From an optimization exercise on the open Yosys and OpenROAD flow, aimed at small area and a short achievable clock period; shortcuts taken in it are not production practice. Only simulation tests tie the RTL to the original design; equivalence was not proved. Not every run is shown, and edits may drop behaviour that the tests do not exercise. No activity file was given, so power comes from the tool's default toggle rates.

===== flow/run.sh =====
#!/bin/bash
# synth_recipe.tcl (not shown) runs the flow's synth.tcl, then flattens the netlist and writes it again
# the make line also repeats each setting of config.mk as NAME=value (left out here)
make -C /OpenROAD-flow-scripts/flow DESIGN_CONFIG=/design/flow/config.mk WORK_HOME=/design/flow/orfs CLKGATE_MAP_FILE= SYNTH_SCRIPT=/design/flow/synth_recipe.tcl finish

===== flow/config.mk =====
export PLATFORM = sky130hd
export DESIGN_NAME = riscvsingle
export DESIGN_NICKNAME = riscvsingle
export VERILOG_FILES = /design/flow/design.v
export SDC_FILE = /design/flow/constraint.sdc
export NUM_CORES = 4
export LEC_CHECK = 0
export CAP_MARGIN = 20
export CORE_MARGIN = 2
export CORE_UTILIZATION = 40
export SLEW_MARGIN = 20

===== flow/constraint.sdc =====
create_clock -name core_clock -period 16.5 [get_ports {clk}]
set_input_delay 3.3000 -clock core_clock [delete_from_list [all_inputs] [get_ports {clk}]]
set_output_delay 3.3000 -clock core_clock [all_outputs]
set_load 0.01 [all_outputs]

===== flow/design.v =====
module adder(
	a, 
	b, 
	ci, 
	sum,
	N,
	Z,
	C,
	V
);
	input [31:0] a, b;
	input ci;
	output [31:0] sum;
	output N, Z, C, V;
	wire c_msb;
	wire c_30;
	wire [2:0] w_carry;
	cla_8bit CLA_8bit_01 (.a(a[7:0]), .b(b[7:0]), .ci(ci), .s(sum[7:0]), .co(w_carry[0]), .c_30());
	cla_8bit CLA_8bit_02 (.a(a[15:8]),  .b(b[15:8]),  .ci(w_carry[0]), .s(sum[15:8]), .co(w_carry[1]), .c_30());
	cla_8bit CLA_8bit_03 (.a(a[23:16]), .b(b[23:16]), .ci(w_carry[1]), .s(sum[23:16]), .co(w_carry[2]), .c_30());
	cla_8bit CLA_8bit_04 (.a(a[31:24]), .b(b[31:24]), .ci(w_carry[2]), .s(sum[31:24]), .co(c_msb), .c_30(c_30));
	assign N = sum[31];
	assign Z = (sum == 32'h0) ? 1'b1 : 1'b0;
	assign C = c_msb;
	assign V = c_msb ^ c_30;
endmodule
module cla_8bit(
	a, 
	b, 
	ci, 
	s, 
	co,
	c_30
);
	input [7:0] a, b;
	input ci;
	output [7:0] s;
	output co, c_30;
	wire [7:0] g, p;
	wire [7:0] c;
	full_adder fa0(.a(a[0]), .b(b[0]), .ci(ci), .s(s[0]), .g(g[0]), .p(p[0]));
	full_adder fa1(.a(a[1]), .b(b[1]), .ci(c[0]), .s(s[1]), .g(g[1]), .p(p[1]));
	full_adder fa2(.a(a[2]), .b(b[2]), .ci(c[1]), .s(s[2]), .g(g[2]), .p(p[2]));
	full_adder fa3(.a(a[3]), .b(b[3]), .ci(c[2]), .s(s[3]), .g(g[3]), .p(p[3]));
	full_adder fa4(.a(a[4]), .b(b[4]), .ci(c[3]), .s(s[4]), .g(g[4]), .p(p[4]));
	full_adder fa5(.a(a[5]), .b(b[5]), .ci(c[4]), .s(s[5]), .g(g[5]), .p(p[5]));
	full_adder fa6(.a(a[6]), .b(b[6]), .ci(c[5]), .s(s[6]), .g(g[6]), .p(p[6]));
	full_adder fa7(.a(a[7]), .b(b[7]), .ci(c[6]), .s(s[7]), .g(g[7]), .p(p[7]));
	cla_unit_8bit u_cla_unit(
		.g(g), 
		.p(p), 
		.ci(ci), 
		.c(c)
	);
	assign co = c[7];
	assign c_30 = c[6];
endmodule
module cla_unit_8bit(
	g, 
	p, 
	ci, 
	c
);
	input [7:0] g, p;
	input ci;
	output [7:0] c;
	assign c[0] = g[0] | (p[0]&ci);
	assign c[1] = g[1] | (p[1]&c[0]);
	assign c[2] = g[2] | (p[2]&c[1]);
	assign c[3] = g[3] | (p[3]&c[2]);   
	assign c[4] = g[4] | (p[4]&c[3]);   
	assign c[5] = g[5] | (p[5]&c[4]);   
	assign c[6] = g[6] | (p[6]&c[5]);   
	assign c[7] = g[7] | (p[7]&c[6]); 
endmodule 
module full_adder(
	a, 
	b, 
	ci, 
	s, 
	g, 
	p
);
	input a, b, ci;
	output s, g, p;
	assign s = p^ci;
	assign g = a&b;
	assign p = a^b;
endmodule
module alu(
    a_in,
    b_in,
    ALUControl,
    result,
    NZCV
);
    input [31:0] a_in, b_in;
    input [4:0] ALUControl;
    output reg [31:0] result; 
    output [3:0] NZCV;
    reg aN, aZ, aC, aV;            
    wire N, Z, C, V;
    wire [31:0] add_sub_b;
    wire [31:0] adder_result, and_result, or_result, slt_result, xor_result, sll_result, srl_result, sra_result, sltu_result;
    assign add_sub_b = (ALUControl == 5'b1_0000 || ALUControl == 5'b1_1000 || ALUControl == 5'b1_0111) ? ~b_in + 32'h1 : b_in;
    adder u_add_32bit_add(
        .a(a_in),
        .b(add_sub_b),
        .ci(1'b0),
        .sum(adder_result),
        .N(N),
        .Z(Z),
        .C(C),
        .V(V)
    );    
    always@(*)begin
        if (ALUControl == 5'b0_0000 || ALUControl == 5'b1_0111 || ALUControl == 5'b1_1000 || ALUControl == 5'b1_0000) begin
            {aN, aZ, aC, aV} = {N, Z, C, V};
        end
        else if ((ALUControl == 5'b1_0001) || (ALUControl == 5'b1_0010)) begin  
            aN = N;
            aZ = Z;
            aC = (a_in >= b_in) ? 1'b1 : 1'b0;
            aV = 1'b0;
        end
        else if (ALUControl == 5'b0_0001) begin
            aN = and_result[31];
            aZ = (and_result == 32'h0) ? 1'b1 : 1'b0;
            aC = 1'b0;
            aV = 1'b0;
        end
        else if (ALUControl == 5'b0_0010) begin
            aN = or_result[31];
            aZ = (or_result == 32'h0) ? 1'b1 : 1'b0;
            aC = 1'b0;
            aV = 1'b0;
        end
        else if (ALUControl == 5'b0_0011) begin
            aN = xor_result[31];
            aZ = (xor_result == 32'h0) ? 1'b1 : 1'b0;
            aC = 1'b0;
            aV = 1'b0;
        end
        else if (ALUControl == 5'b0_0100) begin
            aN = sll_result[31];
            aZ = (sll_result == 32'h0) ? 1'b1 : 1'b0;
            aC = 1'b0;
            aV = 1'b0;
        end
        else if (ALUControl == 5'b0_0101) begin
            aN = srl_result[31];
            aZ = (srl_result == 32'h0) ? 1'b1 : 1'b0;
            aC = 1'b0;
            aV = 1'b0;
        end
        else if (ALUControl == 5'b0_0110) begin
            aN = sra_result[31];
            aZ = (sra_result == 32'h0) ? 1'b1 : 1'b0;
            aC = 1'b0;
            aV = 1'b0;
        end
        else begin
            {aN, aZ, aC, aV} = 4'h0;	
        end
    end
    assign and_result = a_in & b_in;
    assign or_result = a_in | b_in;
    assign xor_result = a_in ^ b_in;
    assign slt_result = aN ^ aV;
    assign sltu_result = (a_in < b_in)? 32'h1 : 32'h0;
    assign sll_result = a_in << b_in[4:0];
    assign srl_result = a_in >> b_in[4:0];
    assign sra_result = $signed(a_in) >>> b_in[4:0];
    always@(*) begin
        case(ALUControl)
            5'b0_0000 : result = adder_result;         
            5'b1_0000 : result = adder_result;         
            5'b0_0001 : result = and_result;           
            5'b0_0010 : result = or_result;            
            5'b0_0011 : result = xor_result;           
            5'b1_0111 : result = slt_result;           
            5'b1_1000 : result = sltu_result;          
            5'b0_0100 : result = sll_result;           
            5'b0_0101 : result = srl_result;           
            5'b0_0110 : result = sra_result;           
            default : result = 32'h0;
        endcase
    end
    assign NZCV = {aN, aZ, aC, aV};
endmodule
module aludec(
    opcode,
    funct3,
    funct7,
    ALUop,
    ALUControl
);
    input [6:0] opcode;
    input [2:0] funct3;
    input [1:0] ALUop;
    input funct7;
    output reg [4:0] ALUControl;
always@(*)begin                 
        if (ALUop == 2'b00) begin
                ALUControl = 5'b0_0000;
        end
        else if (ALUop == 2'b01) begin           
                if (funct3 == 3'b111)  
                    ALUControl = 5'b1_0001;
                else if (funct3 == 3'b110)  
                    ALUControl = 5'b1_0010;
                else 
                    ALUControl = 5'b1_0000;        
        end
        else if (ALUop == 2'b10) begin
                if (funct3 == 3'b000 && ({opcode[5], funct7} == 2'b00 || {opcode[5], funct7} == 2'b01 || {opcode[5], funct7} == 2'b10))                                             
                    ALUControl = 5'b0_0000;  
                else if (funct3 == 3'b000 && funct7 == 1'b1)	
                    ALUControl = 5'b1_0000;  
                else if (funct3 == 3'b100)
                    ALUControl = 5'b0_0011;  
                else if (funct3 == 3'b001)                     
                    ALUControl = 5'b0_0100;  
                else if (funct3 == 3'b101 && funct7 == 1'b0)
                    ALUControl = 5'b0_0101;  
                else if (funct3 == 3'b101 && funct7 == 1'b1) 
                    ALUControl = 5'b0_0110;  
                else if (funct3 == 3'b010)
                    ALUControl = 5'b1_0111;  
                else if (funct3 == 3'b011)
                    ALUControl = 5'b1_1000;  
                else if (funct3 == 3'b110)
                    ALUControl = 5'b0_0010;  
                else if (funct3 == 3'b111)
                    ALUControl = 5'b0_0001;  
                else if (funct3 == 3'b001 && funct7 == 1'b0)    
                    ALUControl = 5'b0_0100;  
                else 
                    ALUControl = 5'h0;     
        end        
        else begin
            ALUControl = 5'h0;
        end
    end
endmodule
module be_logic(  
    w_d,
    r_d,
    addr_last2,
    funct3,
    be_wd,
    be_rd,
    byte_enable
);
    input [31:0] w_d, r_d;
    input [1:0] addr_last2;
    input [2:0] funct3;
    output reg [31:0] be_wd, be_rd;
    output reg [3:0] byte_enable;
    always @(*) begin
        case (funct3)
            3'b000 : begin  
                case (addr_last2)
                    2'b00 : begin
                        be_rd = {{24{r_d[7]}}, r_d[7:0]};
                        be_wd = {{24'b0}, w_d[7:0]};
                        byte_enable = 4'b0001;
                    end
                    2'b01 : begin
                        be_rd = {{24{r_d[15]}}, r_d[15:8]};
                        be_wd = {{16'b0}, w_d[7:0], {8'b0}};
                        byte_enable = 4'b0010;
                    end
                    2'b10 : begin
                        be_rd = {{24{r_d[23]}}, r_d[23:16]};
                        be_wd = {{8'b0}, w_d[7:0], {16'b0}};
                        byte_enable = 4'b0100;
                    end
                    2'b11 : begin
                        be_rd = {{24{r_d[31]}}, r_d[31:24]};
                        be_wd = {w_d[7:0], {24'b0}};
                        byte_enable = 4'b1000;
                    end
                    default : begin
                        be_rd = 32'h0;
                        be_wd = 32'h0;
                        byte_enable = 4'b0000;
                    end
                endcase
            end
            3'b001 : begin  
                case (addr_last2)
                    2'b00 : begin
                        be_rd = {{16{r_d[15]}}, r_d[15:0]};
                        be_wd = {{16'b0}, w_d[15:0]};
                        byte_enable = 4'b0011;
                    end
                    2'b10 : begin
                        be_rd = {{16{r_d[31]}}, r_d[31:16]};
                        be_wd = {w_d[15:0], {16'b0}};
                        byte_enable = 4'b1100;
                    end
                    default : begin
                        be_rd = 32'h0;
                        be_wd = 32'h0;
                        byte_enable = 4'b0000;
                    end
                endcase
            end
            3'b010 : begin  
                case (addr_last2)
                    2'b00 : begin
                        be_rd = r_d;
                        be_wd = w_d;
                        byte_enable = 4'b1111;
                    end
                    default : begin
                        be_rd = 32'h0;
                        be_wd = 32'h0;
                        byte_enable = 4'b0000;
                    end
                endcase
            end
            3'b100 : begin  
                case (addr_last2)
                    2'b00 : begin
                        be_rd = {{24'b0}, r_d[7:0]};
                        be_wd = {{24'b0}, w_d[7:0]};
                        byte_enable = 4'b0001;
                    end
                    2'b01 : begin
                        be_rd = {{24'b0}, r_d[15:8]};
                        be_wd = {{16'b0}, w_d[7:0], {8'b0}};
                        byte_enable = 4'b0010;
                    end
                    2'b10 : begin
                        be_rd = {{24'b0}, r_d[23:16]};
                        be_wd = {{8'b0}, w_d[7:0], {16'b0}};
                        byte_enable = 4'b0100;
                    end
                    2'b11 : begin
                        be_rd = {{24'b0}, r_d[31:24]};
                        be_wd = {w_d[7:0], {24'b0}};
                        byte_enable = 4'b1000;
                    end
                    default : begin
                        be_rd = 32'h0;
                        be_wd = 32'h0;
                        byte_enable = 4'b0000;
                    end
                endcase
            end
            3'b101 : begin  
                case (addr_last2)
                    2'b00 : begin
                        be_rd = {{16'b0}, r_d[15:0]};
                        be_wd = {{16'b0}, w_d[15:0]};
                        byte_enable = 4'b0011;
                    end
                    2'b10 : begin
                        be_rd = {{16'b0}, r_d[31:16]};
                        be_wd = {w_d[31:16], {16'b0}};
                        byte_enable = 4'b1100;
                    end
                    default : begin
                        be_rd = 32'h0;
                        be_wd = 32'h0;
                        byte_enable = 4'b0000;
                    end
                endcase
            end
            3'b110 : begin  
                case (addr_last2)    
                    2'b00 : begin
                        be_rd = r_d;
                        be_wd = w_d;
                        byte_enable = 4'b1111;
                    end
                    default : begin
                        be_rd = 32'h0;
                        be_wd = 32'h0;
                        byte_enable = 4'b0000;
                    end
                endcase
            end
            default : begin
                be_rd = 32'h0;
                be_wd = 32'h0;
                byte_enable = 4'b0000;
            end
        endcase
    end
endmodule
module blogic(
    funct3,
    opcode,
    N,
    Z,
    C,
    V,
    Branch,
    Jal,
    Jalr,
    PCSrc
);
input [2:0] funct3;
input [6:0] opcode;
input N, Z, C, V;
input Branch, Jal, Jalr;
output reg [1:0] PCSrc;
reg Btaken;
always @(*) begin
    Btaken = 1'b0;
    if (Branch == 1'b1) begin
        if (funct3 == 3'b000) begin
            Btaken = (Z == 1'b1)? 1'b1 : 1'b0;  
        end
        else if (funct3 == 3'b001) begin
            Btaken = (Z == 1'b0)? 1'b1 : 1'b0;  
        end
        else if (funct3 == 3'b100) begin
            Btaken = (N != V)? 1'b1 : 1'b0;  
        end
        else if (funct3 == 3'b110) begin
            Btaken = (C == 1'b0)? 1'b1 : 1'b0;  
        end
        else if (funct3 == 3'b111) begin
            Btaken = (C == 1'b1)? 1'b1 : 1'b0;  
        end
        else if (funct3 == 3'b101) begin
            Btaken = ((N == V)) ? 1'b1 : 1'b0;  
        end
    end
    else begin
        Btaken = 1'b0;
    end
end
always @(*) begin
    if ((Btaken == 1'b1) && (opcode == 7'b110_0011)) begin
        PCSrc = 2'b01;
    end
    else if (Jal == 1'b1) begin  
        PCSrc = 2'b01;
    end
    else if (Jalr == 1'b1) begin  
        PCSrc = 2'b10;
    end
    else begin
        PCSrc = 2'b00;
    end
end
endmodule
module controller(
    opcode,
    funct3,
    funct7,
    ResultSrc,
    MemWrite,
    ALUSrc_A,
    ALUSrc_B,
    ImmSrc,
    RegWrite,
    ALUControl,
    Branch,
    Jal,
    Jalr,
    Csr
);
    input [6:0] opcode;
    input [2:0] funct3;
    input funct7;
    output MemWrite, ALUSrc_B, RegWrite;
    output [1:0] ResultSrc, ALUSrc_A;
    output Branch, Jal, Jalr;
    output [2:0] ImmSrc;
    output [4:0] ALUControl;
    output Csr;
    wire [1:0] ALUop;
    wire MemWrite, ALUSrc_B, RegWrite, Branch, BranchE, Jal, Jalr;
    wire [1:0] ResultSrc, ALUSrc_A;
    wire [2:0] ImmSrc;
    wire [4:0] ALUControl;
    wire [31:0] InstrD;
    wire [2:0] funct3E;
    maindec mdec(
        .opcode(opcode),
        .Branch(Branch),
        .ResultSrc(ResultSrc),
        .MemWrite(MemWrite),
        .ALUSrc_A(ALUSrc_A),
        .ALUSrc_B(ALUSrc_B),
        .ImmSrc(ImmSrc),
        .RegWrite(RegWrite),
        .Jal(Jal),
        .Jalr(Jalr),
        .ALUop(ALUop),
        .Csr(Csr)
    );
    aludec adec(
        .opcode(opcode),
        .funct3(funct3),
        .funct7(funct7),
        .ALUop(ALUop),
        .ALUControl(ALUControl)
    );
endmodule
module datapath(
    clk,
    n_rst,
    Instr,          
    ReadData,       
    PCSrc,          
    ResultSrcW,
    ResultSrcE0,
    ALUControlE,
    ALUSrc_AE,
    ALUSrc_BE,
    ImmSrcD,
    RegWriteM,
    RegWriteW,
    Csr,
    PCF,             
    ALUResult,      
    WriteData,      
    NZCV,  
    byte_enable,
    opcode,
    funct3,
    funct7,
    FlushE,
    funct3E
);
    parameter   RESET_PC = 32'h1000_0000;
    input clk, n_rst, ALUSrc_BE, RegWriteM, RegWriteW, Csr, ResultSrcE0;
    input [31:0] Instr, ReadData;
    input [1:0] ResultSrcW, PCSrc, ALUSrc_AE;
    input [2:0] ImmSrcD;
    input [4:0] ALUControlE;
    output [31:0] PCF, ALUResult;
    output [31:0] WriteData;
    output [3:0] NZCV;
    output [3:0] byte_enable;
    output [6:0] opcode;
    output [2:0] funct3;
    output funct7;
    output FlushE;
    output [2:0] funct3E;
    wire [31:0] PC_next, PC_target, PC_Plus4;
    wire [31:0] ImmExt, be_rd, be_wd, ReadDataW;
    wire [31:0] SrcA, bef_SrcB;
    wire [31:0] SrcB, bef_SrcA;
    wire [31:0] Result;
    wire [4:0] uImm;
    wire [31:0] PC_Plus4F, PC_Plus4D, PC_Plus4E, PC_Plus4M, PC_Plus4W;
    wire [31:0] PC_targetE;
    wire [31:0] PCD, PCE;
    wire [31:0] ALUResultE, ALUResultM, ALUResultW;
    wire [31:0] ResultW, ImmExtE, InstrD, WriteDataM, WriteDataW, InstrF;
    wire [2:0] funct3D, funct3E, funct3M, funct3W;
    wire [31:0] RD1E, RD2E;
    wire [4:0] RdE, RdW, RdM;
    wire [1:0] ResultSrcE;
    wire [4:0] Rs1D = InstrD[19:15];
    wire [4:0] Rs2D = InstrD[24:20];
    wire [4:0] Rs1E, Rs2E;
    wire StallF, StallD, FlushD, FlushE;
    reg [31:0] tohost_csr;
    assign WriteData = be_wd;
    assign uImm = Instr[19:15];
    always @(*) begin
        if (Csr == 1'b1) begin
            case (Instr[14:12])
                3'b001 : tohost_csr = bef_SrcA;
                3'b101 : tohost_csr = {27'b0, {uImm}};
                default : tohost_csr = 32'h0;
            endcase
        end
        else
            tohost_csr = 32'h0;
    end
    mux3 u_pc_mux3(
        .in0(PC_Plus4F),
        .in1(PC_targetE),
        .in2(ALUResultE),
        .sel(PCSrc),
        .out(PC_next)
    );
    flopenr # (
        .RESET_VALUE (RESET_PC),
        .WIDTH(32)
    ) u_pc_register(
        .clk(clk),
        .n_rst(n_rst),
        .en(~StallF),
        .clr(1'b0),
        .d(PC_next),
        .q(PCF)
    );
    adder u_pc_plus4(
        .a(PCF), 
        .b(32'h4), 
        .ci(1'b0), 
        .sum(PC_Plus4F),
        .N(),
        .Z(),
        .C(),
        .V()
    );
    pipeline_FD # (
        .RESET_PC(RESET_PC)
    ) u_pipeline_FD(
        .clk(clk),
        .n_rst(n_rst),
        .en(~StallD),
        .clr(FlushD),
        .InstrF(Instr),
        .PCF(PCF),
        .PC_Plus4F(PC_Plus4F),
        .InstrD(InstrD),
        .PCD(PCD),
        .PC_Plus4D(PC_Plus4D)
    );
    assign opcode = InstrD[6:0];
    assign funct3 = InstrD[14:12];
    assign funct7 = InstrD[30];
    extend u_Extend(
        .ImmSrc(ImmSrcD),
        .in(InstrD[31:7]),
        .out(ImmExt)
    );
    reg_file_async rf (
        .clk        (clk),
        .clkb       (clk),
        .we         (RegWriteW),
        .ra1        (InstrD[19:15]),
        .ra2        (InstrD[24:20]),
        .wa         (RdW),
        .wd         (ResultW),
        .rd1        (bef_SrcA),
        .rd2        (bef_SrcB)
    );
    wire [31:0] RD1D, RD2D;
    wire [1:0]  ForwardAE, ForwardBE, ForwardAD, ForwardBD;
    mux3 u_SrcA_mux3(
        .in0(bef_SrcA),
        .in1(ResultW),
        .in2(ALUResultM),
        .sel(ForwardAD),
        .out(RD1D)
    );
    mux3 u_SrcB_mux3(
        .in0(bef_SrcB),
        .in1(ResultW),
        .in2(ALUResultM),
        .sel(ForwardBD),
        .out(RD2D)
    );
    pipeline_DE # (
        .RESET_PC(RESET_PC)
    ) u_pipeline_DE(
        .clk(clk),
        .n_rst(n_rst),
        .clr(FlushE),
        .bef_SrcA(RD1D),
        .bef_SrcB(RD2D),
        .PCD(PCD),
        .Rs1D(InstrD[19:15]),
        .Rs2D(InstrD[24:20]),
        .RdD(InstrD[11:7]),
        .funct3D(InstrD[14:12]),
        .ImmExtD(ImmExt),
        .PC_Plus4D(PC_Plus4D),
        .RD1E(RD1E),
        .RD2E(RD2E),
        .PCE(PCE),
        .Rs1E(Rs1E),
        .Rs2E(Rs2E),
        .RdE(RdE),
        .funct3E(funct3E),
        .ImmExtE(ImmExtE),
        .PC_Plus4E(PC_Plus4E)
    );
    adder u_pc_target(
        .a(PCE), 
        .b(ImmExtE), 
        .ci(1'b0), 
        .sum(PC_targetE),
        .N(),
        .Z(),
        .C(),
        .V()
    );
    wire [31:0] SrcAE, SrcBE;
    mux3 u_RD1E_mux3(
        .in0(RD1E),
        .in1(ResultW),
        .in2(ALUResultM),
        .sel(ForwardAE),
        .out(SrcA)
    );
    mux3 u_RD2E_mux3(
        .in0(RD2E),
        .in1(ResultW),
        .in2(ALUResultM),
        .sel(ForwardBE),
        .out(SrcB)
    );
    mux2 u_alu_mux2(
        .in0(SrcB),
        .in1(ImmExtE),
        .sel(ALUSrc_BE),
        .out(SrcBE)
    );
    mux3 u_alu_mux3(
        .in0(SrcA),
        .in1(PCE),
        .in2(32'd0),
        .sel(ALUSrc_AE),
        .out(SrcAE)
    );
    alu u_ALU(
        .a_in(SrcAE),
        .b_in(SrcBE),
        .ALUControl(ALUControlE),
        .result(ALUResultE),
        .NZCV(NZCV)
    );
    pipeline_EM  # (
        .RESET_PC(RESET_PC)
    ) u_pipeline_EM(
        .clk(clk),
        .n_rst(n_rst),
        .ALUResultE(ALUResultE),
        .WriteDataE(SrcB),
        .RdE(RdE),
        .funct3E(funct3E),
        .PC_Plus4E(PC_Plus4E),
        .ALUResultM(ALUResultM),
        .WriteDataM(WriteDataM),
        .RdM(RdM),
        .funct3M(funct3M),
        .PC_Plus4M(PC_Plus4M)
    );
    be_logic u_be_logic_m(  
        .w_d(WriteDataM),
        .r_d(),
        .addr_last2(ALUResultM[1:0]),
        .funct3(funct3M),
        .be_wd(be_wd),
        .be_rd(),
        .byte_enable(byte_enable)
    );
    be_logic u_be_logic_w(  
        .w_d(),
        .r_d(ReadDataW),
        .addr_last2(ALUResultW[1:0]),
        .funct3(funct3W),
        .be_wd(),
        .be_rd(be_rd),
        .byte_enable()
    );
    pipeline_MW  # (
        .RESET_PC(RESET_PC)
    ) u_pipeline_MW(
        .clk(clk),
        .n_rst(n_rst),
        .ALUResultM(ALUResultM),
        .ReadData(ReadData),
        .RdM(RdM),
        .PC_Plus4M(PC_Plus4M),
        .funct3M(funct3M),
        .ALUResultW(ALUResultW),
        .ReadDataW(ReadDataW),
        .RdW(RdW),
        .PC_Plus4W(PC_Plus4W),
        .funct3W(funct3W)
    );
    assign ALUResult = ALUResultM;
    hazard_unit u_hazard_unit(
        .Rs1D(InstrD[19:15]),
        .Rs2D(InstrD[24:20]),
        .RdE(RdE),
        .Rs1E(Rs1E),
        .Rs2E(Rs2E),
        .RdM(RdM),
        .RdW(RdW),
        .RegWriteM(RegWriteM),
        .RegWriteW(RegWriteW),
        .ResultSrcE0(ResultSrcE0),
        .PCSrcE(PCSrc),
        .ForwardAE(ForwardAE),
        .ForwardBE(ForwardBE),
        .ForwardAD(ForwardAD),
        .ForwardBD(ForwardBD),
        .StallF(StallF),
        .StallD(StallD),
        .FlushE(FlushE),
        .FlushD(FlushD)
    );
    mux3 u_result_mux3(
        .in0(ALUResultW),
        .in1(be_rd),
        .in2(PC_Plus4W),
        .sel(ResultSrcW),
        .out(ResultW)
    );
endmodule
module extend(
    ImmSrc,
    in,
    out
);
    input [2:0] ImmSrc;
    input [24:0] in;      
    output reg [31:0] out;
    always@(*) begin
        if (ImmSrc == 3'b000)                                          
           out = {{20{in[24]}}, in[24:13]};           		 
        else if (ImmSrc == 3'b001)                                     
            out = {{20{in[24]}}, in[24:18], in[4:0]};		
        else if (ImmSrc == 3'b010)                                     
            out = {{20{in[24]}}, in[0], in[23:18], in[4:1], 1'b0};	 
        else if (ImmSrc == 3'b011)                                     
            out = {{12{in[24]}}, in[12:5], in[13], in[23:14], 1'b0};   	
        else if (ImmSrc == 3'b100)                                     
            out = {{{in[24:5]}}, 12'b0};
        else
            out = 32'h0;
    end
endmodule
module flopenr(
	clk,
	n_rst,
	en,
	clr,
	d,
	q
);
    parameter RESET_VALUE = 32'h0000_0000;
	parameter WIDTH = 32;
	input clk, n_rst, en, clr;
	input [WIDTH - 1:0] d;
	output reg [WIDTH - 1:0] q;	
	always@(posedge clk) begin
		if(!n_rst | clr) begin
			q <= 32'h0;
		end
		else begin
			if(en)
				q <= d;
			else 
				q <= q;
		end		
	end
endmodule
module flopr(
	clk,
	n_rst,
	clr,
	d,
	q
);
    parameter RESET_VALUE = 32'h0000_0000;
	parameter WIDTH = 32;
	input clk, n_rst, clr;
	input [WIDTH - 1:0] d;
	output reg [WIDTH - 1:0] q;	
	always@(posedge clk) begin 
		if(!n_rst | clr) begin
			q <= RESET_VALUE;
		end
		else begin
			q <= d;
		end		
	end
endmodule
module hazard_unit(   
    Rs1D,
    Rs2D,
    RdE,
    Rs1E,
    Rs2E,
    RdM,
    RdW,
    RegWriteM,
    RegWriteW,
    ResultSrcE0,
    PCSrcE,
    ForwardAE,
    ForwardBE,
    ForwardAD,
    ForwardBD,
    StallF,
    StallD,
    FlushE,
    FlushD
);
input [4:0] Rs1D, Rs2D, Rs1E, Rs2E, RdM, RdW, RdE;
input RegWriteM, RegWriteW, ResultSrcE0;
input [1:0] PCSrcE;
output [1:0] ForwardAE, ForwardBE, ForwardAD, ForwardBD;
output StallF, StallD, FlushE, FlushD;
wire lwStall;
assign ForwardAE = ((Rs1E == RdM) && RegWriteM) && (Rs1E != 0) ? 2'b10 :
                    ((Rs1E == RdW) && RegWriteW) && (Rs1E != 0) ? 2'b01 : 2'b00;
assign ForwardBE = ((Rs2E == RdM) && RegWriteM) && (Rs2E != 0) ? 2'b10 :
                    ((Rs2E == RdW) && RegWriteW) && (Rs2E != 0) ? 2'b01 : 2'b00;
assign ForwardAD = ((Rs1D == RdM) && RegWriteM) && (Rs1D != 0) ? 2'b10 :
                    ((Rs1D == RdW) && RegWriteW) && (Rs1D != 0) ? 2'b01 : 2'b00;
assign ForwardBD = ((Rs2D == RdM) && RegWriteM) && (Rs2D != 0) ? 2'b10 :
                    ((Rs2D == RdW) && RegWriteW) && (Rs2D != 0) ? 2'b01 : 2'b00;
assign lwStall = (ResultSrcE0 && ((Rs1D == RdE) || (Rs2D == RdE))) ? 1'b1 : 1'b0;
assign StallF = lwStall;
assign StallD = lwStall;
assign FlushE = (lwStall | (PCSrcE != 2'b00)) ? 1'b1 : 1'b0;
assign FlushD = (PCSrcE != 2'b00) ? 1'b1 : 1'b0;
endmodule
module maindec(
    opcode,
    Branch,
    ResultSrc,
    MemWrite,
    ALUSrc_A,
    ALUSrc_B,
    ImmSrc,
    RegWrite,
    Jal,
    Jalr,
    ALUop,
    Csr
);
    input [6:0] opcode;
    output reg MemWrite, RegWrite, Jal, Jalr, ALUSrc_B, Branch;
    output reg [1:0] ALUSrc_A, ALUop;
    output reg [1:0] ResultSrc;
    output reg [2:0] ImmSrc;
    output Csr;
    always@(*) begin     
        case(opcode) 
            7'b000_0011 : {RegWrite, ImmSrc, ALUSrc_A, ALUSrc_B, MemWrite, ResultSrc, Branch, ALUop, Jal, Jalr} = 15'b100_0001_0010_0000;      
            7'b010_0011 : {RegWrite, ImmSrc, ALUSrc_A, ALUSrc_B, MemWrite, ResultSrc, Branch, ALUop, Jal, Jalr} = 15'b000_1001_1000_0000;      
            7'b011_0011 : {RegWrite, ImmSrc, ALUSrc_A, ALUSrc_B, MemWrite, ResultSrc, Branch, ALUop, Jal, Jalr} = 15'b100_0000_0000_1000;      
            7'b011_0111 : {RegWrite, ImmSrc, ALUSrc_A, ALUSrc_B, MemWrite, ResultSrc, Branch, ALUop, Jal, Jalr} = 15'b110_0101_0000_0000;      
            7'b110_0011 : {RegWrite, ImmSrc, ALUSrc_A, ALUSrc_B, MemWrite, ResultSrc, Branch, ALUop, Jal, Jalr} = 15'b001_0000_0001_0100;	   
            7'b001_0011 : {RegWrite, ImmSrc, ALUSrc_A, ALUSrc_B, MemWrite, ResultSrc, Branch, ALUop, Jal, Jalr} = 15'b100_0001_0000_1000;      
            7'b110_1111 : {RegWrite, ImmSrc, ALUSrc_A, ALUSrc_B, MemWrite, ResultSrc, Branch, ALUop, Jal, Jalr} = 15'b101_1000_0100_0010;      
            7'b110_0111 : {RegWrite, ImmSrc, ALUSrc_A, ALUSrc_B, MemWrite, ResultSrc, Branch, ALUop, Jal, Jalr} = 15'b100_0001_0100_0001;      
            7'b001_0111 : {RegWrite, ImmSrc, ALUSrc_A, ALUSrc_B, MemWrite, ResultSrc, Branch, ALUop, Jal, Jalr} = 15'b110_0011_0000_0000;      
            7'b111_0011 : {RegWrite, ImmSrc, ALUSrc_A, ALUSrc_B, MemWrite, ResultSrc, Branch, ALUop, Jal, Jalr} = 15'b100_0001_0000_0000;      
            default : {RegWrite, ImmSrc, ALUSrc_A, ALUSrc_B, MemWrite, ResultSrc, Branch, ALUop, Jal, Jalr} = 15'h0;
        endcase
    end
    assign Csr = (opcode == 7'b111_0011)? 1'b1 : 1'b0;
endmodule
module mux2(
	in0,
	in1,
	sel,
	out
);
	input [31:0] in0, in1; 
	input sel;
	output [31:0] out;
	assign out = (sel) ? in1 : in0;
endmodule
module mux3(
	in0,
	in1,
	in2,
	sel,
	out
);
	input [31:0] in0, in1, in2; 
	input [1:0] sel;
	output reg [31:0] out;
	always@(*)begin
		if(sel == 2'b00)
			out = in0;
		else if(sel == 2'b01)
			out = in1;
		else if(sel == 2'b10)
			out = in2;
		else
			out = 32'h0;
	end
endmodule
module pipeline_DE(
    clk,
    n_rst,
    clr,
    bef_SrcA,
    bef_SrcB,
    PCD,
    Rs1D,
    Rs2D,
    RdD,
    funct3D,
    ImmExtD,
    PC_Plus4D,
    RD1E,
    RD2E,
    PCE,
    Rs1E,
    Rs2E,
    RdE,
    funct3E,
    ImmExtE,
    PC_Plus4E
);
parameter   RESET_PC = 32'h1000_0000;
input clk, n_rst, clr;
input [31:0] bef_SrcA, bef_SrcB, PCD, ImmExtD, PC_Plus4D;
input [4:0] Rs1D, Rs2D, RdD;
input [2:0] funct3D;
output [31:0] RD1E, RD2E, PCE, ImmExtE, PC_Plus4E;
output [4:0] RdE, Rs1E, Rs2E;
output [2:0] funct3E;
flopr # (
        .RESET_VALUE (0),
        .WIDTH(32)
) u_RD1_DE(
        .clk(clk),
        .n_rst(n_rst),
        .clr(clr),
        .d(bef_SrcA),
        .q(RD1E)
    );
flopr # (
        .RESET_VALUE (0),
        .WIDTH(32)
) u_RD2_DE(
        .clk(clk),
        .n_rst(n_rst),
        .clr(clr),
        .d(bef_SrcB),
        .q(RD2E)
    );
flopr # (
        .RESET_VALUE (RESET_PC),
        .WIDTH(32)
) u_PC_DE(
        .clk(clk),
        .n_rst(n_rst),
        .clr(clr),
        .d(PCD),
        .q(PCE)
    );
flopr # (
        .RESET_VALUE (0),
        .WIDTH(32)
) u_ImmExt_DE(
        .clk(clk),
        .n_rst(n_rst),
        .clr(clr),
        .d(ImmExtD),
        .q(ImmExtE)
    );
flopr # (
        .RESET_VALUE (RESET_PC + 32'h4),
        .WIDTH(32)
) u_PCPlus4_DE(
        .clk(clk),
        .n_rst(n_rst),
        .clr(clr),
        .d(PC_Plus4D),
        .q(PC_Plus4E)
    );
flopr # (
        .RESET_VALUE (0),
        .WIDTH(5)
) u_Rd_DE(
        .clk(clk),
        .n_rst(n_rst),
        .clr(clr),
        .d(RdD),
        .q(RdE)
    );
flopr #(
        .RESET_VALUE(0),
        .WIDTH(3)
    ) u_funct3_DE
    (
        .clk(clk),
        .n_rst(n_rst),
        .clr(clr),
        .d(funct3D),
        .q(funct3E)
    );
flopr #(
        .RESET_VALUE(0),
        .WIDTH(5)
    ) u_Rs1_DE
    (
        .clk(clk),
        .n_rst(n_rst),
        .clr(clr),
        .d(Rs1D),
        .q(Rs1E)
    );
flopr #(
        .RESET_VALUE(0),
        .WIDTH(5)
    ) u_Rs2_DE
    (
        .clk(clk),
        .n_rst(n_rst),
        .clr(clr),
        .d(Rs2D),
        .q(Rs2E)
    );
endmodule
module pipeline_EM(
    clk,
    n_rst,
    ALUResultE,
    WriteDataE,
    RdE,
    funct3E,
    PC_Plus4E,
    ALUResultM,
    WriteDataM,
    RdM,
    funct3M,
    PC_Plus4M
);
parameter   RESET_PC = 32'h1000_0000;
input clk, n_rst;
input [31:0] ALUResultE, WriteDataE, PC_Plus4E;
input [4:0] RdE;
input [2:0] funct3E;
output [31:0] ALUResultM, WriteDataM, PC_Plus4M;
output [4:0] RdM;
output [2:0] funct3M;
flopr # (
        .RESET_VALUE(0),
        .WIDTH(32)
) u_ALUResult_EM(
        .clk(clk),
        .n_rst(n_rst),
        .clr(1'b0),
        .d(ALUResultE),
        .q(ALUResultM)
    );
flopr # (
        .RESET_VALUE (0),
        .WIDTH(32)
) u_WriteData_EM(
        .clk(clk),
        .n_rst(n_rst),
        .clr(1'b0),
        .d(WriteDataE),
        .q(WriteDataM)
    );
flopr # (
        .RESET_VALUE (RESET_PC + 32'h4),
        .WIDTH(32)
) u_PCPlus4_EM(
        .clk(clk),
        .n_rst(n_rst),
        .clr(1'b0),
        .d(PC_Plus4E),
        .q(PC_Plus4M)
    );
flopr # (
        .RESET_VALUE (0),
        .WIDTH(5)
) u_Rd_EM(
        .clk(clk),
        .n_rst(n_rst),
        .clr(1'b0),
        .d(RdE),
        .q(RdM)
    );
flopr #(
        .RESET_VALUE(0),
        .WIDTH(3)
    ) u_funct3_EM
    (
        .clk(clk),
        .n_rst(n_rst),
        .clr(1'b0),
        .d(funct3E),
        .q(funct3M)
    );
endmodule
module pipeline_FD(
    clk,
    n_rst,
    en,
    clr,
    InstrF,
    PCF,
    PC_Plus4F,
    InstrD,
    PCD,
    PC_Plus4D
);
parameter   RESET_PC = 32'h1000_0000;
input clk, n_rst, en, clr;
input [31:0] InstrF, PCF, PC_Plus4F;
output [31:0] InstrD, PCD, PC_Plus4D;
flopenr # (
        .RESET_VALUE (32'h0000_0033),
        .WIDTH(32)
) u_Instr_FD(
        .clk(clk),
        .n_rst(n_rst),
        .en(en),
        .clr(clr),
        .d(InstrF),
        .q(InstrD)
    );
flopenr # (
        .RESET_VALUE (RESET_PC),
        .WIDTH(32)
) u_PC_FD(
        .clk(clk),
        .n_rst(n_rst),
        .en(en),
        .clr(clr),
        .d(PCF),
        .q(PCD)
    );
flopenr # (
        .RESET_VALUE (RESET_PC + 32'h4),
        .WIDTH(32)
) u_PCPlus4_FD(
        .clk(clk),
        .n_rst(n_rst),
        .en(en),
        .clr(clr),
        .d(PC_Plus4F),
        .q(PC_Plus4D)
    );
endmodule
module pipeline_MW(
    clk,
    n_rst,
    ALUResultM,
    ReadData,
    RdM,
    PC_Plus4M,
    funct3M,
    ALUResultW,
    ReadDataW,
    RdW,
    PC_Plus4W,
    funct3W
);
parameter   RESET_PC = 32'h1000_0000;
input clk, n_rst;
input [31:0] ALUResultM, ReadData, PC_Plus4M;
input [4:0] RdM;
input [2:0] funct3M;
output [31:0] ALUResultW, ReadDataW, PC_Plus4W;
output [4:0] RdW;
output [2:0] funct3W;
flopr # (
        .RESET_VALUE (0),
        .WIDTH(32)
) u_ALUResult_MW(
        .clk(clk),
        .n_rst(n_rst),
        .clr(1'b0),
        .d(ALUResultM),
        .q(ALUResultW)
    );
flopr # (
        .RESET_VALUE (0),
        .WIDTH(32)
) u_ReadData_MW(
        .clk(clk),
        .n_rst(n_rst),
        .clr(1'b0),
        .d(ReadData),
        .q(ReadDataW)
    );
flopr # (
        .RESET_VALUE (RESET_PC + 32'h4),
        .WIDTH(32)
) u_PCPlus4_MW(
        .clk(clk),
        .n_rst(n_rst),
        .clr(1'b0),
        .d(PC_Plus4M),
        .q(PC_Plus4W)
    );
flopr # (
        .RESET_VALUE (RESET_PC),
        .WIDTH(5)
) u_Rd_MW(
        .clk(clk),
        .n_rst(n_rst),
        .clr(1'b0),
        .d(RdM),
        .q(RdW)
    );
flopr #(
        .RESET_VALUE(0),
        .WIDTH(3)
) u_func3_MW(
        .clk(clk),
        .n_rst(n_rst),
        .clr(1'b0),
        .d(funct3M),
        .q(funct3W)
    );
endmodule
module pipeline_cDE(
    clk,
    n_rst,
    clr,
    RegWriteD,
    ResultSrcD,
    MemWriteD,
    ALUControlD,
    ALUSrc_AD,
    ALUSrc_BD,
    BranchD,
    JalD,
    JalrD,
    RegWriteE,
    ResultSrcE,
    MemWriteE,
    ALUControlE,
    ALUSrc_AE,
    ALUSrc_BE,
    BranchE,
    JalE,
    JalrE
);
input clk, n_rst, clr;
input RegWriteD,  MemWriteD, ALUSrc_BD;
input [4:0] ALUControlD;
input [1:0] ALUSrc_AD, ResultSrcD;
input BranchD, JalD, JalrD;
output RegWriteE, MemWriteE, ALUSrc_BE;
output [4:0] ALUControlE;
output [1:0] ALUSrc_AE, ResultSrcE;
output BranchE, JalE, JalrE;
flopr # (
        .RESET_VALUE (0),
        .WIDTH(1)
) u_Regwrite_DE(
        .clk(clk),
        .n_rst(n_rst),
        .clr(clr),
        .d(RegWriteD),
        .q(RegWriteE)
    );
flopr # (
        .RESET_VALUE (0),
        .WIDTH(2)
) u_ResultSrc_DE(
        .clk(clk),
        .n_rst(n_rst),
        .clr(clr),
        .d(ResultSrcD),
        .q(ResultSrcE)
    );
flopr # (
        .RESET_VALUE (0),
        .WIDTH(1)
) u_Memwrite_DE(
        .clk(clk),
        .n_rst(n_rst),
        .clr(clr),
        .d(MemWriteD),
        .q(MemWriteE)
    );
flopr # (
        .RESET_VALUE (0),
        .WIDTH(5)
) u_ALUControl_DE(
        .clk(clk),
        .n_rst(n_rst),
        .clr(clr),
        .d(ALUControlD),
        .q(ALUControlE)
    );
flopr # (
        .RESET_VALUE (0),
        .WIDTH(2)
) u_ALUSrcA_DE(
        .clk(clk),
        .n_rst(n_rst),
        .clr(clr),
        .d(ALUSrc_AD),
        .q(ALUSrc_AE)
    );
flopr # (
        .RESET_VALUE (0),
        .WIDTH(1)
) u_ALUSrcB_DE(
        .clk(clk),
        .n_rst(n_rst),
        .clr(clr),
        .d(ALUSrc_BD),
        .q(ALUSrc_BE)
    );
flopr # (
        .RESET_VALUE (0),
        .WIDTH(3)
) u_Jump_DE(
        .clk(clk),
        .n_rst(n_rst),
        .clr(clr),
        .d({BranchD, JalD, JalrD}),
        .q({BranchE, JalE, JalrE})
    );
endmodule
module pipeline_cEM(
    clk,
    n_rst,
    RegWriteE,  
    ResultSrcE,  
    MemWriteE,  
    RegWriteM,  
    ResultSrcM,  
    MemWriteM  
);
parameter   RESET_PC = 32'h1000_0000;
input clk, n_rst;
input RegWriteE, MemWriteE;
input [1:0] ResultSrcE;
output RegWriteM, MemWriteM;
output [1:0] ResultSrcM;
flopr # (
        .RESET_VALUE (0),
        .WIDTH(1)
) u_Regwrite_EM(
        .clk(clk),
        .n_rst(n_rst),
        .clr(1'b0),
        .d(RegWriteE),
        .q(RegWriteM)
    );
flopr # (
        .RESET_VALUE (0),
        .WIDTH(2)
) u_ResultSrc_EM(
        .clk(clk),
        .n_rst(n_rst),
        .clr(1'b0),
        .d(ResultSrcE),
        .q(ResultSrcM)
    );
flopr # (
        .RESET_VALUE (0),
        .WIDTH(1)
) u_MemWrite_EM(
        .clk(clk),
        .n_rst(n_rst),
        .clr(1'b0),
        .d(MemWriteE),
        .q(MemWriteM)
    );
endmodule
module pipeline_cMW(
    clk,
    n_rst,
    RegWriteM,
    ResultSrcM,
    RegWriteW,
    ResultSrcW
);
parameter   RESET_PC = 32'h1000_0000;
input clk, n_rst;
input RegWriteM;
input [1:0] ResultSrcM;
output RegWriteW;
output [1:0] ResultSrcW;
flopr # (
        .RESET_VALUE (0),
        .WIDTH(1)
) u_Regwrite_MW(
        .clk(clk),
        .n_rst(n_rst),
        .clr(1'b0),
        .d(RegWriteM),
        .q(RegWriteW)
    );
flopr # (
        .RESET_VALUE (0),
        .WIDTH(2)
) u_ResultSrc_MW(
        .clk(clk),
        .n_rst(n_rst),
        .clr(1'b0),
        .d(ResultSrcM),
        .q(ResultSrcW)
    );
endmodule
module reg_file_async (
    input clk,
    input clkb,
    input we,
    input [4:0] ra1, ra2, wa,
    input [31:0] wd,
    output [31:0] rd1, rd2
);
    parameter DEPTH = 32;
    reg [31:0] mem [0:31];
    assign rd1 = (ra1 != 5'd0) ? mem[ra1] : 32'd0;
    assign rd2 = (ra2 != 5'd0) ? mem[ra2] : 32'd0;
    genvar i;
    generate
        for(i = 1; i < 32 ; i = i+1) begin : REG_FILE
            always @(posedge clkb) begin
                if(i == wa && we) begin
                    mem[i] <= wd;                    
                end
            end
        end
    endgenerate
endmodule
module riscvsingle(
	clk,
	n_rst,
	PC,
	Instr,
	MemWrite,
	ALUResult,
	WriteData,
	ReadData,
    byte_enable
);
	parameter   RESET_PC = 32'h1000_0000;
	input clk, n_rst;
	input [31:0] Instr, ReadData;
	output MemWrite;
	output [31:0] PC, ALUResult, WriteData;
    output [3:0] byte_enable;
	wire [3:0] NZCV;
    wire ALUSrc_BD, RegWriteD, Csr;
    wire [1:0] ResultSrcD, ALUSrc_AD;
    wire BranchD, JalD, JalrD;
	wire [2:0] ImmSrcD;
	wire [4:0] ALUControlD;
	wire MemWriteD;
    wire [6:0] opcode;
    wire [2:0] funct3;
    wire funct7;
	controller u_controller(
        .opcode(opcode),
        .funct3(funct3),
        .funct7(funct7),
        .ResultSrc(ResultSrcD),
        .MemWrite(MemWriteD),
        .ALUSrc_A(ALUSrc_AD),
        .ALUSrc_B(ALUSrc_BD),
        .ImmSrc(ImmSrcD),
        .RegWrite(RegWriteD),
        .ALUControl(ALUControlD),
        .Branch(BranchD),
        .Jal(JalD),
        .Jalr(JalrD),
        .Csr(Csr)
	);
    wire ALUSrc_BE, RegWriteE;
    wire [1:0] ResultSrcE, ALUSrc_AE, PCSrcE;
    wire BranchE, JalE, JalrE;
    wire [2:0] funct3E;
	wire [4:0] ALUControlE;
	wire MemWriteE, FlushE;
    pipeline_cDE u_pipeline_cDE(
        .clk(clk),
        .n_rst(n_rst),
        .clr(FlushE),
        .RegWriteD(RegWriteD),
        .ResultSrcD(ResultSrcD),
        .MemWriteD(MemWriteD),
        .ALUControlD(ALUControlD),
        .ALUSrc_AD(ALUSrc_AD),
        .ALUSrc_BD(ALUSrc_BD),
        .BranchD(BranchD),
        .JalD(JalD),
        .JalrD(JalrD),
        .RegWriteE(RegWriteE),
        .ResultSrcE(ResultSrcE),
        .MemWriteE(MemWriteE),
        .ALUControlE(ALUControlE),
        .ALUSrc_AE(ALUSrc_AE),
        .ALUSrc_BE(ALUSrc_BE),
        .BranchE(BranchE),
        .JalE(JalE),
        .JalrE(JalrE)
    );
    blogic u_blogic(
        .funct3(funct3E),
        .opcode(7'b110_0011),
        .N(NZCV[3]),
        .Z(NZCV[2]),
        .C(NZCV[1]),
        .V(NZCV[0]),
        .Branch(BranchE),
        .Jal(JalE),
        .Jalr(JalrE),
        .PCSrc(PCSrcE)
    );
    wire RegWriteM, MemWriteM;
    wire [1:0] ResultSrcM;
    wire ResultSrcE0 = ResultSrcE[0];
    pipeline_cEM u_pipeline_cEM(
        .clk(clk),
        .n_rst(n_rst),
        .RegWriteE(RegWriteE),  
        .ResultSrcE(ResultSrcE),  
        .MemWriteE(MemWriteE),  
        .RegWriteM(RegWriteM),  
        .ResultSrcM(ResultSrcM),  
        .MemWriteM(MemWriteM)  
    );
    assign MemWrite = MemWriteM;
    wire RegWriteW;
    wire [1:0] ResultSrcW;
    pipeline_cMW u_pipeline_cMW(
        .clk(clk),
        .n_rst(n_rst),
        .RegWriteM(RegWriteM),
        .ResultSrcM(ResultSrcM),
        .RegWriteW(RegWriteW),
        .ResultSrcW(ResultSrcW)
    );
    datapath #(
		.RESET_PC(RESET_PC)
	) i_datapath(
		.clk(clk),
        .n_rst(n_rst),
        .Instr(Instr),        
        .ReadData(ReadData),
        .PCSrc(PCSrcE),
        .ResultSrcW(ResultSrcW),
        .ResultSrcE0(ResultSrcE0),
        .ALUControlE(ALUControlE),
        .ALUSrc_AE(ALUSrc_AE),
        .ALUSrc_BE(ALUSrc_BE),
        .ImmSrcD(ImmSrcD),
        .RegWriteW(RegWriteW),
        .RegWriteM(RegWriteM),
        .Csr(Csr),
        .PCF(PC), 
        .ALUResult(ALUResult),   
        .WriteData(WriteData),      
        .NZCV(NZCV),
        .byte_enable(byte_enable),
        .opcode(opcode),
        .funct3(funct3),
        .funct7(funct7),
        .FlushE(FlushE),
        .funct3E(funct3E)
	);
endmodule

Figure 1. I/O nets highlighted (run 1).
The bar under the picture is 100 um long.
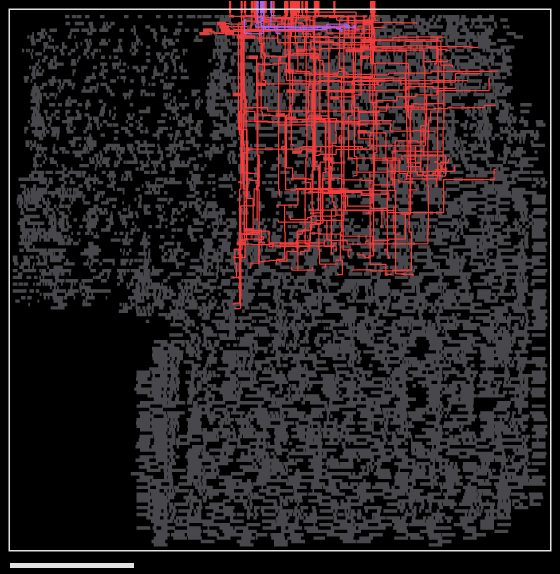
port	color	direction	edge	end cells	buffers	wire
ALUResult	red	output	north	32	48	12,900 um
byte_enable	purple	output	north	4	4	325 um

Figure 2. Cell classes on the final placement (run 1).
The bar under the picture is 100 um long. Fill, decap, tap and diode cells in gray.
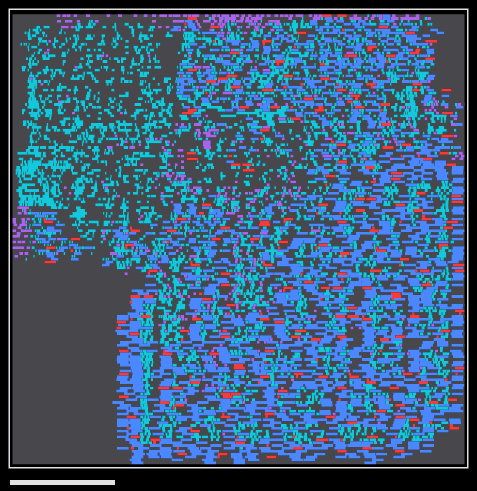
class	color	cells	share of their area
sequential cells	blue	1,524	49%
clock drivers and dummy loads	red	297	6.5%
remaining buffers and delay cells	purple	566	6.0%
remaining logic cells	cyan	4,526	39%

==> flow_summary.toml, run 1 <==
[detailed_routing]
drtPass1Iterations = 10
drt_iter0_markers = 14600
vias = 68700
drt-total-wl_mm = 403
vias_per_cell = 7.30
drc = 0

[die]
coreArea_sq_um = 183000
die_w_um = 434
die_h_um = 434
ioPinCount = 167
tap_cells = 2464
start_util = 0.403
fp-row-count = 157
dieArea_sq_um = 188000

[sta]
maxClockFrequency_ghz = 0.0615
finalCritPeriodShare = 0.985
maxSlewHeadroom = 0.0901
tns_ns = 0
maxSlewViolCount = 0
setup_viol = 0
hold_violations = 0
rsz0062_at_grt = "true"
skew_ns = 0.0567
fin_ws_ns = 0.253
min_period_ns = 16.25
tightestPinTransition_ns = 1.35

[clocking]
insertion_delay_ns = 0.86
cts_sinks = 1524
root_buffer = "clkbuf_16"
cts_tree = "done"
cts_max_path_buffers = 3
clkTransAtPathRegs_ns = 0.06
numCtsBuffers = 160
ctsHoldBuffers = 0

[final_layout]
buf_share = 0.0582
mostFrequentLayoutCells = "edfxtp_1, dfxtp_1, nand2_1, a22oi_1, buf_4"
nNetsFinal = 7032
seq_cell_count = 1524
nNonClkBuffers = 566
multi_input_comb_cells = 4395
final_common_cell = "edfxtp_1"
fill_cells = 16600
n_antenna_cell = 30
final-seq-area_sq_um = 40400
final-clk-cell-share = 0.0630
dominant_cells = "sequential cells"
multi_input_area_share = 0.367
n_clock_buffer = 201
multi_input_area_sq_um = 31700
syn_to_final_growth_pct = 16.7
largest_reg_flops = 992
seq_area_frac = 0.469
regMostFlops = "i_datapath.rf.mem"

[pwr]
leakage_uw = 0.0301
p_int_uw = 6770
p_comb_frac = 0.167
switching_share = 0.296
power_density_nw_per_um2 = 111
p_clk_uw = 3780
p_comb_uw = 1600
p_seq_uw = 4230
power-top-group = "registers"
p_seq_frac = 0.440
ir_worst_vdd_v = 0.000122

[synthesis]
yosysTopAreaCell = "edfxtp_1"
yosys_most_used_dff = "edfxtp_1"
synth_most_common_cell = "edfxtp_1"
async_reset_ff_frac = 0
yosysWarnings = 53
synthCells = 6626
synth_edf_count = 992
yosysTopAreaCellShare = 0.403
yosys-top-cells-area = "edfxtp_1, dfxtp_1, a22oi_1"
ys_ff_latch = 1524
synthTopCellsByCount = "edfxtp_1, dfxtp_1, nand2_1"
avgSynthCellArea_sq_um = 11.1
synth.distinct_cells = 104
syn_nets = 6880
ys_seq_area_frac = 0.547
synth_area_sq_um = 73900

[critical_path]
required_ns = 17.21
rrSetupSlack_ns = 0.25
crit_start = "i_datapath.u_pipeline_DE.u_Rs2_DE.q[4]$_SDFF_PP0_"
path_max_fanout = 6
end_kind = "register"
cpLargestDelayFamily = "adder cells"
cp_slowest_cell = "or4_4"
ff2ff_path_depth = 55
critPathCapture = "i_datapath.u_pc_register.q[22]$_SDFFE_PN0N_"
cp-start-kind = "register"
r2r-start = "i_datapath.u_pipeline_DE.u_Rs2_DE.q[4]$_SDFF_PP0_"
worstPathArrival_ns = 16.96
cp_num_buf_inv = 7
cp_slowest_stage_delay_ns = 0.54
criticalPathCategory = "reg2reg"

[placement]
hpwl_mm = 260
portBuffers = 166
post-place-ws_ns = -0.0571
gp_congestion = 1.02

[worst_hold_path]
hp-class = "reg2reg"
min_from = "i_datapath.u_pipeline_DE.u_PCPlus4_DE.q[28]$_SDFF_PP1_"
holdPathEnd = "i_datapath.u_pipeline_EM.u_PCPlus4_EM.q[28]$_SDFF_PN1_"
worstHoldPathCells = 1

[global_route]
antenna_found_initial = 37
grt_overflow = 0
grt_pass1_vias = 63500
grt_max_degree = 118
grt_pass1_wl_mm = 536

[outcome]
outcome = "timing/DRC/antenna clean"
Figure 3. Met4 routing (run 1).
The bar under the picture is 100 um long. Supply wires on this layer in gray. Cells faint in the background.
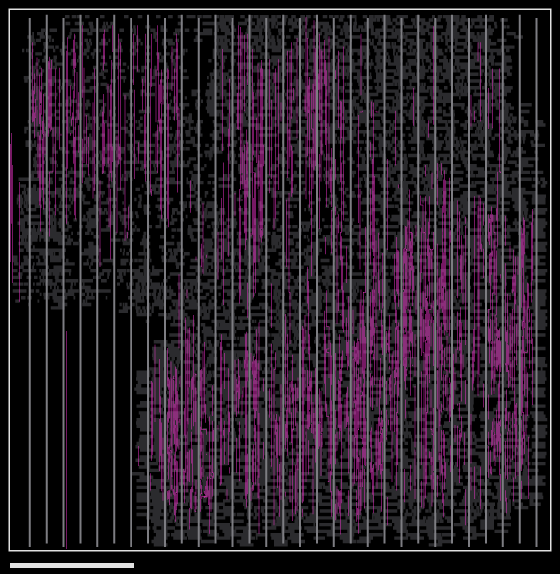
share of all routed wire	8.1%
nets with wire on the layer	404
main direction	vertical

## run 1: logic make-up after synthesis
family | share of synthesized area
AOI/OAI and AO/OA | 0.211
and+or+nand+nor | 0.131
xor gates and xnor gates | 0.0103
adders and majority gates | 0.0382
buffers and inverters | 0.0406
muxes | 0.0214
DFF | 0.547
## run 1: what timing repair did
action,4_1_cts,5_1_grt
pin swaps,7,54
setup buffers,5,9
cloned,2,4
endpoints found under the setup margin,89,317
gates resized for setup,2,58
hold endpoints to repair,0,0
## run 1: metrics by stage
stage | area [sq um] | util | hold WS, ns | std cells | total power (uW)
final | 86200 | 0.470 | 0.413 | 9407 | 9610
after global routing | 86200 | 0.470 | 0.429 | 9382 | 9760
after CTS | 85700 | 0.468 | 0.416 | 9365 | 9500
after detailed placement | 80100 | 0.437 | 0.399 | 9061 | 5790
after global placement | 80100 | 0.437 | 0.398 | 9060 | 5810
after floorplan | 74000 | - | 0.386 | 6626 | 5010
## run 1: metal layers
metal | vias to the layer above | routed length, um | global-route usage
li1 | 26300 | - | -
met1 | 33500 | 147000 | 0.538
met2 | 6925 | 161000 | 0.569
met3 | 1850 | 62300 | 0.161
met4 | 20 | 32600 | 0.267
met5 | - | 184 | 0.00442
Figure 4. Local utilization (run 1).
22 x 22 tiles, from dark blue (low) to red (high), 0 to 100% covered.
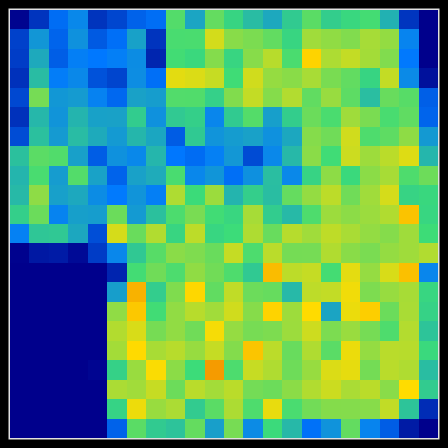

==> run 2: a larger rewrite; changed files in full <==
removed: flow/run.sh
==> flow/design.v <==
module riscvsingle(
	clk,
	n_rst,
	PC,
	Instr,
	MemWrite,
	ALUResult,
	WriteData,
	ReadData,
	byte_enable
);
	input clk, n_rst;
	input [31:0] Instr, ReadData;
	output MemWrite;
	output [31:0] PC, ALUResult, WriteData;
	output [3:0] byte_enable;
	reg  [31:0] PCF;
	reg  [31:0] InstrD;
	reg         validD, jalD;
	reg  [31:0] AE;            
	reg  [31:0] BE;            
	reg  [31:0] XE;            
	reg  [4:0]  shE;           
	reg  [4:0]  RdE;
	reg  [2:0]  f3E;
	reg         validE, regWE, memWE, loadE, jumpE, jalE, jalrE;
	reg         brEqE, brNeE, brLtE, brGeE, brLtuE, brGeuE;
	reg         subE, selSumE, selAndE, selOrE, selXorE, selSllE, selSrE, selSraE, selSltE, selSltuE;
	reg  [31:0] ALUResultM, WDM;
	reg  [3:0]  beM;
	reg  [4:0]  RdM;
	reg  [2:0]  f3M;
	reg  [1:0]  ldOfsM;        
	reg         regWM, memWM, loadM, jumpM;
	reg  [31:0] ResultW;
	reg  [4:0]  RdW;
	reg         regWW;
	reg  [31:0] rf [1:31];
	wire [31:0] a = AE;
	wire [32:0] sum = {1'b0, a} + {1'b0, BE} + {32'b0, subE};
	wire        ltu = ~sum[32];                               
	wire        lt  = (ltu ^ a[31] ^ ~BE[31]) | (BE == 32'h7fff_ffff);  
	wire        eq  = &(a ^ BE);
	function [31:0] rev32(input [31:0] x);
		integer k;
		for (k = 0; k < 32; k = k + 1) rev32[k] = x[31 - k];
	endfunction
	wire [31:0] sh_in = selSllE ? rev32(a) : a;
	wire [32:0] sh_x  = {selSraE & a[31], sh_in};
	wire [32:0] sh_o  = $signed(sh_x) >>> shE;
	wire [31:0] ALUResultE =
		({32{selSumE & validE}} & sum[31:0]) |
		({32{selAndE & validE}} & (a & BE)) |        
		({32{selOrE & validE}}  & (a | BE)) |
		({32{selXorE & validE}} & (a ^ BE)) |
		({32{selSllE & validE}} & rev32(sh_o[31:0])) |
		({32{selSrE & validE}}  & sh_o[31:0]) |
		{31'b0, (selSltE & validE & lt) | (selSltuE & validE & ltu)};
	wire taken = (brEqE & validE & eq) | (brNeE & validE & ~eq) | (brLtE & validE & lt) |
	             (brGeE & validE & ~lt) | (brLtuE & validE & ltu) | (brGeuE & validE & ~ltu);
	wire pcsrc1 = taken | (jalE & validE);       
	wire pcsrc2 = jalrE & validE;                
	wire redirect = pcsrc1 | pcsrc2;
	wire [1:0] ofs = sum[1:0];
	wire [31:0] sd = XE;
	reg  [31:0] st_wd;
	reg  [3:0]  st_be;
	always @(*) begin
		st_wd = 32'h0;
		st_be = 4'b0000;
		case (f3E)
			3'b000, 3'b100: begin
				st_wd = {4{sd[7:0]}} & {{8{ofs == 2'd3}}, {8{ofs == 2'd2}}, {8{ofs == 2'd1}}, {8{ofs == 2'd0}}};
				st_be = {ofs == 2'd3, ofs == 2'd2, ofs == 2'd1, ofs == 2'd0};
			end
			3'b001: begin
				if (ofs == 2'd0) begin st_wd = {16'b0, sd[15:0]}; st_be = 4'b0011; end
				else if (ofs == 2'd2) begin st_wd = {sd[15:0], 16'b0}; st_be = 4'b1100; end
			end
			3'b101: begin
				if (ofs == 2'd0) begin st_wd = {16'b0, sd[15:0]}; st_be = 4'b0011; end
				else if (ofs == 2'd2) begin st_wd = {sd[31:16], 16'b0}; st_be = 4'b1100; end
			end
			3'b010, 3'b110: begin
				if (ofs == 2'd0) begin st_wd = sd; st_be = 4'b1111; end
			end
			default: ;
		endcase
	end
	wire [1:0] ofsM = ldOfsM;
	reg  [31:0] ld;
	always @(*) begin
		ld = 32'h0;
		case (f3M)
			3'b000: case (ofsM)
				2'd0: ld = {{24{ReadData[7]}},  ReadData[7:0]};
				2'd1: ld = {{24{ReadData[15]}}, ReadData[15:8]};
				2'd2: ld = {{24{ReadData[23]}}, ReadData[23:16]};
				2'd3: ld = {{24{ReadData[31]}}, ReadData[31:24]};
			endcase
			3'b100: case (ofsM)
				2'd0: ld = {24'b0, ReadData[7:0]};
				2'd1: ld = {24'b0, ReadData[15:8]};
				2'd2: ld = {24'b0, ReadData[23:16]};
				2'd3: ld = {24'b0, ReadData[31:24]};
			endcase
			3'b001: case (ofsM)
				2'd0: ld = {{16{ReadData[15]}}, ReadData[15:0]};
				2'd2: ld = {{16{ReadData[31]}}, ReadData[31:16]};
				default: ;
			endcase
			3'b101: case (ofsM)
				2'd0: ld = {16'b0, ReadData[15:0]};
				2'd2: ld = {16'b0, ReadData[31:16]};
				default: ;
			endcase
			3'b010, 3'b110: if (ofsM == 2'd0) ld = ReadData;
			default: ;
		endcase
	end
	wire [31:0] ResultM = loadM ? ld : (jumpM ? WDM : ALUResultM);
	wire [6:0] op  = InstrD[6:0];
	wire [2:0] f3  = InstrD[14:12];
	wire       f7b = InstrD[30];
	wire [4:0] rs1 = InstrD[19:15];
	wire [4:0] rs2 = InstrD[24:20];
	wire [4:0] rd  = InstrD[11:7];
	wire isLoad  = (op == 7'b000_0011);
	wire isStore = (op == 7'b010_0011);
	wire isR     = (op == 7'b011_0011);
	wire isLui   = (op == 7'b011_0111);
	wire isBr    = (op == 7'b110_0011);
	wire isI     = (op == 7'b001_0011);
	wire isJalr  = (op == 7'b110_0111);
	wire isAuipc = (op == 7'b001_0111);
	wire isSys   = (op == 7'b111_0011);
	wire regWD = isLoad | isR | isLui | isI | jalD | isJalr | isAuipc | isSys;
	wire useImmB = isLoad | isStore | isLui | isI | isJalr | isAuipc | isSys;
	wire aluRI = isR | isI;
	wire isShift = aluRI & (f3[1:0] == 2'b01);
	wire subD = isBr | (isR & (f3 == 3'b000) & f7b) | (aluRI & (f3[2:1] == 2'b01));
	wire [31:0] immI = {{20{InstrD[31]}}, InstrD[31:20]};
	wire [31:0] immS = {{20{InstrD[31]}}, InstrD[31:25], InstrD[11:7]};
	wire [31:0] immB = {{20{InstrD[31]}}, InstrD[7], InstrD[30:25], InstrD[11:8], 1'b0};
	wire [31:0] immJ = {{12{InstrD[31]}}, InstrD[19:12], InstrD[20], InstrD[30:21], 1'b0};
	wire [31:0] immU = {InstrD[31:12], 12'b0};
	wire [31:0] immBop = isStore ? immS : ((isLui | isAuipc) ? immU : immI);
	wire [31:0] pcm4   = PCF - 32'd4;
	wire [31:0] timm   = jalD ? immJ : immB;
	wire [31:0] tx     = PCF ^ timm ^ 32'hffff_fffc;
	wire [31:0] tc     = (PCF & timm) | ((PCF | timm) & 32'hffff_fffc);
	wire [31:0] target = tx + {tc[30:0], 1'b0};
	wire hitE1 = validE & regWE & (RdE == rs1) & (rs1 != 5'd0);
	wire hitE2 = validE & regWE & (RdE == rs2) & (rs2 != 5'd0);
	wire hitM1 = regWM & (RdM == rs1) & (rs1 != 5'd0);
	wire hitM2 = regWM & (RdM == rs2) & (rs2 != 5'd0);
	wire hitW1 = regWW & (RdW == rs1) & (rs1 != 5'd0);
	wire hitW2 = regWW & (RdW == rs2) & (rs2 != 5'd0);
	wire [31:0] rf1 = (rs1 == 5'd0) ? 32'h0 : rf[rs1];
	wire [31:0] rf2 = (rs2 == 5'd0) ? 32'h0 : rf[rs2];
	wire [31:0] rv1 = hitE1 ? ALUResultE : (hitM1 ? ResultM : (hitW1 ? ResultW : rf1));
	wire [31:0] rv2 = hitE2 ? ALUResultE : (hitM2 ? ResultM : (hitW2 ? ResultW : rf2));
	wire lwStall = validE & loadE & ((rs1 == RdE) | (rs2 == RdE));
	wire flushE  = lwStall | redirect;
	always @(posedge clk) begin
		if (!n_rst)
			PCF <= 32'h0;
		else if (pcsrc1)
			PCF <= XE;
		else if (pcsrc2)
			PCF <= sum[31:0];
		else if (!lwStall)
			PCF <= PCF + 32'd4;
		if (!lwStall) begin
			InstrD <= Instr;
			jalD   <= (Instr[6:0] == 7'b110_1111);
		end
		if (!n_rst | redirect)
			validD <= 1'b0;
		else if (!lwStall)
			validD <= 1'b1;
		AE  <= isLui ? 32'h0 : (isAuipc ? pcm4 : rv1);
		BE  <= (useImmB ? immBop : rv2) ^ {32{subD}};
		XE  <= isStore ? rv2 : target;
		shE <= isR ? rv2[4:0] : InstrD[24:20];
		RdE <= rd;
		f3E <= f3;
		validE <= n_rst & validD & ~flushE;
		regWE  <= regWD;
		memWE  <= isStore;
		loadE  <= isLoad;
		jumpE  <= jalD | isJalr;
		jalE   <= jalD;
		jalrE  <= isJalr;
		brEqE  <= isBr & (f3 == 3'b000);
		brNeE  <= isBr & (f3 == 3'b001);
		brLtE  <= isBr & (f3 == 3'b100);
		brGeE  <= isBr & (f3 == 3'b101);
		brLtuE <= isBr & (f3 == 3'b110);
		brGeuE <= isBr & (f3 == 3'b111);
		subE     <= subD;
		selSumE  <= (~aluRI & ~(isBr & (f3[2:1] == 2'b11))) | (aluRI & (f3 == 3'b000));
		selAndE  <= aluRI & (f3 == 3'b111);
		selOrE   <= aluRI & (f3 == 3'b110);
		selXorE  <= aluRI & (f3 == 3'b100);
		selSllE  <= aluRI & (f3 == 3'b001);
		selSrE   <= aluRI & (f3 == 3'b101);
		selSraE  <= aluRI & (f3 == 3'b101) & f7b;
		selSltE  <= aluRI & (f3 == 3'b010);
		selSltuE <= aluRI & (f3 == 3'b011);
		ALUResultM <= n_rst ? ALUResultE : 32'h0;
		WDM   <= jumpE ? pcm4 : st_wd;    
		beM   <= st_be;
		RdM   <= RdE;
		f3M   <= f3E;
		ldOfsM <= loadE ? sum[1:0] : 2'b00;
		regWM <= n_rst & validE & regWE;
		memWM <= n_rst & validE & memWE;
		loadM <= loadE;
		jumpM <= jumpE;
		ResultW <= ResultM;
		RdW     <= RdM;
		regWW   <= n_rst & regWM;
	end
	genvar i;
	generate
		for (i = 1; i < 32; i = i + 1) begin : RF
			always @(posedge clk) begin
				if (regWW && RdW == i)
					rf[i] <= ResultW;
			end
		end
	endgenerate
	assign PC = PCF;
	assign MemWrite = memWM;
	assign ALUResult = ALUResultM;
	assign WriteData = WDM;
	assign byte_enable = beM;
endmodule
==> flow/flow/run.sh <==
#!/bin/bash
# The standard layout (standard.sh, unchanged synthesis and steps),
# with one change: the buffers that ORFS puts on every input and output port
# are buf_2 cells instead of the default choice.
set -euo pipefail
bash standard.sh 'BUFFER_PORTS_ARGS=-buffer_cell sky130_fd_sc_hd__buf_2' finish > orfs_make.log 2>&1
==> flow/standard.sh <==
#!/bin/bash
# synth_recipe.tcl (not shown) runs the flow's synth.tcl, then flattens the netlist and writes it again
# the make line also repeats each setting of config.mk as NAME=value (left out here)
make -C /OpenROAD-flow-scripts/flow DESIGN_CONFIG=/design/flow/config.mk WORK_HOME=/design/flow/orfs CLKGATE_MAP_FILE= SYNTH_SCRIPT=/design/flow/synth_recipe.tcl "${@:-finish}"
==> flow/config.mk <==
export PLATFORM = sky130hd
export DESIGN_NAME = riscvsingle
export DESIGN_NICKNAME = riscvsingle
export VERILOG_FILES = /design/flow/design.v
export SDC_FILE = /design/flow/constraint.sdc
export NUM_CORES = 4
export LEC_CHECK = 0
export CAP_MARGIN = 20
export CORE_MARGIN = 2
export CORE_UTILIZATION = 45
export CTS_CLUSTER_DIAMETER = 150
export CTS_CLUSTER_SIZE = 20
export PLACE_DENSITY = 0.6
export SLEW_MARGIN = 20
Figure 5. Local utilization (run 2).
39 x 39 tiles, from dark blue (low) to red (high), 0 to 100% covered.
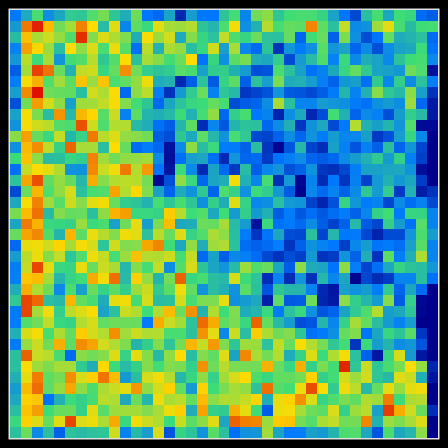
tiles over 75% full	8.5%
nearly empty tiles	1.5%
mean over tiles	47%

==> run 2 against run 1 <==
  * Critical path depth fell by 44
  * Cell count fell by 16%
  * Maximum frequency increased to 2.9 times the previous value
  * Synthesized area decreased by 11%
  * Clock power fell by 44%
  * Cell area shrank 17%
  * Critical path type is now in2reg
==> flow_summary.toml, run 2 <==
[outcome]
outcome = "timing/DRC/antenna clean"

[global_route]
busiest_layer = "met2"
track_usage = 0.497
met3_usage = 0.192
grt_pass1_vias = 55600
antenna_found_initial = 33
grt_overflow = 0
grt_max_degree = 59
use_met2 = 0.681
grt_pass1_wl_mm = 498
met1_usage = 0.633

[critical_path]
rrSetupSlack_ns = 10.94
ff2ff_path_depth = 12
criticalPathCategory = "in2reg"
cp-start-kind = "primary input"
cp_cell_sequence = "buf_2, mux4_2, nor2b_1, o21ai_0, a21boi_0, o22ai_1, o21ai_0, a21o_1, nand2b_1, o31ai_1, xnor2_1"
worstPathArrival_ns = 6.21
cpLargestDelayFamily = "compound AO/OA/AOI/OAI gates"
cp_num_buf_inv = 1
cp_slowest_stage_delay_ns = 0.57
end_kind = "register"
path_max_fanout = 3
rr_endpoint = "BE[3]$_DFF_P_"
r2r-start = "InstrD[23]$_DFFE_PN_"
required_ns = 17.13
cp_slowest_cell = "a21boi_0"
cp_common_cell = "o21ai_0"

[detailed_routing]
met1Wirelength_mm = 134
vias = 61200
drc = 0
wl_per_cell_um = 48.3
routed.top_layer = "met5"
vias_per_cell = 7.79
drt.antenna.violating_nets = 0
wl_met3_mm = 59.1
drt-total-wl_mm = 380
dr_wl_met2_mm = 150
drtPass1Iterations = 12
drt_iter0_markers = 13200

[sta]
maxClockFrequency_ghz = 0.179
finalCritPeriodShare = 0.339
hold_violations = 0
rsz0062_at_grt = "false"
maxSlewViolCount = 0
tns_ns = 0
setup_viol = 0
maxSlewHeadroom = 0.104
min_period_ns = 5.59
skew_ns = 0.0753
tightestPinTransition_ns = 1.33

[final_layout]
multi_input_comb_cells = 3880
inverters_excl_clock = 206
nNonClkBuffers = 398
buf_share = 0.0359
n_antenna_cell = 24
dominant_cells = "sequential cells"
syn_to_final_growth_pct = 9.34
multi_input_area_share = 0.379
stdcell_area_sq_um = 71700
final_common_cell = "edfxtp_1"
seq_area_frac = 0.509
mostFrequentLayoutCells = "edfxtp_1, a22oi_1, nand2_1, a21oi_1, dfxtp_1"
seq_cell_count = 1310
final-seq-area_sq_um = 36500
final-clk-cell-share = 0.0307
drive_gt1_frac = 0.123
multi_input_area_sq_um = 27100
nNetsFinal = 6066
n_clock_buffer = 110
fill_cells = 13100
largest_reg_flops = 992
regMostFlops = "rf"

[synthesis]
synth_area_sq_um = 65500
async_reset_ff_frac = 0
synth_top_family_by_area = "compound AO/OA/AOI/OAI gates"
ys_seq_area_frac = 0.557
synthTopCellsByCount = "edfxtp_1, a22oi_1, nand2_1"
ys_ff_latch = 1310
yosysTopAreaCell = "edfxtp_1"
yosys-top-cells-area = "edfxtp_1, a22oi_1, dfxtp_1"
synth-adder-area-share = 0.0248
synthSimpleGateAreaFrac = 0.113
synth_most_common_cell = "edfxtp_1"
synthCells = 5841
synth.distinct_cells = 97
avgSynthCellArea_sq_um = 11.2
yosysTopAreaCellShare = 0.470
synthMuxAreaShare = 0.0399
yosys_most_used_dff = "edfxtp_1"
synthXorXnorAreaFrac = 0.0218
synth_edf_count = 1025
synth-compound-area-share = 0.205
yosysWarnings = 34
syn_nets = 6035

[die]
die_w_um = 386
tap_cells = 1917
coreArea_sq_um = 145000
die_h_um = 386
ioPinCount = 167
start_util = 0.452
fp-row-count = 140
dieArea_sq_um = 149000

[placement]
placed_area_sq_um = 69400
portBuffers = 166
hpwl_mm = 255
gp_congestion = 1.09

[clocking]
cts_setup_buffers = 0
cts_max_path_buffers = 3
cts_tree = "done"
numCtsBuffers = 76
insertion_delay_ns = 0.78
clkTransAtPathRegs_ns = 0.10
ctsHoldBuffers = 0
cts_resized = 0
cts_sinks = 1310

[worst_hold_path]
min_from = "RdE[4]$_DFF_P_"
worstHoldPathCells = 0
holdPathEnd = "RdM[4]$_DFF_P_"
hp-class = "reg2reg"

[pwr]
ir_worst_vdd_v = 0.000109
power_density_nw_per_um2 = 110
leakage_uw = 0.0252

[flow_run]
max_cap_violations = 0
Figure 6. Clock tree branches (run 2).
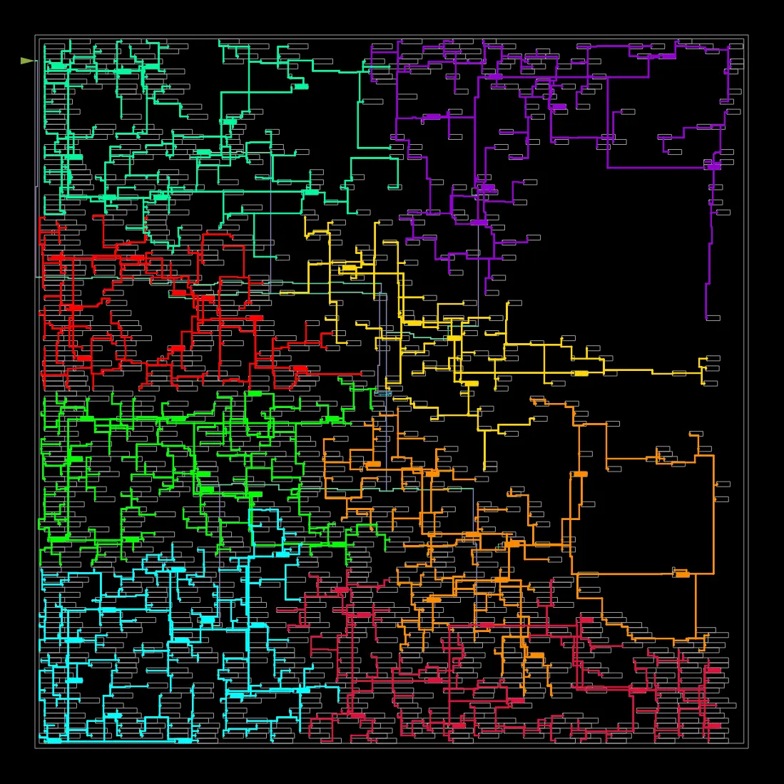
clk root buf: clkbuf_16
H-tree levels: 3

[run 2: metrics by stage]
stage | util | hold WS (ns) | setup slack [ns] | instances | power [uW]
6_report | 0.494 | 0.401 | 10.91 | 7855 | 7890
5_1_grt | 0.494 | 0.419 | 10.69 | 7832 | 7980
4_1_cts | 0.493 | 0.398 | 11.03 | 7829 | 7760
3_5_place_dp | 0.478 | 0.386 | 10.32 | 7709 | 5760
3_3_place_gp | 0.478 | 0.388 | 10.28 | 7709 | 5780
2_1_floorplan | - | 0.329 | 11.01 | 5841 | 4760
[run 2: where the power goes]
part	switching [uW]	internal, uW	leakage, uW	total (uW)
registers	343	3720	0.0119	4060
logic	1230	506	0.0123	1740
clock network	1220	877	0.00105	2100
[run 2: how the worst max path moves through the flow]
stage	startpoint	endpoint	slack, ns	cells after the start
floorplan	ReadData[31]	BE[18]$_DFF_P_	11.01	10
global placement	ReadData[31]	BE[31]$_DFF_P_	10.28	11
detailed placement	ReadData[31]	BE[31]$_DFF_P_	10.32	11
CTS	ReadData[31]	BE[31]$_DFF_P_	11.03	11
global route	InstrD[31]$_DFFE_PN_	XE[29]$_DFF_P_	10.69	16
finish	ReadData[31]	BE[31]$_DFF_P_	10.91	11
Figure 7. Cell classes on the final placement (run 2).
The bar under the picture is 100 um long. Fill, decap, tap and diode cells in gray.
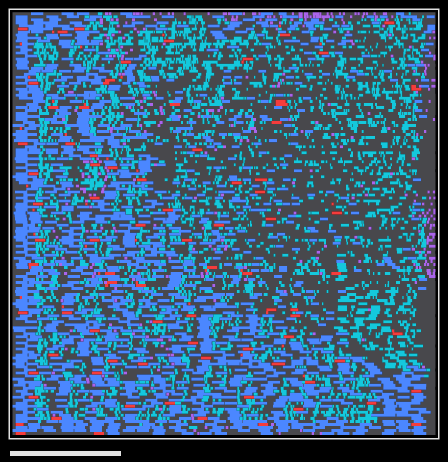

==> run 2 -> run 3 <==
--- a/flow/config.mk
+++ b/flow/config.mk
@@ -12,3 +12,3 @@
 export CTS_CLUSTER_SIZE = 20
 export PLACE_DENSITY = 0.6
-export SLEW_MARGIN = 20
+export SLEW_MARGIN = 50
Figure 8. Cell classes on the final placement (run 3).
The bar under the picture is 100 um long. Fill, decap, tap and diode cells in gray.
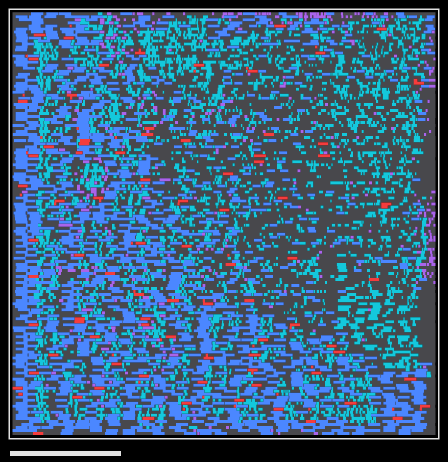
class	color	cells	share of their area
sequential cells	blue	1,310	52%
remaining buffers and delay cells	purple	428	4.5%
clock drivers and dummy loads	red	128	3.2%
remaining logic cells	cyan	4,086	40%

Figure 9. Local utilization (run 3).
39 x 39 tiles, from dark blue (low) to red (high), 0 to 100% covered.
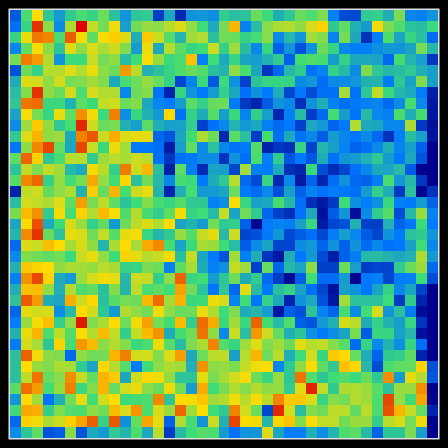
fullest tile	100%
nearly empty tiles	1.2%
mean over tiles	47%
emptiest ninth of the die	east
tiles over 75% full	9.3%

==> run 3 against run 2 <==
  * Critical path depth did not move
  * Worst hold slack better by 0.0075 ns
  * Clock-buffer cell count is 8 higher
  * Largest cell class unchanged
  * Still clean on timing, DRC and antenna
  * Utilization grew 0.73 points
  * Synthesized area is the same
  * Sequential cell count is the same
  * Highest routed layer unchanged
==> flow_summary.toml, run 3 <==
[die]
start_util = 0.452
die_h_um = 386
die_w_um = 386
dieArea_sq_um = 149000
ioPinCount = 167

[placement]
post-place-ws_ns = 10.34
portBuffers = 166
hpwl_mm = 257
gp_congestion = 1.09
dpl.cell_count = 7734
placed_area_sq_um = 70200

[synthesis]
yosysTopAreaCellShare = 0.470
ys_seq_area_frac = 0.557
yosys-top-cells-area = "edfxtp_1, a22oi_1, dfxtp_1"
synthTopCellsByCount = "edfxtp_1, a22oi_1, nand2_1"
synth.distinct_cells = 97
syn_nets = 6035
yosysWarnings = 34
yosysTopAreaCell = "edfxtp_1"
avgSynthCellArea_sq_um = 11.2
synthCells = 5841
synth_most_common_cell = "edfxtp_1"
synth_edf_count = 1025
synth_area_sq_um = 65500

[sta]
skew_ns = 0.0760
rsz0062_at_grt = "false"
maxSlewViolCount = 0
tightestPinTransition_ns = 0.875
maxSlewHeadroom = 0.414
tns_ns = 0
finalCritPeriodShare = 0.333
min_period_ns = 5.50

[detailed_routing]
drtPass1Iterations = 21
drt_iter0_markers = 13800
vias = 61400
wl_met3_mm = 57.8
drt.antenna.violating_nets = 0
wl_per_cell_um = 48.3
drt-total-wl_mm = 381
met1Wirelength_mm = 135
dr_wl_met2_mm = 151

[critical_path]
ff2ff_path_depth = 15
required_ns = 17.19
crit_start = "ReadData[31]"
r2r-start = "AE[0]$_SDFF_PP0_"
critPathCapture = "BE[31]$_DFF_P_"
end_kind = "register"
rr_endpoint = "PCF[27]$_SDFFE_PN0P_"
cp-start-kind = "primary input"
path_max_fanout = 3
rrSetupSlack_ns = 11.05
criticalPathCategory = "in2reg"
worstPathArrival_ns = 6.19

[pwr]
p_comb_frac = 0.224
power.share.clock = 0.265
total_power_uw = 7950
switchingPower_uw = 2820
p_seq_frac = 0.511
switching_share = 0.354
leakage_uw = 0.0257
power_density_nw_per_um2 = 109

[global_route]
grt_pass1_vias = 55600
met1_usage = 0.640
antenna_found_initial = 28
track_usage = 0.498
grt_pass1_wl_mm = 500
grt_overflow = 0
use_met2 = 0.686

[clocking]
cts_sinks = 1310
cts_setup_buffers = 0
cts_tree = "done"
numCtsBuffers = 76
cts_max_path_buffers = 3
clkTransAtPathRegs_ns = 0.10
ctsHoldBuffers = 0
cts_resized = 0
root_buffer = "clkbuf_16"

[final_layout]
fin_cells = 7885
final-seq-area_sq_um = 36500
mostFrequentLayoutCells = "edfxtp_1, a22oi_1, nand2_1, a21oi_1, dfxtp_1"
nNetsFinal = 6096
fill_cells = 13000
regMostFlops = "rf"

[worst_hold_path]
min_from = "RdE[0]$_DFF_P_"
hp-class = "reg2reg"
worstHoldPathCells = 0
holdPathEnd = "RdM[0]$_DFF_P_"

[flow_run]
max_cap_violations = 0

[outcome]
outcome = "timing/DRC/antenna clean"
[run 3: cell counts after synthesis]
Identical to the previous run, type by type.
[run 3: critical path, cell delays in order]
cell	delay [ns]
buf_2	0.16
mux4_2	0.52
nor2b_1	0.15
o21ai_0	0.19
a21boi_0	0.57
o22ai_1	0.41
o21ai_0	0.27
a21o_1	0.14
nand2b_1	0.08
o31ai_1	0.25
xnor2_1	0.15
[run 3: area by class of cell]
class | count | share of cell area
clock inverters | 10 | 0.00306
repair buffers | 428 | 0.0434
flip-flops and latches | 1310 | 0.502
multi-input cells | 3880 | 0.379
well taps | 1917 | 0.0330
diodes | 16 | 0.000551
inverters | 206 | 0.0107
clock buffers | 118 | 0.0283
[run 3: cell families after synthesis]
logic type      synth area share
simple gates               0.113
mux                       0.0399
xor+xnor                  0.0218
buf+inv                   0.0390
compound gates             0.205
flops                      0.557
fa+ha+maj                 0.0248
[run 3: power by group through the flow]
stage / sequential, uW / clock (uW) / combinational, uW
6_report: 4060 / 2110 / 1780
4_1_cts: 4030 / 2090 / 1700
3_3_place_gp: 4120 / 0 / 1660
2_1_floorplan: 3920 / 0 / 843
5_1_grt: 4050 / 2190 / 1800
3_5_place_dp: 4110 / 0 / 1690
Figure 10. Clock tree branches (run 3).
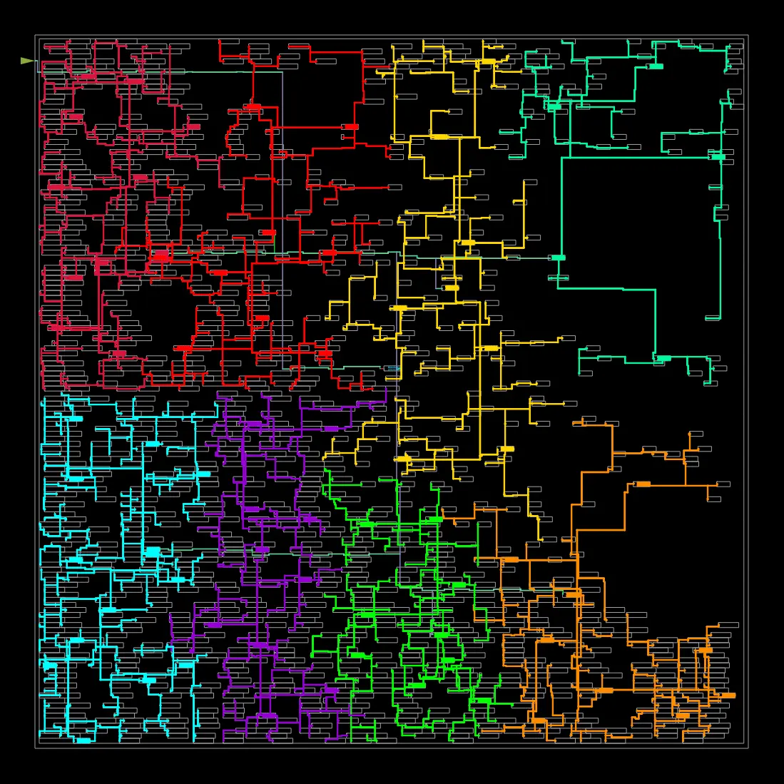

==> run 3 -> run 4 <==
--- a/flow/design.v
+++ b/flow/design.v
@@ -33,7 +33,4 @@
 	reg  [1:0]  ldOfsM;        
 	reg         regWM, memWM, loadM, jumpM;
-	reg  [31:0] ResultW;
-	reg  [4:0]  RdW;
-	reg         regWW;
 	reg  [31:0] rf [1:31];
 	wire [31:0] a = AE;
@@ -155,10 +152,8 @@
 	wire hitM1 = regWM & (RdM == rs1) & (rs1 != 5'd0);
 	wire hitM2 = regWM & (RdM == rs2) & (rs2 != 5'd0);
-	wire hitW1 = regWW & (RdW == rs1) & (rs1 != 5'd0);
-	wire hitW2 = regWW & (RdW == rs2) & (rs2 != 5'd0);
 	wire [31:0] rf1 = (rs1 == 5'd0) ? 32'h0 : rf[rs1];
 	wire [31:0] rf2 = (rs2 == 5'd0) ? 32'h0 : rf[rs2];
-	wire [31:0] rv1 = hitE1 ? ALUResultE : (hitM1 ? ResultM : (hitW1 ? ResultW : rf1));
-	wire [31:0] rv2 = hitE2 ? ALUResultE : (hitM2 ? ResultM : (hitW2 ? ResultW : rf2));
+	wire [31:0] rv1 = hitE1 ? ALUResultE : (hitM1 ? ResultM : rf1);
+	wire [31:0] rv2 = hitE2 ? ALUResultE : (hitM2 ? ResultM : rf2);
 	wire lwStall = validE & loadE & ((rs1 == RdE) | (rs2 == RdE));
 	wire flushE  = lwStall | redirect;
@@ -219,14 +214,12 @@
 		loadM <= loadE;
 		jumpM <= jumpE;
-		ResultW <= ResultM;
-		RdW     <= RdM;
-		regWW   <= n_rst & regWM;
 	end
+	wire wenM = regWM & n_rst;
 	genvar i;
 	generate
 		for (i = 1; i < 32; i = i + 1) begin : RF
 			always @(posedge clk) begin
-				if (regWW && RdW == i)
-					rf[i] <= ResultW;
+				if (wenM && RdM == i)
+					rf[i] <= ResultM;
 			end
 		end
--- a/flow/config.mk
+++ b/flow/config.mk
@@ -12,3 +12,3 @@
 export CTS_CLUSTER_SIZE = 20
 export PLACE_DENSITY = 0.6
-export SLEW_MARGIN = 50
+export SLEW_MARGIN = 20
Figure 11. Clock tree branches (run 4).
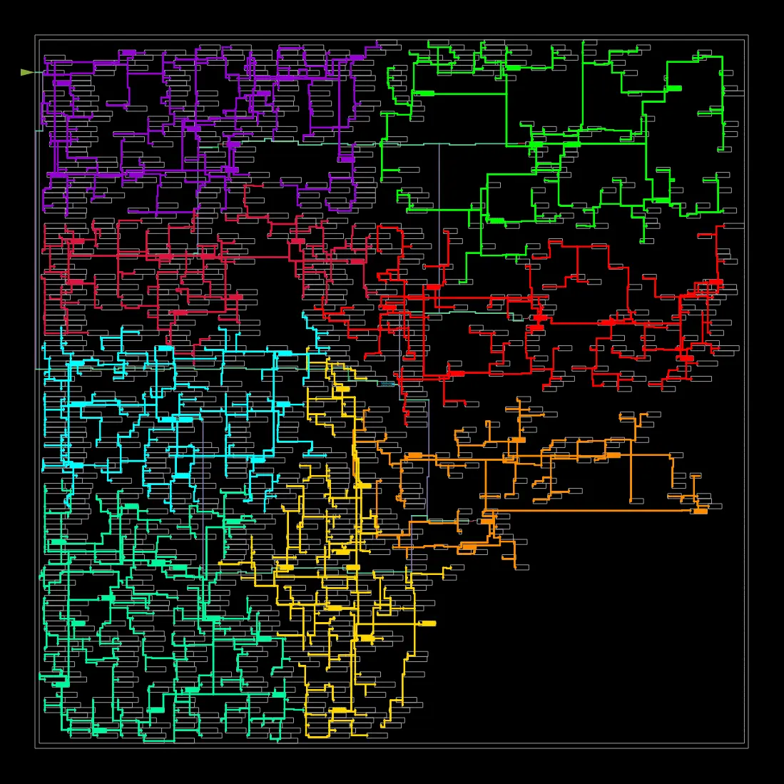
cts bufs inserted: 74
Seq cells: 1,272

Figure 12. Cell classes on the final placement (run 4).
The bar under the picture is 100 um long. Fill, decap, tap and diode cells in gray.
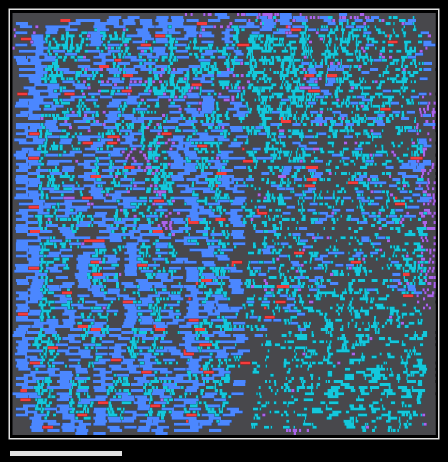
class	color	cells	share of their area
clock drivers and dummy loads	red	101	3.2%
remaining buffers and delay cells	purple	401	3.9%
remaining logic cells	cyan	4,000	40%
sequential cells	blue	1,272	53%

==> run 4 against run 3 <==
  * Still clean
  * Global-route usage decreased by 0.79 points
  * Routed wire length down 3.8%
  * Setup slack got worse by 0.85 ns
  * Sequential share of layout area rose by 0.66 points
  * Cell count is 2.5% lower
  * Clock power decreased by 5%
  * Maximum frequency shrank 13%
  * Synthesized area shrank 2.6%
  * Cell area down 3.4%
  * Clock-buffer cell count down 26
  * Synthesized cell count decreased by 2.4%
==> flow_summary.toml, run 4 <==
[detailed_routing]
drt.antenna.violating_nets = 0
drt_iter0_markers = 12900
drt-total-wl_mm = 366
drtPass1Iterations = 13
vias_per_cell = 7.77
vias = 59700

[global_route]
grt_pass1_wl_mm = 485
track_usage = 0.490
grt_pass1_vias = 54500
antenna_found_initial = 46
grt_max_degree = 72
grt_overflow = 0

[synthesis]
synth.distinct_cells = 104
synth_top_family_by_area = "compound AO/OA/AOI/OAI gates"
synth-compound-area-share = 0.212
yosysTopAreaCell = "edfxtp_1"
avgSynthCellArea_sq_um = 11.2
synthSimpleGateAreaFrac = 0.109
ys_seq_area_frac = 0.559
synthXorXnorAreaFrac = 0.0211
synth_most_common_cell = "edfxtp_1"
yosysWarnings = 34
yosys_most_used_dff = "edfxtp_1"
synth-adder-area-share = 0.0254
synthTopCellsByCount = "edfxtp_1, a22oi_1, nand2_1"
synth_edf_count = 1025
synth_area_sq_um = 63900

[die]
start_util = 0.452
die_w_um = 381
fp-row-count = 138
dieArea_sq_um = 145000
ioPinCount = 167
die_h_um = 381

[placement]
hpwl_mm = 239
placed_area_sq_um = 67900
gp_congestion = 1.10
post-place-ws_ns = 9.74

[critical_path]
worstPathArrival_ns = 6.96
required_ns = 17.11
critPathCapture = "BE[7]$_DFF_P_"
ff2ff_path_depth = 16
cp_slowest_cell = "clkinv_1"
path_max_fanout = 32
cp_cell_sequence = "buf_2, mux4_2, nor2b_1, a31oi_1, o21ai_0, a21oi_1, clkinv_1, a21oi_1, a21oi_1, a21oi_1, xnor2_1"
cp-start-kind = "primary input"
cp_slowest_stage_delay_ns = 1.09
end_kind = "register"
cp_common_cell = "a21oi_1"
cp_num_buf_inv = 2
rr_endpoint = "PCF[3]$_SDFFE_PN0P_"

[final_layout]
stdcell_area_sq_um = 70200
syn_to_final_growth_pct = 9.98
multi_input_comb_cells = 3791
fin_cells = 7686
seq_area_frac = 0.509
largest_reg_flops = 992
n_clock_buffer = 92
nNetsFinal = 5943
inverters_excl_clock = 209
multi_input_area_share = 0.377
mostFrequentLayoutCells = "edfxtp_1, a22oi_1, nand2_1, a21oi_1, nor2_1"
drive_gt1_frac = 0.130
regMostFlops = "rf"
multi_input_area_sq_um = 26500
fill_cells = 12800

[pwr]
total_power_uw = 7400
ir_worst_vdd_v = 0.0000961
power_density_nw_per_um2 = 105

[sta]
rsz0062_at_grt = "false"
setup_viol = 0
tightestPinTransition_ns = 1.34
hold_violations = 0

[clocking]
ctsHoldBuffers = 0
cts_tree = "done"
insertion_delay_ns = 0.79
root_buffer = "clkbuf_16"
htree_levels = 3
cts_setup_buffers = 0

[outcome]
outcome = "timing/DRC/antenna clean"
==> run 4: cell types whose count changed after synthesis, moves of 31 or more <==
cell / change
dfxtp_1: -38
nand2_1: +77
and3_1: -60
nand3_1: -39
a22o_1: +33
nand4_1: -31
==> run 4: worst min path at each step <==
stage                         from             end  slack (ns)  cells past startpoint
finish              RdE[3]$_DFF_P_  RdM[3]$_DFF_P_        0.40                      0
global route        RdE[3]$_DFF_P_  RdM[3]$_DFF_P_        0.41                      0
CTS                 RdE[3]$_DFF_P_  RdM[3]$_DFF_P_        0.40                      0
detailed placement  RdE[3]$_DFF_P_  RdM[3]$_DFF_P_        0.38                      0
global placement    f3E[2]$_DFF_P_  f3M[2]$_DFF_P_        0.39                      0
floorplan           f3E[0]$_DFF_P_  f3M[0]$_DFF_P_        0.33                      0
==> run 4: power by group <==
part	switching [uW]	leakage (uW)	internal, uW	total (uW)
Sequential	196	0.0115	3590	3780
Combinational	1160	0.0120	447	1610
Clock	1170	0.00102	844	2010
==> run 4: routing by layer <==
metal  vias up  share of wire  GRT usage
li1      22300              -          -
met1     28800           0.33      0.578
met5         -        0.00082          0
met2      6566           0.41      0.695
met4        36           0.11      0.421
met3      1968           0.15      0.194
Figure 13. Local utilization (run 4).
38 x 38 tiles, from dark blue (low) to red (high), 0 to 100% covered.
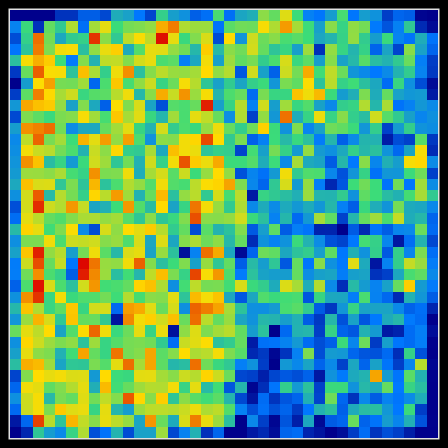

==> run 4 -> run 5 <==
--- a/flow/design.v
+++ b/flow/design.v
@@ -33,10 +33,38 @@
 	reg  [1:0]  ldOfsM;        
 	reg         regWM, memWM, loadM, jumpM;
+	reg  [31:0] ResultW;
+	reg  [4:0]  RdW;
+	reg         regWW;
 	reg  [31:0] rf [1:31];
 	wire [31:0] a = AE;
 	wire [32:0] sum = {1'b0, a} + {1'b0, BE} + {32'b0, subE};
-	wire        ltu = ~sum[32];                               
+	wire [31:0] clt0 = ~(a | BE);
+	wire [31:0] ceq0 = a ^ BE;
+	wire [15:0] clt1, ceq1;
+	wire [7:0]  clt2, ceq2;
+	wire [3:0]  clt3, ceq3;
+	wire [1:0]  clt4, ceq4;
+	genvar c;
+	generate
+		for (c = 0; c < 16; c = c + 1) begin : CMP1
+			assign clt1[c] = clt0[2*c+1] | (ceq0[2*c+1] & clt0[2*c]);
+			assign ceq1[c] = ceq0[2*c+1] & ceq0[2*c];
+		end
+		for (c = 0; c < 8; c = c + 1) begin : CMP2
+			assign clt2[c] = clt1[2*c+1] | (ceq1[2*c+1] & clt1[2*c]);
+			assign ceq2[c] = ceq1[2*c+1] & ceq1[2*c];
+		end
+		for (c = 0; c < 4; c = c + 1) begin : CMP3
+			assign clt3[c] = clt2[2*c+1] | (ceq2[2*c+1] & clt2[2*c]);
+			assign ceq3[c] = ceq2[2*c+1] & ceq2[2*c];
+		end
+		for (c = 0; c < 2; c = c + 1) begin : CMP4
+			assign clt4[c] = clt3[2*c+1] | (ceq3[2*c+1] & clt3[2*c]);
+			assign ceq4[c] = ceq3[2*c+1] & ceq3[2*c];
+		end
+	endgenerate
+	wire        ltu = clt4[1] | (ceq4[1] & clt4[0]);                
+	wire        eq  = ceq4[1] & ceq4[0];
 	wire        lt  = (ltu ^ a[31] ^ ~BE[31]) | (BE == 32'h7fff_ffff);  
-	wire        eq  = &(a ^ BE);
 	function [31:0] rev32(input [31:0] x);
 		integer k;
@@ -152,8 +180,10 @@
 	wire hitM1 = regWM & (RdM == rs1) & (rs1 != 5'd0);
 	wire hitM2 = regWM & (RdM == rs2) & (rs2 != 5'd0);
+	wire hitW1 = regWW & (RdW == rs1) & (rs1 != 5'd0);
+	wire hitW2 = regWW & (RdW == rs2) & (rs2 != 5'd0);
 	wire [31:0] rf1 = (rs1 == 5'd0) ? 32'h0 : rf[rs1];
 	wire [31:0] rf2 = (rs2 == 5'd0) ? 32'h0 : rf[rs2];
-	wire [31:0] rv1 = hitE1 ? ALUResultE : (hitM1 ? ResultM : rf1);
-	wire [31:0] rv2 = hitE2 ? ALUResultE : (hitM2 ? ResultM : rf2);
+	wire [31:0] rv1 = hitE1 ? ALUResultE : (hitM1 ? ResultM : (hitW1 ? ResultW : rf1));
+	wire [31:0] rv2 = hitE2 ? ALUResultE : (hitM2 ? ResultM : (hitW2 ? ResultW : rf2));
 	wire lwStall = validE & loadE & ((rs1 == RdE) | (rs2 == RdE));
 	wire flushE  = lwStall | redirect;
@@ -214,12 +244,14 @@
 		loadM <= loadE;
 		jumpM <= jumpE;
+		ResultW <= ResultM;
+		RdW     <= RdM;
+		regWW   <= n_rst & regWM;
 	end
-	wire wenM = regWM & n_rst;
 	genvar i;
 	generate
 		for (i = 1; i < 32; i = i + 1) begin : RF
 			always @(posedge clk) begin
-				if (wenM && RdM == i)
-					rf[i] <= ResultM;
+				if (regWW && RdW == i)
+					rf[i] <= ResultW;
 			end
 		end
--- a/flow/config.mk
+++ b/flow/config.mk
@@ -12,3 +12,3 @@
 export CTS_CLUSTER_SIZE = 20
 export PLACE_DENSITY = 0.6
-export SLEW_MARGIN = 20
+export SLEW_MARGIN = 50
Figure 14. Local utilization (run 5).
39 x 39 tiles, from dark blue (low) to red (high), 0 to 100% covered.
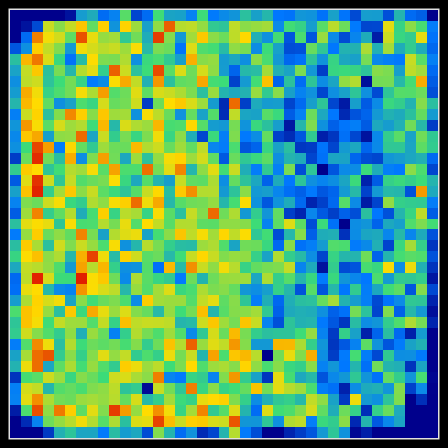
nearly empty tiles	2.5%
tiles over 75% full	8.7%
fullest tile	97%
mean over tiles	47%

Figure 15. Final layout (run 5).
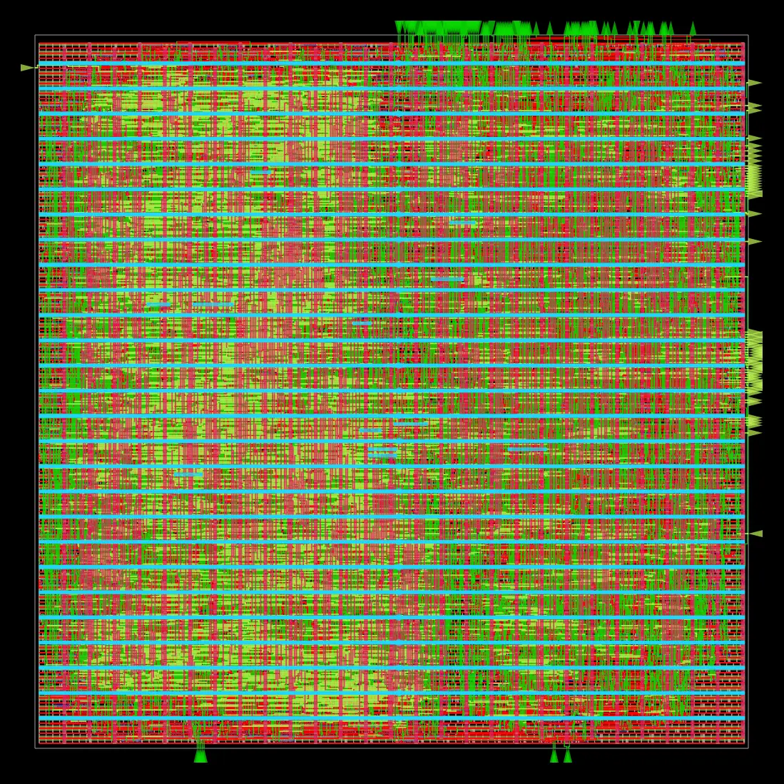
design area: 72,400 sq um
Die Height: 385 um
Post-Route Utilization: 0.503
Core Rows: 139
total wire length: 379 mm

==> run 5 against run 4 <==
  * Still clean
  * Sequential power is 7.9% higher
  * Sequential cell count grew 38
  * Non-clock buffer count increased by 14
  * Worst hold slack got worse by 0.015 ns
  * Critical path depth up 1
  * Combinational power up 28%
  * Register-to-register slack better by 0.35 ns
  * First-iteration DRC count is 0.52% higher
  * Die area increased by 2.4%
  * Setup slack improved by 0.91 ns
  * Routed wire length increased by 3.5%
  * Clock power is essentially flat
  * Critical path type is now reg2reg
  * Largest cell class unchanged
==> flow_summary.toml, run 5 <==
[global_route]
use_met2 = 0.711
met1_usage = 0.603
met3_usage = 0.176
grt_max_degree = 48
track_usage = 0.499
busiest_layer = "met2"
grt_pass1_wl_mm = 499
grt_pass1_vias = 55800
antenna_found_initial = 25
grt_overflow = 0

[final_layout]
inverters_excl_clock = 205
buf_share = 0.0421
seq_area_frac = 0.505
multi_input_comb_cells = 3881
fin_cells = 7834
multi_input_area_sq_um = 27500
multi_input_area_share = 0.381
seq_cell_count = 1310
nNonClkBuffers = 415
final-seq-area_sq_um = 36500
n_clock_buffer = 100
final-clk-cell-share = 0.0286
syn_to_final_growth_pct = 10.6
regMostFlops = "rf"
fill_cells = 12900
mostFrequentLayoutCells = "edfxtp_1, a22oi_1, nand2_1, nor2_1, a21oi_1"
final_common_cell = "edfxtp_1"
n_antenna_cell = 14
drive_gt1_frac = 0.140
nNetsFinal = 6082
dominant_cells = "sequential cells"
largest_reg_flops = 992

[critical_path]
worstPathArrival_ns = 6.13
cp_slowest_cell = "dfxtp_1"
ff2ff_path_depth = 12
r2r-start = "AE[11]$_SDFF_PP0_"
required_ns = 17.19
rr_endpoint = "PCF[18]$_SDFFE_PN0P_"
cpLargestDelayFamily = "compound AO/OA/AOI/OAI gates"
cp_num_buf_inv = 1
cp-start-kind = "register"
cp_cell_sequence = "inv_1, ha_1, nand4_1, o21ai_0, a221oi_1, a2111oi_4, nor3_1, o21bai_1, a31o_2, nand2_1, nor2_1, a221o_1"
cp_slowest_stage_delay_ns = 0.82
criticalPathCategory = "reg2reg"
rrSetupSlack_ns = 11.06
end_kind = "register"
path_max_fanout = 27

[synthesis]
yosysTopAreaCell = "edfxtp_1"
synth_area_sq_um = 65400
synthCells = 5836
synthTopCellsByCount = "edfxtp_1, a22oi_1, nor2_1"
async_reset_ff_frac = 0
syn_nets = 6030
ys_seq_area_frac = 0.558
synth.distinct_cells = 88
synth-adder-area-share = 0.0248
synthMuxAreaShare = 0.0407
synth-compound-area-share = 0.203
ys_ff_latch = 1310
synth_most_common_cell = "edfxtp_1"
yosys_most_used_dff = "edfxtp_1"
yosysWarnings = 34
synth_top_family_by_area = "compound AO/OA/AOI/OAI gates"
synth_edf_count = 1025
synthSimpleGateAreaFrac = 0.112
yosys-top-cells-area = "edfxtp_1, a22oi_1, dfxtp_1"
avgSynthCellArea_sq_um = 11.2
synthXorXnorAreaFrac = 0.0230
yosysTopAreaCellShare = 0.471

[pwr]
power-top-group = "registers"
p_seq_uw = 4080
p_seq_frac = 0.499
switchingPower_uw = 2960
switching_share = 0.362
power.share.clock = 0.248
leakage_uw = 0.0254
p_clk_uw = 2020
ir_worst_vdd_v = 0.0000985
p_comb_uw = 2060
total_power_uw = 8160
p_comb_frac = 0.253
p_int_uw = 5210
power_density_nw_per_um2 = 113

[sta]
rsz0062_at_grt = "false"
finalCritPeriodShare = 0.330
maxClockFrequency_ghz = 0.184
min_period_ns = 5.44
tightestPinTransition_ns = 0.877
hold_violations = 0
fin_ws_ns = 11.06
setup_viol = 0
skew_ns = 0.0408
tns_ns = 0
maxSlewHeadroom = 0.415
maxSlewViolCount = 0

[clocking]
cts_resized = 0
clkTransAtPathRegs_ns = 0.10
insertion_delay_ns = 0.75
cts_setup_buffers = 0
cts_tree = "done"
root_buffer = "clkbuf_16"
ctsHoldBuffers = 0
htree_levels = 3
numCtsBuffers = 75
cts_max_path_buffers = 3
cts_sinks = 1310

[worst_hold_path]
min_from = "RdE[0]$_DFF_P_"
hp-class = "reg2reg"
worstHoldPathCells = 0
holdPathEnd = "RdM[0]$_DFF_P_"

[detailed_routing]
drtPass1Iterations = 14
drc = 0
drt.antenna.violating_nets = 0
vias = 61100
met1Wirelength_mm = 127
vias_per_cell = 7.81
dr_wl_met2_mm = 155
drt_iter0_markers = 12900
wl_met3_mm = 55.4
routed.top_layer = "met5"
wl_per_cell_um = 48.4

[placement]
hpwl_mm = 248
portBuffers = 166
post-place-ws_ns = 10.47
gp_congestion = 1.04
dpl.cell_count = 7707

[die]
ioPinCount = 167
die_w_um = 385
coreArea_sq_um = 144000
dieArea_sq_um = 148000
start_util = 0.454
tap_cells = 1903

[flow_run]
max_cap_violations = 0

[outcome]
outcome = "timing/DRC/antenna clean"
run 5: stage by stage:
step / hold WS (ns) / area (sq um)
floorplan: 0.329 / 65400
global placement: 0.389 / 69000
detailed placement: 0.382 / 70100
CTS: 0.387 / 72100
global route: 0.408 / 72300
finish: 0.385 / 72400
run 5: how the worst max path moves through the flow:
| stage | to | start | cells after the start | slack [ns] |
|---|---|---|---|---|
| 2_1_floorplan | BE[14]$_DFF_P_ | ReadData[31] | 9 | 11.25 |
| 3_3_place_gp | BE[23]$_DFF_P_ | ReadData[31] | 11 | 10.21 |
| 3_5_place_dp | BE[23]$_DFF_P_ | ReadData[31] | 11 | 10.47 |
| 4_1_cts | BE[23]$_DFF_P_ | ReadData[31] | 11 | 11.22 |
| 5_1_grt | PCF[25]$_SDFFE_PN0P_ | AE[11]$_SDFF_PP0_ | 12 | 10.87 |
| 6_report | PCF[18]$_SDFFE_PN0P_ | AE[11]$_SDFF_PP0_ | 12 | 11.06 |
run 5: cells by family after synthesis:
group	Yosys count
AO/OA/AOI/OAI	1875
AND/OR/NAND/NOR	1511
flip-flops	1310
buffers and inverters	645
multiplexers	195
XOR/XNOR	172
adder cells (fa/ha/maj)	128
Figure 16. Cell classes on the final placement (run 5).
The bar under the picture is 100 um long. Fill, decap, tap and diode cells in gray.
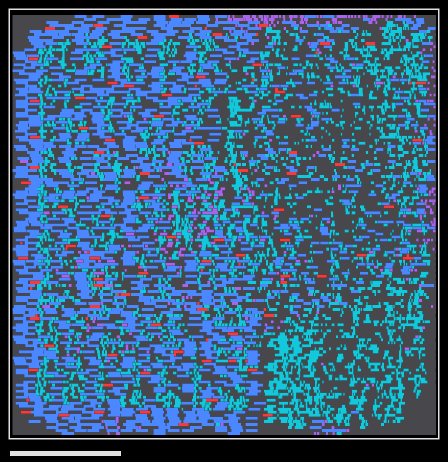

==> run 5 -> run 6 <==
--- a/flow/config.mk
+++ b/flow/config.mk
@@ -12,3 +12,3 @@
 export CTS_CLUSTER_SIZE = 20
 export PLACE_DENSITY = 0.6
-export SLEW_MARGIN = 50
+export SLEW_MARGIN = 20
Figure 17. Cell classes on the final placement (run 6).
The bar under the picture is 100 um long. Fill, decap, tap and diode cells in gray.
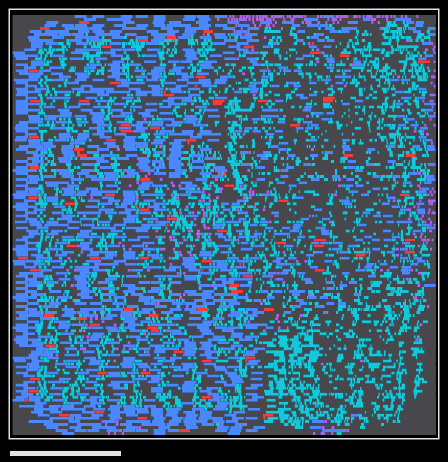
class	color	cells	share of their area
sequential cells	blue	1,310	53%
clock drivers and dummy loads	red	99	3.1%
remaining buffers and delay cells	purple	378	3.5%
remaining logic cells	cyan	4,086	40%

Figure 18. Final layout (run 6).
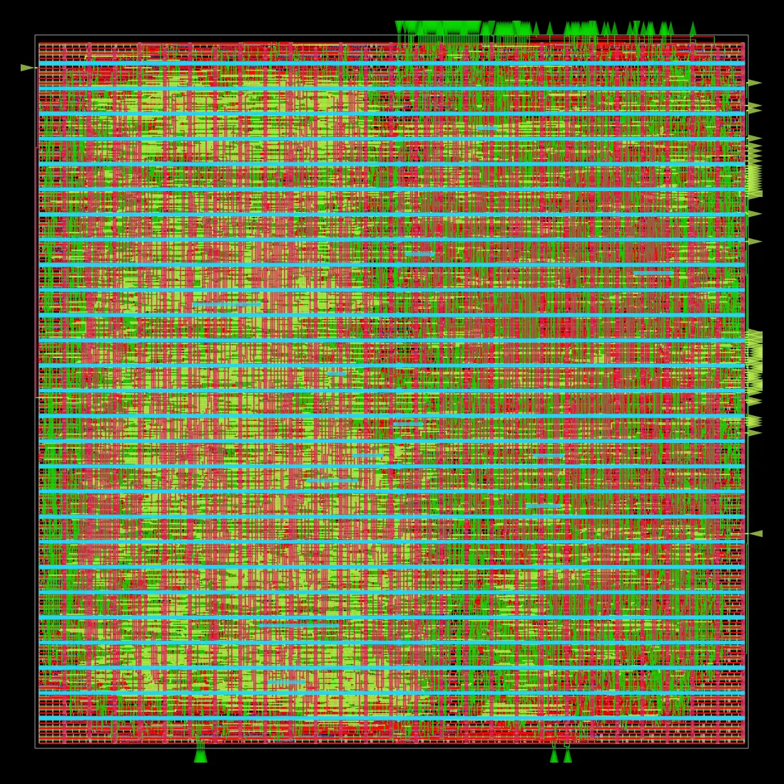
total wire length: 379 mm
design area: 71,300 sq um

==> run 6 against run 5 <==
  * Cell area is 1.4% lower
  * Global-route usage is 0.17 points lower
  * Worst hold slack worse by 0.0097 ns
  * Power is 0.31% lower
  * Critical path depth is 1 lower
  * Clock skew is 0.029 ns higher
  * Sequential power hardly changed
  * Synthesized cell count stayed put
==> flow_summary.toml, run 6 <==
[final_layout]
largest_reg_flops = 992
final_common_cell = "edfxtp_1"
syn_to_final_growth_pct = 9.07
fin_util = 0.495
regMostFlops = "rf"
fill_cells = 12900
multi_input_area_sq_um = 27100
final-seq-area_sq_um = 36500
fin_cells = 7794
mostFrequentLayoutCells = "edfxtp_1, a22oi_1, nand2_1, nor2_1, a21oi_1"
nNetsFinal = 6045

[global_route]
grt_pass1_vias = 55900
antenna_found_initial = 22
track_usage = 0.497
grt_pass1_wl_mm = 498
grt_max_degree = 48
grt_overflow = 0

[clocking]
insertion_delay_ns = 0.77
ctsHoldBuffers = 0
clkTransAtPathRegs_ns = 0.10
cts_max_path_buffers = 3
htree_levels = 3
root_buffer = "clkbuf_16"
cts_setup_buffers = 0
cts_resized = 0
cts_sinks = 1310
cts_tree = "done"
numCtsBuffers = 75

[sta]
setup_viol = 0
min_period_ns = 5.69
hold_violations = 0
holdWs_ns = 0.375
maxSlewHeadroom = 0.115
finalCritPeriodShare = 0.345
fin_ws_ns = 10.81
skew_ns = 0.0702
maxClockFrequency_ghz = 0.176
rsz0062_at_grt = "false"
maxSlewViolCount = 0
tns_ns = 0

[synthesis]
synth_area_sq_um = 65400
synthTopCellsByCount = "edfxtp_1, a22oi_1, nor2_1"
synth_top_family_by_area = "compound AO/OA/AOI/OAI gates"
synth-adder-area-share = 0.0248
avgSynthCellArea_sq_um = 11.2
synthCells = 5836
yosys-top-cells-area = "edfxtp_1, a22oi_1, dfxtp_1"
ys_ff_latch = 1310
synth_edf_count = 1025
syn_nets = 6030
yosys_most_used_dff = "edfxtp_1"
yosysTopAreaCellShare = 0.471
synth-compound-area-share = 0.203
yosysTopAreaCell = "edfxtp_1"
synth_most_common_cell = "edfxtp_1"
synthSimpleGateAreaFrac = 0.112
ys_seq_area_frac = 0.558
async_reset_ff_frac = 0

[die]
start_util = 0.454
fp-row-count = 139
coreArea_sq_um = 144000
die_w_um = 385
ioPinCount = 167
die_h_um = 385
dieArea_sq_um = 148000

[critical_path]
cp_slowest_cell = "a21oi_1"
cpLargestDelayFamily = "compound AO/OA/AOI/OAI gates"
cp_common_cell = "a21oi_1"
criticalPathCategory = "in2reg"
cp_slowest_stage_delay_ns = 0.65
end_kind = "register"
cp_num_buf_inv = 1
cp_cell_sequence = "buf_2, mux4_2, nor2b_1, o21a_1, a21oi_1, o22ai_1, nand2_1, o21ai_0, mux2i_1, a21oi_1, xor2_1"
worstPathArrival_ns = 6.28
cp-start-kind = "primary input"
required_ns = 17.09
path_max_fanout = 16

[pwr]
switching_share = 0.363
leakage_uw = 0.0250
p_comb_frac = 0.248
p_int_uw = 5180
total_power_uw = 8140
p_seq_uw = 4080
switchingPower_uw = 2960
power.share.clock = 0.251
p_comb_uw = 2020
p_seq_frac = 0.501
p_clk_uw = 2050
power-top-group = "registers"
ir_worst_vdd_v = 0.0000977

[placement]
dpl.cell_count = 7676
portBuffers = 166
gp_congestion = 1.04
post-place-ws_ns = 10.19
hpwl_mm = 244
placed_area_sq_um = 69100

[detailed_routing]
vias_per_cell = 7.88
wl_per_cell_um = 48.6
drtPass1Iterations = 14
drc = 0
drt_iter0_markers = 12900
vias = 61400
drt.antenna.violating_nets = 0

[worst_hold_path]
hp-class = "reg2reg"

[flow_run]
max_cap_violations = 0

[outcome]
outcome = "timing/DRC/antenna clean"
run 6: cell counts after synthesis:
Identical to the previous run, type by type.
run 6: worst paths after layout:
check / start / to / slack [ns] / depth (start not counted)
setup / recovery: ReadData[31] / BE[23]$_DFF_P_ / 10.81 / 11
hold / removal: RdM[2]$_DFF_P_ / RdW[2]$_DFF_P_ / 0.38 / 0
hold reg to reg: RdM[2]$_DFF_P_ / RdW[2]$_DFF_P_ / 0.38 / 0
setup reg to reg: AE[11]$_SDFF_PP0_ / PCF[31]$_SDFFE_PN0P_ / 10.84 / 12
run 6: per-layer routing:
metal  share of wire  routed length [um]  vias to the layer above  GRT usage
met4            0.11               41400                       24      0.413
met2            0.41              155000                     6636      0.712
met3            0.15               56400                     1989      0.177
met1            0.33              126000                    29900      0.599
li1                -                   -                    22800          -
met5         0.00061                 230                        -    0.00227
run 6: area by class of cell:
class	instances	area share
Inverter	205	0.0108
Tap cell	1903	0.0334
Antenna cell	18	0.000631
Sequential cell	1310	0.512
Multi-Input combinational cell	3881	0.379
Clock buffer	91	0.0274
Clock inverter	8	0.00263
Timing Repair Buffer	378	0.0339
Figure 19. Met4 routing (run 6).
The bar under the picture is 100 um long. Supply wires on this layer in gray. Cells faint in the background.
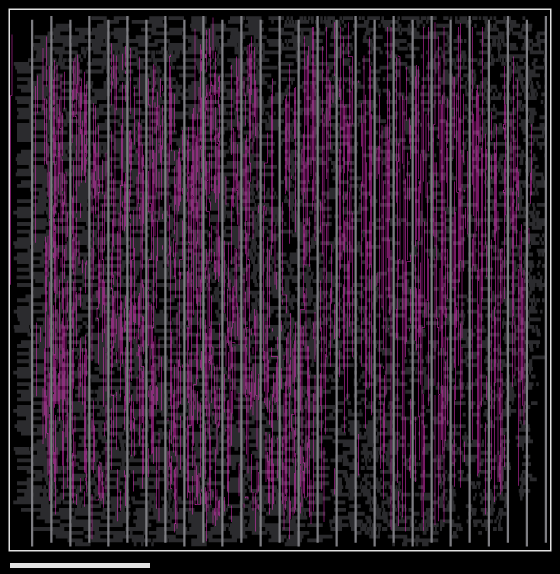

==> run 6 -> run 7 <==
--- a/flow/config.mk
+++ b/flow/config.mk
@@ -12,3 +12,3 @@
 export CTS_CLUSTER_SIZE = 20
 export PLACE_DENSITY = 0.6
-export SLEW_MARGIN = 20
+export SLEW_MARGIN = 60
Figure 20. Met4 routing (run 7).
The bar under the picture is 100 um long. Supply wires on this layer in gray. Cells faint in the background.
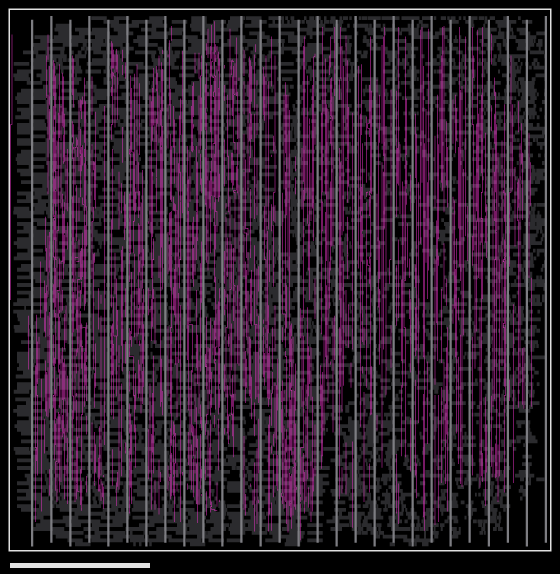
nets with wire on the layer	424
wire length on this layer	41.3 mm

==> run 7 against run 6 <==
  * Still clean
  * Utilization rose by 1.4 points
  * Sequential share of layout area fell by 1.3 points
  * Global-route usage rose by 0.20 points
  * Power rose by 1.1%
  * First-iteration DRC count fell by 0.58%
  * Combinational power rose by 4%
  * Sequential cell count did not move
  * Maximum frequency rose by 4.9%
  * Critical path type unchanged
  * Highest routed layer unchanged
==> flow_summary.toml, run 7 <==
[worst_hold_path]
hp-class = "reg2reg"
worstHoldPathCells = 0
min_from = "RdE[0]$_DFF_P_"

[final_layout]
syn_to_final_growth_pct = 12.2
regMostFlops = "rf"
final-seq-area_sq_um = 36600
dominant_cells = "sequential cells"
n_antenna_cell = 15
n_clock_buffer = 104
nNonClkBuffers = 450
seq_area_frac = 0.498
final_common_cell = "edfxtp_1"
fin_util = 0.510
buf_share = 0.0489
inverters_excl_clock = 205
multi_input_comb_cells = 3881
mostFrequentLayoutCells = "edfxtp_1, a22oi_1, nand2_1, nor2_1, a21oi_1"
multi_input_area_share = 0.381

[critical_path]
cp_cell_sequence = "buf_2, mux4_2, nor2b_1, o21a_2, a21oi_1, o22ai_1, nand2_1, o21ai_0, mux2i_1, a21oi_1, xor2_1"
cp_slowest_cell = "a21oi_1"
r2r-start = "InstrD[23]$_DFFE_PN_"
criticalPathCategory = "in2reg"
path_max_fanout = 16
cp_slowest_stage_delay_ns = 0.61
crit_start = "ReadData[31]"
cp_common_cell = "a21oi_1"
cp-start-kind = "primary input"
end_kind = "register"
worstPathArrival_ns = 6.04
rrSetupSlack_ns = 11.44
critPathCapture = "BE[23]$_DFF_P_"
ff2ff_path_depth = 15

[synthesis]
yosys_most_used_dff = "edfxtp_1"
synth_edf_count = 1025
async_reset_ff_frac = 0
yosysWarnings = 34
avgSynthCellArea_sq_um = 11.2
synth-compound-area-share = 0.203
yosys-top-cells-area = "edfxtp_1, a22oi_1, dfxtp_1"
synthMuxAreaShare = 0.0407
synthCells = 5836
synth_area_sq_um = 65400
yosysTopAreaCellShare = 0.471
synthSimpleGateAreaFrac = 0.112
synth-adder-area-share = 0.0248
synth_most_common_cell = "edfxtp_1"

[pwr]
ir_worst_vdd_v = 0.0000993

[global_route]
antenna_found_initial = 22
grt_pass1_vias = 56400
grt_pass1_wl_mm = 500

[outcome]
outcome = "timing/DRC/antenna clean"

[detailed_routing]
wl_per_cell_um = 48.2
drc = 0
drt.antenna.violating_nets = 0
vias = 61300
drtPass1Iterations = 14

[sta]
setup_viol = 0
finalCritPeriodShare = 0.329
rsz0062_at_grt = "false"
maxSlewHeadroom = 0.523
tns_ns = 0
hold_violations = 0
skew_ns = 0.0502
min_period_ns = 5.42
holdWs_ns = 0.383

[flow_run]
max_cap_violations = 0

[die]
start_util = 0.454
die_w_um = 385
fp-row-count = 139
dieArea_sq_um = 148000
ioPinCount = 167
die_h_um = 385

[clocking]
cts_sinks = 1310
ctsHoldBuffers = 0
root_buffer = "clkbuf_16"
cts_max_path_buffers = 3

[placement]
hpwl_mm = 249
gp_congestion = 1.04
portBuffers = 166
Figure 21. Local utilization (run 7).
39 x 39 tiles, from dark blue (low) to red (high), 0 to 100% covered.
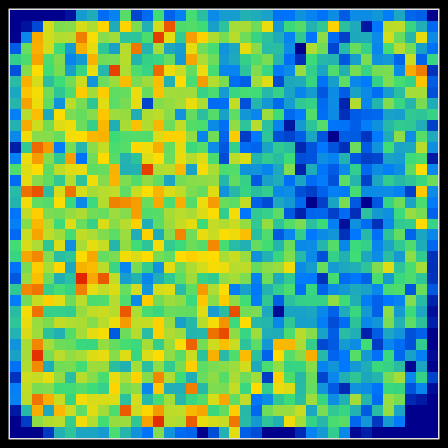
tiles over 75% full	9.1%
fullest tile	96%
nearly empty tiles	2.5%
mean over tiles	48%

run 7: power breakdown:
group          leakage [uW]  internal [uW]  switching (uW)
logic                0.0129            650            1460
clock network       0.00102            863            1170
registers            0.0119           3730             347
total                0.0258           5240            2980
run 7: logic make-up after synthesis:
| logic type | Yosys count |
|---|---|
| buffers and inverters | 645 |
| AOI/OAI and AO/OA | 1875 |
| and+or+nand+nor | 1511 |
| muxes | 195 |
| DFF | 1310 |
| xor gates and xnor gates | 172 |
| adders and majority gates | 128 |
run 7: critical path, delay by kind of cell:
kind / cells / cell delay (ns)
compound gates: 5 / 1.46
buf+inv: 1 / 0.12
mux: 2 / 0.72
xor+xnor: 1 / 0.17
simple gates: 2 / 0.27
run 7: routing by layer:
layer | GRT usage | wire length, um | share of wire
met3 | 0.186 | 56400 | 0.15
met4 | 0.423 | 41300 | 0.11
met2 | 0.717 | 157000 | 0.41
met1 | 0.591 | 125000 | 0.33
met5 | 0.00195 | 147 | 0.00039
run 7: through the flow:
stage,power (uW),cells,setup WS [ns]
6_report,8230,7874,11.08
5_1_grt,8330,7859,11.15
4_1_cts,8070,7850,11.24
3_5_place_dp,6120,7740,10.48
3_3_place_gp,6040,7674,10.21
2_1_floorplan,4950,5836,11.25
Figure 22. Final layout (run 7).
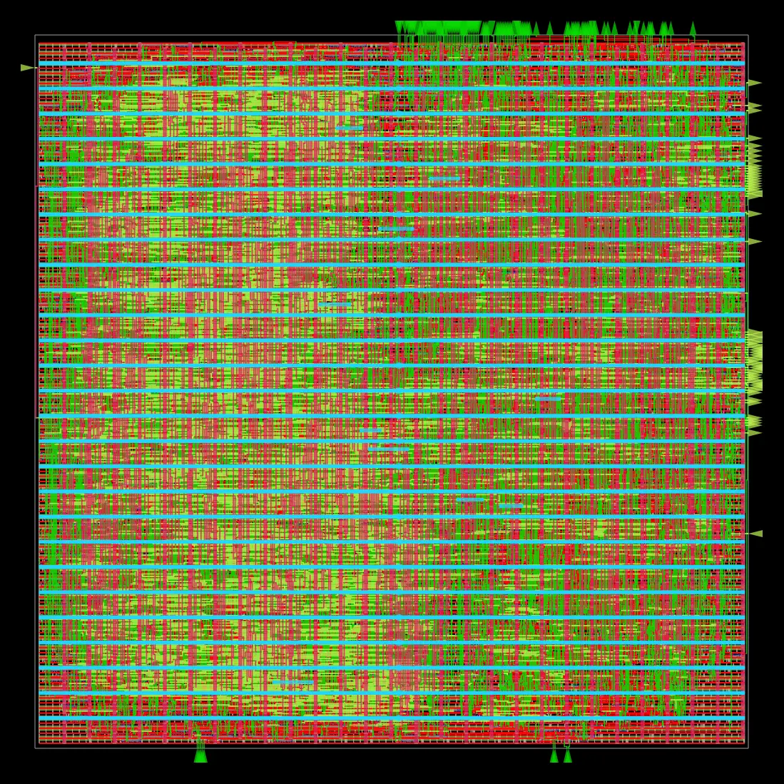

==> run 7 -> run 8 <==
--- a/flow/config.mk
+++ b/flow/config.mk
@@ -12,3 +12,3 @@
 export CTS_CLUSTER_SIZE = 20
 export PLACE_DENSITY = 0.6
-export SLEW_MARGIN = 60
+export SLEW_MARGIN = 70
Figure 23. Final layout (run 8).
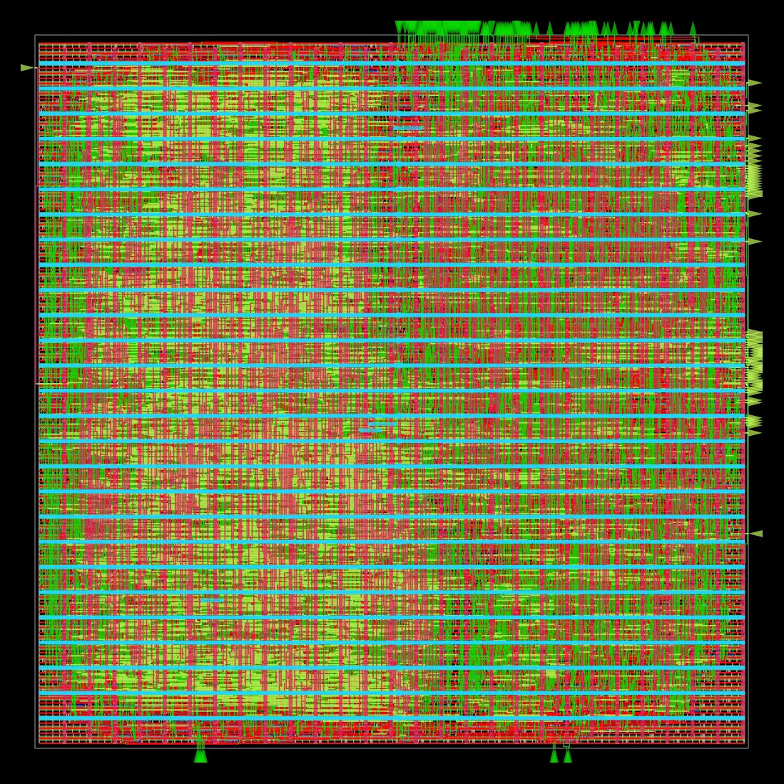
die width: 385 um
design area: 76,300 sq um
final std cells w/o fill: 8,009
I/O pin count: 167

==> run 8 against run 7 <==
  * Register-to-register slack better by 0.15 ns
  * Critical path type unchanged
  * Cell area up 4.0%
  * Die area unchanged
==> flow_summary.toml, run 8 <==
[final_layout]
nNetsFinal = 6262
drive_gt1_frac = 0.204
fill_cells = 12500
dominant_cells = "sequential cells"
inverters_excl_clock = 205
n_clock_buffer = 96
seq_cell_count = 1310
n_antenna_cell = 11
seq_area_frac = 0.480
buf_share = 0.0719
final_common_cell = "edfxtp_1"
multi_input_comb_cells = 3881
multi_input_area_share = 0.379
largest_reg_flops = 992
final-seq-area_sq_um = 36600
regMostFlops = "rf"
final-clk-cell-share = 0.0277
multi_input_area_sq_um = 28900
mostFrequentLayoutCells = "edfxtp_1, a22oi_1, nand2_1, nor2_1, a21oi_1"
nNonClkBuffers = 595
syn_to_final_growth_pct = 16.7

[synthesis]
yosysWarnings = 34
yosys-top-cells-area = "edfxtp_1, a22oi_1, dfxtp_1"
yosys_most_used_dff = "edfxtp_1"
syn_nets = 6030
synth_edf_count = 1025
synthTopCellsByCount = "edfxtp_1, a22oi_1, nor2_1"
synth.distinct_cells = 88
synth_most_common_cell = "edfxtp_1"
yosysTopAreaCell = "edfxtp_1"
synthCells = 5836
yosysTopAreaCellShare = 0.471
synth_area_sq_um = 65400
avgSynthCellArea_sq_um = 11.2
ys_ff_latch = 1310
async_reset_ff_frac = 0
ys_seq_area_frac = 0.558

[clocking]
insertion_delay_ns = 0.75
numCtsBuffers = 75
cts_sinks = 1310
htree_levels = 3
clkTransAtPathRegs_ns = 0.10
cts_max_path_buffers = 3
cts_tree = "done"
ctsHoldBuffers = 0
cts_resized = 0
root_buffer = "clkbuf_16"
cts_setup_buffers = 0

[pwr]
p_clk_uw = 2040
power-top-group = "registers"
switching_share = 0.363
p_seq_frac = 0.488
switchingPower_uw = 3040
leakage_uw = 0.0270
p_comb_uw = 2250
power.share.clock = 0.244
p_int_uw = 5330
power_density_nw_per_um2 = 110
p_comb_frac = 0.269
ir_worst_vdd_v = 0.000105
p_seq_uw = 4080

[detailed_routing]
drt.antenna.violating_nets = 0
wl_met3_mm = 56.1
drtPass1Iterations = 10
drc = 0
drt-total-wl_mm = 381
routed.top_layer = "met5"
drt_iter0_markers = 13100
wl_per_cell_um = 47.6
met1Wirelength_mm = 127
vias = 62100
dr_wl_met2_mm = 156
vias_per_cell = 7.75

[die]
start_util = 0.454
fp-row-count = 139
dieArea_sq_um = 148000
tap_cells = 1903
coreArea_sq_um = 144000

[sta]
hold_violations = 0
tns_ns = 0
maxClockFrequency_ghz = 0.200
rsz0062_at_grt = "false"
tightestPinTransition_ns = 0.527
maxSlewHeadroom = 0.649
finalCritPeriodShare = 0.304
setup_viol = 0
min_period_ns = 5.01
skew_ns = 0.0367
maxSlewViolCount = 0

[critical_path]
rrSetupSlack_ns = 11.59
cpLargestDelayFamily = "compound AO/OA/AOI/OAI gates"
required_ns = 17.13
cp_cell_sequence = "buf_2, mux4_2, nor2b_1, o21a_4, a21oi_2, o22ai_1, nand2_1, o21ai_0, mux2i_1, a21oi_1, xor2_1"
path_max_fanout = 16
crit_start = "ReadData[15]"
criticalPathCategory = "in2reg"
ff2ff_path_depth = 15
cp_num_buf_inv = 1
cp_slowest_stage_delay_ns = 0.50
cp-start-kind = "primary input"
r2r-start = "BE[11]$_DFF_P_"
worstPathArrival_ns = 5.64
rr_endpoint = "PCF[18]$_SDFFE_PN0P_"
end_kind = "register"
critPathCapture = "BE[23]$_DFF_P_"
cp.depth = 11
cp_slowest_cell = "mux4_2"

[flow_run]
max_cap_violations = 0

[worst_hold_path]
hp-class = "reg2reg"
min_from = "RdE[2]$_DFF_P_"
holdPathEnd = "RdM[2]$_DFF_P_"
worstHoldPathCells = 0

[global_route]
grt_max_degree = 48
antenna_found_initial = 17
grt_pass1_wl_mm = 502
grt_overflow = 0
grt_pass1_vias = 57100
track_usage = 0.501

[placement]
gp_congestion = 1.04
hpwl_mm = 259
placed_area_sq_um = 73500
portBuffers = 166

[outcome]
outcome = "timing/DRC/antenna clean"
Figure 24. Cell classes on the final placement (run 8).
The bar under the picture is 100 um long. Fill, decap, tap and diode cells in gray.
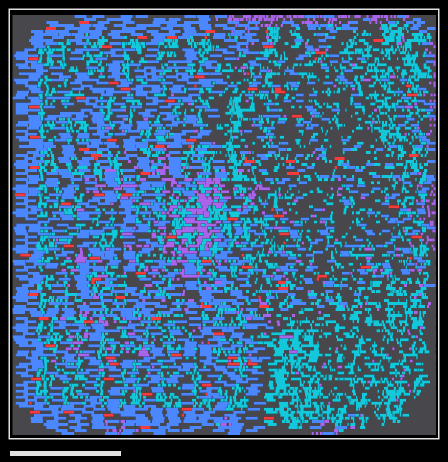
class	color	cells	share of their area
remaining logic cells	cyan	4,086	40%
remaining buffers and delay cells	purple	595	7.4%
sequential cells	blue	1,310	50%
clock drivers and dummy loads	red	104	2.9%

==> run 8: cell counts after synthesis <==
Identical to the previous run, type by type.
==> run 8: per-stage QoR <==
stage / cells / worst slack (ns) / total power [uW] / hold slack, ns / util
after floorplan: 5836 / 11.25 / 4950 / 0.329 / -
after global placement: 7674 / 10.21 / 6040 / 0.389 / 0.479
after detailed placement: 7870 / 10.81 / 6250 / 0.383 / 0.510
after CTS: 7974 / 11.59 / 8200 / 0.401 / 0.525
after global routing: 7998 / 11.41 / 8480 / 0.413 / 0.530
final: 8009 / 11.49 / 8360 / 0.409 / 0.530
==> run 8: kinds of logic (layout without fill, tap and decap cells) <==
group | count (synthesis) | count (layout) | share of synthesized area
muxes | 195 | 195 | 0.0407
adders and majority gates | 128 | 128 | 0.0248
and+or+nand+nor | 1511 | 1511 | 0.112
AOI/OAI and AO/OA | 1875 | 1875 | 0.203
xor gates and xnor gates | 172 | 172 | 0.0230
buffers and inverters | 645 | 904 | 0.0383
other | 0 | 11 | 0
DFF | 1310 | 1310 | 0.558
==> run 8: per-layer routing <==
layer / vias up / track usage
li1: 23300 / -
met1: 30100 / 0.602
met2: 6675 / 0.715
met3: 2004 / 0.178
met4: 8 / 0.425
met5: - / 0.00162
Figure 25. I/O nets highlighted (run 8).
The bar under the picture is 100 um long.
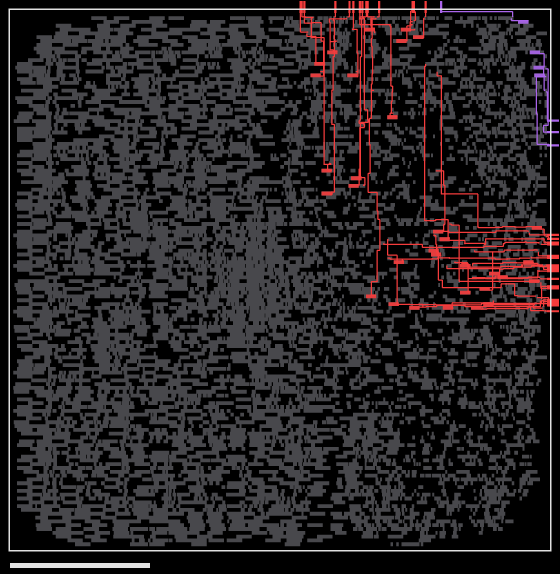

==> run 8 -> run 9 <==
--- a/flow/config.mk
+++ b/flow/config.mk
@@ -12,3 +12,3 @@
 export CTS_CLUSTER_SIZE = 20
 export PLACE_DENSITY = 0.6
-export SLEW_MARGIN = 70
+export SLEW_MARGIN = 75
Figure 26. I/O nets highlighted (run 9).
The bar under the picture is 100 um long.
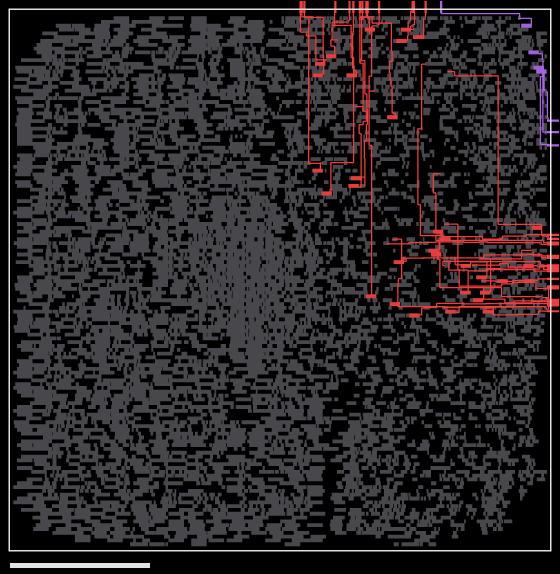
port	color	direction	edge	end cells	buffers	wire
ALUResult	red	output	18 east, 14 north	32	32	3,220 um
byte_enable	purple	output	3 east, 1 north	4	4	238 um

==> run 9 against run 8 <==
  * Still clean on timing, DRC and antenna
  * Synthesized area unchanged
  * Maximum frequency down 0.35%
  * Combinational power up 8%
  * Clock-buffer cell count up 9
  * Sequential cell count unchanged
  * Power up 2.3%
  * Largest cell class unchanged
  * Critical path depth down 1
  * Non-clock buffer count up 157
  * Utilization up 2.2 points
  * Register-to-register slack better by 0.25 ns
  * Clock power about the same
==> flow_summary.toml, run 9 <==
[pwr]
p_seq_frac = 0.475
leakage_uw = 0.0282
power_density_nw_per_um2 = 108
switching_share = 0.362
total_power_uw = 8560
p_int_uw = 5460
power.share.clock = 0.242
p_comb_uw = 2430
switchingPower_uw = 3100
ir_worst_vdd_v = 0.000104
p_clk_uw = 2070
power-top-group = "registers"
p_comb_frac = 0.284
p_seq_uw = 4060

[placement]
post-place-ws_ns = 10.80
gp_congestion = 1.04
placed_area_sq_um = 76300
portBuffers = 166
dpl.cell_count = 8017
hpwl_mm = 270

[final_layout]
fin_cells = 8171
stdcell_area_sq_um = 79500
inverters_excl_clock = 205
multi_input_comb_cells = 3881
seq_cell_count = 1310
nNetsFinal = 6419
multi_input_area_sq_um = 30000
syn_to_final_growth_pct = 21.6
final_common_cell = "edfxtp_1"
fill_cells = 12100
buf_share = 0.0941
drive_gt1_frac = 0.247
nNonClkBuffers = 752
fin_util = 0.552
largest_reg_flops = 992
dominant_cells = "sequential cells"
final-seq-area_sq_um = 36700
multi_input_area_share = 0.377
seq_area_frac = 0.461
mostFrequentLayoutCells = "edfxtp_1, a22oi_1, nand2_1, nor2_1, a21oi_1"
regMostFlops = "rf"
n_clock_buffer = 105
final-clk-cell-share = 0.0270
n_antenna_cell = 9

[critical_path]
path_max_fanout = 16
required_ns = 17.16
critPathCapture = "BE[30]$_DFF_P_"
ff2ff_path_depth = 17
cp-start-kind = "primary input"
rrSetupSlack_ns = 11.84
end_kind = "register"
r2r-start = "InstrD[24]$_DFFE_PN_"
criticalPathCategory = "in2reg"
worstPathArrival_ns = 5.69
rr_endpoint = "XE[31]$_DFF_P_"
crit_start = "ReadData[15]"

[synthesis]
yosysTopAreaCellShare = 0.471
yosysWarnings = 34
async_reset_ff_frac = 0
synthCells = 5836
ys_ff_latch = 1310
synthTopCellsByCount = "edfxtp_1, a22oi_1, nor2_1"
ys_seq_area_frac = 0.558
yosys_most_used_dff = "edfxtp_1"
avgSynthCellArea_sq_um = 11.2
synth_area_sq_um = 65400
synth.distinct_cells = 88
synth_edf_count = 1025
yosysTopAreaCell = "edfxtp_1"
syn_nets = 6030
yosys-top-cells-area = "edfxtp_1, a22oi_1, dfxtp_1"
synth_most_common_cell = "edfxtp_1"

[die]
die_h_um = 385
ioPinCount = 167
tap_cells = 1903
die_w_um = 385
fp-row-count = 139
dieArea_sq_um = 148000
start_util = 0.454
coreArea_sq_um = 144000

[clocking]
htree_levels = 3
insertion_delay_ns = 0.75
ctsHoldBuffers = 0
cts_resized = 0
cts_setup_buffers = 0
numCtsBuffers = 75
root_buffer = "clkbuf_16"
clkTransAtPathRegs_ns = 0.10
cts_tree = "done"
cts_sinks = 1310
cts_max_path_buffers = 3

[sta]
hold_violations = 0
setup_viol = 0
finalCritPeriodShare = 0.305
skew_ns = 0.0369
tns_ns = 0
maxSlewHeadroom = 0.695
holdWs_ns = 0.400
fin_ws_ns = 11.47
min_period_ns = 5.03
maxSlewViolCount = 0
tightestPinTransition_ns = 0.457
maxClockFrequency_ghz = 0.199
rsz0062_at_grt = "false"

[detailed_routing]
drtPass1Iterations = 8
drt.antenna.violating_nets = 0
vias_per_cell = 7.70
wl_per_cell_um = 47.1
drt_iter0_markers = 13600
drt-total-wl_mm = 385
drc = 0
vias = 62900

[outcome]
outcome = "timing/DRC/antenna clean"

[global_route]
grt_max_degree = 46
grt_pass1_wl_mm = 508
grt_pass1_vias = 57900
track_usage = 0.505
grt_overflow = 0
antenna_found_initial = 30

[flow_run]
max_cap_violations = 0

[worst_hold_path]
hp-class = "reg2reg"
worstHoldPathCells = 0
min_from = "RdE[4]$_DFF_P_"
holdPathEnd = "RdM[4]$_DFF_P_"
Figure 27. Local utilization (run 9).
39 x 39 tiles, from dark blue (low) to red (high), 0 to 100% covered.
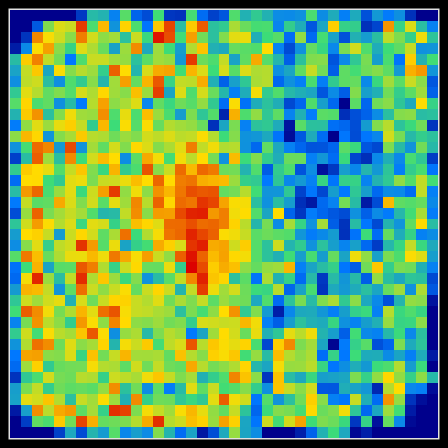
mean over tiles	52%
nearly empty tiles	2.6%
tiles over 75% full	16%
fullest tile	100%

==> run 9: cell counts after synthesis <==
No cell type changed its count.
==> run 9: worst max-delay path, cell delays in order <==
cell	delay, ns
buf_2	0.14
mux4_2	0.50
nor2b_1	0.16
o21a_4	0.32
a21oi_1	0.17
o22ai_1	0.14
or2_2	0.30
o211a_1	0.16
o31ai_1	0.31
xnor2_1	0.15
==> run 9: cell families (layout without fill, tap and decap cells) <==
logic type / Yosys count / count (layout) / share of synthesized area
other: 0 / 9 / 0
adders and majority gates: 128 / 128 / 0.0248
xor gates and xnor gates: 172 / 172 / 0.0230
buffers and inverters: 645 / 1068 / 0.0383
DFF: 1310 / 1310 / 0.558
and+or+nand+nor: 1511 / 1511 / 0.112
muxes: 195 / 195 / 0.0407
AOI/OAI and AO/OA: 1875 / 1875 / 0.203
==> run 9: routing by layer <==
| metal | track usage | vias up | wire [um] |
|---|---|---|---|
| met2 | 0.722 | 6709 | 157000 |
| met1 | 0.602 | 30500 | 128000 |
| met3 | 0.181 | 2117 | 56100 |
| li1 | - | 23600 | - |
| met4 | 0.436 | 32 | 43100 |
| met5 | 0.0104 | - | 414 |
Figure 28. Final layout (run 9).
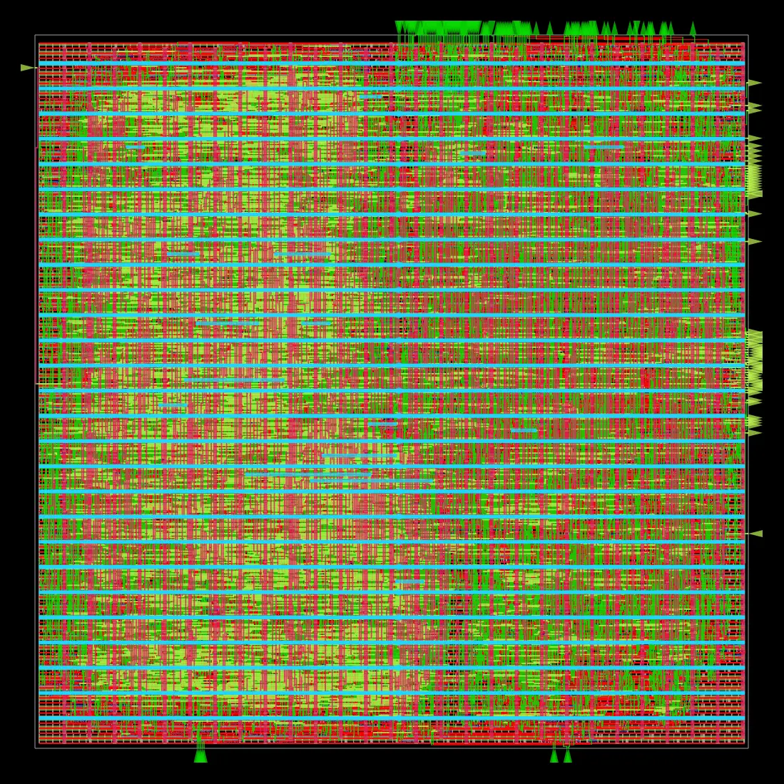

==> run 9 -> run 10 <==
--- a/flow/config.mk
+++ b/flow/config.mk
@@ -6,5 +6,5 @@
 export NUM_CORES = 4
 export LEC_CHECK = 0
-export CAP_MARGIN = 20
+export CAP_MARGIN = 50
 export CORE_MARGIN = 2
 export CORE_UTILIZATION = 45
@@ -12,3 +12,3 @@
 export CTS_CLUSTER_SIZE = 20
 export PLACE_DENSITY = 0.6
-export SLEW_MARGIN = 75
+export SLEW_MARGIN = 50
Figure 29. Final layout (run 10).
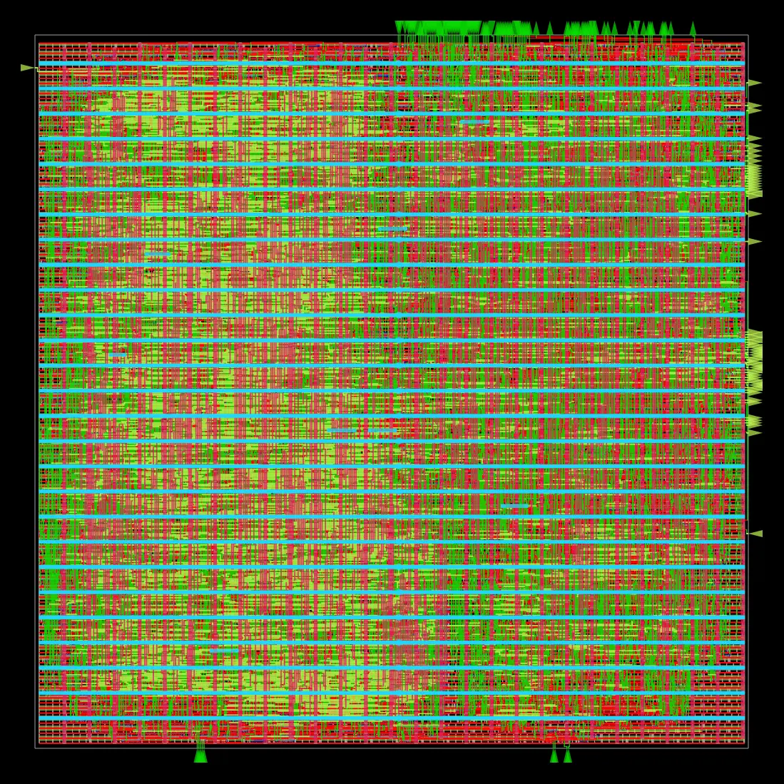
die area: 148,000 sq um
total wire length: 378 mm
Post-Route Utilization: 0.503
final std cells w/o fill: 7,822
design area: 72,400 sq um

Figure 30. I/O nets highlighted (run 10).
The bar under the picture is 100 um long.
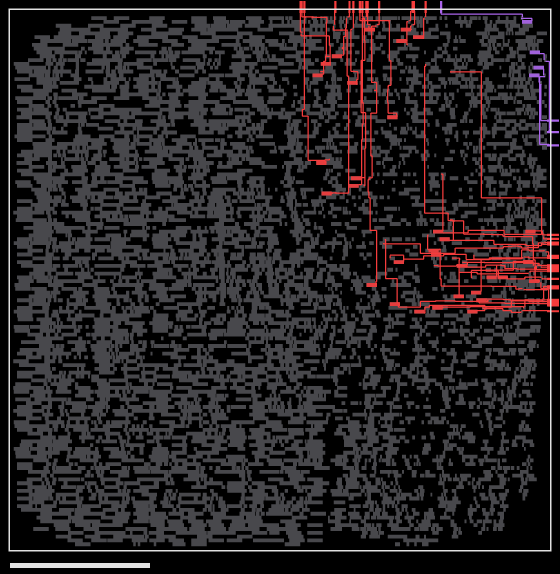
port	color	direction	edge	end cells	buffers	wire
ALUResult	red	output	18 east, 14 north	32	32	3,200 um
byte_enable	purple	output	3 east, 1 north	4	4	236 um

==> run 10 against run 9 <==
  * Maximum frequency down 9.2%
  * Global-route usage decreased by 0.77 points
  * Via count shrank 2.8%
  * First-iteration DRC count decreased by 2.1%
  * Clock skew rose by 0.031 ns
  * Combinational power decreased by 16%
  * Cell area decreased by 8.9%
  * Clock-buffer cell count fell by 13
  * Critical endpoint is now PCF[18]$_SDFFE_PN0P_
  * Largest power group unchanged
==> flow_summary.toml, run 10 <==
[final_layout]
regMostFlops = "rf"
final-seq-area_sq_um = 36500
multi_input_area_sq_um = 27500
mostFrequentLayoutCells = "edfxtp_1, a22oi_1, nand2_1, nor2_1, a21oi_1"
largest_reg_flops = 992
drive_gt1_frac = 0.141
syn_to_final_growth_pct = 10.7
fill_cells = 12900
nNetsFinal = 6082
final_common_cell = "edfxtp_1"

[outcome]
outcome = "timing/DRC/antenna clean"

[synthesis]
syn_nets = 6030
synthXorXnorAreaFrac = 0.0230
synth-compound-area-share = 0.203
synth_area_sq_um = 65400
avgSynthCellArea_sq_um = 11.2
synth.distinct_cells = 88
yosysWarnings = 34
synth-adder-area-share = 0.0248
synth_most_common_cell = "edfxtp_1"
yosysTopAreaCell = "edfxtp_1"
async_reset_ff_frac = 0
yosys_most_used_dff = "edfxtp_1"
yosysTopAreaCellShare = 0.471
ys_ff_latch = 1310
synth_edf_count = 1025
synthMuxAreaShare = 0.0407
synth_top_family_by_area = "compound AO/OA/AOI/OAI gates"
yosys-top-cells-area = "edfxtp_1, a22oi_1, dfxtp_1"
ys_seq_area_frac = 0.558
synthTopCellsByCount = "edfxtp_1, a22oi_1, nor2_1"
synthSimpleGateAreaFrac = 0.112
synthCells = 5836

[detailed_routing]
vias = 61100
drtPass1Iterations = 10
drt_iter0_markers = 13300
drc = 0
vias_per_cell = 7.81
drt.antenna.violating_nets = 0
wl_per_cell_um = 48.4

[global_route]
grt_pass1_wl_mm = 498
track_usage = 0.497
grt_overflow = 0
grt_max_degree = 48
antenna_found_initial = 30
grt_pass1_vias = 56000

[critical_path]
cp.depth = 12
rrSetupSlack_ns = 10.96
cp_slowest_stage_delay_ns = 0.85
cpLargestDelayFamily = "compound AO/OA/AOI/OAI gates"
cp-start-kind = "register"
cp_slowest_cell = "dfxtp_1"
ff2ff_path_depth = 12
cp_num_buf_inv = 1
crit_start = "AE[11]$_SDFF_PP0_"
r2r-start = "AE[11]$_SDFF_PP0_"
end_kind = "register"
required_ns = 17.20
criticalPathCategory = "reg2reg"
path_max_fanout = 27
cp_cell_sequence = "inv_1, ha_1, nand4_1, o21ai_0, a221oi_1, a2111oi_4, nor3_1, o21bai_1, a31o_2, nand2_1, nor2_1, a221o_1"
critPathCapture = "PCF[18]$_SDFFE_PN0P_"
rr_endpoint = "PCF[18]$_SDFFE_PN0P_"
worstPathArrival_ns = 6.24

[sta]
finalCritPeriodShare = 0.335
maxSlewViolCount = 0
tns_ns = 0
setup_viol = 0
min_period_ns = 5.54
maxSlewHeadroom = 0.439
rsz0062_at_grt = "false"
skew_ns = 0.0677
maxClockFrequency_ghz = 0.181
hold_violations = 0
tightestPinTransition_ns = 0.842

[clocking]
ctsHoldBuffers = 0
insertion_delay_ns = 0.77
numCtsBuffers = 75
cts_resized = 0
cts_setup_buffers = 0
cts_tree = "done"
htree_levels = 3
cts_max_path_buffers = 3
clkTransAtPathRegs_ns = 0.10
root_buffer = "clkbuf_16"
cts_sinks = 1310

[worst_hold_path]
hp-class = "reg2reg"
worstHoldPathCells = 0
min_from = "RdM[2]$_DFF_P_"
holdPathEnd = "RdW[2]$_DFF_P_"

[pwr]
power-top-group = "registers"
total_power_uw = 8170
p_comb_uw = 2050
switching_share = 0.363
switchingPower_uw = 2970
p_int_uw = 5210
p_clk_uw = 2040
power_density_nw_per_um2 = 113
p_seq_uw = 4080
power.share.clock = 0.250
p_seq_frac = 0.499
leakage_uw = 0.0254
p_comb_frac = 0.251
ir_worst_vdd_v = 0.000100

[placement]
gp_congestion = 1.04
hpwl_mm = 248
portBuffers = 166

[die]
start_util = 0.454
ioPinCount = 167
die_w_um = 385
die_h_um = 385
coreArea_sq_um = 144000
fp-row-count = 139

[flow_run]
max_cap_violations = 0
## run 10: cell counts after synthesis
Identical to the previous run, type by type.
## run 10: stage by stage
| stage | hold WS, ns | area, sq um | worst slack, ns | util | std cells |
|---|---|---|---|---|---|
| 3_5_place_dp | 0.382 | 70100 | 10.45 | 0.486 | 7707 |
| 2_1_floorplan | 0.329 | 65400 | 11.25 | - | 5836 |
| 4_1_cts | 0.388 | 72200 | 11.24 | 0.501 | 7806 |
| 5_1_grt | 0.388 | 72400 | 10.79 | 0.503 | 7813 |
| 6_report | 0.388 | 72400 | 10.96 | 0.503 | 7822 |
| 3_3_place_gp | 0.389 | 69000 | 10.21 | 0.479 | 7674 |
## run 10: layout make-up
class / instances / share of cell area
diodes: 9 / 0.000311
clock buffers: 92 / 0.0271
clock inverters: 7 / 0.00235
inverters: 205 / 0.0107
multi-input cells: 3881 / 0.380
flip-flops and latches: 1310 / 0.504
well taps: 1903 / 0.0329
repair buffers: 415 / 0.0422
## run 10: routing by layer
layer,global-route usage,wire length (um)
met3,0.178,55400
met1,0.597,127000
met2,0.716,156000
met4,0.408,40000
met5,0,101
Figure 31. Local utilization (run 10).
39 x 39 tiles, from dark blue (low) to red (high), 0 to 100% covered.
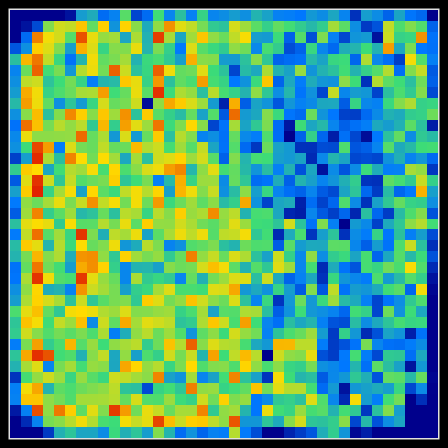

==> run 10 -> run 11 <==
--- a/flow/config.mk
+++ b/flow/config.mk
@@ -6,9 +6,9 @@
 export NUM_CORES = 4
 export LEC_CHECK = 0
-export CAP_MARGIN = 50
+export CAP_MARGIN = 20
 export CORE_MARGIN = 2
-export CORE_UTILIZATION = 45
+export CORE_UTILIZATION = 50
 export CTS_CLUSTER_DIAMETER = 150
 export CTS_CLUSTER_SIZE = 20
-export PLACE_DENSITY = 0.6
-export SLEW_MARGIN = 50
+export PLACE_DENSITY = 0.65
+export SLEW_MARGIN = 60
Figure 32. Local utilization (run 11).
37 x 37 tiles, from dark blue (low) to red (high), 0 to 100% covered.
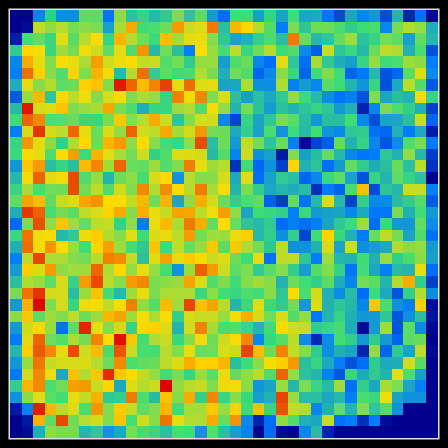
fullest tile	99%
emptiest ninth of the die	south-east
tiles over 75% full	14%
mean over tiles	53%

==> run 11 against run 10 <==
  * Still clean
  * Sequential cell count did not move
  * Maximum frequency rose by 4.5%
  * Routed wire length fell by 4.5%
  * Worst hold slack improved by 0.011 ns
  * First-iteration DRC count rose by 4.9%
  * Sequential power barely moved
  * Non-clock buffer count rose by 26
  * Die area fell by 9.9%
  * Sequential share of layout area fell by 0.36 points
  * Power fell by 0.49%
  * Synthesized area did not move
==> flow_summary.toml, run 11 <==
[synthesis]
synth_area_sq_um = 65400
yosysTopAreaCell = "edfxtp_1"
synthTopCellsByCount = "edfxtp_1, a22oi_1, nor2_1"
avgSynthCellArea_sq_um = 11.2
syn_nets = 6030
yosys-top-cells-area = "edfxtp_1, a22oi_1, dfxtp_1"
yosysWarnings = 34
ys_seq_area_frac = 0.558
yosysTopAreaCellShare = 0.471
async_reset_ff_frac = 0
yosys_most_used_dff = "edfxtp_1"
synth_most_common_cell = "edfxtp_1"
ys_ff_latch = 1310
synth.distinct_cells = 88
synth_edf_count = 1025
synthCells = 5836

[sta]
tns_ns = 0
fin_ws_ns = 11.20
min_period_ns = 5.30
maxSlewViolCount = 0
maxClockFrequency_ghz = 0.189
skew_ns = 0.0324
finalCritPeriodShare = 0.321
maxSlewHeadroom = 0.526
hold_violations = 0
rsz0062_at_grt = "false"
setup_viol = 0
holdWs_ns = 0.399
tightestPinTransition_ns = 0.705

[placement]
portBuffers = 166
placed_area_sq_um = 70600
hpwl_mm = 236
gp_congestion = 1.08
dpl.cell_count = 7566
post-place-ws_ns = 10.56

[worst_hold_path]
worstHoldPathCells = 0
min_from = "RdM[1]$_DFF_P_"
holdPathEnd = "RdW[1]$_DFF_P_"
hp-class = "reg2reg"

[final_layout]
fill_cells = 10900
seq_area_frac = 0.501
n_antenna_cell = 13
fin_cells = 7691
largest_reg_flops = 992
stdcell_area_sq_um = 73000
final-clk-cell-share = 0.0277
syn_to_final_growth_pct = 11.6
buf_share = 0.0482
n_clock_buffer = 93
seq_cell_count = 1310
inverters_excl_clock = 205
multi_input_area_share = 0.382
nNetsFinal = 6108
final-seq-area_sq_um = 36600
final_common_cell = "edfxtp_1"
mostFrequentLayoutCells = "edfxtp_1, a22oi_1, nand2_1, nor2_1, a21oi_1"
multi_input_comb_cells = 3881
nNonClkBuffers = 441
drive_gt1_frac = 0.155
regMostFlops = "rf"
fin_util = 0.563
multi_input_area_sq_um = 27900
dominant_cells = "sequential cells"

[global_route]
met3_usage = 0.231
met1_usage = 0.614
track_usage = 0.529
grt_pass1_vias = 56300
grt_overflow = 0
antenna_found_initial = 19
grt_pass1_wl_mm = 479
grt_max_degree = 49
use_met2 = 0.732
busiest_layer = "met2"

[die]
fp-row-count = 132
ioPinCount = 167
start_util = 0.504
coreArea_sq_um = 130000
dieArea_sq_um = 134000
tap_cells = 1742
die_h_um = 366
die_w_um = 366

[critical_path]
criticalPathCategory = "in2reg"
cp_slowest_stage_delay_ns = 0.54
cp_common_cell = "a21oi_1"
r2r-start = "InstrD[22]$_DFFE_PN_"
worstPathArrival_ns = 5.90
required_ns = 17.11
rr_endpoint = "XE[30]$_DFF_P_"
rrSetupSlack_ns = 11.48
cp-start-kind = "primary input"
cpLargestDelayFamily = "compound AO/OA/AOI/OAI gates"
path_max_fanout = 16
ff2ff_path_depth = 16
cp_slowest_cell = "a21oi_1"
cp_num_buf_inv = 1
end_kind = "register"
cp_cell_sequence = "buf_2, mux4_2, nor2b_1, o21a_2, a21oi_1, o22ai_1, nand2_1, o21ai_0, mux2i_1, a21oi_1, xor2_1"

[clocking]
insertion_delay_ns = 0.75
clkTransAtPathRegs_ns = 0.10
htree_levels = 3
cts_max_path_buffers = 3
root_buffer = "clkbuf_16"
cts_setup_buffers = 0
ctsHoldBuffers = 0
cts_tree = "done"
cts_sinks = 1310
cts_resized = 0
numCtsBuffers = 75

[detailed_routing]
drtPass1Iterations = 10
drt.antenna.violating_nets = 0
wl_per_cell_um = 47.0
drc = 0
drt-total-wl_mm = 362
vias = 61500
drt_iter0_markers = 14000
vias_per_cell = 7.99

[pwr]
total_power_uw = 8130
ir_worst_vdd_v = 0.0000981
leakage_uw = 0.0257
power_density_nw_per_um2 = 111

[outcome]
outcome = "timing/DRC/antenna clean"

[flow_run]
max_cap_violations = 0
Figure 33. I/O nets highlighted (run 11).
The bar under the picture is 100 um long.
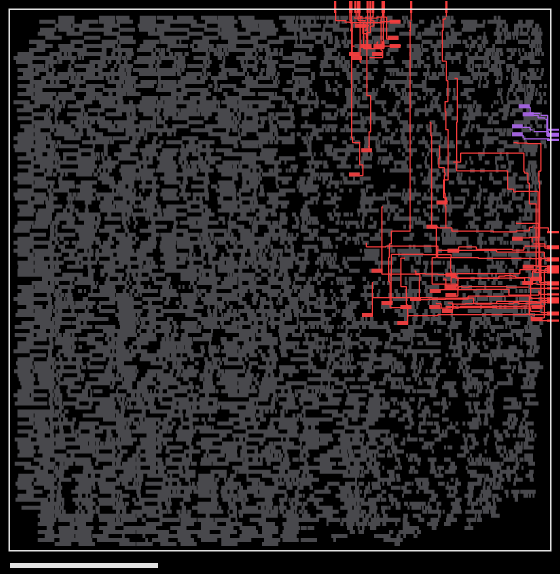
port	color	direction	edge	end cells	buffers	wire
ALUResult	red	output	19 east, 13 north	32	32	3,390 um
byte_enable	purple	output	east	4	4	90.1 um

## run 11: cell counts after synthesis
Identical to the previous run, type by type.
## run 11: kinds of logic after synthesis
group	synth area share
AO/OA/AOI/OAI	0.203
flip-flops	0.558
adder cells (fa/ha/maj)	0.0248
multiplexers	0.0407
AND/OR/NAND/NOR	0.112
buffers and inverters	0.0383
XOR/XNOR	0.0230
## run 11: layer usage
layer	routed length, um	up-vias
met5	566	-
met4	42500	23
met3	58400	2163
met2	144000	6953
met1	116000	29400
li1	-	22900
## run 11: where the power goes
group | total [uW] | switching, uW | internal [uW]
Sequential | 4070 | 340 | 3730
Combinational | 2070 | 1420 | 646
Clock | 1990 | 1150 | 839
Total | 8130 | 2910 | 5220
## run 11: worst max-delay path by stage
stage,start,to,slack (ns),cells past startpoint
3_5_place_dp,ReadData[23],BE[23]$_DFF_P_,10.56,11
6_report,ReadData[23],BE[23]$_DFF_P_,11.20,11
3_3_place_gp,ReadData[31],BE[23]$_DFF_P_,10.37,11
5_1_grt,ReadData[23],BE[23]$_DFF_P_,11.18,11
4_1_cts,ReadData[23],BE[23]$_DFF_P_,11.31,11
2_1_floorplan,ReadData[31],BE[14]$_DFF_P_,11.25,9
Figure 34. Clock tree branches (run 11).
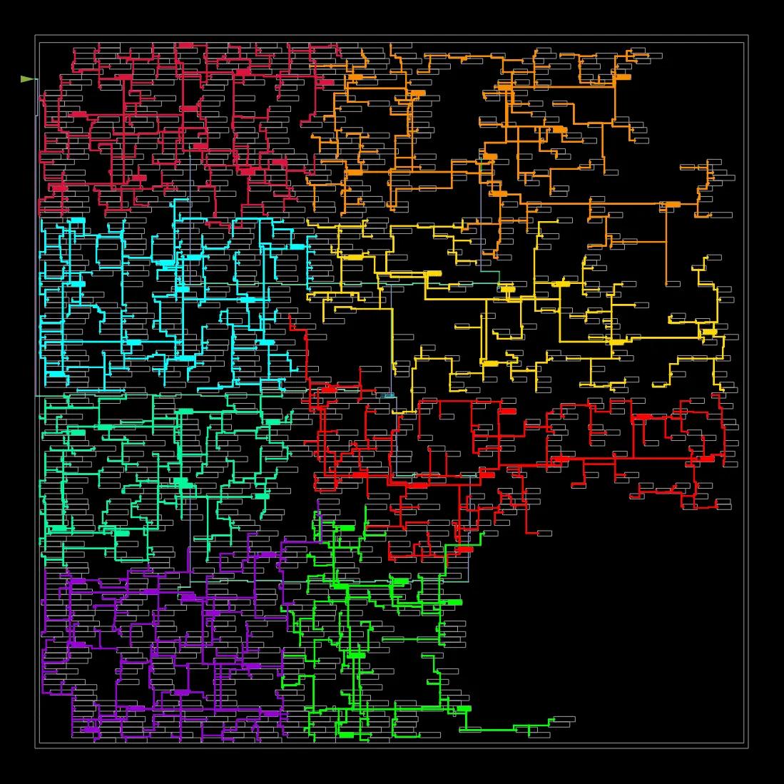

==> run 11 -> run 12 <==
--- a/flow/config.mk
+++ b/flow/config.mk
@@ -12,3 +12,3 @@
 export CTS_CLUSTER_SIZE = 20
 export PLACE_DENSITY = 0.65
-export SLEW_MARGIN = 60
+export SLEW_MARGIN = 70
Figure 35. Clock tree branches (run 12).
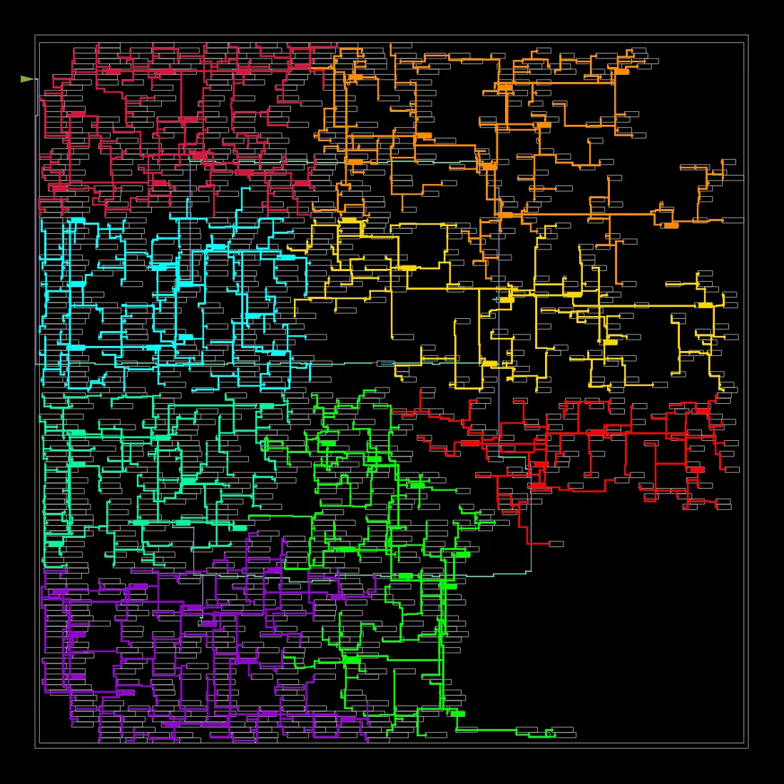
CTS Sinks: 1,310
Seq cells: 1,310
cts bufs inserted: 76

==> run 12 against run 11 <==
  * Still clean
  * First-iteration DRC count up 0.86%
  * Critical path depth did not move
  * Register-to-register slack improved by 0.17 ns
  * Worst hold slack worse by 0.043 ns
==> flow_summary.toml, run 12 <==
[sta]
hold_violations = 0
holdWs_ns = 0.356
finalCritPeriodShare = 0.307
setup_viol = 0
fin_ws_ns = 11.43
rsz0062_at_grt = "false"
tightestPinTransition_ns = 0.534
maxSlewViolCount = 0
maxClockFrequency_ghz = 0.197
tns_ns = 0
skew_ns = 0.0768
maxSlewHeadroom = 0.644
min_period_ns = 5.07

[critical_path]
required_ns = 17.10
cpLargestDelayFamily = "multiplexers"
crit_start = "ReadData[15]"
cp_common_cell = "buf_2"
cp_slowest_cell = "mux4_2"
r2r-start = "AE[11]$_SDFF_PP0_"
rrSetupSlack_ns = 11.65
criticalPathCategory = "in2reg"
ff2ff_path_depth = 13
cp_num_buf_inv = 2
end_kind = "register"
rr_endpoint = "PCF[28]$_SDFFE_PN0P_"
critPathCapture = "BE[15]$_DFF_P_"
worstPathArrival_ns = 5.67
cp_slowest_stage_delay_ns = 0.48
cp.depth = 11
cp_cell_sequence = "buf_2, mux4_2, and3b_1, a211oi_4, buf_2, o22ai_1, nand2_1, o21ai_0, mux2i_1, a221oi_1, xor2_1"
path_max_fanout = 8
cp-start-kind = "primary input"

[pwr]
p_comb_frac = 0.265
switching_share = 0.361
power_density_nw_per_um2 = 110
power.share.clock = 0.246
p_int_uw = 5330
p_seq_frac = 0.489
ir_worst_vdd_v = 0.000101
switchingPower_uw = 3010
leakage_uw = 0.0269
total_power_uw = 8340

[clocking]
htree_levels = 3
cts_resized = 0
cts_max_path_buffers = 3
cts_tree = "done"
insertion_delay_ns = 0.77
root_buffer = "clkbuf_16"
ctsHoldBuffers = 0
clkTransAtPathRegs_ns = 0.10
cts_setup_buffers = 0

[final_layout]
drive_gt1_frac = 0.199
largest_reg_flops = 992
regMostFlops = "rf"
fill_cells = 10700
final_common_cell = "edfxtp_1"
multi_input_area_sq_um = 28800
nNetsFinal = 6253
syn_to_final_growth_pct = 16.1
fin_util = 0.586
mostFrequentLayoutCells = "edfxtp_1, a22oi_1, nand2_1, nor2_1, a21oi_1"
final-seq-area_sq_um = 36600

[synthesis]
async_reset_ff_frac = 0
synth.distinct_cells = 88
synth_edf_count = 1025
syn_nets = 6030
synthCells = 5836
avgSynthCellArea_sq_um = 11.2
synthTopCellsByCount = "edfxtp_1, a22oi_1, nor2_1"
yosys-top-cells-area = "edfxtp_1, a22oi_1, dfxtp_1"
synth_area_sq_um = 65400
synth_most_common_cell = "edfxtp_1"
yosysTopAreaCell = "edfxtp_1"
yosysWarnings = 34
ys_ff_latch = 1310
yosysTopAreaCellShare = 0.471
yosys_most_used_dff = "edfxtp_1"
ys_seq_area_frac = 0.558

[placement]
dpl.cell_count = 7687
post-place-ws_ns = 10.80
portBuffers = 166
gp_congestion = 1.08
placed_area_sq_um = 72900
hpwl_mm = 243

[die]
die_w_um = 366
ioPinCount = 167
dieArea_sq_um = 134000
coreArea_sq_um = 130000
start_util = 0.504

[worst_hold_path]
hp-class = "reg2reg"
holdPathEnd = "RdM[4]$_DFF_P_"
min_from = "RdE[4]$_DFF_P_"
worstHoldPathCells = 0

[detailed_routing]
drt_iter0_markers = 14100
vias_per_cell = 7.95
wl_per_cell_um = 46.5
drt.antenna.violating_nets = 0
drtPass1Iterations = 12
drc = 0
vias = 62400

[global_route]
grt_pass1_vias = 57300
antenna_found_initial = 35
track_usage = 0.533
grt_pass1_wl_mm = 483
grt_max_degree = 49
grt_overflow = 0

[flow_run]
max_cap_violations = 0

[outcome]
outcome = "timing/DRC/antenna clean"
Figure 36. Final layout (run 12).
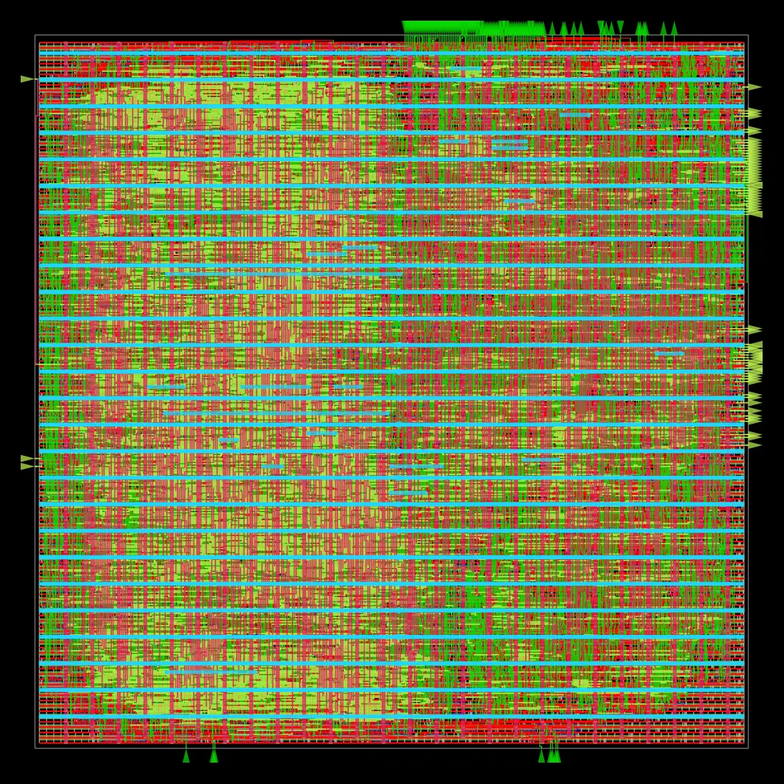
final std cells w/o fill: 7,847
Die Height: 366 um
total wire length: 365 mm
design area: 76,000 sq um
Core Rows: 132

run 12: cell counts after synthesis:
No cell type changed its count.
run 12: cell families after synthesis:
kind of cell	synth area share
flip-flops	0.558
XOR/XNOR	0.0230
adder cells (fa/ha/maj)	0.0248
AND/OR/NAND/NOR	0.112
AO/OA/AOI/OAI	0.203
multiplexers	0.0407
buffers and inverters	0.0383
run 12: cell type report:
type,instances,area share
flip-flops and latches,1310,0.482
repair buffers,585,0.0702
diodes,19,0.000626
clock inverters,9,0.00229
clock buffers,96,0.0260
well taps,1742,0.0287
multi-input cells,3881,0.380
inverters,205,0.0102
run 12: power groups by stage:
stage | Combinational, uW | Sequential [uW] | Clock (uW)
global placement | 1850 | 4120 | 0
CTS | 2050 | 4050 | 2010
detailed placement | 2040 | 4120 | 0
floorplan | 1000 | 3940 | 0
global route | 2240 | 4060 | 2130
finish | 2210 | 4080 | 2050
run 12: routing by layer:
layer  vias to the layer above  GRT usage  part of all wire
li1                      23200          -                 -
met1                     29800      0.612              0.32
met2                      7001      0.739              0.40
met3                      2358      0.244              0.16
met4                        42      0.483              0.12
met5                         -     0.0153            0.0016
Figure 37. Local utilization (run 12).
37 x 37 tiles, from dark blue (low) to red (high), 0 to 100% covered.
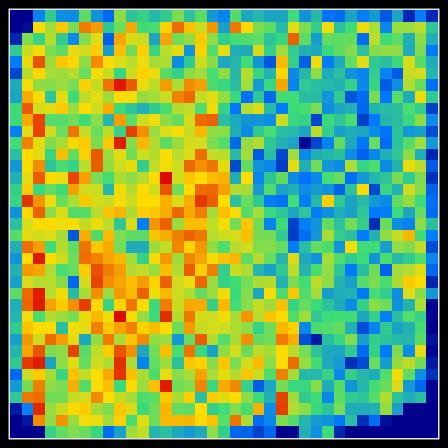

==> run 12 -> run 13 <==
--- a/flow/design.v
+++ b/flow/design.v
@@ -38,7 +38,8 @@
 	reg  [31:0] rf [1:31];
 	wire [31:0] a = AE;
-	wire [32:0] sum = {1'b0, a} + {1'b0, BE} + {32'b0, subE};
-	wire [31:0] clt0 = ~(a | BE);
-	wire [31:0] ceq0 = a ^ BE;
+	wire [31:0] bx  = subE ? ~BE : BE;
+	wire [32:0] sum = {1'b0, a} + {1'b0, bx} + {32'b0, subE};
+	wire [31:0] clt0 = ~a & BE;
+	wire [31:0] ceq0 = ~(a ^ BE);
 	wire [15:0] clt1, ceq1;
 	wire [7:0]  clt2, ceq2;
@@ -66,5 +67,5 @@
 	wire        ltu = clt4[1] | (ceq4[1] & clt4[0]);                
 	wire        eq  = ceq4[1] & ceq4[0];
-	wire        lt  = (ltu ^ a[31] ^ ~BE[31]) | (BE == 32'h7fff_ffff);  
+	wire        lt  = (ltu ^ a[31] ^ BE[31]) | (BE == 32'h8000_0000);   
 	function [31:0] rev32(input [31:0] x);
 		integer k;
@@ -76,5 +77,5 @@
 	wire [31:0] ALUResultE =
 		({32{selSumE & validE}} & sum[31:0]) |
-		({32{selAndE & validE}} & (a & BE)) |        
+		({32{selAndE & validE}} & (a & BE)) |
 		({32{selOrE & validE}}  & (a | BE)) |
 		({32{selXorE & validE}} & (a ^ BE)) |
@@ -206,5 +207,5 @@
 			validD <= 1'b1;
 		AE  <= isLui ? 32'h0 : (isAuipc ? pcm4 : rv1);
-		BE  <= (useImmB ? immBop : rv2) ^ {32{subD}};
+		BE  <= useImmB ? immBop : rv2;
 		XE  <= isStore ? rv2 : target;
 		shE <= isR ? rv2[4:0] : InstrD[24:20];
--- a/flow/config.mk
+++ b/flow/config.mk
@@ -8,7 +8,7 @@
 export CAP_MARGIN = 20
 export CORE_MARGIN = 2
-export CORE_UTILIZATION = 50
+export CORE_UTILIZATION = 45
 export CTS_CLUSTER_DIAMETER = 150
 export CTS_CLUSTER_SIZE = 20
-export PLACE_DENSITY = 0.65
-export SLEW_MARGIN = 70
+export PLACE_DENSITY = 0.6
+export SLEW_MARGIN = 60
Figure 38. Local utilization (run 13).
39 x 39 tiles, from dark blue (low) to red (high), 0 to 100% covered.
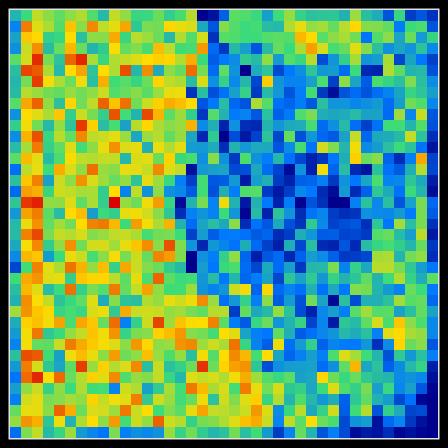
fullest tile	100%
nearly empty tiles	1.2%
tiles over 75% full	12%
mean over tiles	48%

Figure 39. I/O nets highlighted (run 13).
The bar under the picture is 100 um long.
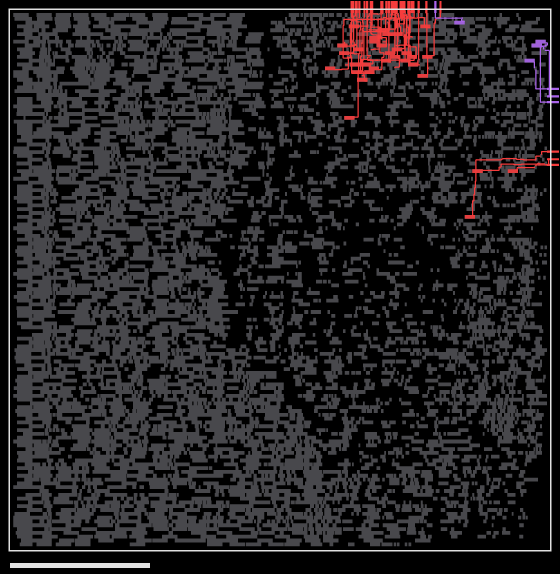
port	color	direction	edge	end cells	buffers	wire
byte_enable	purple	output	3 east, 1 north	4	4	152 um
ALUResult	red	output	29 north, 3 east	32	32	1,550 um

==> run 13 against run 12 <==
  * Still clean
  * Synthesized area increased by 0.27%
  * Cell count increased by 0.99%
  * Sequential share of layout area increased by 1.2 points
  * Register-to-register slack got worse by 0.70 ns
  * Combinational power decreased by 22%
  * Global-route usage decreased by 3.0 points
  * Worst hold slack improved by 0.061 ns
  * Largest power group unchanged
==> flow_summary.toml, run 13 <==
[pwr]
power_density_nw_per_um2 = 104
ir_worst_vdd_v = 0.000116
p_seq_frac = 0.509
leakage_uw = 0.0260
p_comb_frac = 0.225
p_comb_uw = 1730
p_int_uw = 5060

[synthesis]
synth-adder-area-share = 0.0363
synthCells = 5810
synth-compound-area-share = 0.207
ys_ff_latch = 1310
synthTopCellsByCount = "edfxtp_1, a22oi_1, clkbuf_1"
async_reset_ff_frac = 0
synth_area_sq_um = 65600
synth.distinct_cells = 84
avgSynthCellArea_sq_um = 11.3
yosysTopAreaCellShare = 0.469
yosys-top-cells-area = "edfxtp_1, a22oi_1, dfxtp_1"
synth_most_common_cell = "edfxtp_1"
yosys_most_used_dff = "edfxtp_1"
syn_nets = 6065
ys_seq_area_frac = 0.556
synth_edf_count = 1025
yosysTopAreaCell = "edfxtp_1"
synthSimpleGateAreaFrac = 0.106
yosysWarnings = 34

[clocking]
cts_sinks = 1310
htree_levels = 3
clkTransAtPathRegs_ns = 0.11
cts_tree = "done"
insertion_delay_ns = 0.77
numCtsBuffers = 75
cts_setup_buffers = 0

[final_layout]
final_common_cell = "edfxtp_1"
syn_to_final_growth_pct = 12.9
final-seq-area_sq_um = 36600
seq_cell_count = 1310
drive_gt1_frac = 0.164
buf_share = 0.0502
regMostFlops = "rf"
nNetsFinal = 6207
inverters_excl_clock = 214
n_clock_buffer = 107
nNonClkBuffers = 481
seq_area_frac = 0.494
multi_input_area_sq_um = 28400

[sta]
maxSlewHeadroom = 0.526
skew_ns = 0.0580
hold_violations = 0
setup_viol = 0
tightestPinTransition_ns = 0.706
rsz0062_at_grt = "false"

[global_route]
grt_overflow = 0
grt_pass1_wl_mm = 504
grt_pass1_vias = 56400
track_usage = 0.503
met3_usage = 0.195
grt_max_degree = 48
met1_usage = 0.594

[detailed_routing]
routed.top_layer = "met5"
drtPass1Iterations = 12
met1Wirelength_mm = 126
drt_iter0_markers = 13500
wl_per_cell_um = 48.5
vias = 61500
drt-total-wl_mm = 384
drc = 0

[placement]
hpwl_mm = 253
dpl.cell_count = 7779
placed_area_sq_um = 71500
portBuffers = 166
post-place-ws_ns = 10.62
gp_congestion = 1.05

[worst_hold_path]
hp-class = "reg2reg"

[outcome]
outcome = "timing/DRC/antenna clean"

[die]
die_w_um = 386
die_h_um = 386
ioPinCount = 167

[critical_path]
required_ns = 17.18
end_kind = "register"
worstPathArrival_ns = 6.23
criticalPathCategory = "reg2reg"
path_max_fanout = 22
[run 13: cell types whose count changed in the layout (fill, tap and decap cells not counted), moves of 22 or more]
cell,delta
ha_1,+65
a211oi_1,+60
buf_4,+54
nor2_1,-49
and3_1,-37
dfxtp_1,+37
buf_2,-34
dfxtp_2,-34
buf_12,-29
nand2_1,-26
buf_8,-23
o22ai_1,-22
[run 13: worst max-delay path, cell delays in order (launching register included)]
cell and delay, ns:
dfxtp_1 0.69, inv_1 0.16, ha_1 0.37, or4_1 0.55, or4_1 0.66, nor4_1 0.45
buf_4 0.20, mux2_2 0.35, a2111oi_4 0.54, nand3_4 0.38, nor3_4 0.43, buf_4 0.34
a21oi_1 0.07, o32ai_1 0.26
[run 13: worst paths after layout]
check / start / to / slack (ns) / depth (start not counted)
setup / recovery: AE[10]$_SDFF_PP0_ / PCF[14]$_SDFFE_PN0P_ / 10.95 / 13
hold / removal: RdM[1]$_DFF_P_ / RdW[1]$_DFF_P_ / 0.42 / 0
setup reg to reg: AE[10]$_SDFF_PP0_ / PCF[14]$_SDFFE_PN0P_ / 10.95 / 13
hold reg to reg: RdM[1]$_DFF_P_ / RdW[1]$_DFF_P_ / 0.42 / 0
Figure 40. Final layout (run 13).
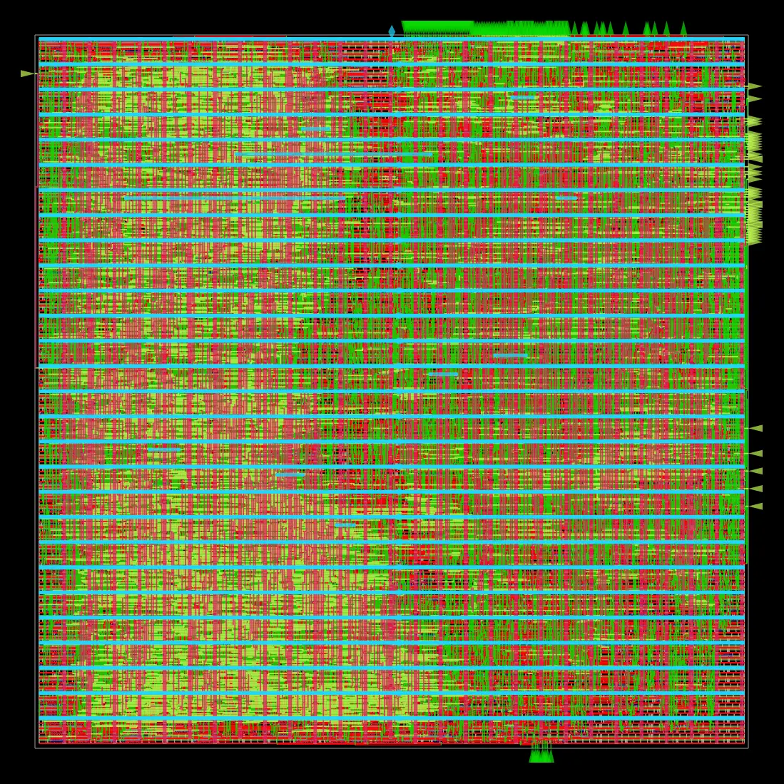

==> run 13 -> run 14 <==
--- a/flow/config.mk
+++ b/flow/config.mk
@@ -12,3 +12,3 @@
 export CTS_CLUSTER_SIZE = 20
 export PLACE_DENSITY = 0.6
-export SLEW_MARGIN = 60
+export SLEW_MARGIN = 50
Figure 41. Final layout (run 14).
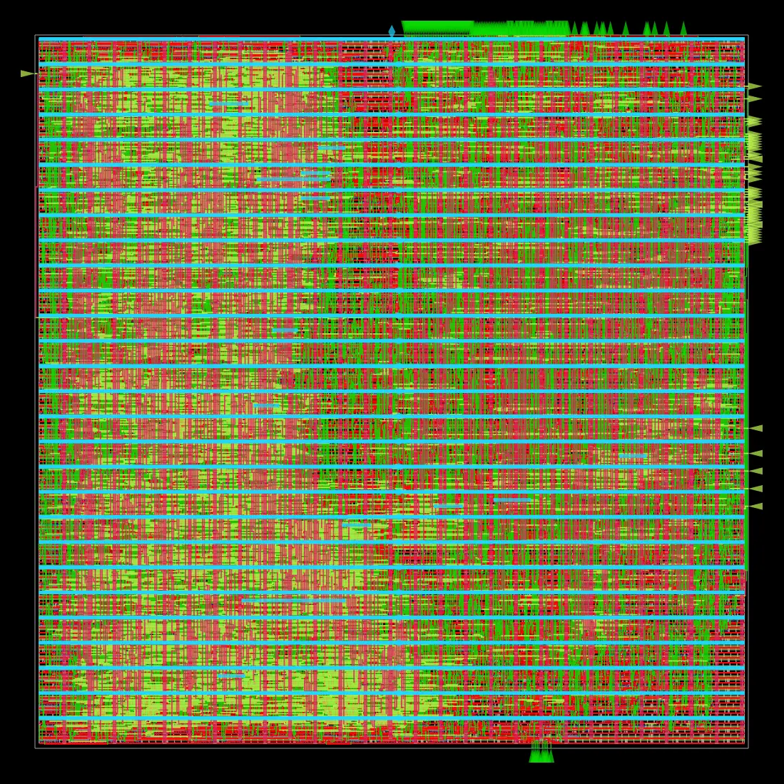
die area: 149,000 sq um
Core Rows: 140
design area: 72,800 sq um
Die Height: 386 um

Figure 42. I/O nets highlighted (run 14).
The bar under the picture is 100 um long.
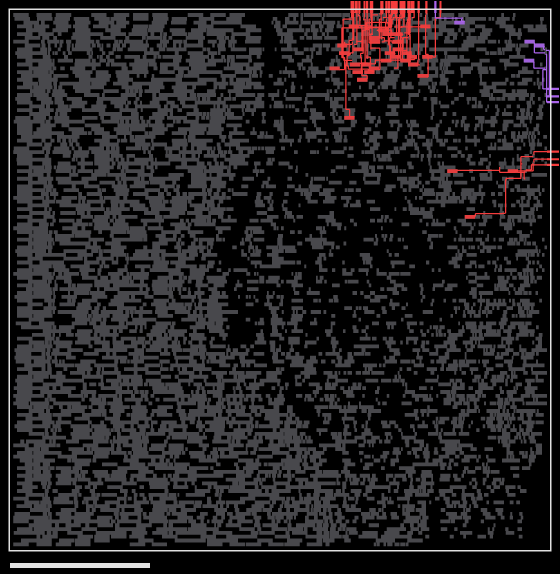
port	color	direction	edge	end cells	buffers	wire
ALUResult	red	output	29 north, 3 east	32	32	1,510 um
byte_enable	purple	output	3 east, 1 north	4	4	152 um

==> run 14 against run 13 <==
  * Die area unchanged
  * Register-to-register slack got worse by 0.18 ns
  * Routed wire length decreased by 0.33%
  * Sequential cell count unchanged
  * Critical path depth unchanged
  * Combinational power decreased by 3%
  * Cell area decreased by 1.6%
  * Still clean
  * Largest power group unchanged
  * Global-route usage decreased by 0.19 points
  * Sequential share of layout area increased by 0.73 points
  * Sequential power about the same
  * Setup slack got worse by 0.18 ns
==> flow_summary.toml, run 14 <==
[outcome]
outcome = "timing/DRC/antenna clean"

[critical_path]
end_kind = "register"
cp-start-kind = "register"
path_max_fanout = 22
cpLargestDelayFamily = "simple AND/OR/NAND/NOR gates"
cp_cell_sequence = "inv_1, ha_1, or3_1, or4_1, nor4_1, buf_4, mux2_2, a2111oi_4, nand3_4, nor3_4, buf_4, a211oi_1, a211oi_1"
worstPathArrival_ns = 6.40
cp_slowest_cell = "dfxtp_1"
cp_slowest_stage_delay_ns = 0.78
required_ns = 17.17
criticalPathCategory = "reg2reg"
cp_num_buf_inv = 3

[global_route]
track_usage = 0.502
busiest_layer = "met2"
grt_max_degree = 48
antenna_found_initial = 29
met3_usage = 0.193
grt_pass1_vias = 55800
grt_pass1_wl_mm = 501
use_met2 = 0.712
met1_usage = 0.596
grt_overflow = 0

[die]
start_util = 0.452
die_w_um = 386
ioPinCount = 167
coreArea_sq_um = 145000

[sta]
maxClockFrequency_ghz = 0.174
skew_ns = 0.0392
tightestPinTransition_ns = 0.922
setup_viol = 0
hold_violations = 0
fin_ws_ns = 10.76
holdWs_ns = 0.419
min_period_ns = 5.74
maxSlewHeadroom = 0.382
rsz0062_at_grt = "false"
finalCritPeriodShare = 0.348
maxSlewViolCount = 0
tns_ns = 0

[flow_run]
max_cap_violations = 0

[synthesis]
synthMuxAreaShare = 0.0357
ys_ff_latch = 1310
synthCells = 5810
synth.distinct_cells = 84
synth_most_common_cell = "edfxtp_1"
avgSynthCellArea_sq_um = 11.3
yosysWarnings = 34
yosysTopAreaCellShare = 0.469
synth-compound-area-share = 0.207
async_reset_ff_frac = 0
synthTopCellsByCount = "edfxtp_1, a22oi_1, clkbuf_1"
synth_edf_count = 1025
ys_seq_area_frac = 0.556
syn_nets = 6065
yosysTopAreaCell = "edfxtp_1"
synthSimpleGateAreaFrac = 0.106
yosys-top-cells-area = "edfxtp_1, a22oi_1, dfxtp_1"
synth_top_family_by_area = "compound AO/OA/AOI/OAI gates"
yosys_most_used_dff = "edfxtp_1"
synth_area_sq_um = 65600
synth-adder-area-share = 0.0363
synthXorXnorAreaFrac = 0.0218

[pwr]
total_power_uw = 7630
power_density_nw_per_um2 = 105
ir_worst_vdd_v = 0.000113
leakage_uw = 0.0255

[detailed_routing]
vias = 61400
routed.top_layer = "met5"
drtPass1Iterations = 10
drc = 0
drt.antenna.violating_nets = 0
wl_met3_mm = 56.6
dr_wl_met2_mm = 156
met1Wirelength_mm = 127
vias_per_cell = 7.80
drt_iter0_markers = 13600
drt-total-wl_mm = 383
wl_per_cell_um = 48.6

[clocking]
htree_levels = 3
cts_sinks = 1310
cts_setup_buffers = 0
root_buffer = "clkbuf_16"
cts_tree = "done"
cts_resized = 0
cts_max_path_buffers = 3
numCtsBuffers = 75
insertion_delay_ns = 0.76
clkTransAtPathRegs_ns = 0.10
ctsHoldBuffers = 0

[worst_hold_path]
hp-class = "reg2reg"

[final_layout]
largest_reg_flops = 992
fin_util = 0.502
regMostFlops = "rf"
drive_gt1_frac = 0.144
fill_cells = 12800
mostFrequentLayoutCells = "edfxtp_1, a22oi_1, nand2_1, a21oi_1, nor2_1"
nNetsFinal = 6165
syn_to_final_growth_pct = 11.1
final_common_cell = "edfxtp_1"
fin_cells = 7877

[placement]
post-place-ws_ns = 10.59
portBuffers = 166
placed_area_sq_um = 70500
gp_congestion = 1.05
hpwl_mm = 251
dpl.cell_count = 7747
==> run 14: cell counts after synthesis <==
Identical to the previous run, type by type.
==> run 14: area by class of cell <==
type / count / area, sq um / area share
diodes: 22 / 55.1 / 0.000756
inverters: 214 / 803 / 0.0110
flip-flops and latches: 1310 / 36500 / 0.501
clock inverters: 8 / 128 / 0.00175
well taps: 1917 / 2400 / 0.0329
repair buffers: 439 / 3100 / 0.0425
clock buffers: 97 / 1980 / 0.0272
multi-input cells: 3870 / 27800 / 0.382
==> run 14: final timing paths <==
kind	startpoint	to	slack, ns	depth (start not counted)
worst max register to register	AE[15]$_SDFF_PP0_	PCF[2]$_SDFFE_PN0P_	10.76	13
worst min-delay path	RdE[0]$_DFF_P_	RdM[0]$_DFF_P_	0.42	0
worst min register to register	RdE[0]$_DFF_P_	RdM[0]$_DFF_P_	0.42	0
worst max-delay path	AE[15]$_SDFF_PP0_	PCF[2]$_SDFFE_PN0P_	10.76	13
==> run 14: where the power goes <==
part / total, uW / internal (uW) / switching (uW)
combinational: 1670 / 487 / 1180
sequential: 3920 / 3680 / 239
clock: 2040 / 857 / 1180

-- static timing again, ports no longer ideal --
No port has a modelled driver above. Below, the same layouts with a new extraction and two added sets of constraints.
Step 1: set_driving_cell puts a clkbuf_16 on clk and a buf_2 on each other input, an assumption about the parent block.
Step 2 also shifts input and output timing later by t, the mid clock arrival at the registers, as if the neighbouring blocks saw the same clock.
Slacks: ideal ports / drivers / drivers and shift; pairs: ideal ports / drivers.
run	t, ns	slack for setup (ns)	slew at the worst register clock pin (ns)
run 1	0.918	0.253 / 0.253 / 0.253	0.07 / 0.07
run 2	0.832	10.912 / 10.939 / 10.142	0.11 / 0.11
run 3	0.823	11.000 / 11.046 / 10.239	0.12 / 0.12
run 4	0.837	10.151 / 10.206 / 9.369	0.11 / 0.11
run 5	0.820	11.057 / 11.057 / 10.411	0.11 / 0.11
run 6	0.820	10.810 / 10.843 / 10.049	0.11 / 0.11
run 7	0.812	11.076 / 11.135 / 10.323	0.11 / 0.11
run 8	0.823	11.492 / 11.521 / 10.728	0.11 / 0.11
run 9	0.814	11.474 / 11.514 / 10.718	0.11 / 0.11
run 10	0.824	10.965 / 10.965 / 10.398	0.11 / 0.11
run 11	0.807	11.203 / 11.248 / 10.441	0.11 / 0.11
run 12	0.812	11.433 / 11.474 / 10.662	0.10 / 0.10
run 13	0.820	10.946 / 10.946 / 10.537	0.12 / 0.12
run 14	0.820	10.764 / 10.764 / 10.488	0.11 / 0.11
After both steps setup and hold are still met in every run listed. For run 4, which loses most, drivers alone change the setup slack by +0.055 ns; drivers and shift together by -0.782 ns.
